Background: an optimization exercise with open tools, aiming at small area, a short achievable clock period and few clock cycles per item. Do not read the settings as production practice.
In this exercise RTL edits were held to simulation tests only and were not proved equivalent to the original.
Some runs may be left out. An edit can pass the tests and still lose a function that they never use.
Power is estimated from default activity; no workload was simulated.

==> design/flow/design.v <==
module prime_finder(
	input              clk,
	input              rst,
	input              start,
	input      [15:0]  n,
	output             done,
	output             is_prime,
	output     [15:0]  prime
);
wire       h3 = n[15];
wire [3:0] h2 = n[14:11];
wire [3:0] h1 = n[10:7];
wire [3:0] h0 = n[6:3];
wire [4:0] t01 = {1'b0, h0} + {1'b0, h1};
wire [4:0] t23 = {1'b0, h2} + {4'd0, h3};
wire [5:0] tt = {1'b0, t01} + {1'b0, t23};
wire [1:0] tu;     
wire [3:0] mh;     
tab_t15 t_t15(.a(tt), .d({tu, mh}));
wire [4:0] b21 = {1'b0, h2} + {1'b0, h1} + {4'd0, h3};
wire [9:0] nb = {1'b0, h3, 3'd0, h3, 4'd0} + {2'd0, h2, 4'd0} + {5'd0, b21};    
wire [2:0] alo = {1'b0, nb[1:0]} + {1'b0, tu};
wire [7:0] abh = nb[9:2] + 8'd1;
wire [9:0] a_c = {alo[2] ? abh : nb[9:2], alo[1:0]};     
wire [4:0] p_c;    
wire       rc_c;   
tab_pos t_pos(.a({mh, n[2:0]}), .d({rc_c, p_c}));
wire       n_small = (n < 16'd6);
wire       n_wrap  = (n > 16'd65521);
wire [1:0] sp_c  = n_wrap ? 2'd1 : !n_small ? 2'd0 : (n <= 16'd2) ? 2'd1 : (n == 16'd3) ? 2'd2 : 2'd3;
wire       spp_c = (n == 16'd2) | (n == 16'd3) | (n == 16'd5);
reg [9:0]  A;
reg [4:0]  p;
reg        rc;
reg [1:0]  sp;
reg        spp;
reg        busy;
reg        done_q, isp_q;
reg [6:0]  c_q;      
wire [31:0] v;
prime_rom rom(.a(A), .d(v));
wire [31:0] vm = v & ({32{1'b1}} << p);    
wire [15:0] e1a; wire [15:0] e1i;
wire [7:0]  e2a; wire [15:0] e2i;
wire [3:0]  e3a; wire [11:0] e3i;
wire [1:0]  e4a; wire [7:0]  e4i;
genvar g;
generate
	for (g = 0; g < 16; g = g + 1) begin : l1
		assign e1a[g] = vm[2*g] | vm[2*g+1];
		assign e1i[g] = ~vm[2*g];
	end
	for (g = 0; g < 8; g = g + 1) begin : l2
		assign e2a[g] = e1a[2*g] | e1a[2*g+1];
		assign e2i[2*g+1:2*g] = e1a[2*g] ? {1'b0, e1i[2*g]} : {1'b1, e1i[2*g+1]};
	end
	for (g = 0; g < 4; g = g + 1) begin : l3
		assign e3a[g] = e2a[2*g] | e2a[2*g+1];
		assign e3i[3*g+2:3*g] = e2a[2*g] ? {1'b0, e2i[4*g+1:4*g]} : {1'b1, e2i[4*g+3:4*g+2]};
	end
	for (g = 0; g < 2; g = g + 1) begin : l4
		assign e4a[g] = e3a[2*g] | e3a[2*g+1];
		assign e4i[4*g+3:4*g] = e3a[2*g] ? {1'b0, e3i[6*g+2:6*g]} : {1'b1, e3i[6*g+5:6*g+3]};
	end
endgenerate
wire       fany = e4a[0] | e4a[1];
wire [4:0] fk = e4a[0] ? {1'b0, e4i[3:0]} : {1'b1, e4i[7:4]};
wire       found = fany | (sp != 2'd0);
wire [6:0] c;                                
tab_off t_off(.a(fk), .d(c));
wire        isp_c = (sp == 2'd0) ? (rc & fany & (fk == p)) : spp;
wire [13:0] phi = {A, c_q[6:3]} - {4'd0, A};    
wire [15:0] prime_o = (sp == 2'd0) ? {phi[12:0], c_q[2:0]} : (sp == 2'd1) ? 16'd2 : (sp == 2'd2) ? 16'd3 : 16'd5;
always @(posedge clk) begin
	if (start) begin
		A   <= a_c;
		p   <= p_c;
		rc  <= rc_c;
		sp  <= sp_c;
		spp <= spp_c;
	end else if (busy & ~found) begin    
		A   <= A + 10'd1;
		p   <= 5'd0;
		rc  <= 1'b0;
	end
	busy    <= ~rst & (start | (busy & ~found));
	done_q  <= ~rst & ~start & (done_q | (busy & found));
	c_q     <= c;
	isp_q   <= isp_c;
end
assign done = done_q;
assign is_prime = isp_q;
assign prime = prime_o;
endmodule
module prime_rom(input [9:0] a, output [31:0] d);
wire r0 = a[9];
wire r1 = ~a[8] & r0;
wire r2 = ~a[9];
wire r3 = ~a[8] & r2;
wire r4 = a[7] ? r3 : r1;
wire r5 = a[6] ? r3 : r4;
wire r6 = a[8] & r2;
wire r7 = a[7] & r6;
wire r8 = a[7] & r2;
wire r9 = a[6] ? r8 : r7;
wire r10 = a[5] ? r9 : r5;
wire r11 = ~a[7] & r1;
wire r12 = a[7] ? r6 : r3;
wire r13 = a[6] ? r12 : r11;
wire r14 = a[7] & r3;
wire r15 = ~a[7] & r3;
wire r16 = a[6] ? r15 : r14;
wire r17 = a[5] ? r16 : r13;
wire r18 = a[4] ? r17 : r10;
wire r19 = a[7] ? r6 : r1;
wire r20 = a[7] ? r2 : r3;
wire r21 = a[6] ? r20 : r19;
wire r22 = a[7] ? r3 : r2;
wire r23 = ~a[7] & r6;
wire r24 = a[6] ? r23 : r22;
wire r25 = a[5] ? r24 : r21;
wire r26 = a[6] ? r22 : r23;
wire r27 = a[5] ? r26 : r23;
wire r28 = a[4] ? r27 : r25;
wire r29 = a[3] ? r28 : r18;
wire r30 = a[6] & r15;
wire r31 = a[5] ? r14 : r30;
wire r32 = a[7] ? r2 : r1;
wire r33 = a[6] ? r23 : r32;
wire r34 = ~a[7] & r2;
wire r35 = a[6] ? r34 : r8;
wire r36 = a[5] ? r35 : r33;
wire r37 = a[4] ? r36 : r31;
wire r38 = a[7] ? r2 : r6;
wire r39 = a[6] ? r38 : r7;
wire r40 = ~a[6] & r20;
wire r41 = a[5] ? r40 : r39;
wire r42 = a[6] ? r23 : r15;
wire r43 = a[5] ? r9 : r42;
wire r44 = a[4] ? r43 : r41;
wire r45 = a[3] ? r44 : r37;
wire r46 = a[2] ? r45 : r29;
wire r47 = ~a[8];
wire r48 = a[7] ? r3 : r47;
wire r49 = a[6] ? r7 : r48;
wire r50 = ~a[6] & r4;
wire r51 = a[5] ? r50 : r49;
wire r52 = ~a[7] & r47;
wire r53 = a[6] ? r7 : r52;
wire r54 = a[6] ? r15 : r6;
wire r55 = a[5] ? r54 : r53;
wire r56 = a[4] ? r55 : r51;
wire r57 = ~a[6] & r3;
wire r58 = a[6] & r22;
wire r59 = a[5] ? r58 : r57;
wire r60 = a[7] ? r3 : r6;
wire r61 = a[6] ? r60 : r20;
wire r62 = a[5] ? r42 : r61;
wire r63 = a[4] ? r62 : r59;
wire r64 = a[3] ? r63 : r56;
wire r65 = a[6] & r14;
wire r66 = a[7] ? r6 : r2;
wire r67 = a[6] ? r66 : r34;
wire r68 = a[5] ? r67 : r65;
wire r69 = ~a[6] & r2;
wire r70 = a[5] ? r69 : r13;
wire r71 = a[4] ? r70 : r68;
wire r72 = a[6] ? r7 : r60;
wire r73 = a[6] ? r7 : r34;
wire r74 = a[5] ? r73 : r72;
wire r75 = a[6] ? r14 : r7;
wire r76 = a[6] & r34;
wire r77 = a[5] ? r76 : r75;
wire r78 = a[4] ? r77 : r74;
wire r79 = a[3] ? r78 : r71;
wire r80 = a[2] ? r79 : r64;
wire r81 = a[1] ? r80 : r46;
wire r82 = a[8] ? r2 : r0;
wire r83 = ~a[7] & r82;
wire r84 = a[6] ? r7 : r83;
wire r85 = ~a[5] & r84;
wire r86 = a[6] ? r15 : r8;
wire r87 = a[6] ? r60 : r15;
wire r88 = a[5] ? r87 : r86;
wire r89 = a[4] ? r88 : r85;
wire r90 = a[6] ? r3 : r7;
wire r91 = a[6] ? r22 : r7;
wire r92 = a[5] ? r91 : r90;
wire r93 = a[6] ? r14 : r66;
wire r94 = a[6] ? r8 : r34;
wire r95 = a[5] ? r94 : r93;
wire r96 = a[4] ? r95 : r92;
wire r97 = a[3] ? r96 : r89;
wire r98 = a[6] ? r7 : r66;
wire r99 = a[6] ? r60 : r3;
wire r100 = a[5] ? r99 : r98;
wire r101 = a[6] ? r14 : r3;
wire r102 = a[6] ? r14 : r15;
wire r103 = a[5] ? r102 : r101;
wire r104 = a[4] ? r103 : r100;
wire r105 = a[6] ? r23 : r7;
wire r106 = a[5] ? r105 : r16;
wire r107 = ~a[6] & r12;
wire r108 = a[5] ? r107 : r13;
wire r109 = a[4] ? r108 : r106;
wire r110 = a[3] ? r109 : r104;
wire r111 = a[2] ? r110 : r97;
wire r112 = a[6] ? r7 : r6;
wire r113 = a[5] ? r102 : r112;
wire r114 = a[6] ? r8 : r15;
wire r115 = a[5] ? r40 : r114;
wire r116 = a[4] ? r115 : r113;
wire r117 = a[6] ? r15 : r52;
wire r118 = a[6] ? r20 : r8;
wire r119 = a[5] ? r118 : r117;
wire r120 = a[6] ? r23 : r8;
wire r121 = a[5] ? r120 : r23;
wire r122 = a[4] ? r121 : r119;
wire r123 = a[3] ? r122 : r116;
wire r124 = a[6] & r66;
wire r125 = a[6] ? r7 : r23;
wire r126 = a[5] ? r125 : r124;
wire r127 = a[6] ? r60 : r14;
wire r128 = a[6] ? r3 : r60;
wire r129 = a[5] ? r128 : r127;
wire r130 = a[4] ? r129 : r126;
wire r131 = a[7] ? r6 : r47;
wire r132 = a[6] ? r14 : r131;
wire r133 = a[6] ? r23 : r20;
wire r134 = a[5] ? r133 : r132;
wire r135 = ~a[6] & r8;
wire r136 = a[6] ? r15 : r22;
wire r137 = a[5] ? r136 : r135;
wire r138 = a[4] ? r137 : r134;
wire r139 = a[3] ? r138 : r130;
wire r140 = a[2] ? r139 : r123;
wire r141 = a[1] ? r140 : r111;
wire r142 = a[0] ? r141 : r81;
wire r143 = a[6] ? r15 : r34;
wire r144 = a[7] ? r2 : r47;
wire r145 = a[6] ? r15 : r144;
wire r146 = a[5] ? r145 : r143;
wire r147 = a[6] ? r14 : r83;
wire r148 = a[5] ? r65 : r147;
wire r149 = a[4] ? r148 : r146;
wire r150 = a[6] ? r2 : r34;
wire r151 = a[6] ? r2 : r23;
wire r152 = a[5] ? r151 : r150;
wire r153 = a[6] ? r34 : r6;
wire r154 = a[5] ? r153 : r117;
wire r155 = a[4] ? r154 : r152;
wire r156 = a[3] ? r155 : r149;
wire r157 = a[6] ? r15 : r131;
wire r158 = a[6] ? r22 : r3;
wire r159 = a[5] ? r158 : r157;
wire r160 = a[5] ? r87 : r9;
wire r161 = a[4] ? r160 : r159;
wire r162 = a[6] ? r66 : r12;
wire r163 = a[6] ? r15 : r23;
wire r164 = a[5] ? r163 : r162;
wire r165 = a[6] & r3;
wire r166 = a[6] ? r15 : r3;
wire r167 = a[5] ? r166 : r165;
wire r168 = a[4] ? r167 : r164;
wire r169 = a[3] ? r168 : r161;
wire r170 = a[2] ? r169 : r156;
wire r171 = a[6] ? r15 : r32;
wire r172 = a[6] ? r38 : r60;
wire r173 = a[5] ? r172 : r171;
wire r174 = a[7] ? r6 : r82;
wire r175 = a[6] ? r7 : r174;
wire r176 = a[5] ? r15 : r175;
wire r177 = a[4] ? r176 : r173;
wire r178 = a[6] ? r22 : r8;
wire r179 = a[5] ? r14 : r178;
wire r180 = ~a[6] & r19;
wire r181 = a[6] ? r7 : r12;
wire r182 = a[5] ? r181 : r180;
wire r183 = a[4] ? r182 : r179;
wire r184 = a[3] ? r183 : r177;
wire r185 = a[6] ? r14 : r20;
wire r186 = a[5] ? r133 : r185;
wire r187 = a[6] ? r60 : r7;
wire r188 = a[5] ? r187 : r42;
wire r189 = a[4] ? r188 : r186;
wire r190 = a[6] ? r23 : r4;
wire r191 = a[5] ? r40 : r190;
wire r192 = a[6] ? r20 : r34;
wire r193 = ~a[6] & r38;
wire r194 = a[5] ? r193 : r192;
wire r195 = a[4] ? r194 : r191;
wire r196 = a[3] ? r195 : r189;
wire r197 = a[2] ? r196 : r184;
wire r198 = a[1] ? r197 : r170;
wire r199 = ~a[8] | r2;
wire r200 = a[7] ? r6 : r199;
wire r201 = a[6] ? r7 : r200;
wire r202 = a[5] ? r201 : r114;
wire r203 = a[6] ? r8 : r11;
wire r204 = a[5] ? r128 : r203;
wire r205 = a[4] ? r204 : r202;
wire r206 = a[6] ? r8 : r14;
wire r207 = a[5] ? r206 : r57;
wire r208 = a[6] ? r12 : r14;
wire r209 = a[6] ? r6 : r23;
wire r210 = a[5] ? r209 : r208;
wire r211 = a[4] ? r210 : r207;
wire r212 = a[3] ? r211 : r205;
wire r213 = a[6] ? r12 : r200;
wire r214 = a[6] ? r8 : r12;
wire r215 = a[5] ? r214 : r213;
wire r216 = a[6] ? r7 : r22;
wire r217 = a[5] ? r216 : r23;
wire r218 = a[4] ? r217 : r215;
wire r219 = a[5] ? r214 : r57;
wire r220 = a[6] ? r23 : r11;
wire r221 = a[6] ? r14 : r6;
wire r222 = a[5] ? r221 : r220;
wire r223 = a[4] ? r222 : r219;
wire r224 = a[3] ? r223 : r218;
wire r225 = a[2] ? r224 : r212;
wire r226 = a[6] ? r15 : r7;
wire r227 = a[5] ? r226 : r133;
wire r228 = a[6] ? r20 : r60;
wire r229 = a[5] ? r228 : r117;
wire r230 = a[4] ? r229 : r227;
wire r231 = a[6] ? r34 : r12;
wire r232 = ~a[6] & r15;
wire r233 = a[5] ? r232 : r231;
wire r234 = a[5] ? r16 : r23;
wire r235 = a[4] ? r234 : r233;
wire r236 = a[3] ? r235 : r230;
wire r237 = a[6] ? r3 : r23;
wire r238 = a[5] ? r193 : r237;
wire r239 = a[6] ? r7 : r2;
wire r240 = a[5] ? r42 : r239;
wire r241 = a[4] ? r240 : r238;
wire r242 = a[6] ? r14 : r4;
wire r243 = a[6] ? r20 : r15;
wire r244 = a[5] ? r243 : r242;
wire r245 = a[6] ? r7 : r144;
wire r246 = ~a[6] & r23;
wire r247 = a[5] ? r246 : r245;
wire r248 = a[4] ? r247 : r244;
wire r249 = a[3] ? r248 : r241;
wire r250 = a[2] ? r249 : r236;
wire r251 = a[1] ? r250 : r225;
wire r252 = a[0] ? r251 : r198;
wire r253 = a[6] ? r15 : r12;
wire r254 = a[5] ? r101 : r253;
wire r255 = a[6] ? r8 : r3;
wire r256 = a[5] ? r76 : r255;
wire r257 = a[4] ? r256 : r254;
wire r258 = a[6] ? r23 : r12;
wire r259 = a[6] ? r3 : r6;
wire r260 = a[5] ? r259 : r258;
wire r261 = a[6] ? r34 : r14;
wire r262 = a[5] ? r261 : r14;
wire r263 = a[4] ? r262 : r260;
wire r264 = a[3] ? r263 : r257;
wire r265 = a[6] ? r2 : r15;
wire r266 = a[5] ? r54 : r265;
wire r267 = a[5] ? r261 : r12;
wire r268 = a[4] ? r267 : r266;
wire r269 = a[5] ? r209 : r57;
wire r270 = a[6] ? r6 : r144;
wire r271 = a[5] ? r166 : r270;
wire r272 = a[4] ? r271 : r269;
wire r273 = a[3] ? r272 : r268;
wire r274 = a[2] ? r273 : r264;
wire r275 = a[6] ? r38 : r34;
wire r276 = a[5] ? r42 : r275;
wire r277 = a[6] ? r12 : r15;
wire r278 = a[5] ? r277 : r13;
wire r279 = a[4] ? r278 : r276;
wire r280 = a[6] ? r23 : r2;
wire r281 = a[5] ? r280 : r65;
wire r282 = a[6] ? r8 : r6;
wire r283 = a[5] ? r93 : r282;
wire r284 = a[4] ? r283 : r281;
wire r285 = a[3] ? r284 : r279;
wire r286 = ~a[6] & r32;
wire r287 = a[5] ? r259 : r286;
wire r288 = a[6] ? r34 : r19;
wire r289 = a[6] ? r8 : r20;
wire r290 = a[5] ? r289 : r288;
wire r291 = a[4] ? r290 : r287;
wire r292 = a[6] ? r15 : r83;
wire r293 = a[6] ? r14 : r34;
wire r294 = a[5] ? r293 : r292;
wire r295 = a[6] ? r20 : r3;
wire r296 = a[5] & r295;
wire r297 = a[4] ? r296 : r294;
wire r298 = a[3] ? r297 : r291;
wire r299 = a[2] ? r298 : r285;
wire r300 = a[1] ? r299 : r274;
wire r301 = a[5] ? r9 : r73;
wire r302 = ~a[6] & r6;
wire r303 = a[5] ? r7 : r302;
wire r304 = a[4] ? r303 : r301;
wire r305 = a[6] ? r7 : r3;
wire r306 = a[6] ? r34 : r15;
wire r307 = a[5] ? r306 : r305;
wire r308 = a[6] ? r34 : r48;
wire r309 = a[5] ? r125 : r308;
wire r310 = a[4] ? r309 : r307;
wire r311 = a[3] ? r310 : r304;
wire r312 = a[6] ? r12 : r8;
wire r313 = a[5] ? r73 : r312;
wire r314 = a[6] ? r15 : r20;
wire r315 = a[5] ? r58 : r314;
wire r316 = a[4] ? r315 : r313;
wire r317 = a[6] ? r38 : r3;
wire r318 = ~a[6] & r60;
wire r319 = a[5] ? r318 : r317;
wire r320 = a[6] ? r12 : r34;
wire r321 = a[6] ? r7 : r20;
wire r322 = a[5] ? r321 : r320;
wire r323 = a[4] ? r322 : r319;
wire r324 = a[3] ? r323 : r316;
wire r325 = a[2] ? r324 : r311;
wire r326 = a[5] ? r133 : r193;
wire r327 = ~a[6] & r7;
wire r328 = a[6] ? r23 : r3;
wire r329 = a[5] ? r328 : r327;
wire r330 = a[4] ? r329 : r326;
wire r331 = a[5] ? r102 : r128;
wire r332 = a[5] ? r153 : r258;
wire r333 = a[4] ? r332 : r331;
wire r334 = a[3] ? r333 : r330;
wire r335 = a[6] & r23;
wire r336 = a[5] ? r305 : r335;
wire r337 = a[6] ? r7 : r14;
wire r338 = a[5] ? r327 : r337;
wire r339 = a[4] ? r338 : r336;
wire r340 = a[6] ? r3 : r34;
wire r341 = a[5] ? r166 : r340;
wire r342 = a[6] & r6;
wire r343 = a[5] ? r342 : r288;
wire r344 = a[4] ? r343 : r341;
wire r345 = a[3] ? r344 : r339;
wire r346 = a[2] ? r345 : r334;
wire r347 = a[1] ? r346 : r325;
wire r348 = a[0] ? r347 : r300;
wire r349 = a[6] ? r14 : r48;
wire r350 = a[5] ? r349 : r289;
wire r351 = a[5] ? r221 : r136;
wire r352 = a[4] ? r351 : r350;
wire r353 = a[6] ? r23 : r14;
wire r354 = a[5] ? r239 : r353;
wire r355 = a[7] ? r2 : r82;
wire r356 = a[6] ? r14 : r355;
wire r357 = a[5] ? r321 : r356;
wire r358 = a[4] ? r357 : r354;
wire r359 = a[3] ? r358 : r352;
wire r360 = a[5] ? r246 : r180;
wire r361 = a[6] ? r22 : r11;
wire r362 = a[6] ? r12 : r60;
wire r363 = a[5] ? r362 : r361;
wire r364 = a[4] ? r363 : r360;
wire r365 = a[6] ? r12 : r66;
wire r366 = a[6] ? r12 : r23;
wire r367 = a[5] ? r366 : r365;
wire r368 = a[5] ? r99 : r232;
wire r369 = a[4] ? r368 : r367;
wire r370 = a[3] ? r369 : r364;
wire r371 = a[2] ? r370 : r359;
wire r372 = a[6] & r2;
wire r373 = a[6] ? r7 : r15;
wire r374 = a[5] ? r373 : r372;
wire r375 = a[6] & r7;
wire r376 = a[5] ? r30 : r375;
wire r377 = a[4] ? r376 : r374;
wire r378 = a[6] ? r12 : r144;
wire r379 = a[5] ? r327 : r378;
wire r380 = a[6] ? r20 : r23;
wire r381 = a[5] ? r380 : r337;
wire r382 = a[4] ? r381 : r379;
wire r383 = a[3] ? r382 : r377;
wire r384 = a[6] ? r38 : r15;
wire r385 = a[5] ? r30 : r384;
wire r386 = a[6] ? r3 : r8;
wire r387 = a[5] ? r76 : r386;
wire r388 = a[4] ? r387 : r385;
wire r389 = a[6] ? r60 : r22;
wire r390 = a[5] ? r187 : r389;
wire r391 = a[6] ? r6 : r48;
wire r392 = a[6] & r60;
wire r393 = a[5] ? r392 : r391;
wire r394 = a[4] ? r393 : r390;
wire r395 = a[3] ? r394 : r388;
wire r396 = a[2] ? r395 : r383;
wire r397 = a[1] ? r396 : r371;
wire r398 = a[6] ? r14 : r60;
wire r399 = a[6] ? r23 : r355;
wire r400 = a[5] ? r399 : r398;
wire r401 = a[6] ? r12 : r52;
wire r402 = a[5] ? r187 : r401;
wire r403 = a[4] ? r402 : r400;
wire r404 = a[5] ? r277 : r349;
wire r405 = a[6] ? r38 : r11;
wire r406 = a[5] ? r163 : r405;
wire r407 = a[4] ? r406 : r404;
wire r408 = a[3] ? r407 : r403;
wire r409 = a[7] ? r3 : r199;
wire r410 = a[6] ? r15 : r409;
wire r411 = a[5] ? r353 : r410;
wire r412 = a[6] ? r6 : r12;
wire r413 = a[5] ? r412 : r335;
wire r414 = a[4] ? r413 : r411;
wire r415 = a[5] ? r166 : r7;
wire r416 = a[6] ? r34 : r23;
wire r417 = a[5] ? r143 : r416;
wire r418 = a[4] ? r417 : r415;
wire r419 = a[3] ? r418 : r414;
wire r420 = a[2] ? r419 : r408;
wire r421 = a[6] ? r12 : r48;
wire r422 = a[6] & r8;
wire r423 = a[5] ? r422 : r421;
wire r424 = a[5] ? r99 : r67;
wire r425 = a[4] ? r424 : r423;
wire r426 = a[6] ? r22 : r4;
wire r427 = a[5] ? r261 : r426;
wire r428 = a[6] ? r14 : r38;
wire r429 = a[5] ? r428 : r132;
wire r430 = a[4] ? r429 : r427;
wire r431 = a[3] ? r430 : r425;
wire r432 = a[6] ? r2 : r7;
wire r433 = a[5] ? r432 : r93;
wire r434 = a[5] ? r124 : r362;
wire r435 = a[4] ? r434 : r433;
wire r436 = a[5] ? r24 : r23;
wire r437 = a[5] ? r181 : r53;
wire r438 = a[4] ? r437 : r436;
wire r439 = a[3] ? r438 : r435;
wire r440 = a[2] ? r439 : r431;
wire r441 = a[1] ? r440 : r420;
wire r442 = a[0] ? r441 : r397;
wire r443 = a[5] ? r105 : r255;
wire r444 = a[6] ? r8 : r19;
wire r445 = a[5] ? r237 : r444;
wire r446 = a[4] ? r445 : r443;
wire r447 = ~a[6] & r131;
wire r448 = a[5] ? r136 : r447;
wire r449 = ~a[6] & r22;
wire r450 = a[5] ? r412 : r449;
wire r451 = a[4] ? r450 : r448;
wire r452 = a[3] ? r451 : r446;
wire r453 = a[5] ? r133 : r65;
wire r454 = a[5] ? r317 : r132;
wire r455 = a[4] ? r454 : r453;
wire r456 = a[6] ? r66 : r11;
wire r457 = ~a[6] & r34;
wire r458 = a[5] ? r457 : r456;
wire r459 = a[5] ? r30 : r361;
wire r460 = a[4] ? r459 : r458;
wire r461 = a[3] ? r460 : r455;
wire r462 = a[2] ? r461 : r452;
wire r463 = a[6] ? r3 : r66;
wire r464 = a[5] ? r86 : r463;
wire r465 = a[6] ? r34 : r11;
wire r466 = a[5] ? r261 : r465;
wire r467 = a[4] ? r466 : r464;
wire r468 = a[5] ? r187 : r107;
wire r469 = ~a[7] & r199;
wire r470 = a[6] ? r8 : r469;
wire r471 = a[6] ? r66 : r15;
wire r472 = a[5] ? r471 : r470;
wire r473 = a[4] ? r472 : r468;
wire r474 = a[3] ? r473 : r467;
wire r475 = a[6] ? r7 : r8;
wire r476 = a[5] ? r206 : r475;
wire r477 = a[5] ? r380 : r67;
wire r478 = a[4] ? r477 : r476;
wire r479 = a[5] ? r16 : r12;
wire r480 = a[6] ? r23 : r66;
wire r481 = a[6] ? r3 : r22;
wire r482 = a[5] ? r481 : r480;
wire r483 = a[4] ? r482 : r479;
wire r484 = a[3] ? r483 : r478;
wire r485 = a[2] ? r484 : r474;
wire r486 = a[1] ? r485 : r462;
wire r487 = a[6] ? r12 : r3;
wire r488 = a[6] & r20;
wire r489 = a[5] ? r488 : r487;
wire r490 = a[5] ? r253 : r206;
wire r491 = a[4] ? r490 : r489;
wire r492 = a[5] ? r57 : r293;
wire r493 = a[5] & r12;
wire r494 = a[4] ? r493 : r492;
wire r495 = a[3] ? r494 : r491;
wire r496 = a[6] ? r12 : r469;
wire r497 = a[5] ? r373 : r496;
wire r498 = a[6] ? r14 : r11;
wire r499 = a[6] ? r34 : r38;
wire r500 = a[5] ? r499 : r498;
wire r501 = a[4] ? r500 : r497;
wire r502 = a[6] ? r12 : r38;
wire r503 = a[5] ? r457 : r502;
wire r504 = a[6] ? r34 : r83;
wire r505 = a[5] ? r261 : r504;
wire r506 = a[4] ? r505 : r503;
wire r507 = a[3] ? r506 : r501;
wire r508 = a[2] ? r507 : r495;
wire r509 = a[6] ? r14 : r8;
wire r510 = a[5] ? r487 : r509;
wire r511 = a[6] ? r23 : r48;
wire r512 = a[5] ? r23 : r511;
wire r513 = a[4] ? r512 : r510;
wire r514 = a[5] ? r6 : r302;
wire r515 = a[5] ? r392 : r3;
wire r516 = a[4] ? r515 : r514;
wire r517 = a[3] ? r516 : r513;
wire r518 = a[5] ? r90 : r421;
wire r519 = a[6] ? r34 : r131;
wire r520 = a[5] ? r193 : r519;
wire r521 = a[4] ? r520 : r518;
wire r522 = a[5] ? r295 : r163;
wire r523 = a[6] ? r14 : r23;
wire r524 = a[5] ? r40 : r523;
wire r525 = a[4] ? r524 : r522;
wire r526 = a[3] ? r525 : r521;
wire r527 = a[2] ? r526 : r517;
wire r528 = a[1] ? r527 : r508;
wire r529 = a[0] ? r528 : r486;
wire r530 = a[6] ? r3 : r12;
wire r531 = a[5] ? r135 : r530;
wire r532 = a[6] ? r3 : r14;
wire r533 = a[6] ? r6 : r20;
wire r534 = a[5] ? r533 : r532;
wire r535 = a[4] ? r534 : r531;
wire r536 = a[5] ? r375 : r428;
wire r537 = a[6] ? r38 : r23;
wire r538 = a[5] ? r76 : r537;
wire r539 = a[4] ? r538 : r536;
wire r540 = a[3] ? r539 : r535;
wire r541 = a[5] ? r216 : r481;
wire r542 = a[5] ? r246 : r124;
wire r543 = a[4] ? r542 : r541;
wire r544 = a[5] ? r30 : r114;
wire r545 = a[6] ? r12 : r7;
wire r546 = a[6] ? r14 : r12;
wire r547 = a[5] ? r546 : r545;
wire r548 = a[4] ? r547 : r544;
wire r549 = a[3] ? r548 : r543;
wire r550 = a[2] ? r549 : r540;
wire r551 = ~a[6] & r14;
wire r552 = a[5] ? r67 : r551;
wire r553 = a[6] ? r3 : r20;
wire r554 = a[6] ? r8 : r60;
wire r555 = a[5] ? r554 : r553;
wire r556 = a[4] ? r555 : r552;
wire r557 = a[6] ? r6 : r11;
wire r558 = a[6] ? r3 : r15;
wire r559 = a[5] ? r558 : r557;
wire r560 = a[5] ? r246 : r220;
wire r561 = a[4] ? r560 : r559;
wire r562 = a[3] ? r561 : r556;
wire r563 = a[5] ? r335 : r162;
wire r564 = a[5] ? r475 : r232;
wire r565 = a[4] ? r564 : r563;
wire r566 = a[5] ? r532 : r258;
wire r567 = a[5] ? r15 : r261;
wire r568 = a[4] ? r567 : r566;
wire r569 = a[3] ? r568 : r565;
wire r570 = a[2] ? r569 : r562;
wire r571 = a[1] ? r570 : r550;
wire r572 = a[5] ? r220 : r98;
wire r573 = a[7] ? r3 : r82;
wire r574 = a[6] ? r66 : r573;
wire r575 = a[5] ? r375 : r574;
wire r576 = a[4] ? r575 : r572;
wire r577 = a[6] & r12;
wire r578 = a[5] ? r577 : r465;
wire r579 = a[5] ? r23 : r216;
wire r580 = a[4] ? r579 : r578;
wire r581 = a[3] ? r580 : r576;
wire r582 = a[5] ? r120 : r42;
wire r583 = a[6] ? r38 : r12;
wire r584 = a[5] ? r305 : r583;
wire r585 = a[4] ? r584 : r582;
wire r586 = a[6] ? r6 : r66;
wire r587 = a[5] ? r15 : r586;
wire r588 = a[5] ? r475 : r255;
wire r589 = a[4] ? r588 : r587;
wire r590 = a[3] ? r589 : r585;
wire r591 = a[2] ? r590 : r581;
wire r592 = a[5] ? r293 : r421;
wire r593 = a[5] ? r14 : r127;
wire r594 = a[4] ? r593 : r592;
wire r595 = a[6] ? r60 : r34;
wire r596 = a[5] ? r595 : r428;
wire r597 = a[5] ? r488 : r231;
wire r598 = a[4] ? r597 : r596;
wire r599 = a[3] ? r598 : r594;
wire r600 = a[6] ? r3 : r52;
wire r601 = a[5] ? r237 : r600;
wire r602 = a[5] ? r457 : r91;
wire r603 = a[4] ? r602 : r601;
wire r604 = a[6] ? r66 : r3;
wire r605 = a[5] ? r604 : r422;
wire r606 = a[6] ? r23 : r52;
wire r607 = a[6] ? r66 : r23;
wire r608 = a[5] ? r607 : r606;
wire r609 = a[4] ? r608 : r605;
wire r610 = a[3] ? r609 : r603;
wire r611 = a[2] ? r610 : r599;
wire r612 = a[1] ? r611 : r591;
wire r613 = a[0] ? r612 : r571;
wire r614 = a[6] ? r20 : r144;
wire r615 = a[5] ? r93 : r614;
wire r616 = a[6] ? r34 : r7;
wire r617 = a[5] ? r166 : r616;
wire r618 = a[4] ? r617 : r615;
wire r619 = a[6] ? r22 : r52;
wire r620 = a[6] ? r34 : r60;
wire r621 = a[5] ? r620 : r619;
wire r622 = a[5] ? r163 : r94;
wire r623 = a[4] ? r622 : r621;
wire r624 = a[3] ? r623 : r618;
wire r625 = a[6] ? r23 : r34;
wire r626 = a[5] ? r105 : r625;
wire r627 = a[6] ? r22 : r48;
wire r628 = a[5] ? r102 : r627;
wire r629 = a[4] ? r628 : r626;
wire r630 = a[6] ? r12 : r20;
wire r631 = a[5] ? r630 : r399;
wire r632 = ~a[5] & r8;
wire r633 = a[4] ? r632 : r631;
wire r634 = a[3] ? r633 : r629;
wire r635 = a[2] ? r634 : r624;
wire r636 = ~a[6] & r469;
wire r637 = a[5] ? r532 : r636;
wire r638 = a[5] ? r509 : r335;
wire r639 = a[4] ? r638 : r637;
wire r640 = a[5] ? r30 : r412;
wire r641 = a[6] ? r60 : r38;
wire r642 = a[5] ? r57 : r641;
wire r643 = a[4] ? r642 : r640;
wire r644 = a[3] ? r643 : r639;
wire r645 = a[5] ? r15 : r487;
wire r646 = a[5] ? r193 : r558;
wire r647 = a[4] ? r646 : r645;
wire r648 = a[6] ? r23 : r60;
wire r649 = a[5] ? r648 : r246;
wire r650 = a[6] ? r6 : r52;
wire r651 = a[5] ? r209 : r650;
wire r652 = a[4] ? r651 : r649;
wire r653 = a[3] ? r652 : r647;
wire r654 = a[2] ? r653 : r644;
wire r655 = a[1] ? r654 : r635;
wire r656 = ~a[6] & r83;
wire r657 = a[5] ? r656 : r465;
wire r658 = a[5] ? r373 : r320;
wire r659 = a[4] ? r658 : r657;
wire r660 = a[5] ? r102 : r306;
wire r661 = a[5] ? r471 : r181;
wire r662 = a[4] ? r661 : r660;
wire r663 = a[3] ? r662 : r659;
wire r664 = a[5] ? r231 : r187;
wire r665 = a[5] ? r65 : r553;
wire r666 = a[4] ? r665 : r664;
wire r667 = a[6] ? r38 : r22;
wire r668 = a[6] ? r20 : r7;
wire r669 = a[5] ? r668 : r667;
wire r670 = ~a[5] & r335;
wire r671 = a[4] ? r670 : r669;
wire r672 = a[3] ? r671 : r666;
wire r673 = a[2] ? r672 : r663;
wire r674 = a[5] ? r16 : r42;
wire r675 = a[6] ? r14 : r174;
wire r676 = a[5] ? r133 : r675;
wire r677 = a[4] ? r676 : r674;
wire r678 = a[5] ? r475 : r72;
wire r679 = a[5] & r306;
wire r680 = a[4] ? r679 : r678;
wire r681 = a[3] ? r680 : r677;
wire r682 = a[6] ? r12 : r409;
wire r683 = a[5] ? r389 : r682;
wire r684 = a[5] ? r488 : r574;
wire r685 = a[4] ? r684 : r683;
wire r686 = a[5] ? r398 : r40;
wire r687 = a[6] ? r12 : r22;
wire r688 = a[5] ? r687 : r21;
wire r689 = a[4] ? r688 : r686;
wire r690 = a[3] ? r689 : r685;
wire r691 = a[2] ? r690 : r681;
wire r692 = a[1] ? r691 : r673;
wire r693 = a[0] ? r692 : r655;
wire r694 = ~a[6] & r52;
wire r695 = a[5] ? r292 : r694;
wire r696 = a[6] ? r3 : r131;
wire r697 = a[5] ? r35 : r696;
wire r698 = a[4] ? r697 : r695;
wire r699 = a[5] ? r327 : r532;
wire r700 = a[6] ? r15 : r2;
wire r701 = a[5] ? r206 : r700;
wire r702 = a[4] ? r701 : r699;
wire r703 = a[3] ? r702 : r698;
wire r704 = a[6] ? r8 : r131;
wire r705 = a[5] ? r216 : r704;
wire r706 = a[5] ? r373 : r60;
wire r707 = a[4] ? r706 : r705;
wire r708 = a[5] ? r114 : r172;
wire r709 = a[5] ? r546 : r487;
wire r710 = a[4] ? r709 : r708;
wire r711 = a[3] ? r710 : r707;
wire r712 = a[2] ? r711 : r703;
wire r713 = a[6] ? r34 : r20;
wire r714 = a[5] ? r261 : r713;
wire r715 = a[6] ? r8 : r83;
wire r716 = a[5] ? r143 : r715;
wire r717 = a[4] ? r716 : r714;
wire r718 = a[5] ? r65 : r107;
wire r719 = a[6] & r38;
wire r720 = a[5] ? r178 : r719;
wire r721 = a[4] ? r720 : r718;
wire r722 = a[3] ? r721 : r717;
wire r723 = a[6] ? r3 : r174;
wire r724 = a[5] ? r261 : r723;
wire r725 = ~a[6] & r11;
wire r726 = a[5] ? r335 : r725;
wire r727 = a[4] ? r726 : r724;
wire r728 = a[5] ? r163 : r470;
wire r729 = a[6] ? r22 : r6;
wire r730 = a[5] ? r729 : r422;
wire r731 = a[4] ? r730 : r728;
wire r732 = a[3] ? r731 : r727;
wire r733 = a[2] ? r732 : r722;
wire r734 = a[1] ? r733 : r712;
wire r735 = a[5] ? r107 : r463;
wire r736 = a[5] ? r554 : r320;
wire r737 = a[4] ? r736 : r735;
wire r738 = a[6] ? r6 : r131;
wire r739 = ~a[5] & r738;
wire r740 = a[5] ? r136 : r54;
wire r741 = a[4] ? r740 : r739;
wire r742 = a[3] ? r741 : r737;
wire r743 = a[5] ? r668 : r65;
wire r744 = a[5] ? r384 : r99;
wire r745 = a[4] ? r744 : r743;
wire r746 = a[6] ? r23 : r83;
wire r747 = a[5] ? r16 : r746;
wire r748 = a[6] ? r14 : r22;
wire r749 = a[5] ? r748 : r337;
wire r750 = a[4] ? r749 : r747;
wire r751 = a[3] ? r750 : r745;
wire r752 = a[2] ? r751 : r742;
wire r753 = a[5] ? r143 : r166;
wire r754 = a[5] ? r76 : r389;
wire r755 = a[4] ? r754 : r753;
wire r756 = a[5] ? r101 : r607;
wire r757 = a[5] ? r321 : r361;
wire r758 = a[4] ? r757 : r756;
wire r759 = a[3] ? r758 : r755;
wire r760 = a[5] ? r75 : r206;
wire r761 = a[5] ? r75 : r133;
wire r762 = a[4] ? r761 : r760;
wire r763 = ~a[6] & r66;
wire r764 = a[5] ? r763 : r337;
wire r765 = a[5] ? r306 : r246;
wire r766 = a[4] ? r765 : r764;
wire r767 = a[3] ? r766 : r762;
wire r768 = a[2] ? r767 : r759;
wire r769 = a[1] ? r768 : r752;
wire r770 = a[0] ? r769 : r734;
wire r771 = a[6] ? r38 : r48;
wire r772 = a[6] ? r15 : r60;
wire r773 = a[5] ? r772 : r771;
wire r774 = a[6] ? r66 : r52;
wire r775 = a[5] ? r107 : r774;
wire r776 = a[4] ? r775 : r773;
wire r777 = a[5] ? r15 : r373;
wire r778 = a[5] ? r16 : r9;
wire r779 = a[4] ? r778 : r777;
wire r780 = a[3] ? r779 : r776;
wire r781 = a[5] ? r342 : r54;
wire r782 = a[4] ? r331 : r781;
wire r783 = a[5] ? r392 : r136;
wire r784 = a[6] ? r60 : r23;
wire r785 = a[5] ? r784 : r558;
wire r786 = a[4] ? r785 : r783;
wire r787 = a[3] ? r786 : r782;
wire r788 = a[2] ? r787 : r780;
wire r789 = a[6] ? r22 : r12;
wire r790 = a[5] ? r57 : r789;
wire r791 = a[5] ? r208 : r499;
wire r792 = a[4] ? r791 : r790;
wire r793 = a[5] ? r8 : r42;
wire r794 = a[6] ? r12 : r83;
wire r795 = a[5] ? r232 : r794;
wire r796 = a[4] ? r795 : r793;
wire r797 = a[3] ? r796 : r792;
wire r798 = a[5] ? r93 : r145;
wire r799 = a[5] ? r337 : r98;
wire r800 = a[4] ? r799 : r798;
wire r801 = a[5] ? r187 : r616;
wire r802 = a[6] ? r15 : r200;
wire r803 = a[5] ? r7 : r802;
wire r804 = a[4] ? r803 : r801;
wire r805 = a[3] ? r804 : r800;
wire r806 = a[2] ? r805 : r797;
wire r807 = a[1] ? r806 : r788;
wire r808 = a[5] ? r719 : r449;
wire r809 = a[5] ? r545 : r127;
wire r810 = a[4] ? r809 : r808;
wire r811 = a[5] ? r98 : r392;
wire r812 = a[5] ? r365 : r163;
wire r813 = a[4] ? r812 : r811;
wire r814 = a[3] ? r813 : r810;
wire r815 = a[6] ? r3 : r48;
wire r816 = a[5] ? r7 : r815;
wire r817 = a[5] ? r16 : r305;
wire r818 = a[4] ? r817 : r816;
wire r819 = a[5] ? r763 : r203;
wire r820 = a[6] ? r6 : r469;
wire r821 = a[6] ? r22 : r15;
wire r822 = a[5] ? r821 : r820;
wire r823 = a[4] ? r822 : r819;
wire r824 = a[3] ? r823 : r818;
wire r825 = a[2] ? r824 : r814;
wire r826 = a[5] ? r214 : r39;
wire r827 = a[5] ? r340 : r232;
wire r828 = a[4] ? r827 : r826;
wire r829 = a[6] ? r14 : r19;
wire r830 = a[5] ? r648 : r829;
wire r831 = a[5] ? r246 : r232;
wire r832 = a[4] ? r831 : r830;
wire r833 = a[3] ? r832 : r828;
wire r834 = a[6] ? r8 : r4;
wire r835 = a[5] ? r532 : r834;
wire r836 = a[5] ? r509 : r447;
wire r837 = a[4] ? r836 : r835;
wire r838 = a[5] ? r127 : r713;
wire r839 = a[5] ? r558 : r302;
wire r840 = a[4] ? r839 : r838;
wire r841 = a[3] ? r840 : r837;
wire r842 = a[2] ? r841 : r833;
wire r843 = a[1] ? r842 : r825;
wire r844 = a[0] ? r843 : r807;
wire r845 = a[5] ? r321 : r143;
wire r846 = a[6] ? r6 : r4;
wire r847 = a[6] ? r20 : r14;
wire r848 = a[5] ? r847 : r846;
wire r849 = a[4] ? r848 : r845;
wire r850 = a[5] ? r76 : r306;
wire r851 = a[5] ? r226 : r143;
wire r852 = a[4] ? r851 : r850;
wire r853 = a[3] ? r852 : r849;
wire r854 = a[5] ? r3 : r172;
wire r855 = a[5] ? r73 : r373;
wire r856 = a[4] ? r855 : r854;
wire r857 = a[5] ? r209 : r58;
wire r858 = a[5] ? r457 : r509;
wire r859 = a[4] ? r858 : r857;
wire r860 = a[3] ? r859 : r856;
wire r861 = a[2] ? r860 : r853;
wire r862 = a[5] ? r551 : r650;
wire r863 = a[5] ? r255 : r784;
wire r864 = a[4] ? r863 : r862;
wire r865 = a[6] ? r15 : r66;
wire r866 = a[5] ? r865 : r763;
wire r867 = a[5] ? r98 : r16;
wire r868 = a[4] ? r867 : r866;
wire r869 = a[3] ? r868 : r864;
wire r870 = a[6] ? r6 : r34;
wire r871 = a[5] ? r143 : r870;
wire r872 = a[6] ? r2 : r12;
wire r873 = a[5] ? r76 : r872;
wire r874 = a[4] ? r873 : r871;
wire r875 = a[5] ? r93 : r86;
wire r876 = a[5] ? r293 : r277;
wire r877 = a[4] ? r876 : r875;
wire r878 = a[3] ? r877 : r874;
wire r879 = a[2] ? r878 : r869;
wire r880 = a[1] ? r879 : r861;
wire r881 = a[5] ? r288 : r583;
wire r882 = a[5] ? r772 : r282;
wire r883 = a[4] ? r882 : r881;
wire r884 = a[5] ? r340 : r305;
wire r885 = a[5] ? r668 : r69;
wire r886 = a[4] ? r885 : r884;
wire r887 = a[3] ? r886 : r883;
wire r888 = a[5] ? r577 : r237;
wire r889 = a[5] ? r389 : r694;
wire r890 = a[4] ? r889 : r888;
wire r891 = a[5] ? r214 : r15;
wire r892 = a[5] ? r120 : r530;
wire r893 = a[4] ? r892 : r891;
wire r894 = a[3] ? r893 : r890;
wire r895 = a[2] ? r894 : r887;
wire r896 = a[5] ? r14 : r447;
wire r897 = a[5] ? r193 : r221;
wire r898 = a[4] ? r897 : r896;
wire r899 = a[5] ? r42 : r125;
wire r900 = a[6] ? r20 : r573;
wire r901 = a[5] ? r226 : r900;
wire r902 = a[4] ? r901 : r899;
wire r903 = a[3] ? r902 : r898;
wire r904 = a[5] ? r209 : r546;
wire r905 = a[5] ? r216 : r117;
wire r906 = a[4] ? r905 : r904;
wire r907 = a[6] ? r60 : r19;
wire r908 = ~a[5] & r907;
wire r909 = a[5] ? r380 : r76;
wire r910 = a[4] ? r909 : r908;
wire r911 = a[3] ? r910 : r906;
wire r912 = a[2] ? r911 : r903;
wire r913 = a[1] ? r912 : r895;
wire r914 = a[0] ? r913 : r880;
wire r915 = a[5] ? r384 : r101;
wire r916 = a[6] ? r6 : r14;
wire r917 = a[6] ? r6 : r15;
wire r918 = a[5] ? r917 : r916;
wire r919 = a[4] ? r918 : r915;
wire r920 = a[5] ? r337 : r772;
wire r921 = a[5] ? r917 : r366;
wire r922 = a[4] ? r921 : r920;
wire r923 = a[3] ? r922 : r919;
wire r924 = a[6] ? r60 : r144;
wire r925 = a[5] ? r54 : r924;
wire r926 = a[5] ? r7 : r625;
wire r927 = a[4] ? r926 : r925;
wire r928 = a[5] ? r261 : r117;
wire r929 = a[5] ? r342 : r105;
wire r930 = a[4] ? r929 : r928;
wire r931 = a[3] ? r930 : r927;
wire r932 = a[2] ? r931 : r923;
wire r933 = a[5] ? r366 : r101;
wire r934 = a[6] ? r15 : r38;
wire r935 = a[5] ? r934 : r327;
wire r936 = a[4] ? r935 : r933;
wire r937 = a[5] ? r24 : r422;
wire r938 = a[6] ? r7 : r4;
wire r939 = a[5] ? r373 : r938;
wire r940 = a[4] ? r939 : r937;
wire r941 = a[3] ? r940 : r936;
wire r942 = a[6] ? r38 : r469;
wire r943 = a[5] ? r16 : r942;
wire r944 = a[5] ? r57 : r120;
wire r945 = a[4] ? r944 : r943;
wire r946 = a[5] ? r261 : r457;
wire r947 = a[5] ? r143 : r128;
wire r948 = a[4] ? r947 : r946;
wire r949 = a[3] ? r948 : r945;
wire r950 = a[2] ? r949 : r941;
wire r951 = a[1] ? r950 : r932;
wire r952 = a[5] ? r143 : r26;
wire r953 = a[6] ? r14 : r469;
wire r954 = a[5] ? r65 : r953;
wire r955 = a[4] ? r954 : r952;
wire r956 = a[5] ? r165 : r916;
wire r957 = a[5] ? r58 : r40;
wire r958 = a[4] ? r957 : r956;
wire r959 = a[3] ? r958 : r955;
wire r960 = a[5] ? r136 : r391;
wire r961 = a[5] ? r577 : r127;
wire r962 = a[4] ? r961 : r960;
wire r963 = a[5] ? r475 : r65;
wire r964 = a[4] ? r963 : r865;
wire r965 = a[3] ? r964 : r962;
wire r966 = a[2] ? r965 : r959;
wire r967 = a[6] ? r60 : r66;
wire r968 = a[5] ? r967 : r136;
wire r969 = a[5] ? r847 : r938;
wire r970 = a[4] ? r969 : r968;
wire r971 = ~a[5] & r519;
wire r972 = a[5] ? r185 : r719;
wire r973 = a[4] ? r972 : r971;
wire r974 = a[3] ? r973 : r970;
wire r975 = a[5] ? r277 : r457;
wire r976 = a[5] ? r54 : r595;
wire r977 = a[4] ? r976 : r975;
wire r978 = a[5] ? r375 : r504;
wire r979 = a[5] ? r193 : r101;
wire r980 = a[4] ? r979 : r978;
wire r981 = a[3] ? r980 : r977;
wire r982 = a[2] ? r981 : r974;
wire r983 = a[1] ? r982 : r966;
wire r984 = a[0] ? r983 : r951;
wire r985 = a[6] ? r15 : r469;
wire r986 = a[5] ? r746 : r985;
wire r987 = a[5] ? r60 : r30;
wire r988 = a[4] ? r987 : r986;
wire r989 = a[5] ? r9 : r398;
wire r990 = a[5] ? r748 : r327;
wire r991 = a[4] ? r990 : r989;
wire r992 = a[3] ? r991 : r988;
wire r993 = a[5] ? r143 : r87;
wire r994 = a[5] ? r153 : r327;
wire r995 = a[4] ? r994 : r993;
wire r996 = a[6] ? r6 : r2;
wire r997 = a[5] ? r277 : r996;
wire r998 = a[5] ? r865 : r366;
wire r999 = a[4] ? r998 : r997;
wire r1000 = a[3] ? r999 : r995;
wire r1001 = a[2] ? r1000 : r992;
wire r1002 = a[6] ? r15 : r48;
wire r1003 = a[5] ? r318 : r1002;
wire r1004 = a[5] ? r15 : r558;
wire r1005 = a[4] ? r1004 : r1003;
wire r1006 = a[6] ? r15 : r573;
wire r1007 = a[5] ? r128 : r1006;
wire r1008 = a[5] ? r124 : r255;
wire r1009 = a[4] ? r1008 : r1007;
wire r1010 = a[3] ? r1009 : r1005;
wire r1011 = a[5] ? r996 : r76;
wire r1012 = a[6] ? r7 : r409;
wire r1013 = a[5] ? r246 : r1012;
wire r1014 = a[4] ? r1013 : r1011;
wire r1015 = a[6] ? r22 : r34;
wire r1016 = a[5] ? r87 : r1015;
wire r1017 = ~a[5] & r87;
wire r1018 = a[4] ? r1017 : r1016;
wire r1019 = a[3] ? r1018 : r1014;
wire r1020 = a[2] ? r1019 : r1010;
wire r1021 = a[1] ? r1020 : r1001;
wire r1022 = a[6] ? r8 : r52;
wire r1023 = a[5] ? r87 : r1022;
wire r1024 = a[5] ? r449 : r996;
wire r1025 = a[4] ? r1024 : r1023;
wire r1026 = a[5] ? r135 : r117;
wire r1027 = a[6] ? r22 : r19;
wire r1028 = a[5] ? r253 : r1027;
wire r1029 = a[4] ? r1028 : r1026;
wire r1030 = a[3] ? r1029 : r1025;
wire r1031 = a[5] ? r487 : r412;
wire r1032 = a[5] ? r237 : r532;
wire r1033 = a[4] ? r1032 : r1031;
wire r1034 = a[5] ? r232 : r772;
wire r1035 = a[5] ? r784 : r7;
wire r1036 = a[4] ? r1035 : r1034;
wire r1037 = a[3] ? r1036 : r1033;
wire r1038 = a[2] ? r1037 : r1030;
wire r1039 = a[6] ? r6 : r83;
wire r1040 = a[5] ? r22 : r1039;
wire r1041 = a[5] ? r328 : r551;
wire r1042 = a[4] ? r1041 : r1040;
wire r1043 = a[6] ? r7 : r38;
wire r1044 = a[5] ? r1043 : r163;
wire r1045 = a[5] ? r353 : r327;
wire r1046 = a[4] ? r1045 : r1044;
wire r1047 = a[3] ? r1046 : r1042;
wire r1048 = a[5] ? r102 : r117;
wire r1049 = a[5] ? r128 : r258;
wire r1050 = a[4] ? r1049 : r1048;
wire r1051 = a[5] ? r114 : r72;
wire r1052 = a[6] ? r15 : r174;
wire r1053 = a[5] ? r255 : r1052;
wire r1054 = a[4] ? r1053 : r1051;
wire r1055 = a[3] ? r1054 : r1050;
wire r1056 = a[2] ? r1055 : r1047;
wire r1057 = a[1] ? r1056 : r1038;
wire r1058 = a[0] ? r1057 : r1021;
wire r1059 = a[5] ? r147 : r619;
wire r1060 = a[5] ? r67 : r318;
wire r1061 = a[4] ? r1060 : r1059;
wire r1062 = a[5] ? r30 : r112;
wire r1063 = a[5] ? r577 : r687;
wire r1064 = a[4] ? r1063 : r1062;
wire r1065 = a[3] ? r1064 : r1061;
wire r1066 = a[6] ? r8 : r573;
wire r1067 = a[5] ? r127 : r1066;
wire r1068 = a[5] ? r158 : r533;
wire r1069 = a[4] ? r1068 : r1067;
wire r1070 = a[6] ? r60 : r52;
wire r1071 = a[5] ? r226 : r1070;
wire r1072 = a[5] ? r98 : r143;
wire r1073 = a[4] ? r1072 : r1071;
wire r1074 = a[3] ? r1073 : r1069;
wire r1075 = a[2] ? r1074 : r1065;
wire r1076 = a[5] ? r865 : r14;
wire r1077 = a[6] ? r20 : r52;
wire r1078 = a[5] ? r69 : r1077;
wire r1079 = a[4] ? r1078 : r1076;
wire r1080 = a[5] ? r42 : r50;
wire r1081 = a[5] ? r509 : r15;
wire r1082 = a[4] ? r1081 : r1080;
wire r1083 = a[3] ? r1082 : r1079;
wire r1084 = a[6] ? r15 : r4;
wire r1085 = a[6] ? r8 : r23;
wire r1086 = a[5] ? r1085 : r1084;
wire r1087 = a[4] ? r957 : r1086;
wire r1088 = a[5] ? r75 : r39;
wire r1089 = a[5] ? r42 : r221;
wire r1090 = a[4] ? r1089 : r1088;
wire r1091 = a[3] ? r1090 : r1087;
wire r1092 = a[2] ? r1091 : r1083;
wire r1093 = a[1] ? r1092 : r1075;
wire r1094 = a[6] ? r6 : r3;
wire r1095 = a[6] ? r23 : r131;
wire r1096 = a[5] ? r1095 : r1094;
wire r1097 = a[5] ? r232 : r619;
wire r1098 = a[4] ? r1097 : r1096;
wire r1099 = a[5] ? r630 : r934;
wire r1100 = a[6] ? r8 : r38;
wire r1101 = a[5] ? r1100 : r125;
wire r1102 = a[4] ? r1101 : r1099;
wire r1103 = a[3] ? r1102 : r1098;
wire r1104 = a[5] ? r65 : r61;
wire r1105 = a[5] ? r208 : r1052;
wire r1106 = a[4] ? r1105 : r1104;
wire r1107 = a[5] ? r208 : r457;
wire r1108 = a[5] ? r353 : r917;
wire r1109 = a[4] ? r1108 : r1107;
wire r1110 = a[3] ? r1109 : r1106;
wire r1111 = a[2] ? r1110 : r1103;
wire r1112 = a[5] ? r30 : r847;
wire r1113 = a[5] ? r523 : r668;
wire r1114 = a[4] ? r1113 : r1112;
wire r1115 = a[6] ? r6 : r7;
wire r1116 = a[5] ? r1115 : r114;
wire r1117 = a[5] ? r73 : r1115;
wire r1118 = a[4] ? r1117 : r1116;
wire r1119 = a[3] ? r1118 : r1114;
wire r1120 = a[6] ? r7 : r469;
wire r1121 = a[5] ? r523 : r1120;
wire r1122 = a[5] ? r226 : r165;
wire r1123 = a[4] ? r1122 : r1121;
wire r1124 = a[6] ? r66 : r7;
wire r1125 = a[5] ? r1124 : r57;
wire r1126 = a[5] ? r143 : r320;
wire r1127 = a[4] ? r1126 : r1125;
wire r1128 = a[3] ? r1127 : r1123;
wire r1129 = a[2] ? r1128 : r1119;
wire r1130 = a[1] ? r1129 : r1111;
wire r1131 = a[0] ? r1130 : r1093;
wire r1132 = a[6] ? r15 : r19;
wire r1133 = a[5] ? r318 : r1132;
wire r1134 = a[4] ? r1133 : r336;
wire r1135 = a[5] ? r302 : r22;
wire r1136 = a[5] ? r772 : r509;
wire r1137 = a[4] ? r1136 : r1135;
wire r1138 = a[3] ? r1137 : r1134;
wire r1139 = a[5] ? r380 : r772;
wire r1140 = a[5] ? r135 : r342;
wire r1141 = a[4] ? r1140 : r1139;
wire r1142 = a[6] ? r7 : r131;
wire r1143 = a[5] ? r30 : r1142;
wire r1144 = a[6] ? r60 : r83;
wire r1145 = a[5] ? r30 : r1144;
wire r1146 = a[4] ? r1145 : r1143;
wire r1147 = a[3] ? r1146 : r1141;
wire r1148 = a[2] ? r1147 : r1138;
wire r1149 = a[5] ? r449 : r938;
wire r1150 = a[5] ? r124 : r190;
wire r1151 = a[4] ? r1150 : r1149;
wire r1152 = a[5] ? r302 : r277;
wire r1153 = a[5] ? r135 : r470;
wire r1154 = a[4] ? r1153 : r1152;
wire r1155 = a[3] ? r1154 : r1151;
wire r1156 = a[5] ? r577 : r457;
wire r1157 = a[5] ? r214 : r136;
wire r1158 = a[4] ? r1157 : r1156;
wire r1159 = a[6] ? r34 : r3;
wire r1160 = a[5] ? r1159 : r105;
wire r1161 = a[5] ? r546 : r1006;
wire r1162 = a[4] ? r1161 : r1160;
wire r1163 = a[3] ? r1162 : r1158;
wire r1164 = a[2] ? r1163 : r1155;
wire r1165 = a[1] ? r1164 : r1148;
wire r1166 = a[6] ? r60 : r11;
wire r1167 = a[5] ? r504 : r1166;
wire r1168 = a[5] ? r327 : r487;
wire r1169 = a[4] ? r1168 : r1167;
wire r1170 = a[5] ? r232 : r293;
wire r1171 = a[5] ? r342 : r496;
wire r1172 = a[4] ? r1171 : r1170;
wire r1173 = a[3] ? r1172 : r1169;
wire r1174 = a[5] ? r65 : r488;
wire r1175 = a[5] ? r1115 : r428;
wire r1176 = a[4] ? r1175 : r1174;
wire r1177 = a[5] ? r305 : r42;
wire r1178 = a[5] ? r373 : r694;
wire r1179 = a[4] ? r1178 : r1177;
wire r1180 = a[3] ? r1179 : r1176;
wire r1181 = a[2] ? r1180 : r1173;
wire r1182 = a[5] ? r120 : r253;
wire r1183 = a[5] ? r8 : r54;
wire r1184 = a[4] ? r1183 : r1182;
wire r1185 = a[5] ? r306 : r620;
wire r1186 = a[5] ? r114 : r327;
wire r1187 = a[4] ? r1186 : r1185;
wire r1188 = a[3] ? r1187 : r1184;
wire r1189 = a[5] ? r136 : r14;
wire r1190 = a[5] ? r246 : r1100;
wire r1191 = a[4] ? r1190 : r1189;
wire r1192 = a[6] ? r60 : r12;
wire r1193 = a[5] ? r1192 : r554;
wire r1194 = a[5] ? r237 : r917;
wire r1195 = a[4] ? r1194 : r1193;
wire r1196 = a[3] ? r1195 : r1191;
wire r1197 = a[2] ? r1196 : r1188;
wire r1198 = a[1] ? r1197 : r1181;
wire r1199 = a[0] ? r1198 : r1165;
wire r1200 = a[7] ? r2 : r199;
wire r1201 = a[6] ? r6 : r1200;
wire r1202 = a[5] ? r209 : r1201;
wire r1203 = a[6] ? r8 : r22;
wire r1204 = a[5] ? r107 : r1203;
wire r1205 = a[4] ? r1204 : r1202;
wire r1206 = a[5] ? r1085 : r12;
wire r1207 = a[5] ? r318 : r465;
wire r1208 = a[4] ? r1207 : r1206;
wire r1209 = a[3] ? r1208 : r1205;
wire r1210 = a[5] ? r42 : r209;
wire r1211 = a[5] ? r523 : r616;
wire r1212 = a[4] ? r1211 : r1210;
wire r1213 = a[5] ? r321 : r340;
wire r1214 = a[6] ? r66 : r48;
wire r1215 = a[5] ? r101 : r1214;
wire r1216 = a[4] ? r1215 : r1213;
wire r1217 = a[3] ? r1216 : r1212;
wire r1218 = a[2] ? r1217 : r1209;
wire r1219 = a[5] ? r306 : r595;
wire r1220 = a[5] ? r42 : r748;
wire r1221 = a[4] ? r1220 : r1219;
wire r1222 = ~a[5] & r163;
wire r1223 = a[5] ? r412 : r1052;
wire r1224 = a[4] ? r1223 : r1222;
wire r1225 = a[3] ? r1224 : r1221;
wire r1226 = a[5] ? r127 : r132;
wire r1227 = a[5] ? r554 : r94;
wire r1228 = a[4] ? r1227 : r1226;
wire r1229 = a[5] ? r870 : r166;
wire r1230 = a[6] ? r66 : r14;
wire r1231 = a[5] ? r1230 : r206;
wire r1232 = a[4] ? r1231 : r1229;
wire r1233 = a[3] ? r1232 : r1228;
wire r1234 = a[2] ? r1233 : r1225;
wire r1235 = a[1] ? r1234 : r1218;
wire r1236 = a[5] ? r321 : r985;
wire r1237 = a[5] ? r366 : r220;
wire r1238 = a[4] ? r1237 : r1236;
wire r1239 = a[5] ? r487 : r551;
wire r1240 = a[6] ? r66 : r60;
wire r1241 = a[5] ? r105 : r1240;
wire r1242 = a[4] ? r1241 : r1239;
wire r1243 = a[3] ? r1242 : r1238;
wire r1244 = a[5] ? r57 : r373;
wire r1245 = a[5] ? r14 : r456;
wire r1246 = a[4] ? r1245 : r1244;
wire r1247 = a[5] ? r392 : r471;
wire r1248 = a[5] ? r226 : r463;
wire r1249 = a[4] ? r1248 : r1247;
wire r1250 = a[3] ? r1249 : r1246;
wire r1251 = a[2] ? r1250 : r1243;
wire r1252 = a[5] ? r12 : r16;
wire r1253 = a[6] ? r8 : r200;
wire r1254 = a[5] ? r107 : r1253;
wire r1255 = a[4] ? r1254 : r1252;
wire r1256 = a[5] ? r416 : r102;
wire r1257 = a[5] ? r416 : r30;
wire r1258 = a[4] ? r1257 : r1256;
wire r1259 = a[3] ? r1258 : r1255;
wire r1260 = a[5] ? r821 : r261;
wire r1261 = a[5] ? r533 : r23;
wire r1262 = a[4] ? r1261 : r1260;
wire r1263 = a[5] ? r373 : r153;
wire r1264 = a[5] ? r193 : r829;
wire r1265 = a[4] ? r1264 : r1263;
wire r1266 = a[3] ? r1265 : r1262;
wire r1267 = a[2] ? r1266 : r1259;
wire r1268 = a[1] ? r1267 : r1251;
wire r1269 = a[0] ? r1268 : r1235;
wire r1270 = a[5] ? r261 : r384;
wire r1271 = a[5] ? r386 : r694;
wire r1272 = a[4] ? r1271 : r1270;
wire r1273 = a[5] ? r16 : r774;
wire r1274 = a[5] ? r583 : r107;
wire r1275 = a[4] ? r1274 : r1273;
wire r1276 = a[3] ? r1275 : r1272;
wire r1277 = a[5] ? r193 : r1052;
wire r1278 = a[5] ? r967 : r865;
wire r1279 = a[4] ? r1278 : r1277;
wire r1280 = a[5] ? r327 : r53;
wire r1281 = a[5] ? r261 : r9;
wire r1282 = a[4] ? r1281 : r1280;
wire r1283 = a[3] ? r1282 : r1279;
wire r1284 = a[2] ? r1283 : r1276;
wire r1285 = a[5] ? r114 : r537;
wire r1286 = ~a[6] & r355;
wire r1287 = a[5] ? r318 : r1286;
wire r1288 = a[4] ? r1287 : r1285;
wire r1289 = a[5] ? r42 : r133;
wire r1290 = a[5] ? r243 : r261;
wire r1291 = a[4] ? r1290 : r1289;
wire r1292 = a[3] ? r1291 : r1288;
wire r1293 = a[6] ? r6 : r60;
wire r1294 = a[5] ? r1293 : r834;
wire r1295 = a[5] ? r335 : r40;
wire r1296 = a[4] ? r1295 : r1294;
wire r1297 = a[6] ? r3 : r38;
wire r1298 = a[5] ? r1297 : r171;
wire r1299 = a[5] ? r748 : r132;
wire r1300 = a[4] ? r1299 : r1298;
wire r1301 = a[3] ? r1300 : r1296;
wire r1302 = a[2] ? r1301 : r1292;
wire r1303 = a[1] ? r1302 : r1284;
wire r1304 = a[5] ? r481 : r373;
wire r1305 = a[5] ? r243 : r258;
wire r1306 = a[4] ? r1305 : r1304;
wire r1307 = a[5] ? r90 : r237;
wire r1308 = a[6] ? r3 : r19;
wire r1309 = a[5] ? r216 : r1308;
wire r1310 = a[4] ? r1309 : r1307;
wire r1311 = a[3] ? r1310 : r1306;
wire r1312 = a[5] ? r392 : r1120;
wire r1313 = a[5] ? r23 : r1002;
wire r1314 = a[4] ? r1313 : r1312;
wire r1315 = a[6] ? r14 : r144;
wire r1316 = a[5] ? r9 : r1315;
wire r1317 = a[5] ? r353 : r449;
wire r1318 = a[4] ? r1317 : r1316;
wire r1319 = a[3] ? r1318 : r1314;
wire r1320 = a[2] ? r1319 : r1311;
wire r1321 = a[5] ? r558 : r93;
wire r1322 = a[5] ? r153 : r917;
wire r1323 = a[4] ? r1322 : r1321;
wire r1324 = a[6] ? r22 : r174;
wire r1325 = a[5] ? r577 : r1324;
wire r1326 = a[5] ? r375 : r192;
wire r1327 = a[4] ? r1326 : r1325;
wire r1328 = a[3] ? r1327 : r1323;
wire r1329 = a[5] & r65;
wire r1330 = a[5] ? r457 : r15;
wire r1331 = a[4] ? r1330 : r1329;
wire r1332 = a[6] ? r12 : r174;
wire r1333 = a[5] ? r551 : r1332;
wire r1334 = a[5] ? r545 : r24;
wire r1335 = a[4] ? r1334 : r1333;
wire r1336 = a[3] ? r1335 : r1331;
wire r1337 = a[2] ? r1336 : r1328;
wire r1338 = a[1] ? r1337 : r1320;
wire r1339 = a[0] ? r1338 : r1303;
wire r1340 = a[6] ? r34 : r66;
wire r1341 = ~a[5] & r1340;
wire r1342 = a[5] ? r870 : r1084;
wire r1343 = a[4] ? r1342 : r1341;
wire r1344 = a[5] ? r821 : r748;
wire r1345 = a[6] ? r38 : r4;
wire r1346 = a[5] ? r1340 : r1345;
wire r1347 = a[4] ? r1346 : r1344;
wire r1348 = a[3] ? r1347 : r1343;
wire r1349 = a[5] ? r327 : r815;
wire r1350 = a[5] ? r24 : r1052;
wire r1351 = a[4] ? r1350 : r1349;
wire r1352 = a[5] ? r302 : r616;
wire r1353 = a[5] ? r551 : r246;
wire r1354 = a[4] ? r1353 : r1352;
wire r1355 = a[3] ? r1354 : r1351;
wire r1356 = a[2] ? r1355 : r1348;
wire r1357 = a[5] ? r312 : r135;
wire r1358 = a[5] ? r523 : r481;
wire r1359 = a[4] ? r1358 : r1357;
wire r1360 = a[5] ? r15 : r794;
wire r1361 = a[5] ? r135 : r378;
wire r1362 = a[4] ? r1361 : r1360;
wire r1363 = a[3] ? r1362 : r1359;
wire r1364 = a[6] ? r66 : r8;
wire r1365 = a[5] ? r15 : r1364;
wire r1366 = a[5] ? r165 : r509;
wire r1367 = a[4] ? r1366 : r1365;
wire r1368 = a[5] ? r114 : r243;
wire r1369 = a[6] ? r60 : r174;
wire r1370 = a[5] ? r337 : r1369;
wire r1371 = a[4] ? r1370 : r1368;
wire r1372 = a[3] ? r1371 : r1367;
wire r1373 = a[2] ? r1372 : r1363;
wire r1374 = a[1] ? r1373 : r1356;
wire r1375 = a[5] ? r20 : r40;
wire r1376 = a[6] ? r15 : r11;
wire r1377 = a[5] ? r327 : r1376;
wire r1378 = a[4] ? r1377 : r1375;
wire r1379 = a[5] ? r475 : r1027;
wire r1380 = a[5] ? r7 : r373;
wire r1381 = a[4] ? r1380 : r1379;
wire r1382 = a[3] ? r1381 : r1378;
wire r1383 = a[5] ? r641 : r373;
wire r1384 = a[5] ? r107 : r221;
wire r1385 = a[4] ? r1384 : r1383;
wire r1386 = a[5] ? r375 : r239;
wire r1387 = a[5] ? r208 : r870;
wire r1388 = a[4] ? r1387 : r1386;
wire r1389 = a[3] ? r1388 : r1385;
wire r1390 = a[2] ? r1389 : r1382;
wire r1391 = a[5] ? r865 : r774;
wire r1392 = a[5] ? r523 : r53;
wire r1393 = a[4] ? r1392 : r1391;
wire r1394 = ~a[5] & r101;
wire r1395 = a[6] ? r2 : r60;
wire r1396 = a[5] ? r1395 : r57;
wire r1397 = a[4] ? r1396 : r1394;
wire r1398 = a[3] ? r1397 : r1393;
wire r1399 = a[5] ? r934 : r76;
wire r1400 = a[5] ? r306 : r261;
wire r1401 = a[4] ? r1400 : r1399;
wire r1402 = a[5] ? r1159 : r373;
wire r1403 = a[5] ? r384 : r60;
wire r1404 = a[4] ? r1403 : r1402;
wire r1405 = a[3] ? r1404 : r1401;
wire r1406 = a[2] ? r1405 : r1398;
wire r1407 = a[1] ? r1406 : r1390;
wire r1408 = a[0] ? r1407 : r1374;
wire r1409 = ~a[6] & r144;
wire r1410 = a[6] ? r2 : r3;
wire r1411 = a[5] ? r1410 : r1409;
wire r1412 = a[5] ? r185 : r625;
wire r1413 = a[4] ? r1412 : r1411;
wire r1414 = a[5] ? r30 : r13;
wire r1415 = a[5] ? r318 : r16;
wire r1416 = a[4] ? r1415 : r1414;
wire r1417 = a[3] ? r1416 : r1413;
wire r1418 = ~a[6] & r409;
wire r1419 = a[5] ? r537 : r1418;
wire r1420 = a[5] ? r75 : r511;
wire r1421 = a[4] ? r1420 : r1419;
wire r1422 = a[6] ? r8 : r2;
wire r1423 = a[5] ? r1422 : r165;
wire r1424 = a[5] ? r151 : r318;
wire r1425 = a[4] ? r1424 : r1423;
wire r1426 = a[3] ? r1425 : r1421;
wire r1427 = a[2] ? r1426 : r1417;
wire r1428 = a[5] ? r86 : r328;
wire r1429 = a[5] ? r763 : r456;
wire r1430 = a[4] ? r1429 : r1428;
wire r1431 = a[5] ? r232 : r335;
wire r1432 = a[5] ? r625 : r600;
wire r1433 = a[4] ? r1432 : r1431;
wire r1434 = a[3] ? r1433 : r1430;
wire r1435 = a[6] ? r20 : r12;
wire r1436 = a[5] ? r327 : r1435;
wire r1437 = a[6] ? r8 : r66;
wire r1438 = a[5] ? r546 : r1437;
wire r1439 = a[4] ? r1438 : r1436;
wire r1440 = a[6] ? r22 : r60;
wire r1441 = a[5] ? r1440 : r449;
wire r1442 = a[5] ? r15 : r7;
wire r1443 = a[4] ? r1442 : r1441;
wire r1444 = a[3] ? r1443 : r1439;
wire r1445 = a[2] ? r1444 : r1434;
wire r1446 = a[1] ? r1445 : r1427;
wire r1447 = a[6] ? r3 : r11;
wire r1448 = a[5] ? r1203 : r1447;
wire r1449 = a[5] ? r545 : r178;
wire r1450 = a[4] ? r1449 : r1448;
wire r1451 = a[5] ? r101 : r375;
wire r1452 = a[5] ? r87 : r317;
wire r1453 = a[4] ? r1452 : r1451;
wire r1454 = a[3] ? r1453 : r1450;
wire r1455 = a[5] ? r69 : r302;
wire r1456 = a[5] ? r166 : r30;
wire r1457 = a[4] ? r1456 : r1455;
wire r1458 = ~a[6] & r48;
wire r1459 = a[5] ? r416 : r1458;
wire r1460 = a[5] ? r65 : r480;
wire r1461 = a[4] ? r1460 : r1459;
wire r1462 = a[3] ? r1461 : r1457;
wire r1463 = a[2] ? r1462 : r1454;
wire r1464 = a[5] ? r342 : r193;
wire r1465 = a[5] ? r105 : r57;
wire r1466 = a[4] ? r1465 : r1464;
wire r1467 = a[6] ? r12 : r4;
wire r1468 = a[5] ? r231 : r1467;
wire r1469 = a[5] ? r165 : r600;
wire r1470 = a[4] ? r1469 : r1468;
wire r1471 = a[3] ? r1470 : r1466;
wire r1472 = a[5] ? r551 : r1012;
wire r1473 = a[6] ? r60 : r6;
wire r1474 = a[5] ? r312 : r1473;
wire r1475 = a[4] ? r1474 : r1472;
wire r1476 = a[5] ? r475 : r463;
wire r1477 = a[4] ? r76 : r1476;
wire r1478 = a[3] ? r1477 : r1475;
wire r1479 = a[2] ? r1478 : r1471;
wire r1480 = a[1] ? r1479 : r1463;
wire r1481 = a[0] ? r1480 : r1446;
wire r1482 = a[5] ? r93 : r53;
wire r1483 = a[5] ? r398 : r14;
wire r1484 = a[4] ? r1483 : r1482;
wire r1485 = a[5] ? r996 : r93;
wire r1486 = a[5] ? r625 : r1364;
wire r1487 = a[4] ? r1486 : r1485;
wire r1488 = a[3] ? r1487 : r1484;
wire r1489 = a[6] ? r20 : r22;
wire r1490 = a[5] ? r1489 : r794;
wire r1491 = a[5] ? r258 : r163;
wire r1492 = a[4] ? r1491 : r1490;
wire r1493 = a[5] ? r107 : r185;
wire r1494 = a[6] ? r7 : r11;
wire r1495 = a[5] ? r366 : r1494;
wire r1496 = a[4] ? r1495 : r1493;
wire r1497 = a[3] ? r1496 : r1492;
wire r1498 = a[2] ? r1497 : r1488;
wire r1499 = a[5] ? r259 : r511;
wire r1500 = a[5] ? r163 : r180;
wire r1501 = a[4] ? r1500 : r1499;
wire r1502 = a[5] ? r237 : r499;
wire r1503 = a[5] ? r14 : r73;
wire r1504 = a[4] ? r1503 : r1502;
wire r1505 = a[3] ? r1504 : r1501;
wire r1506 = a[5] ? r337 : r784;
wire r1507 = a[5] ? r40 : r117;
wire r1508 = a[4] ? r1507 : r1506;
wire r1509 = a[5] ? r384 : r124;
wire r1510 = a[5] ? r193 : r627;
wire r1511 = a[4] ? r1510 : r1509;
wire r1512 = a[3] ? r1511 : r1508;
wire r1513 = a[2] ? r1512 : r1505;
wire r1514 = a[1] ? r1513 : r1498;
wire r1515 = a[6] ? r7 : r1200;
wire r1516 = a[5] ? r475 : r1515;
wire r1517 = a[5] ? r23 : r687;
wire r1518 = a[4] ? r1517 : r1516;
wire r1519 = a[6] ? r34 : r52;
wire r1520 = a[5] ? r91 : r1519;
wire r1521 = a[5] ? r166 : r523;
wire r1522 = a[4] ? r1521 : r1520;
wire r1523 = a[3] ? r1522 : r1518;
wire r1524 = a[5] ? r9 : r302;
wire r1525 = a[5] ? r327 : r143;
wire r1526 = a[4] ? r1525 : r1524;
wire r1527 = a[5] ? r865 : r91;
wire r1528 = a[5] ? r206 : r14;
wire r1529 = a[4] ? r1528 : r1527;
wire r1530 = a[3] ? r1529 : r1526;
wire r1531 = a[2] ? r1530 : r1523;
wire r1532 = a[6] ? r15 : r1200;
wire r1533 = a[5] ? r373 : r1532;
wire r1534 = a[5] ? r422 : r595;
wire r1535 = a[4] ? r1534 : r1533;
wire r1536 = a[5] ? r320 : r335;
wire r1537 = a[5] ? r700 : r193;
wire r1538 = a[4] ? r1537 : r1536;
wire r1539 = a[3] ? r1538 : r1535;
wire r1540 = a[5] ? r384 : r694;
wire r1541 = a[5] ? r551 : r846;
wire r1542 = a[4] ? r1541 : r1540;
wire r1543 = a[5] ? r384 : r378;
wire r1544 = a[5] ? r523 : r54;
wire r1545 = a[4] ? r1544 : r1543;
wire r1546 = a[3] ? r1545 : r1542;
wire r1547 = a[2] ? r1546 : r1539;
wire r1548 = a[1] ? r1547 : r1531;
wire r1549 = a[0] ? r1548 : r1514;
wire r1550 = a[6] ? r3 : r32;
wire r1551 = a[5] ? r1550 : r253;
wire r1552 = a[5] ? r86 : r93;
wire r1553 = a[4] ? r1552 : r1551;
wire r1554 = a[5] ? r772 : r117;
wire r1555 = a[5] ? r101 : r321;
wire r1556 = a[4] ? r1555 : r1554;
wire r1557 = a[3] ? r1556 : r1553;
wire r1558 = a[5] ? r1230 : r178;
wire r1559 = a[5] ? r551 : r694;
wire r1560 = a[4] ? r1559 : r1558;
wire r1561 = a[5] ? r151 : r246;
wire r1562 = a[5] ? r1473 : r487;
wire r1563 = a[4] ? r1562 : r1561;
wire r1564 = a[3] ? r1563 : r1560;
wire r1565 = a[2] ? r1564 : r1557;
wire r1566 = a[5] ? r15 : r34;
wire r1567 = a[5] ? r239 : r327;
wire r1568 = a[4] ? r1567 : r1566;
wire r1569 = a[5] ? r107 : r135;
wire r1570 = a[5] ? r1124 : r190;
wire r1571 = a[4] ? r1570 : r1569;
wire r1572 = a[3] ? r1571 : r1568;
wire r1573 = a[5] ? r554 : r147;
wire r1574 = a[5] ? r625 : r650;
wire r1575 = a[4] ? r1574 : r1573;
wire r1576 = a[5] ? r302 : r821;
wire r1577 = a[5] ? r90 : r821;
wire r1578 = a[4] ? r1577 : r1576;
wire r1579 = a[3] ? r1578 : r1575;
wire r1580 = a[2] ? r1579 : r1572;
wire r1581 = a[1] ? r1580 : r1565;
wire r1582 = a[5] ? r719 : r231;
wire r1583 = a[5] ? r166 : r93;
wire r1584 = a[4] ? r1583 : r1582;
wire r1585 = a[5] ? r57 : r457;
wire r1586 = a[5] ? r772 : r5;
wire r1587 = a[4] ? r1586 : r1585;
wire r1588 = a[3] ? r1587 : r1584;
wire r1589 = a[5] ? r107 : r136;
wire r1590 = a[6] ? r22 : r131;
wire r1591 = a[5] ? r65 : r1590;
wire r1592 = a[4] ? r1591 : r1589;
wire r1593 = a[5] ? r422 : r1286;
wire r1594 = a[6] ? r23 : r38;
wire r1595 = a[5] ? r320 : r1594;
wire r1596 = a[4] ? r1595 : r1593;
wire r1597 = a[3] ? r1596 : r1592;
wire r1598 = a[2] ? r1597 : r1588;
wire r1599 = a[5] ? r15 : r275;
wire r1600 = a[6] ? r7 : r573;
wire r1601 = a[5] ? r163 : r1600;
wire r1602 = a[4] ? r1601 : r1599;
wire r1603 = a[5] & r328;
wire r1604 = a[5] ? r1115 : r365;
wire r1605 = a[4] ? r1604 : r1603;
wire r1606 = a[3] ? r1605 : r1602;
wire r1607 = a[6] ? r6 : r8;
wire r1608 = a[5] ? r386 : r1607;
wire r1609 = a[5] ? r232 : r821;
wire r1610 = a[4] ? r1609 : r1608;
wire r1611 = a[5] ? r1085 : r53;
wire r1612 = a[5] ? r16 : r595;
wire r1613 = a[4] ? r1612 : r1611;
wire r1614 = a[3] ? r1613 : r1610;
wire r1615 = a[2] ? r1614 : r1606;
wire r1616 = a[1] ? r1615 : r1598;
wire r1617 = a[0] ? r1616 : r1581;
wire r1618 = a[5] ? r117 : r165;
wire r1619 = ~a[5] & r340;
wire r1620 = a[4] ? r1619 : r1618;
wire r1621 = a[5] ? r93 : r498;
wire r1622 = a[5] ? r60 : r1192;
wire r1623 = a[4] ? r1622 : r1621;
wire r1624 = a[3] ? r1623 : r1620;
wire r1625 = a[5] ? r595 : r143;
wire r1626 = a[5] ? r277 : r305;
wire r1627 = a[4] ? r1626 : r1625;
wire r1628 = a[5] ? r86 : r246;
wire r1629 = a[5] ? r620 : r1006;
wire r1630 = a[4] ? r1629 : r1628;
wire r1631 = a[3] ? r1630 : r1627;
wire r1632 = a[2] ? r1631 : r1624;
wire r1633 = a[6] ? r14 : r52;
wire r1634 = a[5] ? r275 : r1633;
wire r1635 = a[6] ? r6 : r22;
wire r1636 = a[5] ? r30 : r1635;
wire r1637 = a[4] ? r1636 : r1634;
wire r1638 = a[5] ? r1594 : r102;
wire r1639 = a[5] ? r86 : r39;
wire r1640 = a[4] ? r1639 : r1638;
wire r1641 = a[3] ? r1640 : r1637;
wire r1642 = a[5] ? r328 : r763;
wire r1643 = a[5] ? r125 : r846;
wire r1644 = a[4] ? r1643 : r1642;
wire r1645 = a[5] ? r342 : r171;
wire r1646 = a[6] ? r14 : r2;
wire r1647 = a[5] ? r1646 : r185;
wire r1648 = a[4] ? r1647 : r1645;
wire r1649 = a[3] ? r1648 : r1644;
wire r1650 = a[2] ? r1649 : r1641;
wire r1651 = a[1] ? r1650 : r1632;
wire r1652 = a[5] ? r26 : r117;
wire r1653 = a[5] ? r648 : r135;
wire r1654 = a[4] ? r1653 : r1652;
wire r1655 = a[5] ? r916 : r21;
wire r1656 = a[5] ? r328 : r302;
wire r1657 = a[4] ? r1656 : r1655;
wire r1658 = a[3] ? r1657 : r1654;
wire r1659 = a[5] ? r15 : r98;
wire r1660 = a[5] ? r327 : r1286;
wire r1661 = a[4] ? r1660 : r1659;
wire r1662 = a[5] ? r102 : r1192;
wire r1663 = a[6] ? r60 : r48;
wire r1664 = a[5] ? r30 : r1663;
wire r1665 = a[4] ? r1664 : r1662;
wire r1666 = a[3] ? r1665 : r1661;
wire r1667 = a[2] ? r1666 : r1658;
wire r1668 = a[5] ? r335 : r16;
wire r1669 = a[5] ? r487 : r253;
wire r1670 = a[4] ? r1669 : r1668;
wire r1671 = a[5] ? r243 : r246;
wire r1672 = a[5] ? r719 : r422;
wire r1673 = a[4] ? r1672 : r1671;
wire r1674 = a[3] ? r1673 : r1670;
wire r1675 = a[5] ? r16 : r91;
wire r1676 = a[4] ? r1383 : r1675;
wire r1677 = a[5] ? r253 : r1070;
wire r1678 = a[5] ? r75 : r533;
wire r1679 = a[4] ? r1678 : r1677;
wire r1680 = a[3] ? r1679 : r1676;
wire r1681 = a[2] ? r1680 : r1674;
wire r1682 = a[1] ? r1681 : r1667;
wire r1683 = a[0] ? r1682 : r1651;
wire r1684 = a[5] ? r214 : r1002;
wire r1685 = a[5] ? r293 : r1532;
wire r1686 = a[4] ? r1685 : r1684;
wire r1687 = a[5] ? r65 : r162;
wire r1688 = a[6] ? r3 : r83;
wire r1689 = a[5] ? r86 : r1688;
wire r1690 = a[4] ? r1689 : r1687;
wire r1691 = a[3] ? r1690 : r1686;
wire r1692 = a[6] ? r38 : r8;
wire r1693 = a[5] ? r551 : r1692;
wire r1694 = a[5] ? r163 : r1240;
wire r1695 = a[4] ? r1694 : r1693;
wire r1696 = a[5] ? r1607 : r86;
wire r1697 = a[5] ? r509 : r1688;
wire r1698 = a[4] ? r1697 : r1696;
wire r1699 = a[3] ? r1698 : r1695;
wire r1700 = a[2] ? r1699 : r1691;
wire r1701 = a[5] ? r15 : r193;
wire r1702 = a[5] ? r15 : r328;
wire r1703 = a[4] ? r1702 : r1701;
wire r1704 = a[5] ? r700 : r42;
wire r1705 = a[5] ? r42 : r327;
wire r1706 = a[4] ? r1705 : r1704;
wire r1707 = a[3] ? r1706 : r1703;
wire r1708 = a[5] ? r232 : r342;
wire r1709 = a[5] ? r187 : r1435;
wire r1710 = a[4] ? r1709 : r1708;
wire r1711 = a[6] ? r3 : r469;
wire r1712 = a[5] ? r1043 : r1711;
wire r1713 = a[5] ? r237 : r725;
wire r1714 = a[4] ? r1713 : r1712;
wire r1715 = a[3] ? r1714 : r1710;
wire r1716 = a[2] ? r1715 : r1707;
wire r1717 = a[1] ? r1716 : r1700;
wire r1718 = a[5] ? r1052 : r630;
wire r1719 = a[5] ? r551 : r746;
wire r1720 = a[4] ? r1719 : r1718;
wire r1721 = a[5] ? r328 : r208;
wire r1722 = a[5] ? r1692 : r99;
wire r1723 = a[4] ? r1722 : r1721;
wire r1724 = a[3] ? r1723 : r1720;
wire r1725 = a[5] ? r107 : r1166;
wire r1726 = a[5] ? r648 : r8;
wire r1727 = a[4] ? r1726 : r1725;
wire r1728 = a[6] ? r66 : r83;
wire r1729 = a[5] ? r277 : r1728;
wire r1730 = a[5] ? r302 : r713;
wire r1731 = a[4] ? r1730 : r1729;
wire r1732 = a[3] ? r1731 : r1727;
wire r1733 = a[2] ? r1732 : r1724;
wire r1734 = a[6] ? r23 : r469;
wire r1735 = a[5] ? r226 : r1734;
wire r1736 = a[5] ? r136 : r465;
wire r1737 = a[4] ? r1736 : r1735;
wire r1738 = a[5] ? r532 : r389;
wire r1739 = a[5] ? r98 : r24;
wire r1740 = a[4] ? r1739 : r1738;
wire r1741 = a[3] ? r1740 : r1737;
wire r1742 = a[5] ? r1192 : r277;
wire r1743 = a[5] ? r57 : r938;
wire r1744 = a[4] ? r1743 : r1742;
wire r1745 = a[5] ? r58 : r255;
wire r1746 = a[5] ? r253 : r715;
wire r1747 = a[4] ? r1746 : r1745;
wire r1748 = a[3] ? r1747 : r1744;
wire r1749 = a[2] ? r1748 : r1741;
wire r1750 = a[1] ? r1749 : r1733;
wire r1751 = a[0] ? r1750 : r1717;
wire r1752 = a[5] ? r42 : r449;
wire r1753 = a[5] ? r143 : r53;
wire r1754 = a[4] ? r1753 : r1752;
wire r1755 = a[5] ? r23 : r907;
wire r1756 = a[5] ? r107 : r132;
wire r1757 = a[4] ? r1756 : r1755;
wire r1758 = a[3] ? r1757 : r1754;
wire r1759 = a[5] ? r551 : r614;
wire r1760 = a[5] ? r255 : r729;
wire r1761 = a[4] ? r1760 : r1759;
wire r1762 = a[5] ? r380 : r166;
wire r1763 = a[5] ? r255 : r1607;
wire r1764 = a[4] ? r1763 : r1762;
wire r1765 = a[3] ? r1764 : r1761;
wire r1766 = a[2] ? r1765 : r1758;
wire r1767 = a[5] ? r125 : r916;
wire r1768 = a[5] ? r91 : r277;
wire r1769 = a[4] ? r1768 : r1767;
wire r1770 = a[5] ? r509 : r802;
wire r1771 = a[5] ? r15 : r67;
wire r1772 = a[4] ? r1771 : r1770;
wire r1773 = a[3] ? r1772 : r1769;
wire r1774 = a[5] ? r365 : r375;
wire r1775 = a[5] ? r306 : r65;
wire r1776 = a[4] ? r1775 : r1774;
wire r1777 = a[5] ? r509 : r120;
wire r1778 = a[5] ? r373 : r1144;
wire r1779 = a[4] ? r1778 : r1777;
wire r1780 = a[3] ? r1779 : r1776;
wire r1781 = a[2] ? r1780 : r1773;
wire r1782 = a[1] ? r1781 : r1766;
wire r1783 = a[6] ? r6 : r38;
wire r1784 = a[5] ? r1783 : r465;
wire r1785 = a[5] ? r72 : r128;
wire r1786 = a[4] ? r1785 : r1784;
wire r1787 = a[6] ? r60 : r469;
wire r1788 = a[5] ? r917 : r1787;
wire r1789 = a[5] ? r193 : r305;
wire r1790 = a[4] ? r1789 : r1788;
wire r1791 = a[3] ? r1790 : r1786;
wire r1792 = a[5] ? r306 : r277;
wire r1793 = a[5] ? r127 : r65;
wire r1794 = a[4] ? r1793 : r1792;
wire r1795 = a[5] ? r12 : r237;
wire r1796 = a[5] ? r30 : r292;
wire r1797 = a[4] ? r1796 : r1795;
wire r1798 = a[3] ? r1797 : r1794;
wire r1799 = a[2] ? r1798 : r1791;
wire r1800 = a[5] ? r412 : r314;
wire r1801 = a[5] ? r481 : r1039;
wire r1802 = a[4] ? r1801 : r1800;
wire r1803 = a[5] ? r237 : r206;
wire r1804 = a[5] ? r488 : r117;
wire r1805 = a[4] ? r1804 : r1803;
wire r1806 = a[3] ? r1805 : r1802;
wire r1807 = a[5] ? r14 : r23;
wire r1808 = a[5] ? r719 : r1734;
wire r1809 = a[4] ? r1808 : r1807;
wire r1810 = a[5] ? r105 : r1473;
wire r1811 = a[5] ? r305 : r166;
wire r1812 = a[4] ? r1811 : r1810;
wire r1813 = a[3] ? r1812 : r1809;
wire r1814 = a[2] ? r1813 : r1806;
wire r1815 = a[1] ? r1814 : r1799;
wire r1816 = a[0] ? r1815 : r1782;
wire r1817 = a[5] ? r216 : r73;
wire r1818 = a[5] ? r258 : r30;
wire r1819 = a[4] ? r1818 : r1817;
wire r1820 = a[5] ? r314 : r763;
wire r1821 = a[5] ? r54 : r57;
wire r1822 = a[4] ? r1821 : r1820;
wire r1823 = a[3] ? r1822 : r1819;
wire r1824 = a[5] ? r94 : r546;
wire r1825 = a[5] ? r67 : r13;
wire r1826 = a[4] ? r1825 : r1824;
wire r1827 = a[6] ? r34 : r32;
wire r1828 = a[5] ? r90 : r1827;
wire r1829 = a[5] ? r30 : r1192;
wire r1830 = a[4] ? r1829 : r1828;
wire r1831 = a[3] ? r1830 : r1826;
wire r1832 = a[2] ? r1831 : r1823;
wire r1833 = a[5] ? r335 : r58;
wire r1834 = a[6] ? r12 : r573;
wire r1835 = a[5] ? r293 : r1834;
wire r1836 = a[4] ? r1835 : r1833;
wire r1837 = a[5] ? r577 : r1489;
wire r1838 = a[5] ? r509 : r821;
wire r1839 = a[4] ? r1838 : r1837;
wire r1840 = a[3] ? r1839 : r1836;
wire r1841 = a[5] ? r821 : r258;
wire r1842 = a[5] ? r166 : r321;
wire r1843 = a[4] ? r1842 : r1841;
wire r1844 = a[5] ? r422 : r719;
wire r1845 = a[5] ? r107 : r361;
wire r1846 = a[4] ? r1845 : r1844;
wire r1847 = a[3] ? r1846 : r1843;
wire r1848 = a[2] ? r1847 : r1840;
wire r1849 = a[1] ? r1848 : r1832;
wire r1850 = a[5] ? r181 : r353;
wire r1851 = a[5] ? r488 : r317;
wire r1852 = a[4] ? r1851 : r1850;
wire r1853 = a[5] ? r136 : r261;
wire r1854 = a[5] ? r209 : r763;
wire r1855 = a[4] ? r1854 : r1853;
wire r1856 = a[3] ? r1855 : r1852;
wire r1857 = a[6] ? r66 : r19;
wire r1858 = a[5] ? r353 : r1857;
wire r1859 = a[5] ? r181 : r320;
wire r1860 = a[4] ? r1859 : r1858;
wire r1861 = a[5] ? r206 : r342;
wire r1862 = a[4] ? r1861 : r649;
wire r1863 = a[3] ? r1862 : r1860;
wire r1864 = a[2] ? r1863 : r1856;
wire r1865 = a[5] ? r265 : r57;
wire r1866 = a[6] ? r14 : r32;
wire r1867 = a[5] ? r193 : r1866;
wire r1868 = a[4] ? r1867 : r1865;
wire r1869 = a[6] ? r38 : r6;
wire r1870 = a[5] ? r1869 : r232;
wire r1871 = a[5] ? r23 : r412;
wire r1872 = a[4] ? r1871 : r1870;
wire r1873 = a[3] ? r1872 : r1868;
wire r1874 = a[5] ? r509 : r143;
wire r1875 = a[5] ? r365 : r237;
wire r1876 = a[4] ? r1875 : r1874;
wire r1877 = a[5] ? r353 : r480;
wire r1878 = a[5] ? r265 : r58;
wire r1879 = a[4] ? r1878 : r1877;
wire r1880 = a[3] ? r1879 : r1876;
wire r1881 = a[2] ? r1880 : r1873;
wire r1882 = a[1] ? r1881 : r1864;
wire r1883 = a[0] ? r1882 : r1849;
wire r1884 = a[5] ? r1734 : r509;
wire r1885 = a[5] ? r216 : r107;
wire r1886 = a[4] ? r1885 : r1884;
wire r1887 = a[5] ? r105 : r22;
wire r1888 = a[5] ? r14 : r277;
wire r1889 = a[4] ? r1888 : r1887;
wire r1890 = a[3] ? r1889 : r1886;
wire r1891 = a[5] ? r375 : r650;
wire r1892 = a[5] ? r577 : r193;
wire r1893 = a[4] ? r1892 : r1891;
wire r1894 = a[5] ? r14 : r470;
wire r1895 = a[6] ? r34 : r174;
wire r1896 = a[5] ? r1293 : r1895;
wire r1897 = a[4] ? r1896 : r1894;
wire r1898 = a[3] ? r1897 : r1893;
wire r1899 = a[2] ? r1898 : r1890;
wire r1900 = a[6] ? r20 : r66;
wire r1901 = a[5] ? r127 : r1900;
wire r1902 = a[5] ? r87 : r985;
wire r1903 = a[4] ? r1902 : r1901;
wire r1904 = a[5] ? r246 : r421;
wire r1905 = a[5] ? r488 : r26;
wire r1906 = a[4] ? r1905 : r1904;
wire r1907 = a[3] ? r1906 : r1903;
wire r1908 = a[5] ? r317 : r457;
wire r1909 = a[5] ? r265 : r1070;
wire r1910 = a[4] ? r1909 : r1908;
wire r1911 = a[5] ? r226 : r656;
wire r1912 = a[5] ? r7 : r101;
wire r1913 = a[4] ? r1912 : r1911;
wire r1914 = a[3] ? r1913 : r1910;
wire r1915 = a[2] ? r1914 : r1907;
wire r1916 = a[1] ? r1915 : r1899;
wire r1917 = a[5] ? r789 : r1787;
wire r1918 = a[6] ? r23 : r6;
wire r1919 = a[5] ? r1918 : r158;
wire r1920 = a[4] ? r1919 : r1917;
wire r1921 = a[5] ? r275 : r763;
wire r1922 = a[5] ? r551 : r499;
wire r1923 = a[4] ? r1922 : r1921;
wire r1924 = a[3] ? r1923 : r1920;
wire r1925 = a[5] ? r772 : r447;
wire r1926 = a[5] ? r625 : r648;
wire r1927 = a[4] ? r1926 : r1925;
wire r1928 = a[5] ? r76 : r554;
wire r1929 = a[5] ? r15 : r401;
wire r1930 = a[4] ? r1929 : r1928;
wire r1931 = a[3] ? r1930 : r1927;
wire r1932 = a[2] ? r1931 : r1924;
wire r1933 = a[5] ? r30 : r335;
wire r1934 = a[5] ? r1437 : r275;
wire r1935 = a[4] ? r1934 : r1933;
wire r1936 = a[6] ? r12 : r19;
wire r1937 = a[5] ? r916 : r1936;
wire r1938 = a[5] ? r532 : r185;
wire r1939 = a[4] ? r1938 : r1937;
wire r1940 = a[3] ? r1939 : r1935;
wire r1941 = a[5] ? r163 : r65;
wire r1942 = a[5] ? r57 : r487;
wire r1943 = a[4] ? r1942 : r1941;
wire r1944 = a[5] ? r26 : r656;
wire r1945 = a[5] ? r499 : r545;
wire r1946 = a[4] ? r1945 : r1944;
wire r1947 = a[3] ? r1946 : r1943;
wire r1948 = a[2] ? r1947 : r1940;
wire r1949 = a[1] ? r1948 : r1932;
wire r1950 = a[0] ? r1949 : r1916;
wire r1951 = a[5] ? r124 : r73;
wire r1952 = a[5] ? r471 : r3;
wire r1953 = a[4] ? r1952 : r1951;
wire r1954 = a[5] ? r366 : r1550;
wire r1955 = a[5] ? r246 : r668;
wire r1956 = a[4] ? r1955 : r1954;
wire r1957 = a[3] ? r1956 : r1953;
wire r1958 = a[5] ? r386 : r511;
wire r1959 = a[5] ? r457 : r58;
wire r1960 = a[4] ? r1959 : r1958;
wire r1961 = a[5] ? r412 : r546;
wire r1962 = a[4] ? r1961 : r23;
wire r1963 = a[3] ? r1962 : r1960;
wire r1964 = a[2] ? r1963 : r1957;
wire r1965 = a[5] ? r625 : r306;
wire r1966 = a[5] ? r187 : r180;
wire r1967 = a[4] ? r1966 : r1965;
wire r1968 = a[5] ? r7 : r255;
wire r1969 = a[5] ? r558 : r480;
wire r1970 = a[4] ? r1969 : r1968;
wire r1971 = a[3] ? r1970 : r1967;
wire r1972 = a[5] ? r114 : r719;
wire r1973 = a[5] ? r305 : r193;
wire r1974 = a[4] ? r1973 : r1972;
wire r1975 = a[5] ? r372 : r280;
wire r1976 = a[5] ? r1435 : r114;
wire r1977 = a[4] ? r1976 : r1975;
wire r1978 = a[3] ? r1977 : r1974;
wire r1979 = a[2] ? r1978 : r1971;
wire r1980 = a[1] ? r1979 : r1964;
wire r1981 = a[5] ? r511 : r656;
wire r1982 = a[5] ? r221 : r421;
wire r1983 = a[4] ? r1982 : r1981;
wire r1984 = a[5] ? r165 : r725;
wire r1985 = a[5] ? r1918 : r475;
wire r1986 = a[4] ? r1985 : r1984;
wire r1987 = a[3] ? r1986 : r1983;
wire r1988 = a[6] ? r34 : r4;
wire r1989 = a[5] ? r23 : r1988;
wire r1990 = a[5] ? r337 : r317;
wire r1991 = a[4] ? r1990 : r1989;
wire r1992 = a[6] ? r3 : r200;
wire r1993 = a[5] ? r1297 : r1992;
wire r1994 = a[5] ? r328 : r163;
wire r1995 = a[4] ? r1994 : r1993;
wire r1996 = a[3] ? r1995 : r1991;
wire r1997 = a[2] ? r1996 : r1987;
wire r1998 = a[5] ? r583 : r1203;
wire r1999 = a[5] ? r328 : r57;
wire r2000 = a[4] ? r1999 : r1998;
wire r2001 = a[5] ? r523 : r327;
wire r2002 = a[5] ? r73 : r6;
wire r2003 = a[4] ? r2002 : r2001;
wire r2004 = a[3] ? r2003 : r2000;
wire r2005 = a[5] ? r375 : r24;
wire r2006 = a[4] ? r2005 : r433;
wire r2007 = a[5] ? r365 : r286;
wire r2008 = a[5] ? r554 : r292;
wire r2009 = a[4] ? r2008 : r2007;
wire r2010 = a[3] ? r2009 : r2006;
wire r2011 = a[2] ? r2010 : r2004;
wire r2012 = a[1] ? r2011 : r1997;
wire r2013 = a[0] ? r2012 : r1980;
wire r2014 = a[5] ? r1550 : r533;
wire r2015 = a[5] & r289;
wire r2016 = a[4] ? r2015 : r2014;
wire r2017 = a[5] ? r206 : r308;
wire r2018 = a[5] ? r327 : r127;
wire r2019 = a[4] ? r2018 : r2017;
wire r2020 = a[3] ? r2019 : r2016;
wire r2021 = a[5] & r34;
wire r2022 = a[5] ? r1293 : r165;
wire r2023 = a[4] ? r2022 : r2021;
wire r2024 = a[5] ? r412 : r1006;
wire r2025 = a[5] ? r75 : r1022;
wire r2026 = a[4] ? r2025 : r2024;
wire r2027 = a[3] ? r2026 : r2023;
wire r2028 = a[2] ? r2027 : r2020;
wire r2029 = a[5] ? r135 : r1494;
wire r2030 = a[5] ? r1340 : r90;
wire r2031 = a[4] ? r2030 : r2029;
wire r2032 = a[5] ? r372 : r321;
wire r2033 = a[5] ? r366 : r1787;
wire r2034 = a[4] ? r2033 : r2032;
wire r2035 = a[3] ? r2034 : r2031;
wire r2036 = a[5] ? r428 : r365;
wire r2037 = a[5] ? r232 : r586;
wire r2038 = a[4] ? r2037 : r2036;
wire r2039 = a[5] ? r60 : r488;
wire r2040 = a[5] ? r449 : r1734;
wire r2041 = a[4] ? r2040 : r2039;
wire r2042 = a[3] ? r2041 : r2038;
wire r2043 = a[2] ? r2042 : r2035;
wire r2044 = a[1] ? r2043 : r2028;
wire r2045 = a[5] ? r648 : r934;
wire r2046 = a[5] ? r99 : r181;
wire r2047 = a[4] ? r2046 : r2045;
wire r2048 = a[5] ? r232 : r471;
wire r2049 = a[5] ? r76 : r532;
wire r2050 = a[4] ? r2049 : r2048;
wire r2051 = a[3] ? r2050 : r2047;
wire r2052 = a[5] ? r65 : r349;
wire r2053 = a[5] ? r428 : r166;
wire r2054 = a[4] ? r2053 : r2052;
wire r2055 = a[5] ? r546 : r934;
wire r2056 = a[5] ? r76 : r34;
wire r2057 = a[4] ? r2056 : r2055;
wire r2058 = a[3] ? r2057 : r2054;
wire r2059 = a[2] ? r2058 : r2051;
wire r2060 = a[5] ? r1230 : r625;
wire r2061 = a[5] ? r162 : r15;
wire r2062 = a[4] ? r2061 : r2060;
wire r2063 = a[6] ? r23 : r174;
wire r2064 = a[5] ? r162 : r2063;
wire r2065 = ~a[6] & r573;
wire r2066 = a[5] ? r551 : r2065;
wire r2067 = a[4] ? r2066 : r2064;
wire r2068 = a[3] ? r2067 : r2062;
wire r2069 = ~a[5] & r99;
wire r2070 = a[5] ? r102 : r636;
wire r2071 = a[4] ? r2070 : r2069;
wire r2072 = a[5] ? r166 : r98;
wire r2073 = a[5] ? r353 : r99;
wire r2074 = a[4] ? r2073 : r2072;
wire r2075 = a[3] ? r2074 : r2071;
wire r2076 = a[2] ? r2075 : r2068;
wire r2077 = a[1] ? r2076 : r2059;
wire r2078 = a[0] ? r2077 : r2044;
wire r2079 = a[5] ? r23 : r190;
wire r2080 = a[4] ? r2079 : r1756;
wire r2081 = a[5] ? r558 : r546;
wire r2082 = a[5] ? r530 : r163;
wire r2083 = a[4] ? r2082 : r2081;
wire r2084 = a[3] ? r2083 : r2080;
wire r2085 = a[5] ? r107 : r90;
wire r2086 = a[5] ? r114 : r1635;
wire r2087 = a[4] ? r2086 : r2085;
wire r2088 = a[5] ? r261 : r1409;
wire r2089 = a[5] ? r30 : r870;
wire r2090 = a[4] ? r2089 : r2088;
wire r2091 = a[3] ? r2090 : r2087;
wire r2092 = a[2] ? r2091 : r2084;
wire r2093 = a[5] ? r312 : r246;
wire r2094 = a[6] ? r14 : r573;
wire r2095 = a[5] ? r7 : r2094;
wire r2096 = a[4] ? r2095 : r2093;
wire r2097 = a[5] ? r26 : r606;
wire r2098 = a[6] ? r20 : r4;
wire r2099 = a[5] ? r523 : r2098;
wire r2100 = a[4] ? r2099 : r2097;
wire r2101 = a[3] ? r2100 : r2096;
wire r2102 = a[5] ? r1159 : r216;
wire r2103 = a[5] ? r916 : r1115;
wire r2104 = a[4] ? r2103 : r2102;
wire r2105 = a[5] ? r748 : r143;
wire r2106 = a[5] ? r105 : r226;
wire r2107 = a[4] ? r2106 : r2105;
wire r2108 = a[3] ? r2107 : r2104;
wire r2109 = a[2] ? r2108 : r2101;
wire r2110 = a[1] ? r2109 : r2092;
wire r2111 = a[6] ? r22 : r14;
wire r2112 = a[5] ? r2111 : r57;
wire r2113 = a[5] ? r719 : r384;
wire r2114 = a[4] ? r2113 : r2112;
wire r2115 = a[5] ? r15 : r165;
wire r2116 = a[5] & r172;
wire r2117 = a[4] ? r2116 : r2115;
wire r2118 = a[3] ? r2117 : r2114;
wire r2119 = a[6] ? r60 : r4;
wire r2120 = a[5] ? r392 : r2119;
wire r2121 = a[5] ? r545 : r1728;
wire r2122 = a[4] ? r2121 : r2120;
wire r2123 = a[5] ? r277 : r519;
wire r2124 = a[5] ? r120 : r480;
wire r2125 = a[4] ? r2124 : r2123;
wire r2126 = a[3] ? r2125 : r2122;
wire r2127 = a[2] ? r2126 : r2118;
wire r2128 = a[5] ? r1918 : r449;
wire r2129 = a[5] ? r416 : r132;
wire r2130 = a[4] ? r2129 : r2128;
wire r2131 = a[5] ? r112 : r143;
wire r2132 = a[5] ? r206 : r694;
wire r2133 = a[4] ? r2132 : r2131;
wire r2134 = a[3] ? r2133 : r2130;
wire r2135 = a[5] ? r255 : r504;
wire r2136 = a[5] ? r69 : r2119;
wire r2137 = a[4] ? r2136 : r2135;
wire r2138 = a[5] ? r232 : r422;
wire r2139 = a[5] ? r65 : r22;
wire r2140 = a[4] ? r2139 : r2138;
wire r2141 = a[3] ? r2140 : r2137;
wire r2142 = a[2] ? r2141 : r2134;
wire r2143 = a[1] ? r2142 : r2127;
wire r2144 = a[0] ? r2143 : r2110;
wire r2145 = a[5] ? r293 : r1409;
wire r2146 = a[5] ? r1635 : r391;
wire r2147 = a[4] ? r2146 : r2145;
wire r2148 = a[5] ? r65 : r1550;
wire r2149 = a[5] ? r293 : r124;
wire r2150 = a[4] ? r2149 : r2148;
wire r2151 = a[3] ? r2150 : r2147;
wire r2152 = a[5] ? r30 : r94;
wire r2153 = a[5] ? r422 : r375;
wire r2154 = a[4] ? r2153 : r2152;
wire r2155 = a[5] ? r24 : r1376;
wire r2156 = a[5] ? r87 : r107;
wire r2157 = a[4] ? r2156 : r2155;
wire r2158 = a[3] ? r2157 : r2154;
wire r2159 = a[2] ? r2158 : r2151;
wire r2160 = a[5] ? r577 : r42;
wire r2161 = a[5] ? r127 : r748;
wire r2162 = a[4] ? r2161 : r2160;
wire r2163 = a[5] ? r305 : r763;
wire r2164 = a[6] ? r60 : r32;
wire r2165 = a[5] ? r226 : r2164;
wire r2166 = a[4] ? r2165 : r2163;
wire r2167 = a[3] ? r2166 : r2162;
wire r2168 = a[5] ? r124 : r24;
wire r2169 = a[5] ? r1918 : r1376;
wire r2170 = a[4] ? r2169 : r2168;
wire r2171 = a[5] ? r342 : r320;
wire r2172 = a[6] ? r7 : r19;
wire r2173 = a[5] ? r166 : r2172;
wire r2174 = a[4] ? r2173 : r2171;
wire r2175 = a[3] ? r2174 : r2170;
wire r2176 = a[2] ? r2175 : r2167;
wire r2177 = a[1] ? r2176 : r2159;
wire r2178 = a[6] ? r12 : r131;
wire r2179 = a[6] ? r60 : r8;
wire r2180 = a[5] ? r2179 : r2178;
wire r2181 = a[5] ? r289 : r725;
wire r2182 = a[4] ? r2181 : r2180;
wire r2183 = a[5] ? r209 : r410;
wire r2184 = a[5] ? r166 : r23;
wire r2185 = a[4] ? r2184 : r2183;
wire r2186 = a[3] ? r2185 : r2182;
wire r2187 = a[5] ? r865 : r2111;
wire r2188 = a[5] ? r335 : r2094;
wire r2189 = a[4] ? r2188 : r2187;
wire r2190 = a[5] ? r558 : r57;
wire r2191 = a[6] ? r8 : r32;
wire r2192 = a[5] ? r178 : r2191;
wire r2193 = a[4] ? r2192 : r2190;
wire r2194 = a[3] ? r2193 : r2189;
wire r2195 = a[2] ? r2194 : r2186;
wire r2196 = a[6] ? r12 : r6;
wire r2197 = a[5] ? r2196 : r306;
wire r2198 = a[5] ? r772 : r620;
wire r2199 = a[4] ? r2198 : r2197;
wire r2200 = a[5] ? r509 : r133;
wire r2201 = a[5] ? r1340 : r243;
wire r2202 = a[4] ? r2201 : r2200;
wire r2203 = a[3] ? r2202 : r2199;
wire r2204 = a[5] ? r1646 : r143;
wire r2205 = a[5] ? r16 : r302;
wire r2206 = a[4] ? r2205 : r2204;
wire r2207 = a[5] ? r193 : r401;
wire r2208 = a[5] ? r14 : r557;
wire r2209 = a[4] ? r2208 : r2207;
wire r2210 = a[3] ? r2209 : r2206;
wire r2211 = a[2] ? r2210 : r2203;
wire r2212 = a[1] ? r2211 : r2195;
wire r2213 = a[0] ? r2212 : r2177;
wire r2214 = a[5] ? r916 : r143;
wire r2215 = a[5] ? r583 : r280;
wire r2216 = a[4] ? r2215 : r2214;
wire r2217 = a[5] ? r314 : r214;
wire r2218 = a[5] ? r216 : r187;
wire r2219 = a[4] ? r2218 : r2217;
wire r2220 = a[3] ? r2219 : r2216;
wire r2221 = a[5] ? r607 : r165;
wire r2222 = a[5] ? r165 : r2172;
wire r2223 = a[4] ? r2222 : r2221;
wire r2224 = a[5] ? r172 : r447;
wire r2225 = a[5] ? r57 : r253;
wire r2226 = a[4] ? r2225 : r2224;
wire r2227 = a[3] ? r2226 : r2223;
wire r2228 = a[2] ? r2227 : r2220;
wire r2229 = a[5] ? r335 : r625;
wire r2230 = a[5] ? r226 : r600;
wire r2231 = a[4] ? r2230 : r2229;
wire r2232 = a[5] ? r502 : r1918;
wire r2233 = a[5] ? r546 : r277;
wire r2234 = a[4] ? r2233 : r2232;
wire r2235 = a[3] ? r2234 : r2231;
wire r2236 = a[5] ? r551 : r99;
wire r2237 = a[6] ? r66 : r469;
wire r2238 = a[5] ? r523 : r2237;
wire r2239 = a[4] ? r2238 : r2236;
wire r2240 = a[5] ? r58 : r258;
wire r2241 = a[5] ? r258 : r69;
wire r2242 = a[4] ? r2241 : r2240;
wire r2243 = a[3] ? r2242 : r2239;
wire r2244 = a[2] ? r2243 : r2235;
wire r2245 = a[1] ? r2244 : r2228;
wire r2246 = a[5] ? r206 : r967;
wire r2247 = a[6] ? r3 : r573;
wire r2248 = a[5] ? r153 : r2247;
wire r2249 = a[4] ? r2248 : r2246;
wire r2250 = a[5] ? r8 : r9;
wire r2251 = a[5] ? r558 : r143;
wire r2252 = a[4] ? r2251 : r2250;
wire r2253 = a[3] ? r2252 : r2249;
wire r2254 = a[5] ? r373 : r487;
wire r2255 = a[5] ? r143 : r318;
wire r2256 = a[4] ? r2255 : r2254;
wire r2257 = a[5] ? r523 : r3;
wire r2258 = a[5] ? r523 : r2172;
wire r2259 = a[4] ? r2258 : r2257;
wire r2260 = a[3] ? r2259 : r2256;
wire r2261 = a[2] ? r2260 : r2253;
wire r2262 = a[5] ? r335 : r675;
wire r2263 = a[5] ? r101 : r487;
wire r2264 = a[4] ? r2263 : r2262;
wire r2265 = a[5] ? r39 : r619;
wire r2266 = a[5] ? r35 : r327;
wire r2267 = a[4] ? r2266 : r2265;
wire r2268 = a[3] ? r2267 : r2264;
wire r2269 = a[5] ? r1635 : r577;
wire r2270 = a[5] ? r15 : r1293;
wire r2271 = a[4] ? r2270 : r2269;
wire r2272 = a[5] & r1437;
wire r2273 = a[5] ? r166 : r656;
wire r2274 = a[4] ? r2273 : r2272;
wire r2275 = a[3] ? r2274 : r2271;
wire r2276 = a[2] ? r2275 : r2268;
wire r2277 = a[1] ? r2276 : r2261;
wire r2278 = a[0] ? r2277 : r2245;
wire r2279 = a[6] ? r20 : r174;
wire r2280 = a[5] ? r2279 : r1002;
wire r2281 = a[5] ? r76 : r1345;
wire r2282 = a[4] ? r2281 : r2280;
wire r2283 = a[5] ? r187 : r228;
wire r2284 = a[5] ? r99 : r2065;
wire r2285 = a[4] ? r2284 : r2283;
wire r2286 = a[3] ? r2285 : r2282;
wire r2287 = a[5] ? r502 : r821;
wire r2288 = a[5] ? r713 : r226;
wire r2289 = a[4] ? r2288 : r2287;
wire r2290 = a[5] ? r61 : r384;
wire r2291 = ~a[5] & r65;
wire r2292 = a[4] ? r2291 : r2290;
wire r2293 = a[3] ? r2292 : r2289;
wire r2294 = a[2] ? r2293 : r2286;
wire r2295 = a[5] ? r193 : r232;
wire r2296 = a[5] ? r293 : r763;
wire r2297 = a[4] ? r2296 : r2295;
wire r2298 = a[5] ? r532 : r337;
wire r2299 = a[4] ? r2298 : r939;
wire r2300 = a[3] ? r2299 : r2297;
wire r2301 = a[5] ? r763 : r426;
wire r2302 = a[5] ? r282 : r558;
wire r2303 = a[4] ? r2302 : r2301;
wire r2304 = a[5] ? r2196 : r76;
wire r2305 = a[5] ? r729 : r16;
wire r2306 = a[4] ? r2305 : r2304;
wire r2307 = a[3] ? r2306 : r2303;
wire r2308 = a[2] ? r2307 : r2300;
wire r2309 = a[1] ? r2308 : r2294;
wire r2310 = a[5] ? r133 : r53;
wire r2311 = a[5] ? r1085 : r15;
wire r2312 = a[4] ? r2311 : r2310;
wire r2313 = a[5] ? r772 : r1458;
wire r2314 = a[6] ? r38 : r19;
wire r2315 = a[5] ? r30 : r2314;
wire r2316 = a[4] ? r2315 : r2313;
wire r2317 = a[3] ? r2316 : r2312;
wire r2318 = a[5] ? r916 : r127;
wire r2319 = a[5] ? r253 : r192;
wire r2320 = a[4] ? r2319 : r2318;
wire r2321 = a[5] ? r1607 : r50;
wire r2322 = a[5] ? r625 : r1711;
wire r2323 = a[4] ? r2322 : r2321;
wire r2324 = a[3] ? r2323 : r2320;
wire r2325 = a[2] ? r2324 : r2317;
wire r2326 = a[5] ? r375 : r23;
wire r2327 = a[5] ? r616 : r763;
wire r2328 = a[4] ? r2327 : r2326;
wire r2329 = a[5] ? r143 : r132;
wire r2330 = a[5] ? r373 : r1866;
wire r2331 = a[4] ? r2330 : r2329;
wire r2332 = a[3] ? r2331 : r2328;
wire r2333 = a[5] ? r253 : r114;
wire r2334 = a[5] ? r14 : r8;
wire r2335 = a[4] ? r2334 : r2333;
wire r2336 = a[5] ? r1085 : r470;
wire r2337 = a[5] ? r595 : r373;
wire r2338 = a[4] ? r2337 : r2336;
wire r2339 = a[3] ? r2338 : r2335;
wire r2340 = a[2] ? r2339 : r2332;
wire r2341 = a[1] ? r2340 : r2325;
wire r2342 = a[0] ? r2341 : r2309;
wire r2343 = a[5] ? r1293 : r675;
wire r2344 = a[5] ? r625 : r12;
wire r2345 = a[4] ? r2344 : r2343;
wire r2346 = a[5] ? r917 : r246;
wire r2347 = a[5] ? r90 : r606;
wire r2348 = a[4] ? r2347 : r2346;
wire r2349 = a[3] ? r2348 : r2345;
wire r2350 = ~a[6] & r1200;
wire r2351 = a[5] ? r151 : r2350;
wire r2352 = a[5] & r102;
wire r2353 = a[4] ? r2352 : r2351;
wire r2354 = a[5] ? r289 : r253;
wire r2355 = a[5] ? r318 : r1827;
wire r2356 = a[4] ? r2355 : r2354;
wire r2357 = a[3] ? r2356 : r2353;
wire r2358 = a[2] ? r2357 : r2349;
wire r2359 = a[5] ? r398 : r463;
wire r2360 = a[5] ? r124 : r84;
wire r2361 = a[4] ? r2360 : r2359;
wire r2362 = a[5] ? r302 : r265;
wire r2363 = a[5] ? r340 : r1494;
wire r2364 = a[4] ? r2363 : r2362;
wire r2365 = a[3] ? r2364 : r2361;
wire r2366 = a[5] ? r373 : r1192;
wire r2367 = a[5] ? r232 : r554;
wire r2368 = a[4] ? r2367 : r2366;
wire r2369 = a[5] ? r181 : r16;
wire r2370 = a[5] ? r258 : r481;
wire r2371 = a[4] ? r2370 : r2369;
wire r2372 = a[3] ? r2371 : r2368;
wire r2373 = a[2] ? r2372 : r2365;
wire r2374 = a[1] ? r2373 : r2358;
wire r2375 = a[5] ? r1142 : r821;
wire r2376 = a[5] ? r30 : r1827;
wire r2377 = a[4] ? r2376 : r2375;
wire r2378 = a[5] ? r449 : r444;
wire r2379 = a[5] ? r277 : r231;
wire r2380 = a[4] ? r2379 : r2378;
wire r2381 = a[3] ? r2380 : r2377;
wire r2382 = a[5] ? r772 : r42;
wire r2383 = a[5] ? r620 : r784;
wire r2384 = a[4] ? r2383 : r2382;
wire r2385 = a[5] ? r185 : r375;
wire r2386 = ~a[5] & r620;
wire r2387 = a[4] ? r2386 : r2385;
wire r2388 = a[3] ? r2387 : r2384;
wire r2389 = a[2] ? r2388 : r2381;
wire r2390 = a[5] ? r335 : r107;
wire r2391 = a[5] ? r337 : r1992;
wire r2392 = a[4] ? r2391 : r2390;
wire r2393 = a[5] ? r481 : r625;
wire r2394 = a[5] ? r616 : r317;
wire r2395 = a[4] ? r2394 : r2393;
wire r2396 = a[3] ? r2395 : r2392;
wire r2397 = a[5] ? r15 : r353;
wire r2398 = a[5] ? r99 : r1711;
wire r2399 = a[4] ? r2398 : r2397;
wire r2400 = a[5] & r1918;
wire r2401 = a[5] ? r86 : r91;
wire r2402 = a[4] ? r2401 : r2400;
wire r2403 = a[3] ? r2402 : r2399;
wire r2404 = a[2] ? r2403 : r2396;
wire r2405 = a[1] ? r2404 : r2389;
wire r2406 = a[0] ? r2405 : r2374;
assign d[0] = r142;
assign d[1] = r252;
assign d[2] = r348;
assign d[3] = r442;
assign d[4] = r529;
assign d[5] = r613;
assign d[6] = r693;
assign d[7] = r770;
assign d[8] = r844;
assign d[9] = r914;
assign d[10] = r984;
assign d[11] = r1058;
assign d[12] = r1131;
assign d[13] = r1199;
assign d[14] = r1269;
assign d[15] = r1339;
assign d[16] = r1408;
assign d[17] = r1481;
assign d[18] = r1549;
assign d[19] = r1617;
assign d[20] = r1683;
assign d[21] = r1751;
assign d[22] = r1816;
assign d[23] = r1883;
assign d[24] = r1950;
assign d[25] = r2013;
assign d[26] = r2078;
assign d[27] = r2144;
assign d[28] = r2213;
assign d[29] = r2278;
assign d[30] = r2342;
assign d[31] = r2406;
endmodule
module tab_t15(input [5:0] a, output [5:0] d);
wire t0 = a[4];
wire t1 = ~a[5];
wire t2 = a[4] & t1;
wire t3 = a[3] ? t2 : t0;
wire t4 = a[2] ? t3 : t0;
wire t5 = a[5];
wire t6 = ~a[4] & t5;
wire t7 = a[3] ? t6 : t0;
wire t8 = a[2] ? t7 : t0;
wire t9 = a[1] ? t8 : t4;
wire t10 = ~a[4];
wire t11 = a[4] ? t5 : t1;
wire t12 = a[3] ? t11 : t10;
wire t13 = a[2] ? t12 : t10;
wire t14 = a[3] ? t0 : t10;
wire t15 = a[2] ? t14 : t10;
wire t16 = a[1] ? t15 : t13;
wire t17 = a[0] ? t16 : t9;
wire t18 = a[3] ? t6 : t5;
wire t19 = a[2] ? t18 : t5;
wire t20 = a[3] ? t11 : t1;
wire t21 = a[2] ? t20 : t1;
wire t22 = a[1] ? t21 : t19;
wire t23 = a[4] ? t1 : t5;
wire t24 = a[3] ? t2 : t23;
wire t25 = a[2] ? t24 : t23;
wire t26 = a[3] ? t5 : t11;
wire t27 = a[2] ? t26 : t11;
wire t28 = a[1] ? t27 : t25;
wire t29 = a[0] ? t28 : t22;
wire t30 = ~a[4] | t1;
wire t31 = ~a[3] | t30;
wire t32 = a[2] & t31;
wire t33 = ~a[4] & t1;
wire t34 = a[3] ? t33 : t1;
wire t35 = a[2] ? t34 : t5;
wire t36 = a[1] ? t35 : t32;
wire t37 = a[4] & t5;
wire t38 = a[3] ? t1 : t30;
wire t39 = a[2] ? t38 : t37;
wire t40 = a[4] | t5;
wire t41 = ~a[3] & t33;
wire t42 = a[2] ? t41 : t40;
wire t43 = a[1] ? t42 : t39;
wire t44 = a[0] ? t43 : t36;
wire t45 = a[3];
wire t46 = a[3] & t30;
wire t47 = a[2] ? t46 : t45;
wire t48 = a[3] ? t33 : t5;
wire t49 = a[2] ? t48 : t45;
wire t50 = a[1] ? t49 : t47;
wire t51 = a[3] ? t1 : t37;
wire t52 = a[2] ? t51 : t45;
wire t53 = ~a[3] & t40;
wire t54 = a[2] ? t53 : t45;
wire t55 = a[1] ? t54 : t52;
wire t56 = a[0] ? t55 : t50;
wire t57 = a[3] ? t23 : t0;
wire t58 = a[2] ? t57 : t0;
wire t59 = a[3] ? t10 : t0;
wire t60 = a[2] ? t59 : t0;
wire t61 = a[1] ? t60 : t58;
wire t62 = a[0] ? t61 : t9;
wire t63 = a[3] ? t23 : t5;
wire t64 = a[2] ? t63 : t5;
wire t65 = a[1] ? t64 : t19;
assign d[0] = t17;
assign d[1] = t29;
assign d[2] = t44;
assign d[3] = t56;
assign d[4] = t62;
assign d[5] = t65;
endmodule
module tab_pos(input [6:0] a, output [5:0] d);
wire p0 = a[6];
wire p1 = a[5] | p0;
wire p2 = ~a[6];
wire p3 = a[5] & p2;
wire p4 = a[4] ? p3 : p1;
wire p5 = ~a[5] & p0;
wire p6 = ~a[5] | p2;
wire p7 = a[4] ? p6 : p5;
wire p8 = a[3] ? p7 : p4;
wire p9 = a[4] ? p0 : p2;
wire p10 = a[5] ? p0 : p2;
wire p11 = ~a[5];
wire p12 = a[4] ? p11 : p10;
wire p13 = a[3] ? p12 : p9;
wire p14 = a[2] ? p13 : p8;
wire p15 = a[4] ? p10 : p6;
wire p16 = a[4] ? p2 : p3;
wire p17 = a[3] ? p16 : p15;
wire p18 = a[4] ? p1 : p10;
wire p19 = a[5] ? p2 : p0;
wire p20 = a[4] ? p19 : p5;
wire p21 = a[3] ? p20 : p18;
wire p22 = a[2] ? p21 : p17;
wire p23 = a[1] ? p22 : p14;
wire p24 = a[4] & p0;
wire p25 = a[3] ? p6 : p24;
wire p26 = a[4] | p0;
wire p27 = ~a[5] & p2;
wire p28 = a[3] ? p27 : p26;
wire p29 = a[2] ? p28 : p25;
wire p30 = a[5] & p0;
wire p31 = a[4] ? p1 : p30;
wire p32 = a[3] ? p2 : p31;
wire p33 = a[4] | p1;
wire p34 = ~a[4] & p30;
wire p35 = a[3] ? p34 : p33;
wire p36 = a[2] ? p35 : p32;
wire p37 = a[1] ? p36 : p29;
wire p38 = a[4];
wire p39 = a[4] ? p6 : p30;
wire p40 = a[3] ? p39 : p38;
wire p41 = a[4] ? p27 : p1;
wire p42 = a[3] ? p41 : p38;
wire p43 = a[2] ? p42 : p40;
wire p44 = a[4] ? p2 : p0;
wire p45 = a[3] ? p44 : p38;
wire p46 = ~a[4];
wire p47 = a[3] ? p46 : p38;
wire p48 = a[2] ? p47 : p45;
wire p49 = a[1] ? p48 : p43;
wire p50 = a[5];
wire p51 = a[4] ? p3 : p50;
wire p52 = a[3] ? p51 : p50;
wire p53 = a[4] ? p5 : p50;
wire p54 = a[3] ? p53 : p50;
wire p55 = a[2] ? p54 : p52;
wire p56 = a[4] ? p19 : p50;
wire p57 = a[3] ? p56 : p50;
wire p58 = a[4] ? p11 : p50;
wire p59 = a[3] ? p58 : p50;
wire p60 = a[2] ? p59 : p57;
wire p61 = a[1] ? p60 : p55;
wire p62 = a[4] ? p5 : p0;
wire p63 = a[3] ? p62 : p0;
wire p64 = a[4] ? p19 : p0;
wire p65 = a[3] ? p64 : p0;
wire p66 = a[2] ? p65 : p63;
wire p67 = a[5] | p2;
wire p68 = a[4] ? p67 : p10;
wire p69 = a[4] ? p5 : p19;
wire p70 = a[3] ? p69 : p68;
wire p71 = ~a[5] | p0;
wire p72 = a[4] ? p2 : p71;
wire p73 = a[3] ? p72 : p51;
wire p74 = a[2] ? p73 : p70;
wire p75 = a[4] ? p11 : p5;
wire p76 = a[4] ? p19 : p67;
wire p77 = a[3] ? p76 : p75;
wire p78 = a[4] ? p10 : p71;
wire p79 = a[4] ? p27 : p19;
wire p80 = a[3] ? p79 : p78;
wire p81 = a[2] ? p80 : p77;
wire p82 = a[1] ? p81 : p74;
wire p83 = a[0] & p82;
assign d[0] = p23;
assign d[1] = p37;
assign d[2] = p49;
assign d[3] = p61;
assign d[4] = p66;
assign d[5] = p83;
endmodule
module tab_off(input [4:0] a, output [6:0] d);
wire c0 = a[3];
wire c1 = ~a[3];
wire c2 = a[1] ? c1 : c0;
wire c3 = a[1] ? c0 : c1;
wire c4 = a[0] ? c3 : c2;
wire c5 = a[4];
wire c6 = ~a[4];
wire c7 = a[3] ? c6 : c5;
wire c8 = a[2] ? c6 : c5;
wire c9 = a[1] ? c8 : c7;
wire c10 = a[2] ? c5 : c6;
wire c11 = a[3] ? c5 : c6;
wire c12 = a[1] ? c11 : c10;
wire c13 = a[0] ? c12 : c9;
wire c14 = a[3] | c5;
wire c15 = ~a[2] & c6;
wire c16 = a[1] ? c15 : c14;
wire c17 = a[2] & c5;
wire c18 = ~a[3] | c6;
wire c19 = a[1] ? c18 : c17;
wire c20 = a[0] ? c19 : c16;
wire c21 = ~a[3] & c6;
wire c22 = a[2] ? c21 : c14;
wire c23 = a[2];
wire c24 = a[1] ? c23 : c22;
wire c25 = a[2] & c6;
wire c26 = a[1] ? c23 : c25;
wire c27 = a[0] ? c26 : c24;
wire c28 = ~a[3] & c5;
wire c29 = a[2] ? c0 : c28;
wire c30 = a[1] ? c0 : c29;
wire c31 = a[0] ? c0 : c30;
wire c32 = a[3] & c5;
wire c33 = a[2] ? c5 : c32;
wire c34 = a[1] ? c5 : c33;
wire c35 = a[0] ? c5 : c34;
assign d[0] = 1'b1;
assign d[1] = c4;
assign d[2] = c13;
assign d[3] = c20;
assign d[4] = c27;
assign d[5] = c31;
assign d[6] = c35;
endmodule
==> design/flow/run.sh <==
#!/bin/bash
# synth_recipe.tcl (not shown) runs the flow's synth.tcl, then flattens the netlist and writes it again
# the make line also repeats each setting of config.mk as NAME=value (left out here)
make -C /OpenROAD-flow-scripts/flow DESIGN_CONFIG=/design/flow/config.mk WORK_HOME=/design/flow/orfs CLKGATE_MAP_FILE= SYNTH_SCRIPT=/design/flow/synth_recipe.tcl finish
==> design/flow/config.mk <==
export PLATFORM = sky130hd
export DESIGN_NAME = prime_finder
export DESIGN_NICKNAME = prime_finder
export VERILOG_FILES = /design/flow/design.v
export SDC_FILE = /design/flow/constraint.sdc
export NUM_CORES = 4
export LEC_CHECK = 0
export ABC_AREA = 1
export CAP_MARGIN = 20
export CORE_MARGIN = 2
export CORE_UTILIZATION = 15
export GPL_ROUTABILITY_DRIVEN = 1
export PLACE_DENSITY = 0.22
export SETUP_SLACK_MARGIN = 3.0
export SLEW_MARGIN = 20
==> design/flow/constraint.sdc <==
create_clock -name core_clock -period 8.0 [get_ports {clk}]
set_input_delay 1.6000 -clock core_clock [delete_from_list [all_inputs] [get_ports {clk}]]
set_output_delay 1.6000 -clock core_clock [all_outputs]
set_load 0.01 [all_outputs]
Run 1, nets reached from selected ports:
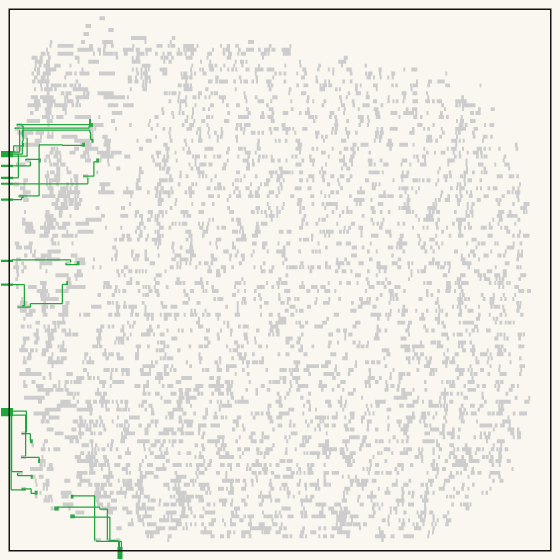
legend:
  green:
    port: `prime`
    bits: 16
    direction: output
    end_cells: 16
    buffers: 16
    wire: 1010 um

Run 1, where the registers sit:
Bar = 100 um.
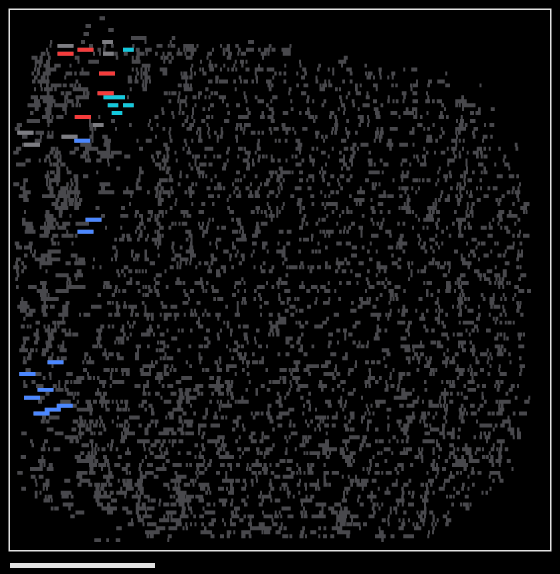
legend:
  cyan:
    signal: `c_q`
    flops: 6
    where: upper left
  blue:
    signal: `A`
    flops: 10
  red:
    signal: `p`
    flops: 5
    where: upper left
Seq area share: 0.0267
Seq. pwr: 244 uW
final core utilization: 0.210
area occupied by registers: 751 um^2

==> flow_summary.json, run 1 <==
{
  "die_y_um": 371,
  "crit_start": "n[7]",
  "status": "no timing/DRC/antenna violations",
  "path_max_fanout": 4,
  "nMultiInputCombCells": 3654,
  "power_frac_comb": 0.953,
  "clkPwrFrac": 0.019,
  "p_clk_uw": 162,
  "postRouteAntennaNets": 0,
  "place_ws_ps": 1330,
  "route.met3.wl_mm": 47.0,
  "dieWidth_um": 371,
  "yosysMostFrequentCell": "nand2_1",
  "ys_types": 59,
  "place_area_mm2": 0.0233,
  "dp.cells": 5997,
  "grtUsageMet1": 0.517,
  "hold_class": "flop to flop",
  "multi_input_area_share": 0.694,
  "synth_top_family_by_area": "simple AND/OR/NAND/NOR gates",
  "p_per_area_mw_per_mm2": 309,
  "max_slew_margin": 0.159,
  "gp_congestion": 1.20,
  "worst_pin_slew_ps": 1260,
  "cts_max_path_buffers": 2,
  "core_area_mm2": 0.134,
  "seq_power_share": 0.028,
  "path_class": "input pin to flop",
  "min_to": "isp_q$_DFF_P_",
  "final.fill_count": 16024,
  "ioPinCount": 37,
  "synthTopCellsByCount": "1439 x nand2_1, 1065 x nand3_1, 449 x nor2_1, 274 x inv_1, 221 x a21oi_1",
  "netlist_top_cells_area": "nand2_1 27%, nand3_1 26%, nor2_1 8.3%",
  "yosysTopAreaCell": "nand2_1",
  "inverters": 307,
  "ir_drop_mv": 0.123,
  "m1WireLength_mm": 119,
  "diodes": 57,
  "grt_busiest_layer": "met2",
  "post-route-period-util": 0.667,
  "hold_viol": 0,
  "syn_area_per_cell_um2": 4.77,
  "syn-num-nets": 4324,
  "setup_slack_ps": 2670,
  "intPower_mw": 2.25,
  "p_comb_mw": 8.28,
  "vias_per_cell": 6.28,
  "root_buffer": "clkbuf_16",
  "place.port_buffers": 36,
  "final_common_cell": "nand2_1",
  "grt_pass1_wl_mm": 404,
  "worstPathArrival_ps": 5400,
  "fmax_mhz": 187,
  "clockBufferCount": 4,
  "fin_crit_ps": 5330,
  "syn_inst": 4246,
  "fin_area_mm2": 0.0281,
  "power.switching_mw": 6.44,
  "r2r_slack_ps": 2910,
  "clk_latency_ps": 300,
  "top_power_group": "combinational cells",
  "p_total_mw": 8.69,
  "cts-buffers-inserted": 3,
  "wl_per_cell_um": 52.0,
  "cts_tree": "built",
  "cts_sinks": 28,
  "grt_max_degree": 123,
  "p_leak_nw": 13.8,
  "route.met2.wl_mm": 121,
  "synth_compound_gate_area_share": 0.115,
  "maxCapViolCount": 0,
  "synth-seq-cells": 28,
  "synth-edff-count": 19,
  "yosys.area_share.adder": 0.0398,
  "final_cell_mix": "1325 x nand2_1, 1002 x nand3_1, 339 x nor2_1",
  "nFlopsAndLatches": 28,
  "rr_worst_depth": 24,
  "hold_slack_ps": 485,
  "seq_area_frac_synth": 0.0371,
  "hold_start": "spp$_DFFE_PP_",
  "cp.required_ps": 8060,
  "synthArstFlopShare": 0,
  "r2r-start": "A[8]$_DFFE_PP_",
  "synth-simple-area-share": 0.683,
  "drc": 0,
  "nonClkBufAreaFrac": 0.142,
  "first_global_vias": 34967,
  "endpoint": "A[4]$_DFFE_PP_",
  "hpwl_mm": 248,
  "top_layer": "met5",
  "nets": 4500,
  "drt_first_pass_iters": 7,
  "drtIter0Drc": 7263,
  "areaGrowthSynthToFinish_pct": 38.8,
  "overflow": 0,
  "postCtsHoldBufs": 0,
  "synthMuxAreaShare": 0,
  "clock_tree_area_fraction": 0.00356,
  "die-area_mm2": 0.138,
  "synth_xor_area_frac": 0.00519,
  "ctsHtreeMaxLevel": 1,
  "rsz0062_at_grt": "true",
  "use_met2": 0.602,
  "cts.clk_slew.worst_paths_ps": 100,
  "r2r_end": "c_q[2]$_DFF_P_",
  "initial_core_util": 0.151,
  "switching_share": 0.741,
  "crit_path_start_kind": "input pin",
  "setup-tns-final_ps": 0,
  "synth_top_area_share": 0.267,
  "tap_cells": 1768,
  "finalNonFillerCells": 6246,
  "hold_path_depth": 2,
  "largest_cell_class": "multi-input gates",
  "finalSetupViolCount": 0,
  "layout-drive-gt1-share": 0.219,
  "synth_flop_cell": "edfxtp_1",
  "grt.total_usage": 0.457,
  "n_all_buffers": 428,
  "multiInputGateArea_mm2": 0.0195,
  "finalClockSkew_ps": 12.4,
  "worstSetupEndpointType": "flop",
  "antenna_found_initial": 50,
  "slew_violations": 0
}
Testbench counts for the RTL of run 1, summed over its fixed seeds: cycles 153, items 72.
Run 1, the metal 3 layer:
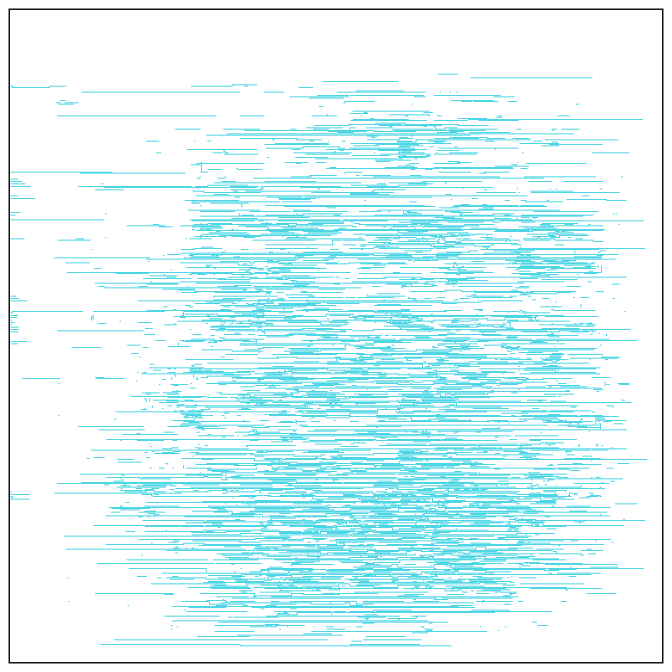
share of all routed wire: 14%
nets with wire on the layer: 1019
wire length on this layer: 47.0 mm
total wire length: 325 mm
via count: 39223
met3 Resource Use GR: 0.251

-- run 1: what timing repair did --
item | 4_1_cts | 5_1_grt
gates resized for setup | 480 | 260
gates cloned | 1 | 0
setup endpoints to repair | 48 | 43
setup buffers | 124 | 63
hold endpoints to repair | 0 | 0
pin swaps | 70 | 54
-- run 1: flip-flops by register name (all words and copies together) (netlist names) --
name,cells
busy,1
c_q,6
done_q,1
isp_q,1
rc,1
p,5
sp,2
A,10
spp,1
-- run 1: logic make-up (layout without fill, tap and decap cells) --
family,after synthesis,in the layout
AOI/OAI and AO/OA,429,429
xor gates and xnor gates,12,12
adders and majority gates,59,59
buffers and inverters,564,739
DFF,28,28
other,0,57
and+or+nand+nor,3154,3154
-- run 1: worst max-delay path, cell delays in order --
cell	delay (ps)
buf_8	100
fa_1	530
ha_2	190
inv_2	40
fa_2	360
o21ai_2	170
xor2_2	210
inv_2	100
ha_4	290
o21ai_2	60
o21ai_2	130
o21ai_1	80
inv_1	60
ha_2	160
inv_2	40
fa_2	440
nor3_2	170
inv_1	70
buf_4	130
buf_6	100
buf_6	100
a32o_2	260
==> run 2, diff against run 1 <==
--- a/design/flow/config.mk
+++ b/design/flow/config.mk
@@ -12,4 +12,4 @@
 export GPL_ROUTABILITY_DRIVEN = 1
 export PLACE_DENSITY = 0.22
-export SETUP_SLACK_MARGIN = 3.0
+export SETUP_SLACK_MARGIN = 5.0
 export SLEW_MARGIN = 20
Run 2, IR drop over the die:
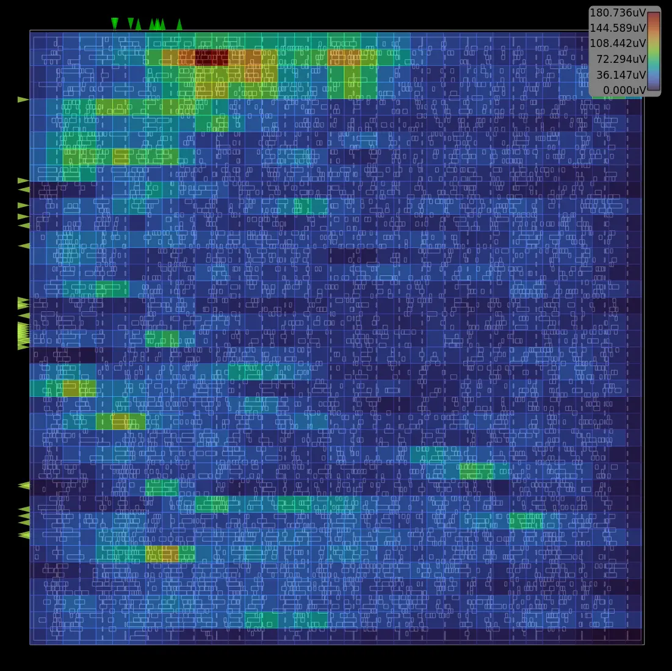
Power Total: 10.6 mW
switching power: 7.44 mW
cell-internal power: 3.18 mW
Pwr Density: 305 mW/mm^2

Run 2, nets reached from selected ports:
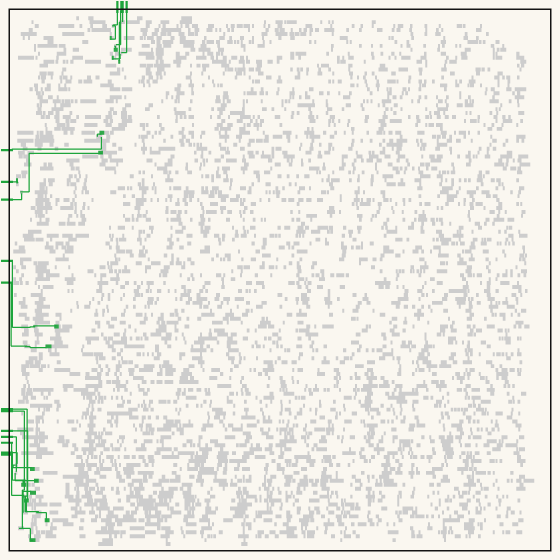
legend:
  green:
    port: `prime`
    bits: 16
    direction: output
    end_cells: 16
    buffers: 16
    wire: 921 um

==> run 2 against run 1 <==
  * Critical path depth is the same
  * Utilization grew 5.0 points
  * Area after synthesis is the same
==> flow_summary.json, run 2 <==
{
  "ctsHtreeMaxLevel": 1,
  "max_slew_margin": 0.289,
  "cts_tree": "built",
  "use_met2": 0.686,
  "pg_seq_uw": 248,
  "drtIter0Drc": 7377,
  "syn-num-nets": 4324,
  "path_buf_inv": 9,
  "worst_pin_slew_ps": 1060,
  "cp.required_ps": 8070,
  "critical-path-top-delay-family": "adder cells",
  "synth_xor_area_frac": 0.00519,
  "p_comb_mw": 10.2,
  "largest_register_ffs": 10,
  "synth_compound_gate_area_share": 0.115,
  "synth-edff-count": 19,
  "initial_core_util": 0.151,
  "crit_start": "n[7]",
  "min_to": "done_q$_DFF_P_",
  "hold_viol": 0,
  "slew_violations": 0,
  "ys_types": 59,
  "fmax_mhz": 187,
  "dieWidth_um": 371,
  "worstPathCellList": "buf_8 > fa_1 > ha_2 > inv_2 > fa_2 > o21ai_2 > xor2_2 > inv_2 > ha_4 > o21ai_2 > o21ai_2 > o21ai_1 > inv_1 > ha_4 > inv_2 > fa_2 > nor3_2 > inv_1 > buf_4 > buf_4 > buf_4 > a32o_1",
  "clk_latency_ps": 310,
  "synthMuxAreaShare": 0,
  "cts-buffers-inserted": 3,
  "die_y_um": 371,
  "ir_drop_mv": 0.129,
  "final_cell_mix": "1169 x nand2_1, 920 x nand3_1, 439 x buf_4",
  "place.port_buffers": 36,
  "areaGrowthSynthToFinish_pct": 71.7,
  "vias_per_cell": 6.29,
  "crit_path_start_kind": "input pin",
  "synthTopCellsByCount": "1439 x nand2_1, 1065 x nand3_1, 449 x nor2_1, 274 x inv_1, 221 x a21oi_1",
  "yosysTopAreaCell": "nand2_1",
  "final.fill_count": 15543,
  "path_class": "input pin to flop",
  "syn_area_per_cell_um2": 4.77,
  "power_frac_comb": 0.961,
  "p_clk_uw": 165,
  "route.met3.wl_mm": 51.3,
  "dp.cells": 6015,
  "top_layer": "met5",
  "grt_max_degree": 96,
  "netlist_top_cells_area": "nand2_1 27%, nand3_1 26%, nor2_1 8.3%",
  "switching_share": 0.701,
  "p_leak_nw": 16.5,
  "finalSetupViolCount": 0,
  "hold_class": "flop to flop",
  "maxCapViolCount": 0,
  "finalNonFillerCells": 6525,
  "syn_inst": 4246,
  "worstPathArrival_ps": 5430,
  "status": "no timing/DRC/antenna violations",
  "path_max_fanout": 3,
  "dr_total_vias": 41028,
  "cts_sinks": 28,
  "seq_power_share": 0.023,
  "rsz0062_at_grt": "true",
  "cts_max_path_buffers": 2,
  "hold_path_depth": 2,
  "worstSetupEndpointType": "flop",
  "final_common_cell": "nand2_1",
  "grt_pass1_wl_mm": 447,
  "r2r_end": "p[4]$_SDFFCE_PN0P_",
  "drt_first_pass_iters": 7,
  "setup-tns-final_ps": 0,
  "r2r_slack_ps": 3510,
  "routed_wl_mm": 365,
  "antenna_found_initial": 67,
  "ioPinCount": 37,
  "root_buffer": "clkbuf_16",
  "critPathSlowestCell": "fa_1",
  "grt_busiest_layer": "met2"
}
Run 2, clock wires, drivers and flops:
Bar = 100 um.
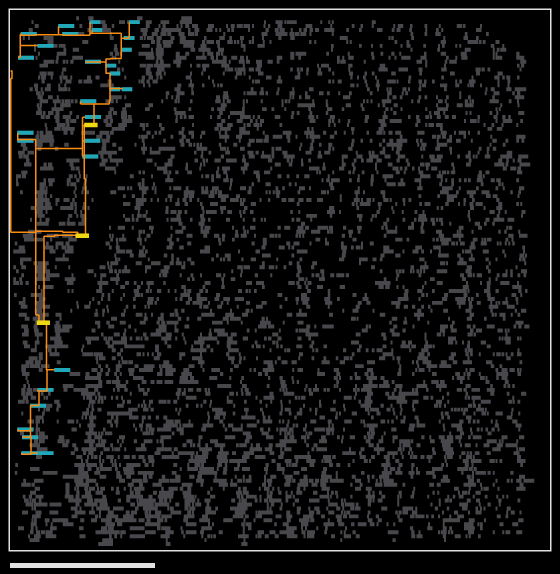
legend:
  cyan:
    item: flip-flops
    count: 28
  yellow:
    item: clock drivers
    count: 3
  orange:
    item: clock wires
    length: 940 um
routed clock nets: 4

==> run 2: cell types whose count changed in the layout (fill, tap and decap cells not counted), moves of 49 or more <==
cell     delta
buf_12     +84
buf_4     +126
buf_6      +58
nand2_1   -156
nand2_2    +66
nand2_4    +57
nand3_1    -82
nand3_2    +49
nor2_1     -67
nor2_4     +56
==> run 2: stage by stage <==
stage	total power [mW]	setup WS (ps)	cell area [um^2]	util	hold WS [ps]
detailed placement	7.49	1320	24100	0.180	508
global placement	7.63	1170	24100	0.180	523
global route	10.6	2440	34700	0.259	546
floorplan	3.77	2610	21100	-	412
finish	10.6	2650	34800	0.260	515
CTS	9.40	2670	32600	0.244	520
==> run 2: layout make-up <==
type,instances,area [um^2],share of cell area
repair buffers,717,7840,0.225
diodes,41,103,0.00295
flip-flops and latches,28,751,0.0216
well taps,1768,2210,0.0636
clock buffers,4,100,0.00288
repair inverters,6,50.0,0.00144
inverters,306,1550,0.0447
multi-input cells,3655,22200,0.637
==> run 2: what timing repair did <==
item / 4_1_cts / 5_1_grt
buffers inserted: 365 / 82
resized for setup: 1165 / 300
endpoints found under the setup margin: 60 / 60
endpoints found under the hold margin: 0 / 0
pin swaps: 180 / 124
cloned: 16 / 1
==> run 3, diff against run 2 <==
--- a/design/flow/config.mk
+++ b/design/flow/config.mk
@@ -12,4 +12,3 @@
 export GPL_ROUTABILITY_DRIVEN = 1
 export PLACE_DENSITY = 0.22
-export SETUP_SLACK_MARGIN = 5.0
 export SLEW_MARGIN = 20
Run 3, where the registers sit:
Bar = 100 um.
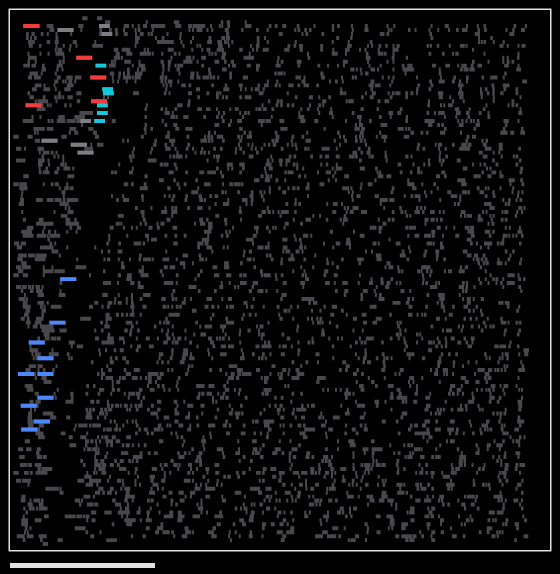
legend:
  blue:
    signal: `A`
    flops: 10
  cyan:
    signal: `c_q`
    flops: 6
    where: upper left
  red:
    signal: `p`
    flops: 5
    where: upper left
not colored: 7

Run 3, clock wires, drivers and flops:
Bar = 100 um.
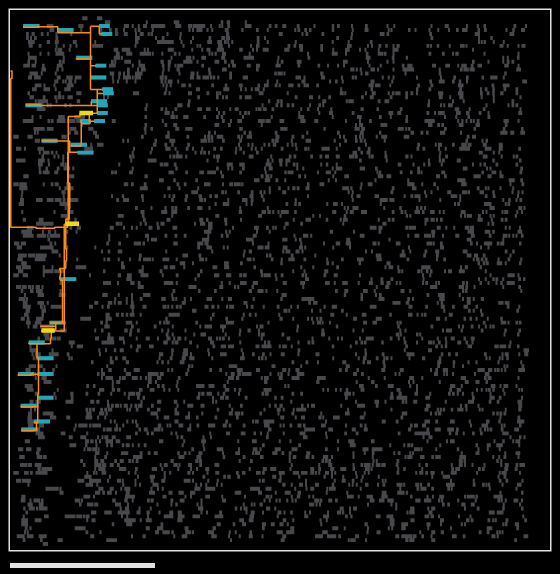
legend:
  yellow:
    item: clock drivers
    count: 3
  cyan:
    item: flip-flops
    count: 28
  orange:
    item: clock wires
    length: 899 um
routed clock nets: 4

==> run 3 against run 2 <==
  * Sequential share of layout area is 0.94 points higher
  * First-iteration DRC count fell by 3.4%
  * Setup slack lost 1500 ps
  * Final area shrank 30%
  * Critical path type is now flop to flop
  * Critical endpoint is now c_q[2]$_DFF_P_
==> flow_summary.json, run 3 <==
{
  "grt_max_degree": 104,
  "post-route-period-util": 0.859,
  "syn_area_per_cell_um2": 4.77,
  "synthArstFlopShare": 0,
  "final.fill_count": 16365,
  "synthTopCellsByCount": "1439 x nand2_1, 1065 x nand3_1, 449 x nor2_1, 274 x inv_1, 221 x a21oi_1",
  "largest_cell_class": "multi-input gates",
  "synth-seq-cells": 28,
  "r2r_slack_ps": 1130,
  "diodes": 50,
  "cts_max_path_buffers": 2,
  "drtIter0Drc": 7124,
  "synthMuxAreaShare": 0,
  "finalSetupViolCount": 0,
  "fin_crit_ps": 6870,
  "nFlopsAndLatches": 28,
  "top_power_group": "combinational cells",
  "hold_viol": 0,
  "clock_tree_area_fraction": 0.00413,
  "routed_wl_mm": 349,
  "grt.total_usage": 0.494,
  "crit_start": "A[8]$_DFFE_PP_",
  "ctsHtreeMaxLevel": 1,
  "nets": 4391,
  "crit_path_start_kind": "flop",
  "grt_util_met3": 0.228,
  "top_regs": "A (10), c_q (6), p (5)",
  "route.met2.wl_mm": 135,
  "tap_cells": 1768,
  "final_cell_mix": "1435 x nand2_1, 1065 x nand3_1, 426 x nor2_1",
  "seq_share": 0.0309,
  "maxCapViolCount": 0,
  "r2r-start": "A[8]$_DFFE_PP_",
  "multi_input_area_share": 0.710,
  "ctsResizeCount": 0,
  "synth_compound_gate_area_share": 0.115,
  "p_per_area_mw_per_mm2": 335,
  "dr_total_vias": 38315,
  "synth_top_family_by_area": "simple AND/OR/NAND/NOR gates",
  "largest_register_ffs": 10,
  "synth_top_area_share": 0.267,
  "initial_core_util": 0.151,
  "p_total_mw": 8.13,
  "die-area_mm2": 0.138,
  "intPower_mw": 1.85,
  "dieWidth_um": 371,
  "core_area_mm2": 0.134,
  "rsz0062_at_grt": "false",
  "top_layer": "met5",
  "die_y_um": 371,
  "seq_area_frac_synth": 0.0371,
  "worst_pin_slew_ps": 1320,
  "worstPathArrival_ps": 7060,
  "clk_latency_ps": 310,
  "nonClkBufAreaFrac": 0.110,
  "path_max_fanout": 12,
  "root_buffer": "clkbuf_16",
  "regArea_um2": 751,
  "synth_flop_cell": "edfxtp_1",
  "cp.required_ps": 8190,
  "status": "no timing/DRC/antenna violations",
  "regMostFlops": "A",
  "r2r_end": "c_q[2]$_DFF_P_",
  "switching_share": 0.773,
  "wl_per_cell_um": 57.0,
  "endpoint": "c_q[2]$_DFF_P_",
  "synth-edff-count": 19,
  "hold_class": "flop to flop",
  "max_slew_margin": 0.118,
  "yosys.area_share.adder": 0.0398,
  "route.met3.wl_mm": 43.4,
  "hpwl_mm": 273,
  "p_comb_mw": 7.71,
  "path_class": "flop to flop",
  "clockBufferCount": 4,
  "synth-simple-area-share": 0.683,
  "post_cts_buffers": 0,
  "power_frac_comb": 0.948,
  "finalClockSkew_ps": 15.7,
  "pg_seq_uw": 254,
  "clkPwrFrac": 0.020,
  "netlist_top_cells_area": "nand2_1 27%, nand3_1 26%, nor2_1 8.3%",
  "final_common_cell": "nand2_1",
  "syn-num-nets": 4324,
  "gp_congestion": 1.16,
  "cts.clk_slew.worst_paths_ps": 100,
  "drc": 0
}
Run 3, nets reached from selected ports:
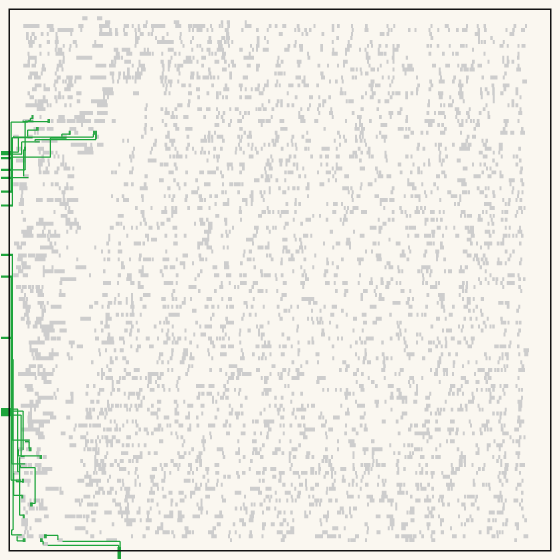
legend:
  green:
    port: `prime`
    bits: 16
    direction: output
    end_cells: 16
    buffers: 16
    wire: 1290 um
IO Pins: 37
IO buf count: 36

==> run 3: logic make-up (layout without fill, tap and decap cells) <==
group                    Yosys count  count (layout)
adder cells (fa/ha/maj)           59              59
other                              0              50
AO/OA/AOI/OAI                    429             429
buffers and inverters            564             630
XOR/XNOR                          12              12
flip-flops                        28              28
AND/OR/NAND/NOR                 3154            3154
==> run 3: metrics by stage <==
stage	cell area, um^2	std cells	util	hold WS [ps]	setup WS [ps]
after CTS	24000	6077	0.180	500	1360
after floorplan	20300	4246	-	419	2290
after global placement	23900	6073	0.179	461	833
after detailed placement	23900	6073	0.179	469	995
final	24300	6130	0.181	509	1130
after global routing	24200	6087	0.181	525	827
==> run 3: critical path, stage by stage (launching register included) <==
cell      delay [ps]
edfxtp_1         330
buf_4            200
inv_1            270
ha_1             310
nand2_1          560
inv_2            210
nand2_2          730
nand2_1          190
inv_1            900
nand2_1          440
nand2_1          190
nand2_1           80
nand2_1           90
nand2_1           50
nand3_1          180
nand3_1          270
nand3_1          180
nand2_1          100
nor2_2           180
nand2_2          140
nor2_8           180
nand2_1          100
nand2_2          120
inv_1             90
ha_1             280
nand3_1           80
nand3_1          100
o21ai_1           90
==> run 4, diff against run 3 <==
--- a/design/flow/config.mk
+++ b/design/flow/config.mk
@@ -12,3 +12,4 @@
 export GPL_ROUTABILITY_DRIVEN = 1
 export PLACE_DENSITY = 0.22
+export SETUP_SLACK_MARGIN = 2.0
 export SLEW_MARGIN = 20
Run 4, IR drop over the die:
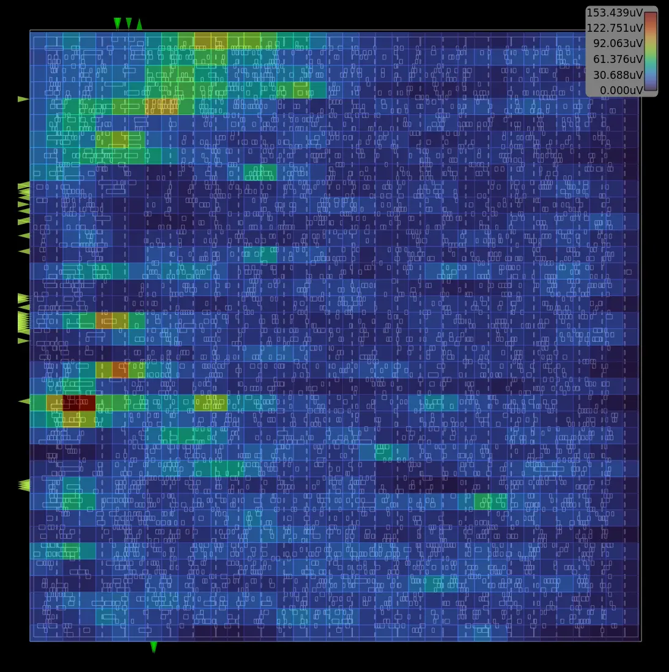
cell-internal power: 1.91 mW
switching power: 6.34 mW
Pwr Density: 333 mW/mm^2

Run 4, nets reached from selected ports:
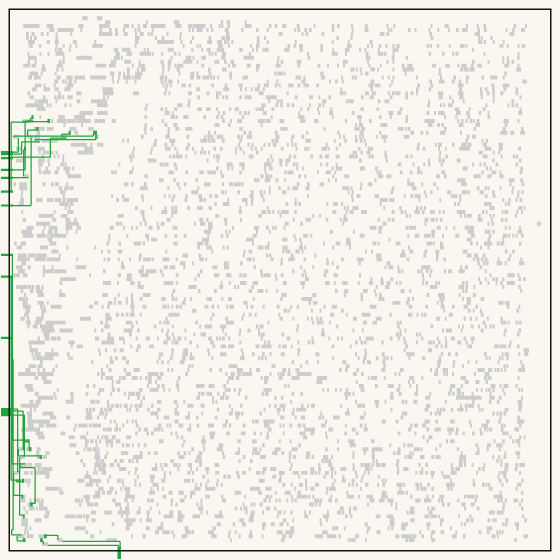
legend:
  green:
    port: `prime`
    bits: 16
    direction: output
    end_cells: 16
    buffers: 16
    wire: 1290 um

==> run 4 against run 3 <==
  * Still clean on timing, DRC and antenna
  * Die area stayed put
  * Synthesized cell count stayed put
  * Setup slack better by 710 ps
  * Sequential share of layout area is 0.071 points lower
  * Largest cell class unchanged
  * Largest power group unchanged
==> flow_summary.json, run 4 <==
{
  "synth_top_family_by_area": "simple AND/OR/NAND/NOR gates",
  "path_buf_inv": 5,
  "regMostFlops": "A",
  "postCtsHoldBufs": 0,
  "dp.cells": 6073,
  "fmax_mhz": 162,
  "syn_area_mm2": 0.0203,
  "core_area_mm2": 0.134,
  "critPathSlowestCell": "nand2_1",
  "synthTopCellsByCount": "1439 x nand2_1, 1065 x nand3_1, 449 x nor2_1, 274 x inv_1, 221 x a21oi_1",
  "multiInputGateArea_mm2": 0.0175,
  "worst_pin_slew_ps": 1340,
  "ctsResizeCount": 28,
  "seq_area_frac_synth": 0.0371,
  "hpwl_mm": 273,
  "drtIter0Drc": 7016,
  "worstSetupEndpointType": "flop",
  "p_total_mw": 8.26,
  "routed_wl_mm": 349,
  "fin_area_mm2": 0.0248,
  "netlist_top_cells_area": "nand2_1 27%, nand3_1 26%, nor2_1 8.3%",
  "synth_xor_area_frac": 0.00519,
  "synth-edff-count": 19,
  "ys_warn_count": 1,
  "use_met2": 0.670,
  "place_area_mm2": 0.0239,
  "critical-path-top-delay-family": "simple AND/OR/NAND/NOR gates",
  "status": "no timing/DRC/antenna violations",
  "die_y_um": 371,
  "ioPinCount": 37,
  "seq_power_share": 0.030,
  "vias_per_cell": 6.21,
  "cts_tree": "built",
  "crit_path_start_kind": "flop",
  "cts_max_path_buffers": 2,
  "synth_compound_gate_area_share": 0.115,
  "worstPathCellList": "buf_12 > buf_4 > inv_6 > nor2_4 > nand2_1 > nand2_1 > inv_1 > nand2_1 > o21ai_1 > nand3_1 > nand3_1 > nand3_1 > nand3_1 > nand2_1 > nor2_2 > nand2_4 > nor2_8 > nand2_1 > nand2_2 > inv_1 > ha_1 > nand3_1 > nand3_1 > o21ai_1",
  "cp.required_ps": 8190,
  "hold_start": "spp$_DFFE_PP_",
  "die-area_mm2": 0.138,
  "hold_viol": 0,
  "dr_total_vias": 38189,
  "final_common_cell": "nand2_1",
  "ctsHtreeMaxLevel": 1,
  "layout-drive-gt1-share": 0.126,
  "worstPathArrival_ps": 6350,
  "overflow": 0,
  "placementRows": 134,
  "fin_crit_ps": 6160,
  "initial_core_util": 0.151,
  "cp_common_cell": "nand3_1",
  "gp_congestion": 1.16,
  "top_regs": "A (10), c_q (6), p (5)",
  "grt_busiest_layer": "met2",
  "synthMuxAreaShare": 0,
  "nets": 4412,
  "finalSetupViolCount": 0,
  "hold_slack_ps": 515,
  "route.met2.wl_mm": 134,
  "synth-simple-area-share": 0.683,
  "syn-num-nets": 4324,
  "cts_sinks": 28,
  "finalClockSkew_ps": 14.4,
  "path_max_fanout": 46,
  "ys_types": 59,
  "grt.total_usage": 0.495,
  "hold_class": "flop to flop",
  "switching_share": 0.768,
  "syn_inst": 4246,
  "slew_violations": 0,
  "post_cts_buffers": 3,
  "syn_area_per_cell_um2": 4.77,
  "antenna_found_initial": 68,
  "final.fill_count": 16326,
  "drc": 0,
  "max_slew_margin": 0.106,
  "place_ws_ps": 995,
  "postRouteAntennaNets": 0,
  "synth-seq-cells": 28,
  "yosysTopAreaCell": "nand2_1",
  "m1WireLength_mm": 129,
  "yosysMostFrequentCell": "nand2_1",
  "ir_drop_mv": 0.168,
  "grtUsageMet1": 0.560,
  "dieWidth_um": 371,
  "crit_start": "A[6]$_DFFE_PP_",
  "grt_util_met3": 0.234,
  "r2r-start": "A[6]$_DFFE_PP_",
  "grt_pass1_wl_mm": 430,
  "clk_latency_ps": 310,
  "setup-tns-final_ps": 0,
  "regArea_um2": 751,
  "drt_first_pass_iters": 9,
  "root_buffer": "clkbuf_16",
  "power_frac_comb": 0.950,
  "setup_slack_ps": 1840,
  "final_cell_mix": "1417 x nand2_1, 1061 x nand3_1, 417 x nor2_1",
  "largest_register_ffs": 10,
  "cts-buffers-inserted": 3,
  "finalNonFillerCells": 6153,
  "synth_flop_cell": "edfxtp_1",
  "top_layer": "met5",
  "synthArstFlopShare": 0,
  "rsz0062_at_grt": "true",
  "path_class": "flop to flop",
  "yosys.area_share.adder": 0.0398,
  "synth_top_area_share": 0.267,
  "clkPwrFrac": 0.020,
  "first_global_vias": 34870,
  "wl_per_cell_um": 56.8,
  "grt_max_degree": 104,
  "maxCapViolCount": 0,
  "post-route-period-util": 0.770,
  "route.met3.wl_mm": 44.3,
  "place.port_buffers": 36,
  "cts.clk_slew.worst_paths_ps": 100,
  "p_leak_nw": 12.8,
  "areaGrowthSynthToFinish_pct": 22.6,
  "cpPeakStageDelay_ps": 660
}
Run 4, where the registers sit:
Bar = 100 um.
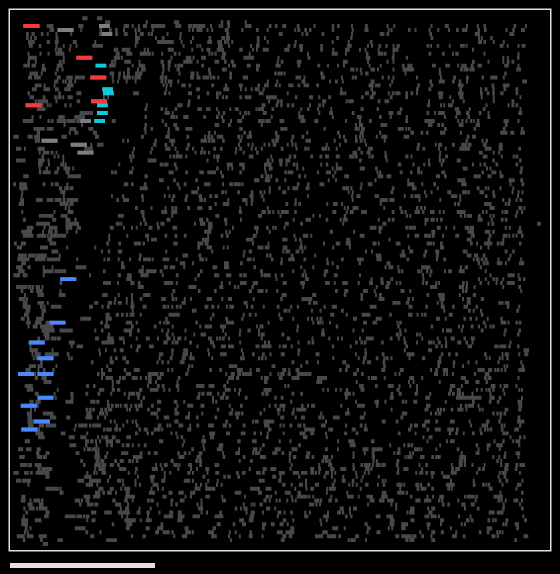
legend:
  red:
    signal: `p`
    flops: 5
    where: upper left
  cyan:
    signal: `c_q`
    flops: 6
    where: upper left
  blue:
    signal: `A`
    flops: 10
final core utilization: 0.186
Seq. pwr: 251 uW
Seq area share: 0.0302

==> run 4: changes by cell type in the layout (fill, tap and decap cells not counted), moves of 9 or more <==
cell / change
nand2_2: +10
inv_1: -11
buf_4: +17
nand2_1: -18
clkdlybuf4s50_1: -10
nor2_1: -9
clkinvlp_4: +11
==> run 4: area by class of cell <==
cell class	count	share of cell area
flip-flops and latches	28	0.0302
repair buffers	341	0.116
well taps	1768	0.0891
diodes	52	0.00524
multi-input cells	3654	0.706
clock buffers	4	0.00403
inverters	306	0.0497
==> run 4: power by group through the flow <==
stage | Combinational [mW] | Clock, mW | Sequential [mW]
CTS | 7.13 | 0.171 | 0.257
global route | 7.79 | 0.171 | 0.255
detailed placement | 7.08 | 0 | 0.258
floorplan | 3.30 | 0 | 0.225
finish | 7.84 | 0.164 | 0.251
global placement | 7.22 | 0 | 0.261
==> run 4: worst paths after layout <==
path / end / depth (start not counted) / slack, ps
setup / recovery: c_q[2]$_DFF_P_ / 24 / 1840
hold / removal: isp_q$_DFF_P_ / 2 / 520
setup reg to reg: c_q[2]$_DFF_P_ / 24 / 1840
hold reg to reg: isp_q$_DFF_P_ / 2 / 520
==> run 5, diff against run 4 <==
--- a/design/flow/config.mk
+++ b/design/flow/config.mk
@@ -9,7 +9,7 @@
 export CAP_MARGIN = 20
 export CORE_MARGIN = 2
-export CORE_UTILIZATION = 15
+export CORE_UTILIZATION = 25
 export GPL_ROUTABILITY_DRIVEN = 1
-export PLACE_DENSITY = 0.22
-export SETUP_SLACK_MARGIN = 2.0
+export PLACE_DENSITY = 0.35
+export SETUP_SLACK_MARGIN = 3.0
 export SLEW_MARGIN = 20
==> run 5 against run 4 <==
  * The run now fails in global routing (5_1_grt)
  * Area after synthesis unchanged
  * Synthesized cell count unchanged
==> flow_summary.json, run 5 <==
{
  "status": "stopped before the end",
  "toolErrorMsg": "[ERROR GRT-0116] Global routing finished with congestion. Check the congestion regions in the DRC Viewer.",
  "synth_xor_area_frac": 0.00519,
  "synth_top_area_share": 0.267,
  "ioPinCount": 37,
  "cts_sinks": 28,
  "synthMuxAreaShare": 0,
  "syn_inst": 4246,
  "syn_area_mm2": 0.0203,
  "gp_congestion": 1.32,
  "dieWidth_um": 289,
  "initial_core_util": 0.252,
  "ys_types": 59,
  "syn_area_per_cell_um2": 4.77,
  "yosysMostFrequentCell": "nand2_1",
  "synthArstFlopShare": 0,
  "root_buffer": "clkbuf_16",
  "ctsHtreeMaxLevel": 1,
  "synth_flop_cell": "edfxtp_1",
  "hpwl_mm": 215,
  "postCtsHoldBufs": 0,
  "syn-num-nets": 4324,
  "yosys.area_share.adder": 0.0398,
  "grt_pass1_wl_mm": 403,
  "ys_warn_count": 1,
  "synth_top_family_by_area": "simple AND/OR/NAND/NOR gates",
  "seq_area_frac_synth": 0.0371,
  "synth-simple-area-share": 0.683,
  "cts_max_path_buffers": 2,
  "yosysTopAreaCell": "nand2_1",
  "synth-edff-count": 19,
  "synth-seq-cells": 28,
  "synth_compound_gate_area_share": 0.115,
  "grt.total_usage": 0.731,
  "die_y_um": 289,
  "place.port_buffers": 36,
  "first_global_vias": 38221,
  "placementRows": 104,
  "cts-buffers-inserted": 3,
  "haltStage": "global routing (5_1_grt)",
  "overflow": 27,
  "netlist_top_cells_area": "nand2_1 27%, nand3_1 26%, nor2_1 8.3%",
  "place_area_mm2": 0.0221,
  "grt_max_degree": 95,
  "synthTopCellsByCount": "1439 x nand2_1, 1065 x nand3_1, 449 x nor2_1, 274 x inv_1, 221 x a21oi_1"
}
[run 5: cell counts after synthesis]
Identical to the previous run, type by type.
[run 5: per-layer routing]
layer	GRT usage	overflow
met3	0.633	0
met2	0.843	15
met1	0.755	1
met4	0.659	11
met5	0.397	0
[run 5: worst max-delay path by stage]
stage                     start            endpoint  cells past startpoint
after detailed placement  n[15]  p[0]$_SDFFCE_PN0P_                     19
after floorplan            n[3]      A[8]$_DFFE_PP_                     22
after global placement    n[15]  p[0]$_SDFFCE_PN0P_                     19
after CTS                  n[7]      A[8]$_DFFE_PP_                     23
[run 5: per-stage QoR]
stage               utilization  instances  total power [mW]  setup slack [ps]
global placement          0.275       5255              6.62              1350
detailed placement        0.275       5255              6.52              1450
floorplan                     -       4246              3.53              2590
CTS                       0.295       5323              6.99              2650
[run 5: power groups by stage]
stage	clock network [mW]	logic [mW]	registers, mW
detailed placement	0	6.26	0.265
global placement	0	6.35	0.267
floorplan	0	3.31	0.225
CTS	0.156	6.58	0.252
[run 5: what timing repair did]
action,CTS
gates cloned,1
resized for setup,288
pin swaps,28
setup endpoints to repair,47
setup buffers,63
==> run 6, diff against run 5 <==
--- a/design/flow/design.v
+++ b/design/flow/design.v
@@ -20,7 +20,8 @@
 wire [4:0] b21 = {1'b0, h2} + {1'b0, h1} + {4'd0, h3};
 wire [9:0] nb = {1'b0, h3, 3'd0, h3, 4'd0} + {2'd0, h2, 4'd0} + {5'd0, b21};    
-wire [2:0] alo = {1'b0, nb[1:0]} + {1'b0, tu};
-wire [7:0] abh = nb[9:2] + 8'd1;
-wire [9:0] a_c = {alo[2] ? abh : nb[9:2], alo[1:0]};     
+wire [9:0] nb1 = nb + 10'd1;
+wire [9:0] nb2 = nb + 10'd2;
+wire [9:0] nb3 = nb + 10'd3;
+wire [9:0] a_c = tu[1] ? (tu[0] ? nb3 : nb2) : (tu[0] ? nb1 : nb);     
 wire [4:0] p_c;    
 wire       rc_c;   
--- a/design/flow/config.mk
+++ b/design/flow/config.mk
@@ -9,7 +9,7 @@
 export CAP_MARGIN = 20
 export CORE_MARGIN = 2
-export CORE_UTILIZATION = 25
+export CORE_UTILIZATION = 15
 export GPL_ROUTABILITY_DRIVEN = 1
-export PLACE_DENSITY = 0.35
+export PLACE_DENSITY = 0.28
 export SETUP_SLACK_MARGIN = 3.0
 export SLEW_MARGIN = 20
Run 6, where the registers sit:
Bar = 100 um.
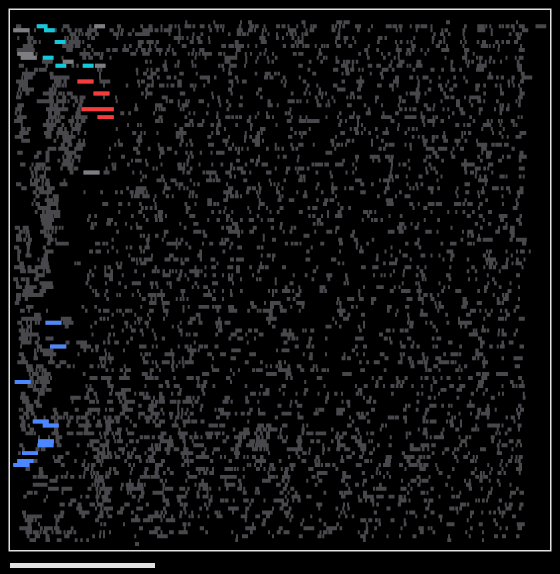
legend:
  cyan:
    signal: `c_q`
    flops: 6
    where: upper left
  red:
    signal: `p`
    flops: 5
    where: upper left
  blue:
    signal: `A`
    flops: 10
    where: lower left

Run 6, clock wires, drivers and flops:
Bar = 100 um.
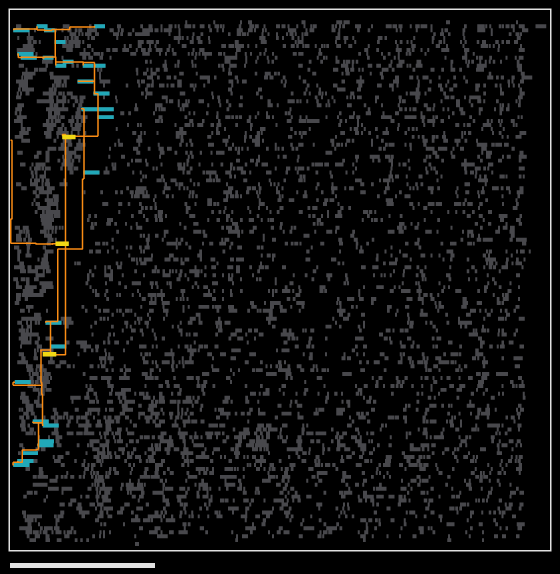
legend:
  orange:
    item: clock wires
    length: 840 um
  cyan:
    item: flip-flops
    count: 28
  yellow:
    item: clock drivers
    count: 3
routed clock nets: 4

==> run 6 against run 5 <==
  * Now clean on timing, DRC and antenna
  * Synthesized cell count up 3.8%
  * Area after synthesis about the same
==> flow_summary.json, run 6 <==
{
  "cpPeakStageDelay_ps": 460,
  "route.met3.wl_mm": 52.2,
  "r2r_slack_ps": 2840,
  "grt_max_degree": 74,
  "grt_util_met3": 0.275,
  "finalSetupViolCount": 0,
  "rsz0062_at_grt": "true",
  "hold_slack_ps": 508,
  "nMultiInputCombCells": 3810,
  "cp.required_ps": 8200,
  "use_met2": 0.691,
  "grtUsageMet1": 0.584,
  "regMostFlops": "A",
  "path_max_fanout": 10,
  "yosysTopAreaCell": "nand2_1",
  "fin_crit_ps": 5160,
  "synth_flop_cell": "edfxtp_1",
  "netlist_top_cells_area": "nand2_1 31%, nand3_1 20%, nor2_1 9.6%",
  "cts.clk_slew.worst_paths_ps": 100,
  "post_cts_buffers": 67,
  "syn_area_mm2": 0.0203,
  "ioPinCount": 37,
  "inverters": 302,
  "p_leak_nw": 15.0,
  "synth_top_area_share": 0.309,
  "synth-edff-count": 19,
  "top_layer": "met5",
  "ys_types": 47,
  "grt_busiest_layer": "met2",
  "multi_input_area_share": 0.675,
  "nonClkBufAreaFrac": 0.168,
  "route.met2.wl_mm": 139,
  "place_ws_ps": 1550,
  "final_cell_mix": "1525 x nand2_1, 770 x nand3_1, 406 x nor2_1",
  "clk_latency_ps": 310,
  "final_common_cell": "nand2_1",
  "synth_xor_area_frac": 0.00648,
  "postRouteAntennaNets": 0,
  "seq_share": 0.0261,
  "status": "no timing/DRC/antenna violations",
  "drc": 0,
  "areaGrowthSynthToFinish_pct": 41.7,
  "synth-simple-area-share": 0.649,
  "hold_class": "flop to flop",
  "tap_cells": 1768,
  "hold_path_depth": 2,
  "min_to": "isp_q$_DFF_P_",
  "r2r-start": "A[9]$_DFFE_PP_",
  "routed_wl_mm": 371,
  "ir_drop_mv": 0.259,
  "largest_register_ffs": 10,
  "place.port_buffers": 36,
  "worstSetupEndpointType": "flop",
  "n_all_buffers": 527,
  "post-route-period-util": 0.645,
  "ctsHtreeMaxLevel": 1,
  "yosysMostFrequentCell": "nand2_1",
  "die_y_um": 372,
  "synthArstFlopShare": 0,
  "dp.cells": 6313,
  "first_global_vias": 37208,
  "multiInputGateArea_mm2": 0.0194,
  "m1WireLength_mm": 135,
  "ys_warn_count": 1,
  "crit_cells": 25,
  "clock_tree_area_fraction": 0.00349,
  "place_area_mm2": 0.0252,
  "worst_pin_slew_ps": 1150,
  "synth_top_family_by_area": "simple AND/OR/NAND/NOR gates",
  "slew_violations": 0,
  "regArea_um2": 751,
  "core_area_mm2": 0.134,
  "grt.total_usage": 0.522,
  "layout-drive-gt1-share": 0.208,
  "cts_max_path_buffers": 2,
  "wl_per_cell_um": 57.0,
  "hold_start": "spp$_DFFE_PP_",
  "gp_congestion": 1.20,
  "maxCapViolCount": 0,
  "cts_sinks": 28,
  "dieWidth_um": 372,
  "cp_common_cell": "nand2_1",
  "max_slew_margin": 0.225,
  "dr_total_vias": 41268,
  "antenna_found_initial": 81,
  "finalNonFillerCells": 6498,
  "crit_path_start_kind": "flop",
  "syn_inst": 4407,
  "finalClockSkew_ps": 18.1,
  "vias_per_cell": 6.35,
  "path_buf_inv": 5,
  "final.fill_count": 16137,
  "rr_worst_depth": 25,
  "synthTopCellsByCount": "1670 x nand2_1, 815 x nand3_1, 517 x nor2_1, 303 x a21oi_1, 276 x inv_1",
  "synthMuxAreaShare": 0,
  "worstPathArrival_ps": 5360,
  "yosys.area_share.adder": 0.0400,
  "ctsResizeCount": 318,
  "grt_pass1_wl_mm": 456,
  "syn-num-nets": 4486,
  "largest_cell_class": "multi-input gates",
  "root_buffer": "clkbuf_16",
  "clockBufferCount": 4,
  "die-area_mm2": 0.138,
  "drtIter0Drc": 7246,
  "synth-seq-cells": 28,
  "drt_first_pass_iters": 9,
  "hold_viol": 0,
  "cts-buffers-inserted": 3,
  "r2r_end": "c_q[2]$_DFF_P_",
  "path_class": "flop to flop",
  "cts_tree": "built",
  "setup_slack_ps": 2840,
  "initial_core_util": 0.151,
  "placementRows": 134,
  "fin_area_mm2": 0.0287,
  "syn_area_per_cell_um2": 4.60,
  "seq_area_frac_synth": 0.0370,
  "crit_start": "A[9]$_DFFE_PP_",
  "postCtsHoldBufs": 0,
  "fmax_mhz": 194,
  "critPathSlowestCell": "edfxtp_1",
  "endpoint": "c_q[2]$_DFF_P_",
  "critical-path-top-delay-family": "simple AND/OR/NAND/NOR gates",
  "nFlopsAndLatches": 28,
  "diodes": 59,
  "final_util": 0.215,
  "synth_compound_gate_area_share": 0.156,
  "top_regs": "A (10), c_q (6), p (5)",
  "setup-tns-final_ps": 0,
  "nets": 4751,
  "overflow": 0,
  "hpwl_mm": 284
}
Testbench counts for the RTL of run 6, summed over its fixed seeds: cycles 153, items 72.
Run 6, IR drop over the die:
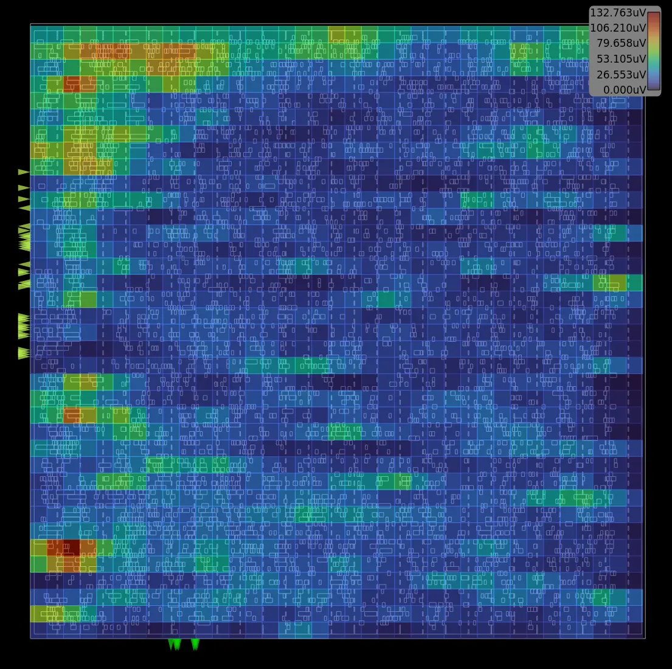
switching power: 7.40 mW
Power Total: 9.94 mW
cell-internal power: 2.54 mW
Pwr Density: 346 mW/mm^2

-- run 6: changes by cell type after synthesis, moves of 9 or more --
cell,before,now
a21oi_1,221,303
nand2_2,44,8
o21ai_0,114,201
nand2_4,9,0
nand4_1,59,82
buf_6,12,0
nand2_1,1439,1670
nor2_2,33,5
nor2_1,449,517
buf_4,22,6
buf_2,100,83
nand3_1,1065,815
clkbuf_1,68,118
-- run 6: report_power, final --
group / total, mW / switching (mW) / leakage [nW] / internal [mW]
sequential: 0.252 / 0.0472 / 0.263 / 0.205
clock: 0.162 / 0.0737 / 0.0497 / 0.0881
combinational: 9.53 / 7.27 / 14.7 / 2.25
-- run 6: cell families after synthesis --
| group | after synthesis |
|---|---|
| AND/OR/NAND/NOR | 3136 |
| flip-flops | 28 |
| AO/OA/AOI/OAI | 598 |
| XOR/XNOR | 15 |
| buffers and inverters | 570 |
| adder cells (fa/ha/maj) | 60 |
-- run 6: worst min-delay path: cells and delay by family (launching register included) --
kind | cells | cell delay, ps
AND/OR/NAND/NOR | 2 | 160
flip-flops | 1 | 330
==> run 7, diff against run 6 <==
--- a/design/flow/config.mk
+++ b/design/flow/config.mk
@@ -11,5 +11,6 @@
 export CORE_UTILIZATION = 15
 export GPL_ROUTABILITY_DRIVEN = 1
-export PLACE_DENSITY = 0.28
+export PLACE_DENSITY = 0.22
 export SETUP_SLACK_MARGIN = 3.0
 export SLEW_MARGIN = 20
+export TNS_END_PERCENT = 0
Run 7, nets reached from selected ports:
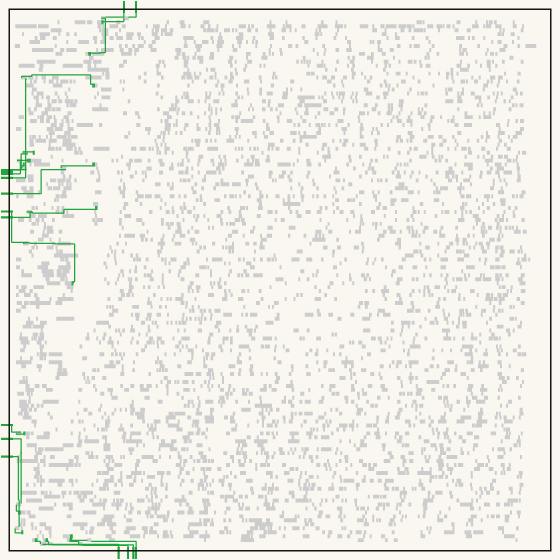
legend:
  green:
    port: `prime`
    bits: 16
    direction: output
    end_cells: 16
    buffers: 16
    wire: 885 um

Run 7, the metal 3 layer:
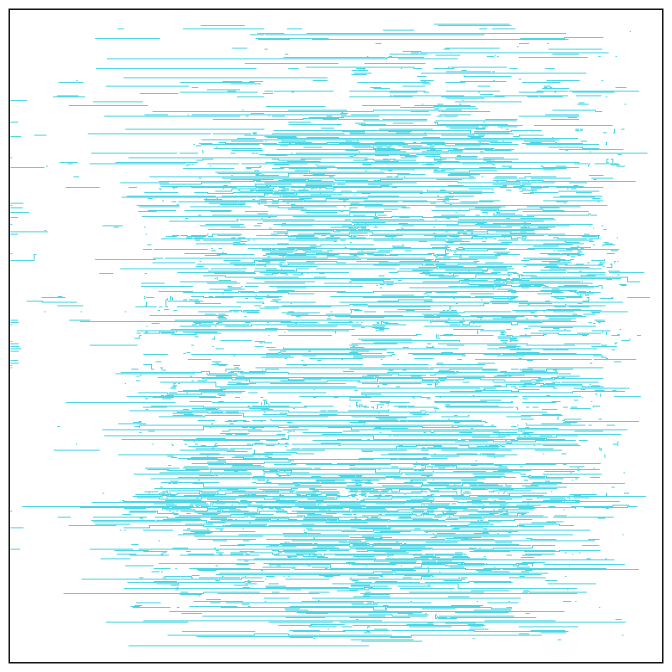
nets with wire on the layer: 998
longest straight run: 225 um

==> run 7 against run 6 <==
  * Still clean on timing, DRC and antenna
  * Flip-flop and latch count unchanged
  * Non-clock buffer count down 74
  * Final cell count down 1.3%
  * Synthesized cell count unchanged
  * Utilization down 1.2 points
  * Final area down 5.7%
  * Setup slack worse by 250 ps
  * Largest cell class unchanged
  * Largest power group unchanged
  * Highest routed layer unchanged
==> flow_summary.json, run 7 <==
{
  "worstPathCellList": "buf_4 > buf_4 > buf_12 > nor2_4 > buf_4 > buf_4 > a21oi_1 > nand3_1 > nand3_1 > nand3_1 > nand3_1 > nand2_1 > nor2_2 > buf_4 > a21oi_1 > o21a_1 > nand2_2 > buf_4 > nand2_1 > nand2_1 > nand2_1 > nand2_1",
  "clkPwrFrac": 0.017,
  "finalClockSkew_ps": 17.3,
  "top_power_group": "combinational cells",
  "synth_flop_cell": "edfxtp_1",
  "setup-tns-final_ps": 0,
  "fin_crit_ps": 5410,
  "largest_register_ffs": 10,
  "fin_area_mm2": 0.0271,
  "path_class": "flop to flop",
  "pg_seq_uw": 258,
  "synthTopCellsByCount": "1670 x nand2_1, 815 x nand3_1, 517 x nor2_1, 303 x a21oi_1, 276 x inv_1",
  "drtIter0Drc": 7576,
  "routed_wl_mm": 360,
  "syn_area_mm2": 0.0203,
  "hold_path_depth": 2,
  "crit_start": "A[3]$_DFFE_PP_",
  "final_cell_mix": "1583 x nand2_1, 782 x nand3_1, 437 x nor2_1",
  "antenna_found_initial": 71,
  "final_util": 0.202,
  "synthArstFlopShare": 0,
  "post_cts_buffers": 30,
  "postRouteAntennaNets": 0,
  "drc": 0,
  "regMostFlops": "A",
  "critPathSlowestCell": "edfxtp_1",
  "crit_path_start_kind": "flop",
  "power_frac_comb": 0.956,
  "grt.total_usage": 0.505,
  "post-route-period-util": 0.676,
  "rr_worst_depth": 22,
  "clk_latency_ps": 310,
  "finalSetupViolCount": 0,
  "worstPathArrival_ps": 5580,
  "first_global_vias": 36392,
  "cpPeakStageDelay_ps": 500,
  "syn-num-nets": 4486,
  "worstSetupEndpointType": "flop",
  "core_area_mm2": 0.134,
  "r2r-start": "A[3]$_DFFE_PP_",
  "dp.cells": 6305,
  "multiInputGateArea_mm2": 0.0185,
  "cts.clk_slew.worst_paths_ps": 100,
  "place_area_mm2": 0.0250,
  "cp_common_cell": "buf_4",
  "hold_class": "flop to flop",
  "layout-drive-gt1-share": 0.162,
  "place_ws_ps": 1700,
  "fmax_mhz": 185,
  "max_slew_margin": 0.0975,
  "hold_viol": 0,
  "cts_max_path_buffers": 2,
  "die-area_mm2": 0.138,
  "seq_area_frac_synth": 0.0370,
  "synth-seq-cells": 28,
  "p_clk_uw": 162,
  "ir_drop_mv": 0.139,
  "cts_tree": "built",
  "netlist_top_cells_area": "nand2_1 31%, nand3_1 20%, nor2_1 9.6%",
  "min_to": "done_q$_DFF_P_",
  "rsz0062_at_grt": "true",
  "switching_share": 0.750,
  "grt_pass1_wl_mm": 442,
  "syn_area_per_cell_um2": 4.60,
  "r2r_slack_ps": 2590,
  "p_comb_mw": 9.12,
  "hold_start": "done_q$_DFF_P_",
  "gp_congestion": 1.15,
  "yosysTopAreaCell": "nand2_1",
  "root_buffer": "clkbuf_16",
  "final_common_cell": "nand2_1",
  "syn_inst": 4407,
  "intPower_mw": 2.39,
  "ctsHtreeMaxLevel": 1,
  "setup_slack_ps": 2590,
  "dr_total_vias": 40606,
  "status": "no timing/DRC/antenna violations",
  "grt_max_degree": 99,
  "drt_first_pass_iters": 8,
  "r2r_end": "c_q[1]$_DFF_P_",
  "maxCapViolCount": 0,
  "seq_power_share": 0.027,
  "cts_sinks": 28,
  "cp.required_ps": 8180,
  "endpoint": "c_q[1]$_DFF_P_",
  "p_leak_nw": 14.5,
  "ys_types": 47,
  "areaGrowthSynthToFinish_pct": 33.7,
  "place.port_buffers": 36,
  "ctsResizeCount": 175,
  "synth-edff-count": 19,
  "slew_violations": 0,
  "postCtsHoldBufs": 0,
  "regArea_um2": 751,
  "hold_slack_ps": 529,
  "yosysMostFrequentCell": "nand2_1",
  "worst_pin_slew_ps": 1350,
  "wl_per_cell_um": 56.1,
  "top_regs": "A (10), c_q (6), p (5)",
  "die_y_um": 372,
  "placementRows": 134,
  "nets": 4676
}
Run 7, IR drop over the die:
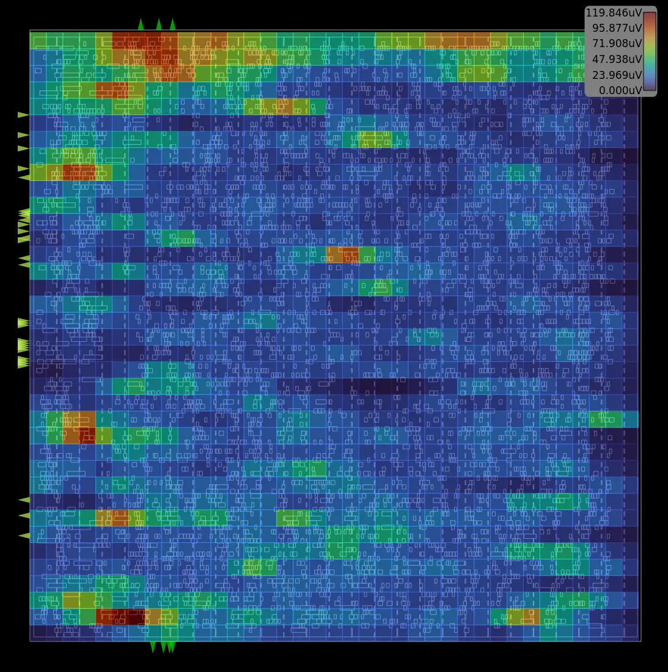
Power Total: 9.54 mW
Pwr Density: 352 mW/mm^2
switching power: 7.15 mW

run 7: cells by family (layout without fill, tap and decap cells):
group,count (synthesis),in the layout,synth area share
AOI/OAI and AO/OA,598,598,0.156
other,0,52,0
xor gates and xnor gates,15,15,0.00648
DFF,28,28,0.0370
and+or+nand+nor,3136,3136,0.649
adders and majority gates,60,60,0.0400
buffers and inverters,570,759,0.112
run 7: routing by layer:
| layer | share of wire | vias to the layer above | GRT usage |
|---|---|---|---|
| li1 | - | 14942 | - |
| met1 | 0.36 | 19930 | 0.562 |
| met2 | 0.38 | 4171 | 0.670 |
| met3 | 0.14 | 1511 | 0.267 |
| met4 | 0.12 | 52 | 0.489 |
| met5 | 0.0016 | - | 0.0203 |
run 7: critical path, delay by kind of cell (launching register included):
family,cells,cell delay [ps]
buffers and inverters,7,1870
AND/OR/NAND/NOR,12,2150
flip-flops,1,500
AO/OA/AOI/OAI,3,440
run 7: cell type report:
class                      count  share of cell area
clock buffer                   4             0.00369
inverter                     302              0.0459
timing repair buffer         453               0.154
antenna                       52             0.00480
multi-input combinational   3809               0.682
tap                         1768              0.0817
sequential                    28              0.0277
==> run 8, diff against run 7 <==
--- a/design/flow/config.mk
+++ b/design/flow/config.mk
@@ -14,3 +14,2 @@
 export SETUP_SLACK_MARGIN = 3.0
 export SLEW_MARGIN = 20
-export TNS_END_PERCENT = 0
Run 8, clock wires, drivers and flops:
Bar = 100 um.
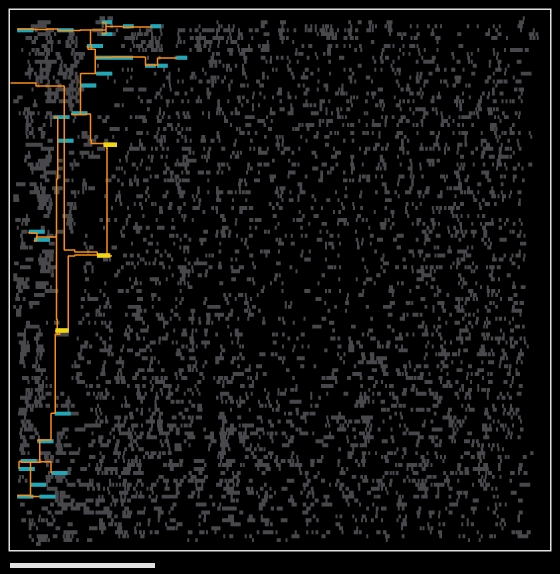
legend:
  cyan:
    item: flip-flops
    count: 28
  orange:
    item: clock wires
    length: 1020 um
  yellow:
    item: clock drivers
    count: 3
routed clock nets: 4
clk_skew: 9.49 ps
Clock group: 168 uW

Run 8, the metal 3 layer:
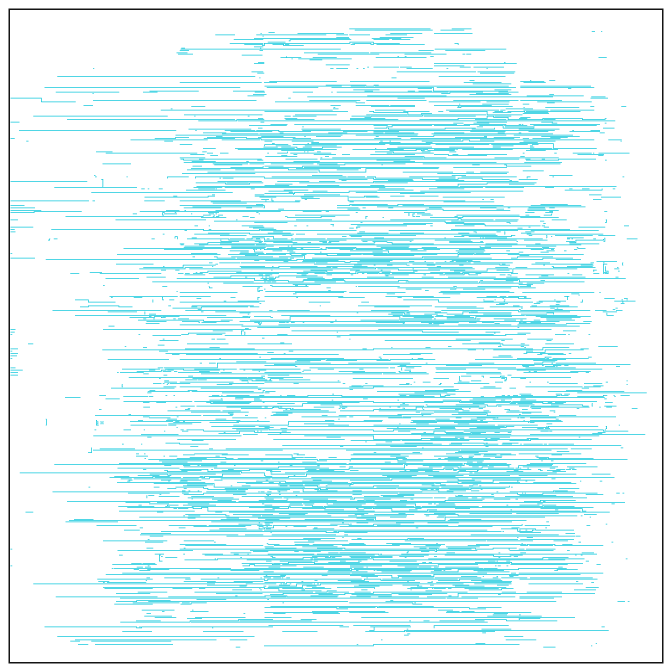
share of all routed wire: 14%
nets with wire on the layer: 1002
wire length on this layer: 51.3 mm
total wire length: 364 mm
via count: 40512
met3 Resource Use GR: 0.275

==> run 8 against run 7 <==
  * Largest power group unchanged
  * Non-clock buffer count up 18
  * Clock-buffer cell count unchanged
  * Register-to-register slack better by 250 ps
  * Clock skew down 7.8 ps
  * Flip-flop and latch count unchanged
  * Setup slack better by 250 ps
  * Critical path depth up 1
  * Highest routed layer unchanged
  * Synthesized cell count unchanged
  * Fmax up 4.8%
  * Final cell count up 0.42%
  * First-iteration DRC count down 0.70%
  * Total power up 1.6%
==> flow_summary.json, run 8 <==
{
  "status": "no timing/DRC/antenna violations",
  "setup_slack_ps": 2840,
  "worstPathArrival_ps": 5180,
  "path_max_fanout": 24,
  "cp_common_cell": "nand2_1",
  "hold_viol": 0,
  "synth-edff-count": 19,
  "top_regs": "A (10), c_q (6), p (5)",
  "power.switching_mw": 7.29,
  "crit_path_start_kind": "flop",
  "ir_drop_mv": 0.132,
  "postRouteAntennaNets": 0,
  "drtIter0Drc": 7523,
  "largest_register_ffs": 10,
  "synth_flop_cell": "edfxtp_1",
  "top_layer": "met5",
  "drt_first_pass_iters": 8,
  "path_class": "flop to flop",
  "dp.cells": 6243,
  "antenna_found_initial": 71,
  "yosysMostFrequentCell": "nand2_1",
  "cts_sinks": 28,
  "cpPeakStageDelay_ps": 440,
  "vias_per_cell": 6.29,
  "grt_max_degree": 81,
  "synth-seq-cells": 28,
  "ys_warn_count": 1,
  "place.port_buffers": 36,
  "regMostFlops": "A",
  "multiInputGateArea_mm2": 0.0193,
  "place_area_mm2": 0.0245,
  "syn-num-nets": 4486,
  "critical-path-top-delay-family": "simple AND/OR/NAND/NOR gates",
  "post-route-period-util": 0.645,
  "clk_latency_ps": 310,
  "endpoint": "A[9]$_DFFE_PP_",
  "ys_types": 47,
  "route.met2.wl_mm": 136,
  "r2r_slack_ps": 2840,
  "layout-drive-gt1-share": 0.196,
  "worstSetupEndpointType": "flop",
  "switching_share": 0.752,
  "seq_area_frac_synth": 0.0370,
  "setup-tns-final_ps": 0,
  "slew_violations": 0,
  "initial_core_util": 0.151,
  "placementRows": 134,
  "worstPathCellList": "buf_12 > inv_16 > nor2_4 > buf_4 > nand2_4 > nand2_1 > nor2_2 > buf_4 > nand3_1 > nand2_1 > nand2_1 > nand2_1 > nand3_1 > nand2_1 > nand2_1 > nand3_1 > nand2_1 > nor2_1 > nand2_2 > nor2_4 > nand4_1 > nand2_1 > buf_12",
  "overflow": 0,
  "fmax_mhz": 194,
  "final_cell_mix": "1549 x nand2_1, 766 x nand3_1, 400 x nor2_1",
  "cts-buffers-inserted": 3,
  "grt_pass1_wl_mm": 445,
  "ctsHtreeMaxLevel": 1,
  "root_buffer": "clkbuf_16",
  "rr_worst_depth": 23,
  "final_common_cell": "nand2_1",
  "grtUsageMet1": 0.575,
  "first_global_vias": 36053,
  "path_buf_inv": 5,
  "synth_top_area_share": 0.309,
  "core_area_mm2": 0.134,
  "fin_area_mm2": 0.0283,
  "rsz0062_at_grt": "true",
  "grt_busiest_layer": "met2",
  "max_slew_margin": 0.153,
  "syn_area_per_cell_um2": 4.60,
  "cts_tree": "built",
  "drc": 0,
  "p_per_area_mw_per_mm2": 342,
  "crit_cells": 23,
  "nets": 4695,
  "maxCapViolCount": 0,
  "worst_pin_slew_ps": 1270,
  "synthArstFlopShare": 0,
  "regArea_um2": 751,
  "p_comb_mw": 9.27,
  "finalNonFillerCells": 6443,
  "netlist_top_cells_area": "nand2_1 31%, nand3_1 20%, nor2_1 9.6%",
  "cts.clk_slew.worst_paths_ps": 100,
  "areaGrowthSynthToFinish_pct": 39.8,
  "intPower_mw": 2.41,
  "cp.required_ps": 8030,
  "ioPinCount": 37
}
Run 8, where the registers sit:
Bar = 100 um.
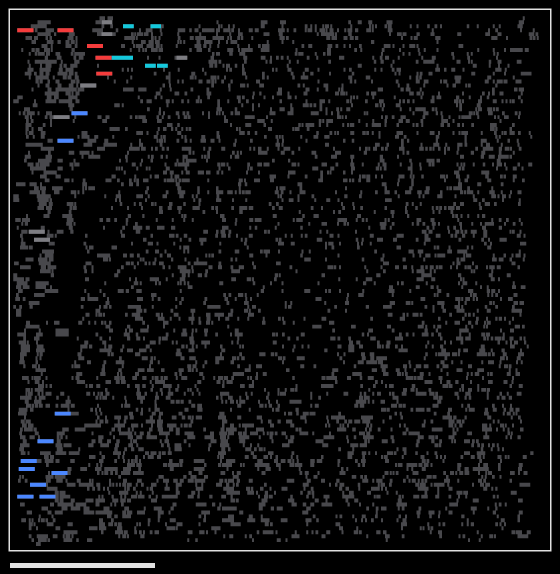
legend:
  cyan:
    signal: `c_q`
    flops: 6
    where: upper left
  red:
    signal: `p`
    flops: 5
    where: upper left
  blue:
    signal: `A`
    flops: 10

run 8: cell counts after synthesis:
Identical to the previous run, type by type.
run 8: repair_timing:
| item | 4_1_cts | 5_1_grt |
|---|---|---|
| hold buffers | 0 | 0 |
| pin swaps | 39 | 48 |
| gates resized for setup | 374 | 273 |
| setup endpoints to repair | 51 | 43 |
| cloned | 1 | 2 |
| buffers inserted | 79 | 53 |
run 8: stage by stage:
step / utilization / hold slack (ps) / total power [mW]
final: 0.212 / 527 / 9.70
after CTS: 0.199 / 527 / 8.58
after detailed placement: 0.183 / 509 / 7.94
after floorplan: - / 419 / 3.66
after global placement: 0.183 / 514 / 8.12
after global routing: 0.211 / 565 / 9.59
run 8: area by class of cell:
cell class / count / share of cell area
well taps: 1768 / 0.0781
repair inverters: 1 / 0.000309
clock buffers: 4 / 0.00353
inverters: 302 / 0.0478
multi-input cells: 3809 / 0.682
repair buffers: 471 / 0.157
flip-flops and latches: 28 / 0.0265
diodes: 60 / 0.00530
run 8: cell families after synthesis:
logic type / after synthesis / share of synthesized area
simple gates: 3136 / 0.649
buf+inv: 570 / 0.112
compound gates: 598 / 0.156
xor+xnor: 15 / 0.00648
fa+ha+maj: 60 / 0.0400
flops: 28 / 0.0370
==> run 9, diff against run 8 <==
--- a/design/flow/design.v
+++ b/design/flow/design.v
@@ -38,5 +38,5 @@
 reg        busy;
 reg        done_q, isp_q;
-reg [6:0]  c_q;      
+reg [4:0]  k_q;      
 wire [31:0] v;
 prime_rom rom(.a(A), .d(v));
@@ -69,8 +69,8 @@
 wire       found = fany | (sp != 2'd0);
 wire [6:0] c;                                
-tab_off t_off(.a(fk), .d(c));
+tab_off t_off(.a(k_q), .d(c));
 wire        isp_c = (sp == 2'd0) ? (rc & fany & (fk == p)) : spp;
-wire [13:0] phi = {A, c_q[6:3]} - {4'd0, A};    
-wire [15:0] prime_o = (sp == 2'd0) ? {phi[12:0], c_q[2:0]} : (sp == 2'd1) ? 16'd2 : (sp == 2'd2) ? 16'd3 : 16'd5;
+wire [13:0] phi = {A, c[6:3]} - {4'd0, A};    
+wire [15:0] prime_o = (sp == 2'd0) ? {phi[12:0], c[2:0]} : (sp == 2'd1) ? 16'd2 : (sp == 2'd2) ? 16'd3 : 16'd5;
 always @(posedge clk) begin
 	if (start) begin
@@ -87,5 +87,5 @@
 	busy    <= ~rst & (start | (busy & ~found));
 	done_q  <= ~rst & ~start & (done_q | (busy & found));
-	c_q     <= c;
+	k_q     <= fk;
 	isp_q   <= isp_c;
 end
Run 9, IR drop over the die:
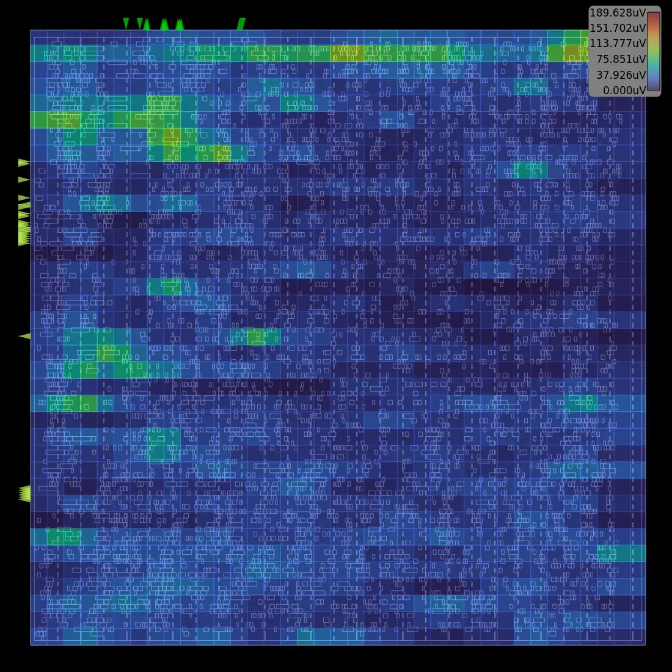
Power Total: 9.82 mW
Pwr Density: 335 mW/mm^2

Run 9, nets reached from selected ports:
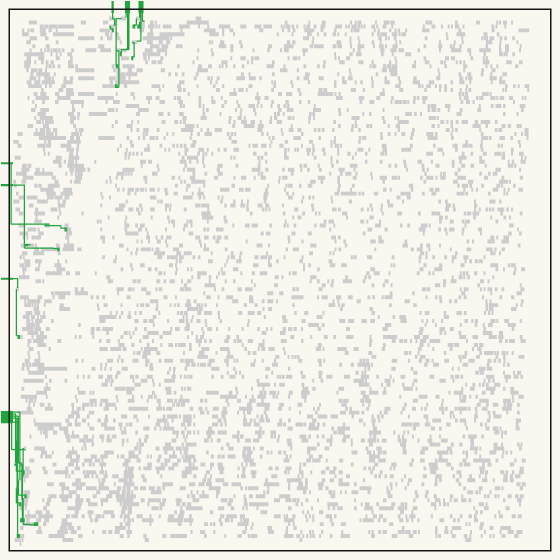
legend:
  green:
    port: `prime`
    bits: 16
    direction: output
    end_cells: 16
    buffers: 16
    wire: 852 um

==> run 9 against run 8 <==
  * Area after synthesis decreased by 1.4%
  * Combinational power increased by 2%
  * Sequential power increased by 4%
  * Die area decreased by 1.4%
  * Register-to-register slack improved by 80 ps
  * First-iteration DRC count decreased by 6.6%
  * Clock skew increased by 2.7 ps
  * Critical path type is now input pin to flop
  * Largest cell class unchanged
  * Highest routed layer unchanged
==> flow_summary.json, run 9 <==
{
  "synth-edff-count": 19,
  "final.fill_count": 15805,
  "regArea_um2": 738,
  "crit_path_start_kind": "input pin",
  "r2r-start": "A[6]$_DFFE_PP_",
  "antenna_found_initial": 63,
  "die_y_um": 369,
  "synthTopCellsByCount": "1424 x nand2_1, 1127 x nand3_1, 470 x nor2_1, 261 x inv_1, 221 x a21oi_1",
  "postCtsHoldBufs": 0,
  "synth-seq-cells": 27,
  "overflow": 0,
  "finalSetupViolCount": 0,
  "yosysMostFrequentCell": "nand2_1",
  "slew_violations": 0,
  "drtIter0Drc": 7028,
  "synthArstFlopShare": 0,
  "clkPwrFrac": 0.015,
  "yosysTopAreaCell": "nand3_1",
  "final_cell_mix": "1276 x nand2_1, 1009 x nand3_1, 383 x buf_4",
  "synth_top_family_by_area": "simple AND/OR/NAND/NOR gates",
  "critPathSlowestCell": "fa_1",
  "status": "no timing/DRC/antenna violations",
  "cpPeakStageDelay_ps": 470,
  "grt_pass1_wl_mm": 439,
  "route.met3.wl_mm": 50.0,
  "regMostFlops": "A",
  "path_class": "input pin to flop",
  "nFlopsAndLatches": 27,
  "rr_worst_depth": 23,
  "finalNonFillerCells": 6330,
  "grt_max_degree": 112,
  "ioPinCount": 37,
  "maxCapViolCount": 0,
  "max_slew_margin": 0.193,
  "layout-drive-gt1-share": 0.249,
  "nMultiInputCombCells": 3675,
  "first_global_vias": 35752,
  "synth_xor_area_frac": 0.00658,
  "rsz0062_at_grt": "true",
  "p_comb_mw": 9.41,
  "ir_drop_mv": 0.156,
  "seq_share": 0.0251,
  "cp.required_ps": 8020,
  "yosys.area_share.adder": 0.0425,
  "use_met2": 0.682,
  "ys_warn_count": 1,
  "multi_input_area_share": 0.676,
  "initial_core_util": 0.152,
  "m1WireLength_mm": 131,
  "power.switching_mw": 7.26,
  "largest_register_ffs": 10,
  "ys_types": 50,
  "syn_inst": 4247,
  "clk_latency_ps": 310,
  "synth_flop_cell": "edfxtp_1",
  "pg_seq_uw": 270,
  "die-area_mm2": 0.136,
  "grt.total_usage": 0.507,
  "hpwl_mm": 274,
  "multiInputGateArea_mm2": 0.0198,
  "gp_congestion": 1.15,
  "final_common_cell": "nand2_1",
  "synth_top_area_share": 0.282,
  "place.port_buffers": 36,
  "intPower_mw": 2.56,
  "core_area_mm2": 0.132,
  "top_layer": "met5",
  "cts-buffers-inserted": 3,
  "worstSetupEndpointType": "flop",
  "cts_sinks": 27,
  "dieWidth_um": 369,
  "top_regs": "A (10), k_q (5), p (5)",
  "hold_class": "flop to flop",
  "diodes": 60,
  "clock_tree_area_fraction": 0.00277,
  "postRouteAntennaNets": 0,
  "p_leak_nw": 14.4,
  "synth_compound_gate_area_share": 0.118,
  "post-route-period-util": 0.641,
  "worstPathArrival_ps": 5150,
  "nonClkBufAreaFrac": 0.173,
  "clockBufferCount": 3,
  "synth-simple-area-share": 0.683,
  "r2r_end": "p[2]$_SDFFCE_PN0P_",
  "r2r_slack_ps": 2920,
  "cts_tree": "built",
  "nets": 4598,
  "inverters": 274,
  "drt_first_pass_iters": 9,
  "final_util": 0.223,
  "p_clk_uw": 144,
  "seq_area_frac_synth": 0.0366,
  "syn_area_per_cell_um2": 4.70,
  "finalClockSkew_ps": 12.2,
  "syn_area_mm2": 0.0200,
  "n_all_buffers": 535,
  "seq_power_share": 0.027,
  "dp.cells": 6082,
  "hold_slack_ps": 531,
  "worst_pin_slew_ps": 1210,
  "min_to": "done_q$_DFF_P_",
  "drc": 0,
  "netlist_top_cells_area": "nand3_1 28%, nand2_1 27%, nor2_1 8.8%",
  "route.met2.wl_mm": 135
}
Testbench counts for the RTL of run 9, summed over its fixed seeds: cycles 153, items 72.
Run 9, the metal 3 layer:
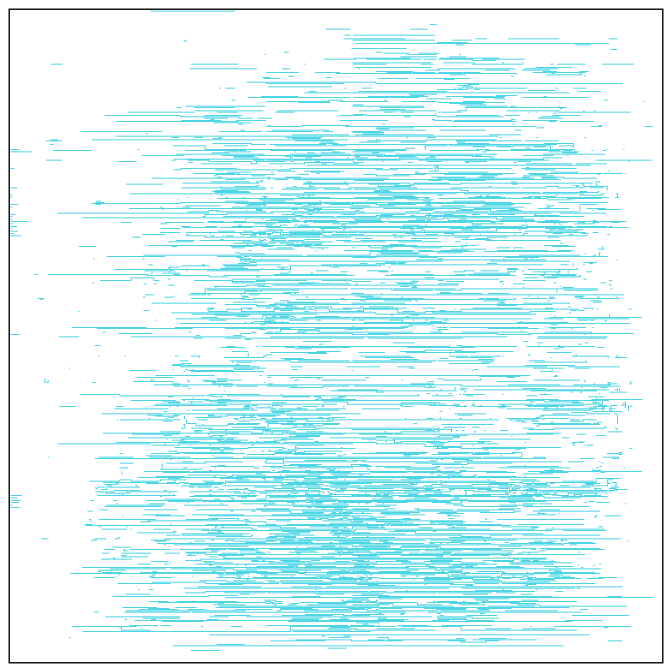
longest straight run: 255 um
nets with wire on the layer: 1049
met3 Resource Use GR: 0.259
via count: 40308
total wire length: 359 mm

## run 9: how the worst max path moves through the flow
stage              startpoint            endpoint  depth (start not counted)
3_3_place_gp            n[12]  p[1]$_SDFFCE_PN0P_                         19
5_1_grt                  n[7]    rc$_SDFFCE_PN0P_                         22
6_report                 n[7]  p[2]$_SDFFCE_PN0P_                         20
2_1_floorplan           n[15]  p[2]$_SDFFCE_PN0P_                         19
4_1_cts        k_q[4]$_DFF_P_           prime[14]                         25
3_5_place_dp   A[8]$_DFFE_PP_      A[8]$_DFFE_PP_                         22
## run 9: metrics by stage
step                worst slack [ps]  cell area [um^2]  total power, mW
floorplan                       2740             20100             3.56
global placement                1340             24200             8.02
detailed placement              1450             24200             7.84
CTS                             2810             26100             8.52
global route                    2700             29200             9.69
finish                          2870             29400             9.82
## run 9: worst register-to-register path: cells and delay by family, from the launching register on
family / cells / cell delay, ps
compound gates: 2 / 660
simple gates: 15 / 2290
flops: 1 / 520
buf+inv: 6 / 1340
## run 9: what timing repair did
action	CTS	global route
gates cloned	1	4
resized for setup	392	493
endpoints found under the setup margin	48	45
pin swaps	61	86
buffers inserted	77	102
==> run 10, diff against run 9 <==
--- a/design/flow/config.mk
+++ b/design/flow/config.mk
@@ -7,5 +7,5 @@
 export LEC_CHECK = 0
 export ABC_AREA = 1
-export CAP_MARGIN = 20
+export CAP_MARGIN = 5
 export CORE_MARGIN = 2
 export CORE_UTILIZATION = 15
@@ -13,3 +13,4 @@
 export PLACE_DENSITY = 0.22
 export SETUP_SLACK_MARGIN = 3.0
-export SLEW_MARGIN = 20
+export SLEW_MARGIN = 5
+export TNS_END_PERCENT = 0
Run 10, IR drop over the die:
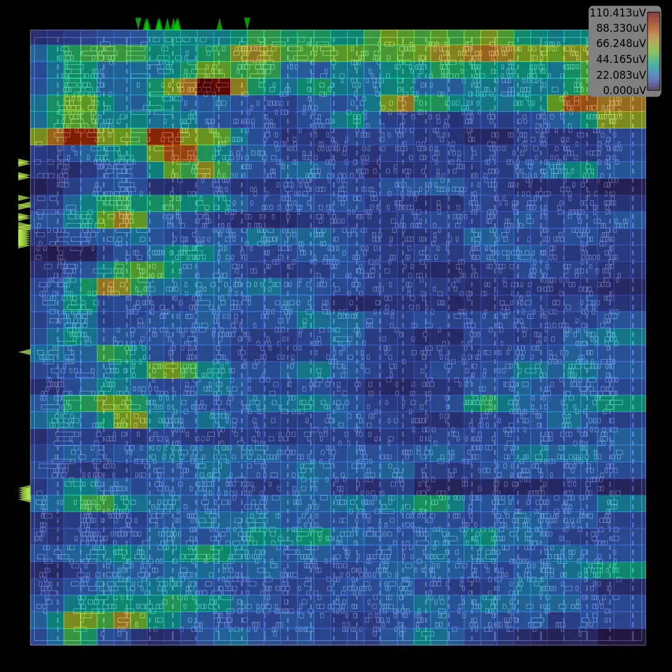
Power Total: 9.28 mW
Pwr Density: 344 mW/mm^2

Run 10, clock wires, drivers and flops:
Bar = 100 um.
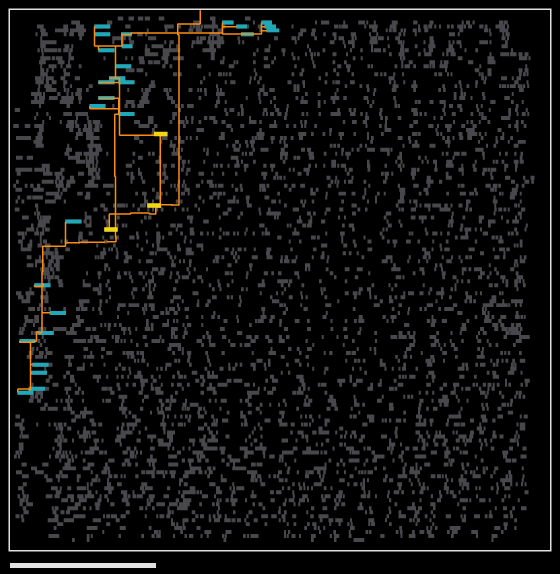
legend:
  yellow:
    item: clock drivers
    count: 3
  cyan:
    item: flip-flops
    count: 27
  orange:
    item: clock wires
    length: 912 um
routed clock nets: 4
Clock Latency Late Sink: 300 ps
Clock group: 144 uW
clk_skew: 7.61 ps

==> run 10 against run 9 <==
  * Sequential power rose by 4%
  * Total power decreased by 5.5%
  * Still clean
  * Critical endpoint is now A[9]$_DFFE_PP_
  * Highest routed layer unchanged
  * Final area is 8.0% lower
  * Routed wire length shrank 4.1%
  * Via count shrank 2.9%
  * Die area did not move
==> flow_summary.json, run 10 <==
{
  "yosys.area_share.adder": 0.0425,
  "path_class": "flop to flop",
  "overflow": 0,
  "synth_compound_gate_area_share": 0.118,
  "synth_top_family_by_area": "simple AND/OR/NAND/NOR gates",
  "ys_warn_count": 1,
  "largest_register_ffs": 10,
  "syn_area_per_cell_um2": 4.70,
  "postCtsHoldBufs": 0,
  "initial_core_util": 0.152,
  "place_ws_ps": 1470,
  "syn_inst": 4247,
  "crit_start": "A[7]$_DFFE_PP_",
  "fin_crit_ps": 5390,
  "dp.cells": 6106,
  "wl_per_cell_um": 55.1,
  "synth_xor_area_frac": 0.00658,
  "cts_max_path_buffers": 2,
  "synthArstFlopShare": 0,
  "path_buf_inv": 6,
  "root_buffer": "clkbuf_16",
  "r2r-start": "A[7]$_DFFE_PP_",
  "synth-seq-cells": 27,
  "die-area_mm2": 0.136,
  "place.port_buffers": 36,
  "layout-drive-gt1-share": 0.189,
  "status": "no timing/DRC/antenna violations",
  "synthMuxAreaShare": 0,
  "drt_first_pass_iters": 6,
  "cp_common_cell": "nand3_1",
  "synth-simple-area-share": 0.683,
  "postRouteAntennaNets": 0,
  "gp_congestion": 1.14,
  "core_area_mm2": 0.132,
  "synth_top_area_share": 0.282,
  "hold_slack_ps": 522,
  "top_regs": "A (10), k_q (5), p (5)",
  "fmax_mhz": 185,
  "critical-path-top-delay-family": "simple AND/OR/NAND/NOR gates",
  "hold_class": "flop to flop",
  "max_slew_margin": 0.103,
  "final_common_cell": "nand2_1",
  "drtIter0Drc": 6767,
  "final_cell_mix": "1334 x nand2_1, 1072 x nand3_1, 388 x nor2_1",
  "ctsHtreeMaxLevel": 1,
  "rsz0062_at_grt": "true",
  "synth_flop_cell": "edfxtp_1",
  "ioPinCount": 37,
  "areaGrowthSynthToFinish_pct": 35.2,
  "hold_viol": 0,
  "finalNonFillerCells": 6250,
  "seq_area_frac_synth": 0.0366,
  "maxCapViolCount": 0,
  "antenna_found_initial": 68,
  "yosysTopAreaCell": "nand3_1",
  "first_global_vias": 35527,
  "cts-buffers-inserted": 3,
  "cp.required_ps": 8020,
  "syn-num-nets": 4329,
  "worstSetupEndpointType": "flop",
  "synthTopCellsByCount": "1424 x nand2_1, 1127 x nand3_1, 470 x nor2_1, 261 x inv_1, 221 x a21oi_1",
  "setup-tns-final_ps": 0,
  "slew_violations": 0,
  "finalSetupViolCount": 0,
  "cpPeakStageDelay_ps": 560,
  "worstPathArrival_ps": 5410,
  "yosysMostFrequentCell": "nand2_1",
  "grt_max_degree": 96,
  "die_y_um": 369,
  "worstPathCellList": "buf_4 > inv_6 > nand2_1 > buf_4 > nand2_2 > nand2_4 > inv_1 > nor2_2 > nand3_1 > nand3_1 > nand3_1 > nand3_1 > nand3_1 > nand3_2 > nand2_1 > nor2_1 > nand2_1 > nor2_4 > nand2_1 > inv_1 > nand3_1 > nand2_1 > buf_12",
  "grt.total_usage": 0.491,
  "final_util": 0.205,
  "regMostFlops": "A",
  "p_leak_nw": 13.6,
  "path_max_fanout": 25,
  "grt_pass1_wl_mm": 427,
  "setup_slack_ps": 2610,
  "placementRows": 133,
  "ys_types": 50,
  "cts.clk_slew.worst_paths_ps": 90,
  "hpwl_mm": 265,
  "hold_start": "busy$_DFF_P_",
  "ir_drop_mv": 0.145,
  "post-route-period-util": 0.674,
  "critPathSlowestCell": "nor2_2",
  "syn_area_mm2": 0.0200,
  "vias_per_cell": 6.26,
  "nets": 4534,
  "netlist_top_cells_area": "nand3_1 28%, nand2_1 27%, nor2_1 8.8%",
  "cts_tree": "built",
  "drc": 0,
  "crit_path_start_kind": "flop",
  "cts_sinks": 27,
  "fin_area_mm2": 0.0270,
  "place_area_mm2": 0.0243,
  "synth-edff-count": 19,
  "dieWidth_um": 369,
  "worst_pin_slew_ps": 1340
}
Run 10, the metal 3 layer:
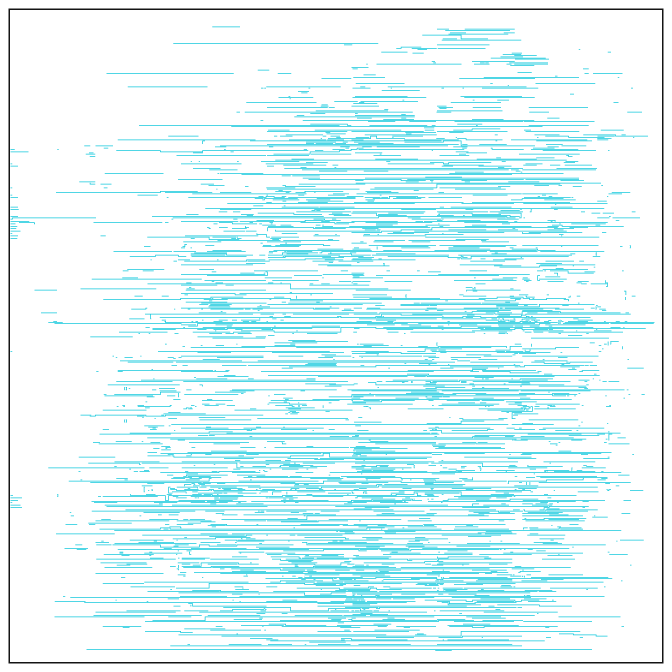
wire length on this layer: 44.3 mm
nets with wire on the layer: 963
main direction: horizontal
met3 Resource Use GR: 0.224
total wire length: 345 mm
via count: 39130

[run 10: cell counts after synthesis]
Identical to the previous run, type by type.
[run 10: where the power goes]
part	switching, mW	internal, mW
Clock	0.0745	0.0694
Combinational	6.72	2.14
Sequential	0.0846	0.198
[run 10: area by class of cell]
type / instances / area, um^2
Tap cell: 1755 / 2200
Clock buffer: 3 / 75.1
Timing Repair Buffer: 473 / 4130
Sequential cell: 27 / 741
Antenna cell: 44 / 110
Fill cell: 15882 / 105000
Inverter: 273 / 1160
Multi-Input combinational cell: 3674 / 18600
Clock inverter: 1 / 6.26
[run 10: repair_timing]
| action | CTS | global route |
|---|---|---|
| cloned | 0 | 0 |
| resized for setup | 291 | 242 |
| buffers inserted | 41 | 53 |
| setup endpoints to repair | 49 | 47 |
| pin swaps | 39 | 68 |
[run 10: worst paths after layout]
kind                          to  slack (ps)  depth (start not counted)
setup reg to reg  A[9]$_DFFE_PP_        2610                         23
hold reg to reg     busy$_DFF_P_         520                          2
setup / recovery  A[9]$_DFFE_PP_        2610                         23
hold / removal      busy$_DFF_P_         520                          2
[run 10: per-layer routing]
layer  track usage  wire length, um
met1         0.574           131000
met3         0.224            44300
met2         0.650           130000
met5             0              242
met4         0.469            39800
==> run 11, diff against run 10 <==
--- a/design/flow/config.mk
+++ b/design/flow/config.mk
@@ -14,3 +14,2 @@
 export SETUP_SLACK_MARGIN = 3.0
 export SLEW_MARGIN = 5
-export TNS_END_PERCENT = 0
Run 11, IR drop over the die:
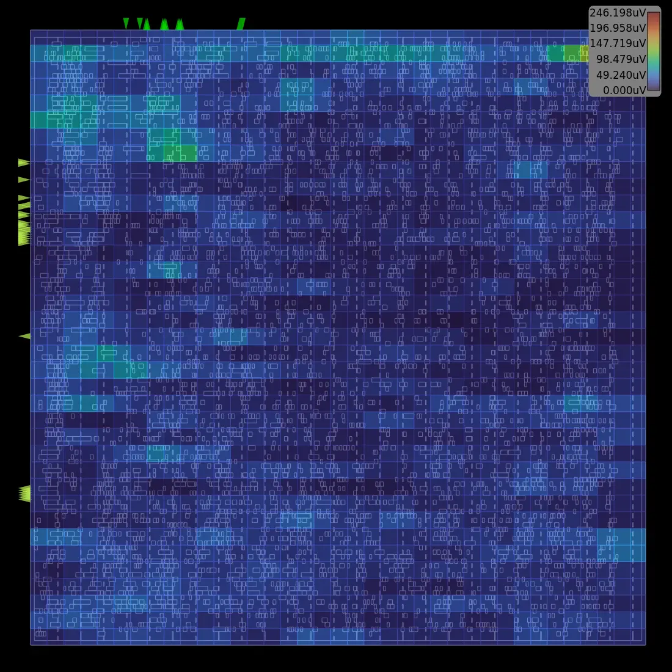
Pwr Density: 343 mW/mm^2
switching power: 7.17 mW

Run 11, clock wires, drivers and flops:
Bar = 100 um.
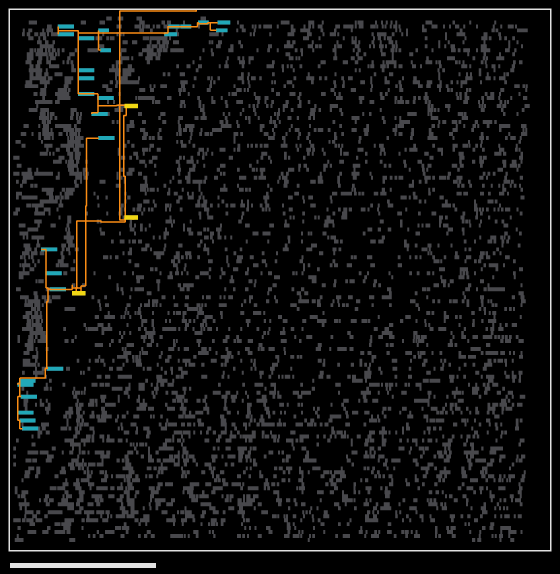
legend:
  cyan:
    item: flip-flops
    count: 27
  yellow:
    item: clock drivers
    count: 3
  orange:
    item: clock wires
    length: 921 um
routed clock nets: 4

==> run 11 against run 10 <==
  * Still clean
  * Final area rose by 4.3%
  * Flip-flop and latch count did not move
  * Non-clock buffer count rose by 28
  * Clock-buffer cell count did not move
  * Global-route usage rose by 1.6 points
  * First-iteration DRC count rose by 5.0%
  * Sequential power fell by 4%
  * Clock skew rose by 5.2 ps
  * Critical path type unchanged
  * Largest cell class unchanged
  * Highest routed layer unchanged
==> flow_summary.json, run 11 <==
{
  "status": "no timing/DRC/antenna violations",
  "dieWidth_um": 369,
  "syn_area_mm2": 0.0200,
  "drt_first_pass_iters": 7,
  "hold_start": "done_q$_DFF_P_",
  "ir_drop_mv": 0.164,
  "grt.total_usage": 0.507,
  "syn-num-nets": 4329,
  "ys_types": 50,
  "gp_congestion": 1.15,
  "postRouteAntennaNets": 0,
  "worst_pin_slew_ps": 1410,
  "hpwl_mm": 274,
  "place.port_buffers": 36,
  "drc": 0,
  "setup-tns-final_ps": 0,
  "synthMuxAreaShare": 0,
  "layout-drive-gt1-share": 0.221,
  "syn_inst": 4247,
  "slew_violations": 0,
  "hold_viol": 0,
  "critical-path-top-delay-family": "simple AND/OR/NAND/NOR gates",
  "die-area_mm2": 0.136,
  "die_y_um": 369,
  "crit_start": "A[8]$_DFFE_PP_",
  "synth_top_family_by_area": "simple AND/OR/NAND/NOR gates",
  "r2r-start": "A[8]$_DFFE_PP_",
  "synthTopCellsByCount": "1424 x nand2_1, 1127 x nand3_1, 470 x nor2_1, 261 x inv_1, 221 x a21oi_1",
  "fin_area_mm2": 0.0281,
  "finalNonFillerCells": 6290,
  "root_buffer": "clkbuf_16",
  "ctsHtreeMaxLevel": 1,
  "synth-simple-area-share": 0.683,
  "grtUsageMet1": 0.565,
  "core_area_mm2": 0.132,
  "p_leak_nw": 14.0,
  "yosysMostFrequentCell": "nand2_1",
  "worstSetupEndpointType": "flop",
  "postCtsHoldBufs": 0,
  "hold_class": "flop to flop",
  "place_area_mm2": 0.0242,
  "p_total_mw": 9.66,
  "drtIter0Drc": 7106,
  "place_ws_ps": 1430,
  "dr_total_vias": 40133,
  "synthArstFlopShare": 0,
  "final.fill_count": 15812,
  "netlist_top_cells_area": "nand3_1 28%, nand2_1 27%, nor2_1 8.8%",
  "fmax_mhz": 194,
  "synth-seq-cells": 27,
  "wl_per_cell_um": 56.8,
  "setup_slack_ps": 2840,
  "grt_max_degree": 112,
  "fin_crit_ps": 5160,
  "synth_xor_area_frac": 0.00658,
  "grt_util_met3": 0.267,
  "ioPinCount": 37,
  "areaGrowthSynthToFinish_pct": 40.9,
  "path_buf_inv": 4,
  "cp.required_ps": 8030,
  "vias_per_cell": 6.38,
  "use_met2": 0.676,
  "top_regs": "A (10), k_q (5), p (5)",
  "final_util": 0.214,
  "post_cts_buffers": 91,
  "grt_busiest_layer": "met2",
  "path_max_fanout": 16,
  "cts_sinks": 27,
  "ctsResizeCount": 442,
  "routed_wl_mm": 357,
  "dp.cells": 6081,
  "maxCapViolCount": 0,
  "ys_warn_count": 1,
  "post-route-period-util": 0.645,
  "initial_core_util": 0.152,
  "synth-edff-count": 19,
  "worstPathArrival_ps": 5190,
  "hold_slack_ps": 522,
  "first_global_vias": 35999,
  "regMostFlops": "A",
  "cts.clk_slew.worst_paths_ps": 90,
  "yosysTopAreaCell": "nand3_1",
  "yosys.area_share.adder": 0.0425,
  "grt_pass1_wl_mm": 439,
  "max_slew_margin": 0.0568,
  "overflow": 0,
  "final_common_cell": "nand2_1",
  "cpPeakStageDelay_ps": 540,
  "cp_common_cell": "nand3_1",
  "final_cell_mix": "1306 x nand2_1, 1041 x nand3_1, 383 x buf_4",
  "synth_top_area_share": 0.282,
  "synth_flop_cell": "edfxtp_1",
  "synth_compound_gate_area_share": 0.118,
  "cts_tree": "built",
  "syn_area_per_cell_um2": 4.70,
  "finalSetupViolCount": 0,
  "crit_path_start_kind": "flop",
  "worstPathCellList": "buf_4 > ha_1 > buf_8 > nand2_4 > nor2_4 > nor2_4 > nand3_1 > nand3_1 > nand3_1 > nand3_1 > nand3_1 > nand3_1 > nand2_1 > nor2_2 > nand2_1 > nor2_4 > nand2_1 > inv_2 > nand3_1 > nand2_2 > buf_12",
  "antenna_found_initial": 70,
  "finalClockSkew_ps": 12.8,
  "clk_latency_ps": 310,
  "nets": 4563,
  "seq_area_frac_synth": 0.0366,
  "largest_register_ffs": 10,
  "cts_max_path_buffers": 2,
  "rsz0062_at_grt": "true",
  "path_class": "flop to flop",
  "critPathSlowestCell": "nand3_1",
  "cts-buffers-inserted": 3,
  "placementRows": 133
}
Run 11, nets reached from selected ports:
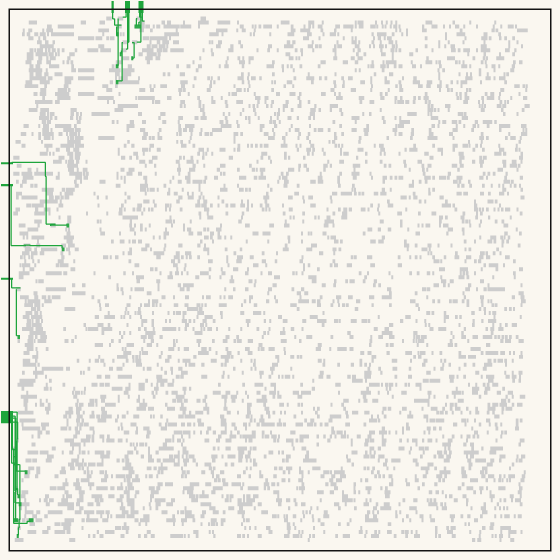
legend:
  green:
    port: `prime`
    bits: 16
    direction: output
    end_cells: 16
    buffers: 16
    wire: 843 um

-- run 11: area by class of cell --
cell class                      count  area, um^2  area share
Antenna cell                       55         138     0.00489
Timing Repair Buffer              501        4510       0.160
Inverter                          273        1200      0.0428
Clock buffer                        3        75.1     0.00267
Tap cell                         1755        2200      0.0780
Multi-Input combinational cell   3675       19300       0.685
Clock inverter                      1        6.26    0.000222
Sequential cell                    27         741      0.0263
-- run 11: where the power goes --
group	internal [mW]	leakage, nW	switching, mW	total [mW]
combinational	2.23	13.7	7.02	9.25
sequential	0.198	0.256	0.0738	0.272
clock	0.0693	0.0418	0.0733	0.143
-- run 11: final timing paths --
| path | end | slack, ps | depth (start not counted) |
|---|---|---|---|
| max | A[9]$_DFFE_PP_ | 2840 | 21 |
| max reg2reg | A[9]$_DFFE_PP_ | 2840 | 21 |
| min | done_q$_DFF_P_ | 520 | 2 |
| min reg2reg | done_q$_DFF_P_ | 520 | 2 |
-- run 11: per-layer routing --
layer	vias up	wire length [um]
met1	19838	130000
li1	14702	-
met5	-	915
met4	62	42000
met2	4069	135000
met3	1462	49300
==> run 12, diff against run 11 <==
--- a/design/flow/config.mk
+++ b/design/flow/config.mk
@@ -12,4 +12,4 @@
 export GPL_ROUTABILITY_DRIVEN = 1
 export PLACE_DENSITY = 0.22
-export SETUP_SLACK_MARGIN = 3.0
+export SETUP_SLACK_MARGIN = 3.5
 export SLEW_MARGIN = 5
Run 12, nets reached from selected ports:
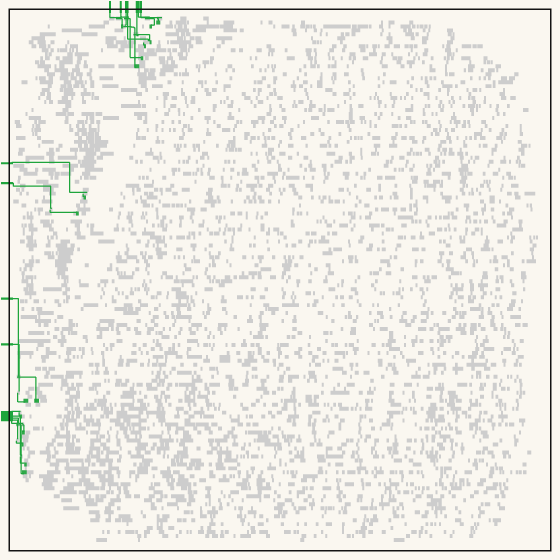
legend:
  green:
    port: `prime`
    bits: 16
    direction: output
    end_cells: 16
    buffers: 16
    wire: 657 um

Run 12, clock wires, drivers and flops:
Bar = 100 um.
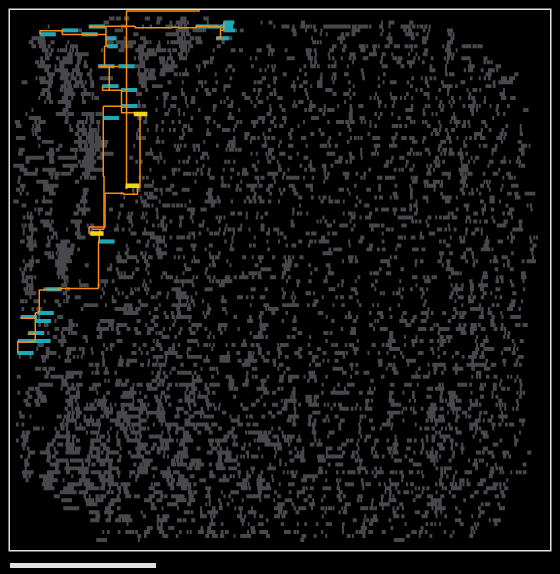
legend:
  yellow:
    item: clock drivers
    count: 3
  cyan:
    item: flip-flops
    count: 27
  orange:
    item: clock wires
    length: 827 um
routed clock nets: 4
Clock group: 140 uW
clk_skew: 6.61 ps
Clk pwr share: 0.013

==> run 12 against run 11 <==
  * Utilization up 3.1 points
  * Non-clock buffer count up 199
  * Sequential power about the same
  * Worst hold slack better by 6.2 ps
  * Die area unchanged
  * Setup slack better by 110 ps
  * Register-to-register slack better by 600 ps
  * Clock skew down 6.2 ps
  * Total power up 7.6%
  * Critical endpoint is now p[2]$_SDFFCE_PN0P_
  * Largest power group unchanged
  * Highest routed layer unchanged
==> flow_summary.json, run 12 <==
{
  "path_class": "input pin to flop",
  "top_regs": "A (10), k_q (5), p (5)",
  "postRouteAntennaNets": 0,
  "wl_per_cell_um": 52.9,
  "fin_crit_ps": 5050,
  "syn-num-nets": 4329,
  "die_y_um": 369,
  "crit_start": "n[7]",
  "post_cts_buffers": 132,
  "r2r_slack_ps": 3440,
  "grtUsageMet1": 0.556,
  "p_leak_nw": 15.7,
  "grt_util_met3": 0.225,
  "maxCapViolCount": 0,
  "path_buf_inv": 3,
  "dp.cells": 6135,
  "overflow": 0,
  "finalNonFillerCells": 6474,
  "yosysTopAreaCell": "nand3_1",
  "final.fill_count": 15478,
  "syn_area_per_cell_um2": 4.70,
  "cp.required_ps": 8050,
  "critPathSlowestCell": "fa_1",
  "p_per_area_mw_per_mm2": 323,
  "ys_types": 50,
  "max_slew_margin": 0.314,
  "synth-seq-cells": 27,
  "p_total_mw": 10.4,
  "dieWidth_um": 369,
  "areaGrowthSynthToFinish_pct": 61.3,
  "post-route-period-util": 0.631,
  "seq_area_frac_synth": 0.0366,
  "layout-drive-gt1-share": 0.298,
  "grt_busiest_layer": "met2",
  "worstPathArrival_ps": 5090,
  "antenna_found_initial": 44,
  "hold_slack_ps": 528,
  "cts-buffers-inserted": 3,
  "root_buffer": "clkbuf_16",
  "place_area_mm2": 0.0245,
  "grt.total_usage": 0.479,
  "initial_core_util": 0.152,
  "ys_warn_count": 1,
  "use_met2": 0.635,
  "grt_max_degree": 118,
  "dr_total_vias": 40273,
  "final_cell_mix": "1237 x nand2_1, 1004 x nand3_1, 456 x buf_4",
  "die-area_mm2": 0.136,
  "crit_cells": 20,
  "route.met2.wl_mm": 127,
  "worstPathCellList": "buf_8 > fa_1 > ha_2 > fa_2 > a21oi_2 > o21ai_2 > xor2_2 > inv_2 > ha_4 > nor2_4 > a21oi_2 > o21a_1 > o31a_1 > a32o_2 > inv_4 > ha_4 > ha_4 > or2_4 > a21oi_2 > a221oi_2",
  "synth_flop_cell": "edfxtp_1",
  "r2r-start": "A[8]$_DFFE_PP_",
  "endpoint": "p[2]$_SDFFCE_PN0P_",
  "postCtsHoldBufs": 0,
  "top_layer": "met5",
  "hpwl_mm": 258,
  "syn_inst": 4247,
  "largest_register_ffs": 10,
  "final_common_cell": "nand2_1",
  "worstSetupEndpointType": "flop",
  "setup_slack_ps": 2950,
  "synth-edff-count": 19,
  "hold_path_depth": 2,
  "place_ws_ps": 1670,
  "fmax_mhz": 198,
  "setup-tns-final_ps": 0,
  "netlist_top_cells_area": "nand3_1 28%, nand2_1 27%, nor2_1 8.8%",
  "finalSetupViolCount": 0,
  "regMostFlops": "A",
  "place.port_buffers": 36,
  "nets": 4762,
  "ir_drop_mv": 0.182,
  "r2r_end": "A[1]$_DFFE_PP_",
  "path_max_fanout": 4,
  "gp_congestion": 1.12,
  "rr_worst_depth": 23,
  "grt_pass1_wl_mm": 420,
  "slew_violations": 0,
  "drtIter0Drc": 7129,
  "routed_wl_mm": 342,
  "ioPinCount": 37,
  "status": "no timing/DRC/antenna violations",
  "synthArstFlopShare": 0,
  "ctsResizeCount": 700,
  "syn_area_mm2": 0.0200,
  "drt_first_pass_iters": 9,
  "cts.clk_slew.worst_paths_ps": 90,
  "synth_top_area_share": 0.282,
  "hold_start": "done_q$_DFF_P_",
  "clk_latency_ps": 300,
  "yosysMostFrequentCell": "nand2_1",
  "drc": 0,
  "fin_area_mm2": 0.0322,
  "min_to": "done_q$_DFF_P_",
  "cts_sinks": 27,
  "placementRows": 133,
  "cts_tree": "built",
  "first_global_vias": 36016,
  "crit_path_start_kind": "input pin",
  "hold_viol": 0,
  "route.met3.wl_mm": 47.3
}
Run 12, where the registers sit:
Bar = 100 um.
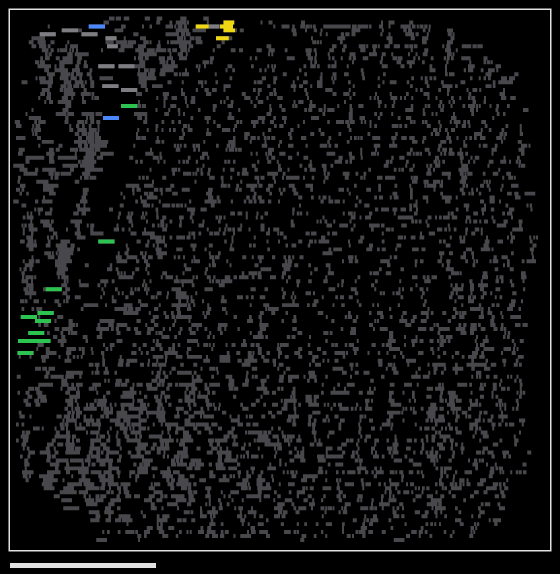
legend:
  yellow:
    signal: `k_q`
    flops: 5
    where: top center
  green:
    signal: `A`
    flops: 10
    where: middle left
  blue:
    signal: `sp`
    flops: 2
not colored: 10
Seq. pwr: 272 uW
final core utilization: 0.244
Seq area share: 0.0231

run 12: logic make-up (layout without fill, tap and decap cells):
| group | Yosys count | count (layout) | share of synthesized area |
|---|---|---|---|
| other | 0 | 40 | 0 |
| buffers and inverters | 546 | 977 | 0.113 |
| XOR/XNOR | 15 | 15 | 0.00658 |
| AND/OR/NAND/NOR | 3162 | 3163 | 0.683 |
| adder cells (fa/ha/maj) | 63 | 63 | 0.0425 |
| AO/OA/AOI/OAI | 434 | 434 | 0.118 |
| flip-flops | 27 | 27 | 0.0366 |
run 12: worst min-delay path, stage by stage, from the launching register on:
cell	delay [ps]
dfxtp_1	330
a21oi_1	120
nor3_1	50
run 12: cell type report:
type                            instances  area, um^2  area share
Multi-Input combinational cell       3675       20600       0.640
Timing Repair Buffer                  700        7160       0.222
Tap cell                             1755        2200      0.0682
Inverter                              273        1300      0.0403
Sequential cell                        27         743      0.0231
Antenna cell                           40         100     0.00311
Clock buffer                            3        75.1     0.00233
Clock inverter                          1        6.26    0.000194
run 12: report_power, final:
group,switching (mW),leakage [nW],internal (mW)
Clock,0.0703,0.0417,0.0692
Combinational,7.16,15.4,2.83
Sequential,0.0726,0.256,0.199

[afterwards: timing with drivers on the ports]
The results above use ideal ports. As a check the final layouts listed here were re-extracted and re-timed, cells and wires unchanged. Step 1 (the two cells are an assumption about what drives the block):
set clk [get_ports {clk}]
set_driving_cell -lib_cell sky130_fd_sc_hd__clkbuf_16 $clk
set_driving_cell -lib_cell sky130_fd_sc_hd__buf_2 [delete_from_list [all_inputs] $clk]
Step 2 times the ports against the registers' clock, not the clock port: input delays grow and output delays shrink by t, the midpoint of the rising clock arrivals with the driver on. Slacks: ideal / step 1 / step 2; pairs: ideal / step 1.
| run | t, ns | slack for setup (ns) | worst setup path at the end | worst data-port slew with drivers (ns) | cell pins on the clock port's net |
|---|---|---|---|---|---|
| run 1 | 0.350 | 2.665 / 2.676 / 2.326 | input to register | 0.05 | 1 |
| run 2 | 0.351 | 2.647 / 2.655 / 2.305 | input to register | 0.05 | 1 |
| run 3 | 0.349 | 1.131 / 1.131 / 1.078 | input to register | 0.03 | 1 |
| run 4 | 0.344 | 1.840 / 1.840 / 1.840 | register to register | 0.03 | 1 |
| run 6 | 0.341 | 2.844 / 2.844 / 2.646 | input to register | 0.06 | 1 |
| run 7 | 0.352 | 2.592 / 2.592 / 2.590 | input to register | 0.05 | 1 |
| run 8 | 0.360 | 2.840 / 2.840 / 2.673 | input to register | 0.06 | 1 |
| run 9 | 0.357 | 2.875 / 2.862 / 2.532 | input to register | 0.06 | 1 |
| run 10 | 0.351 | 2.606 / 2.606 / 2.592 | input to register | 0.04 | 1 |
| run 11 | 0.358 | 2.842 / 2.842 / 2.547 | input to register | 0.06 | 1 |
| run 12 | 0.341 | 2.953 / 2.952 / 2.617 | input to register | 0.06 | 1 |
After both steps setup and hold are still met in every run listed. For run 9, which loses most, drivers alone change the setup slack by -0.013 ns; drivers and shift together by -0.343 ns.
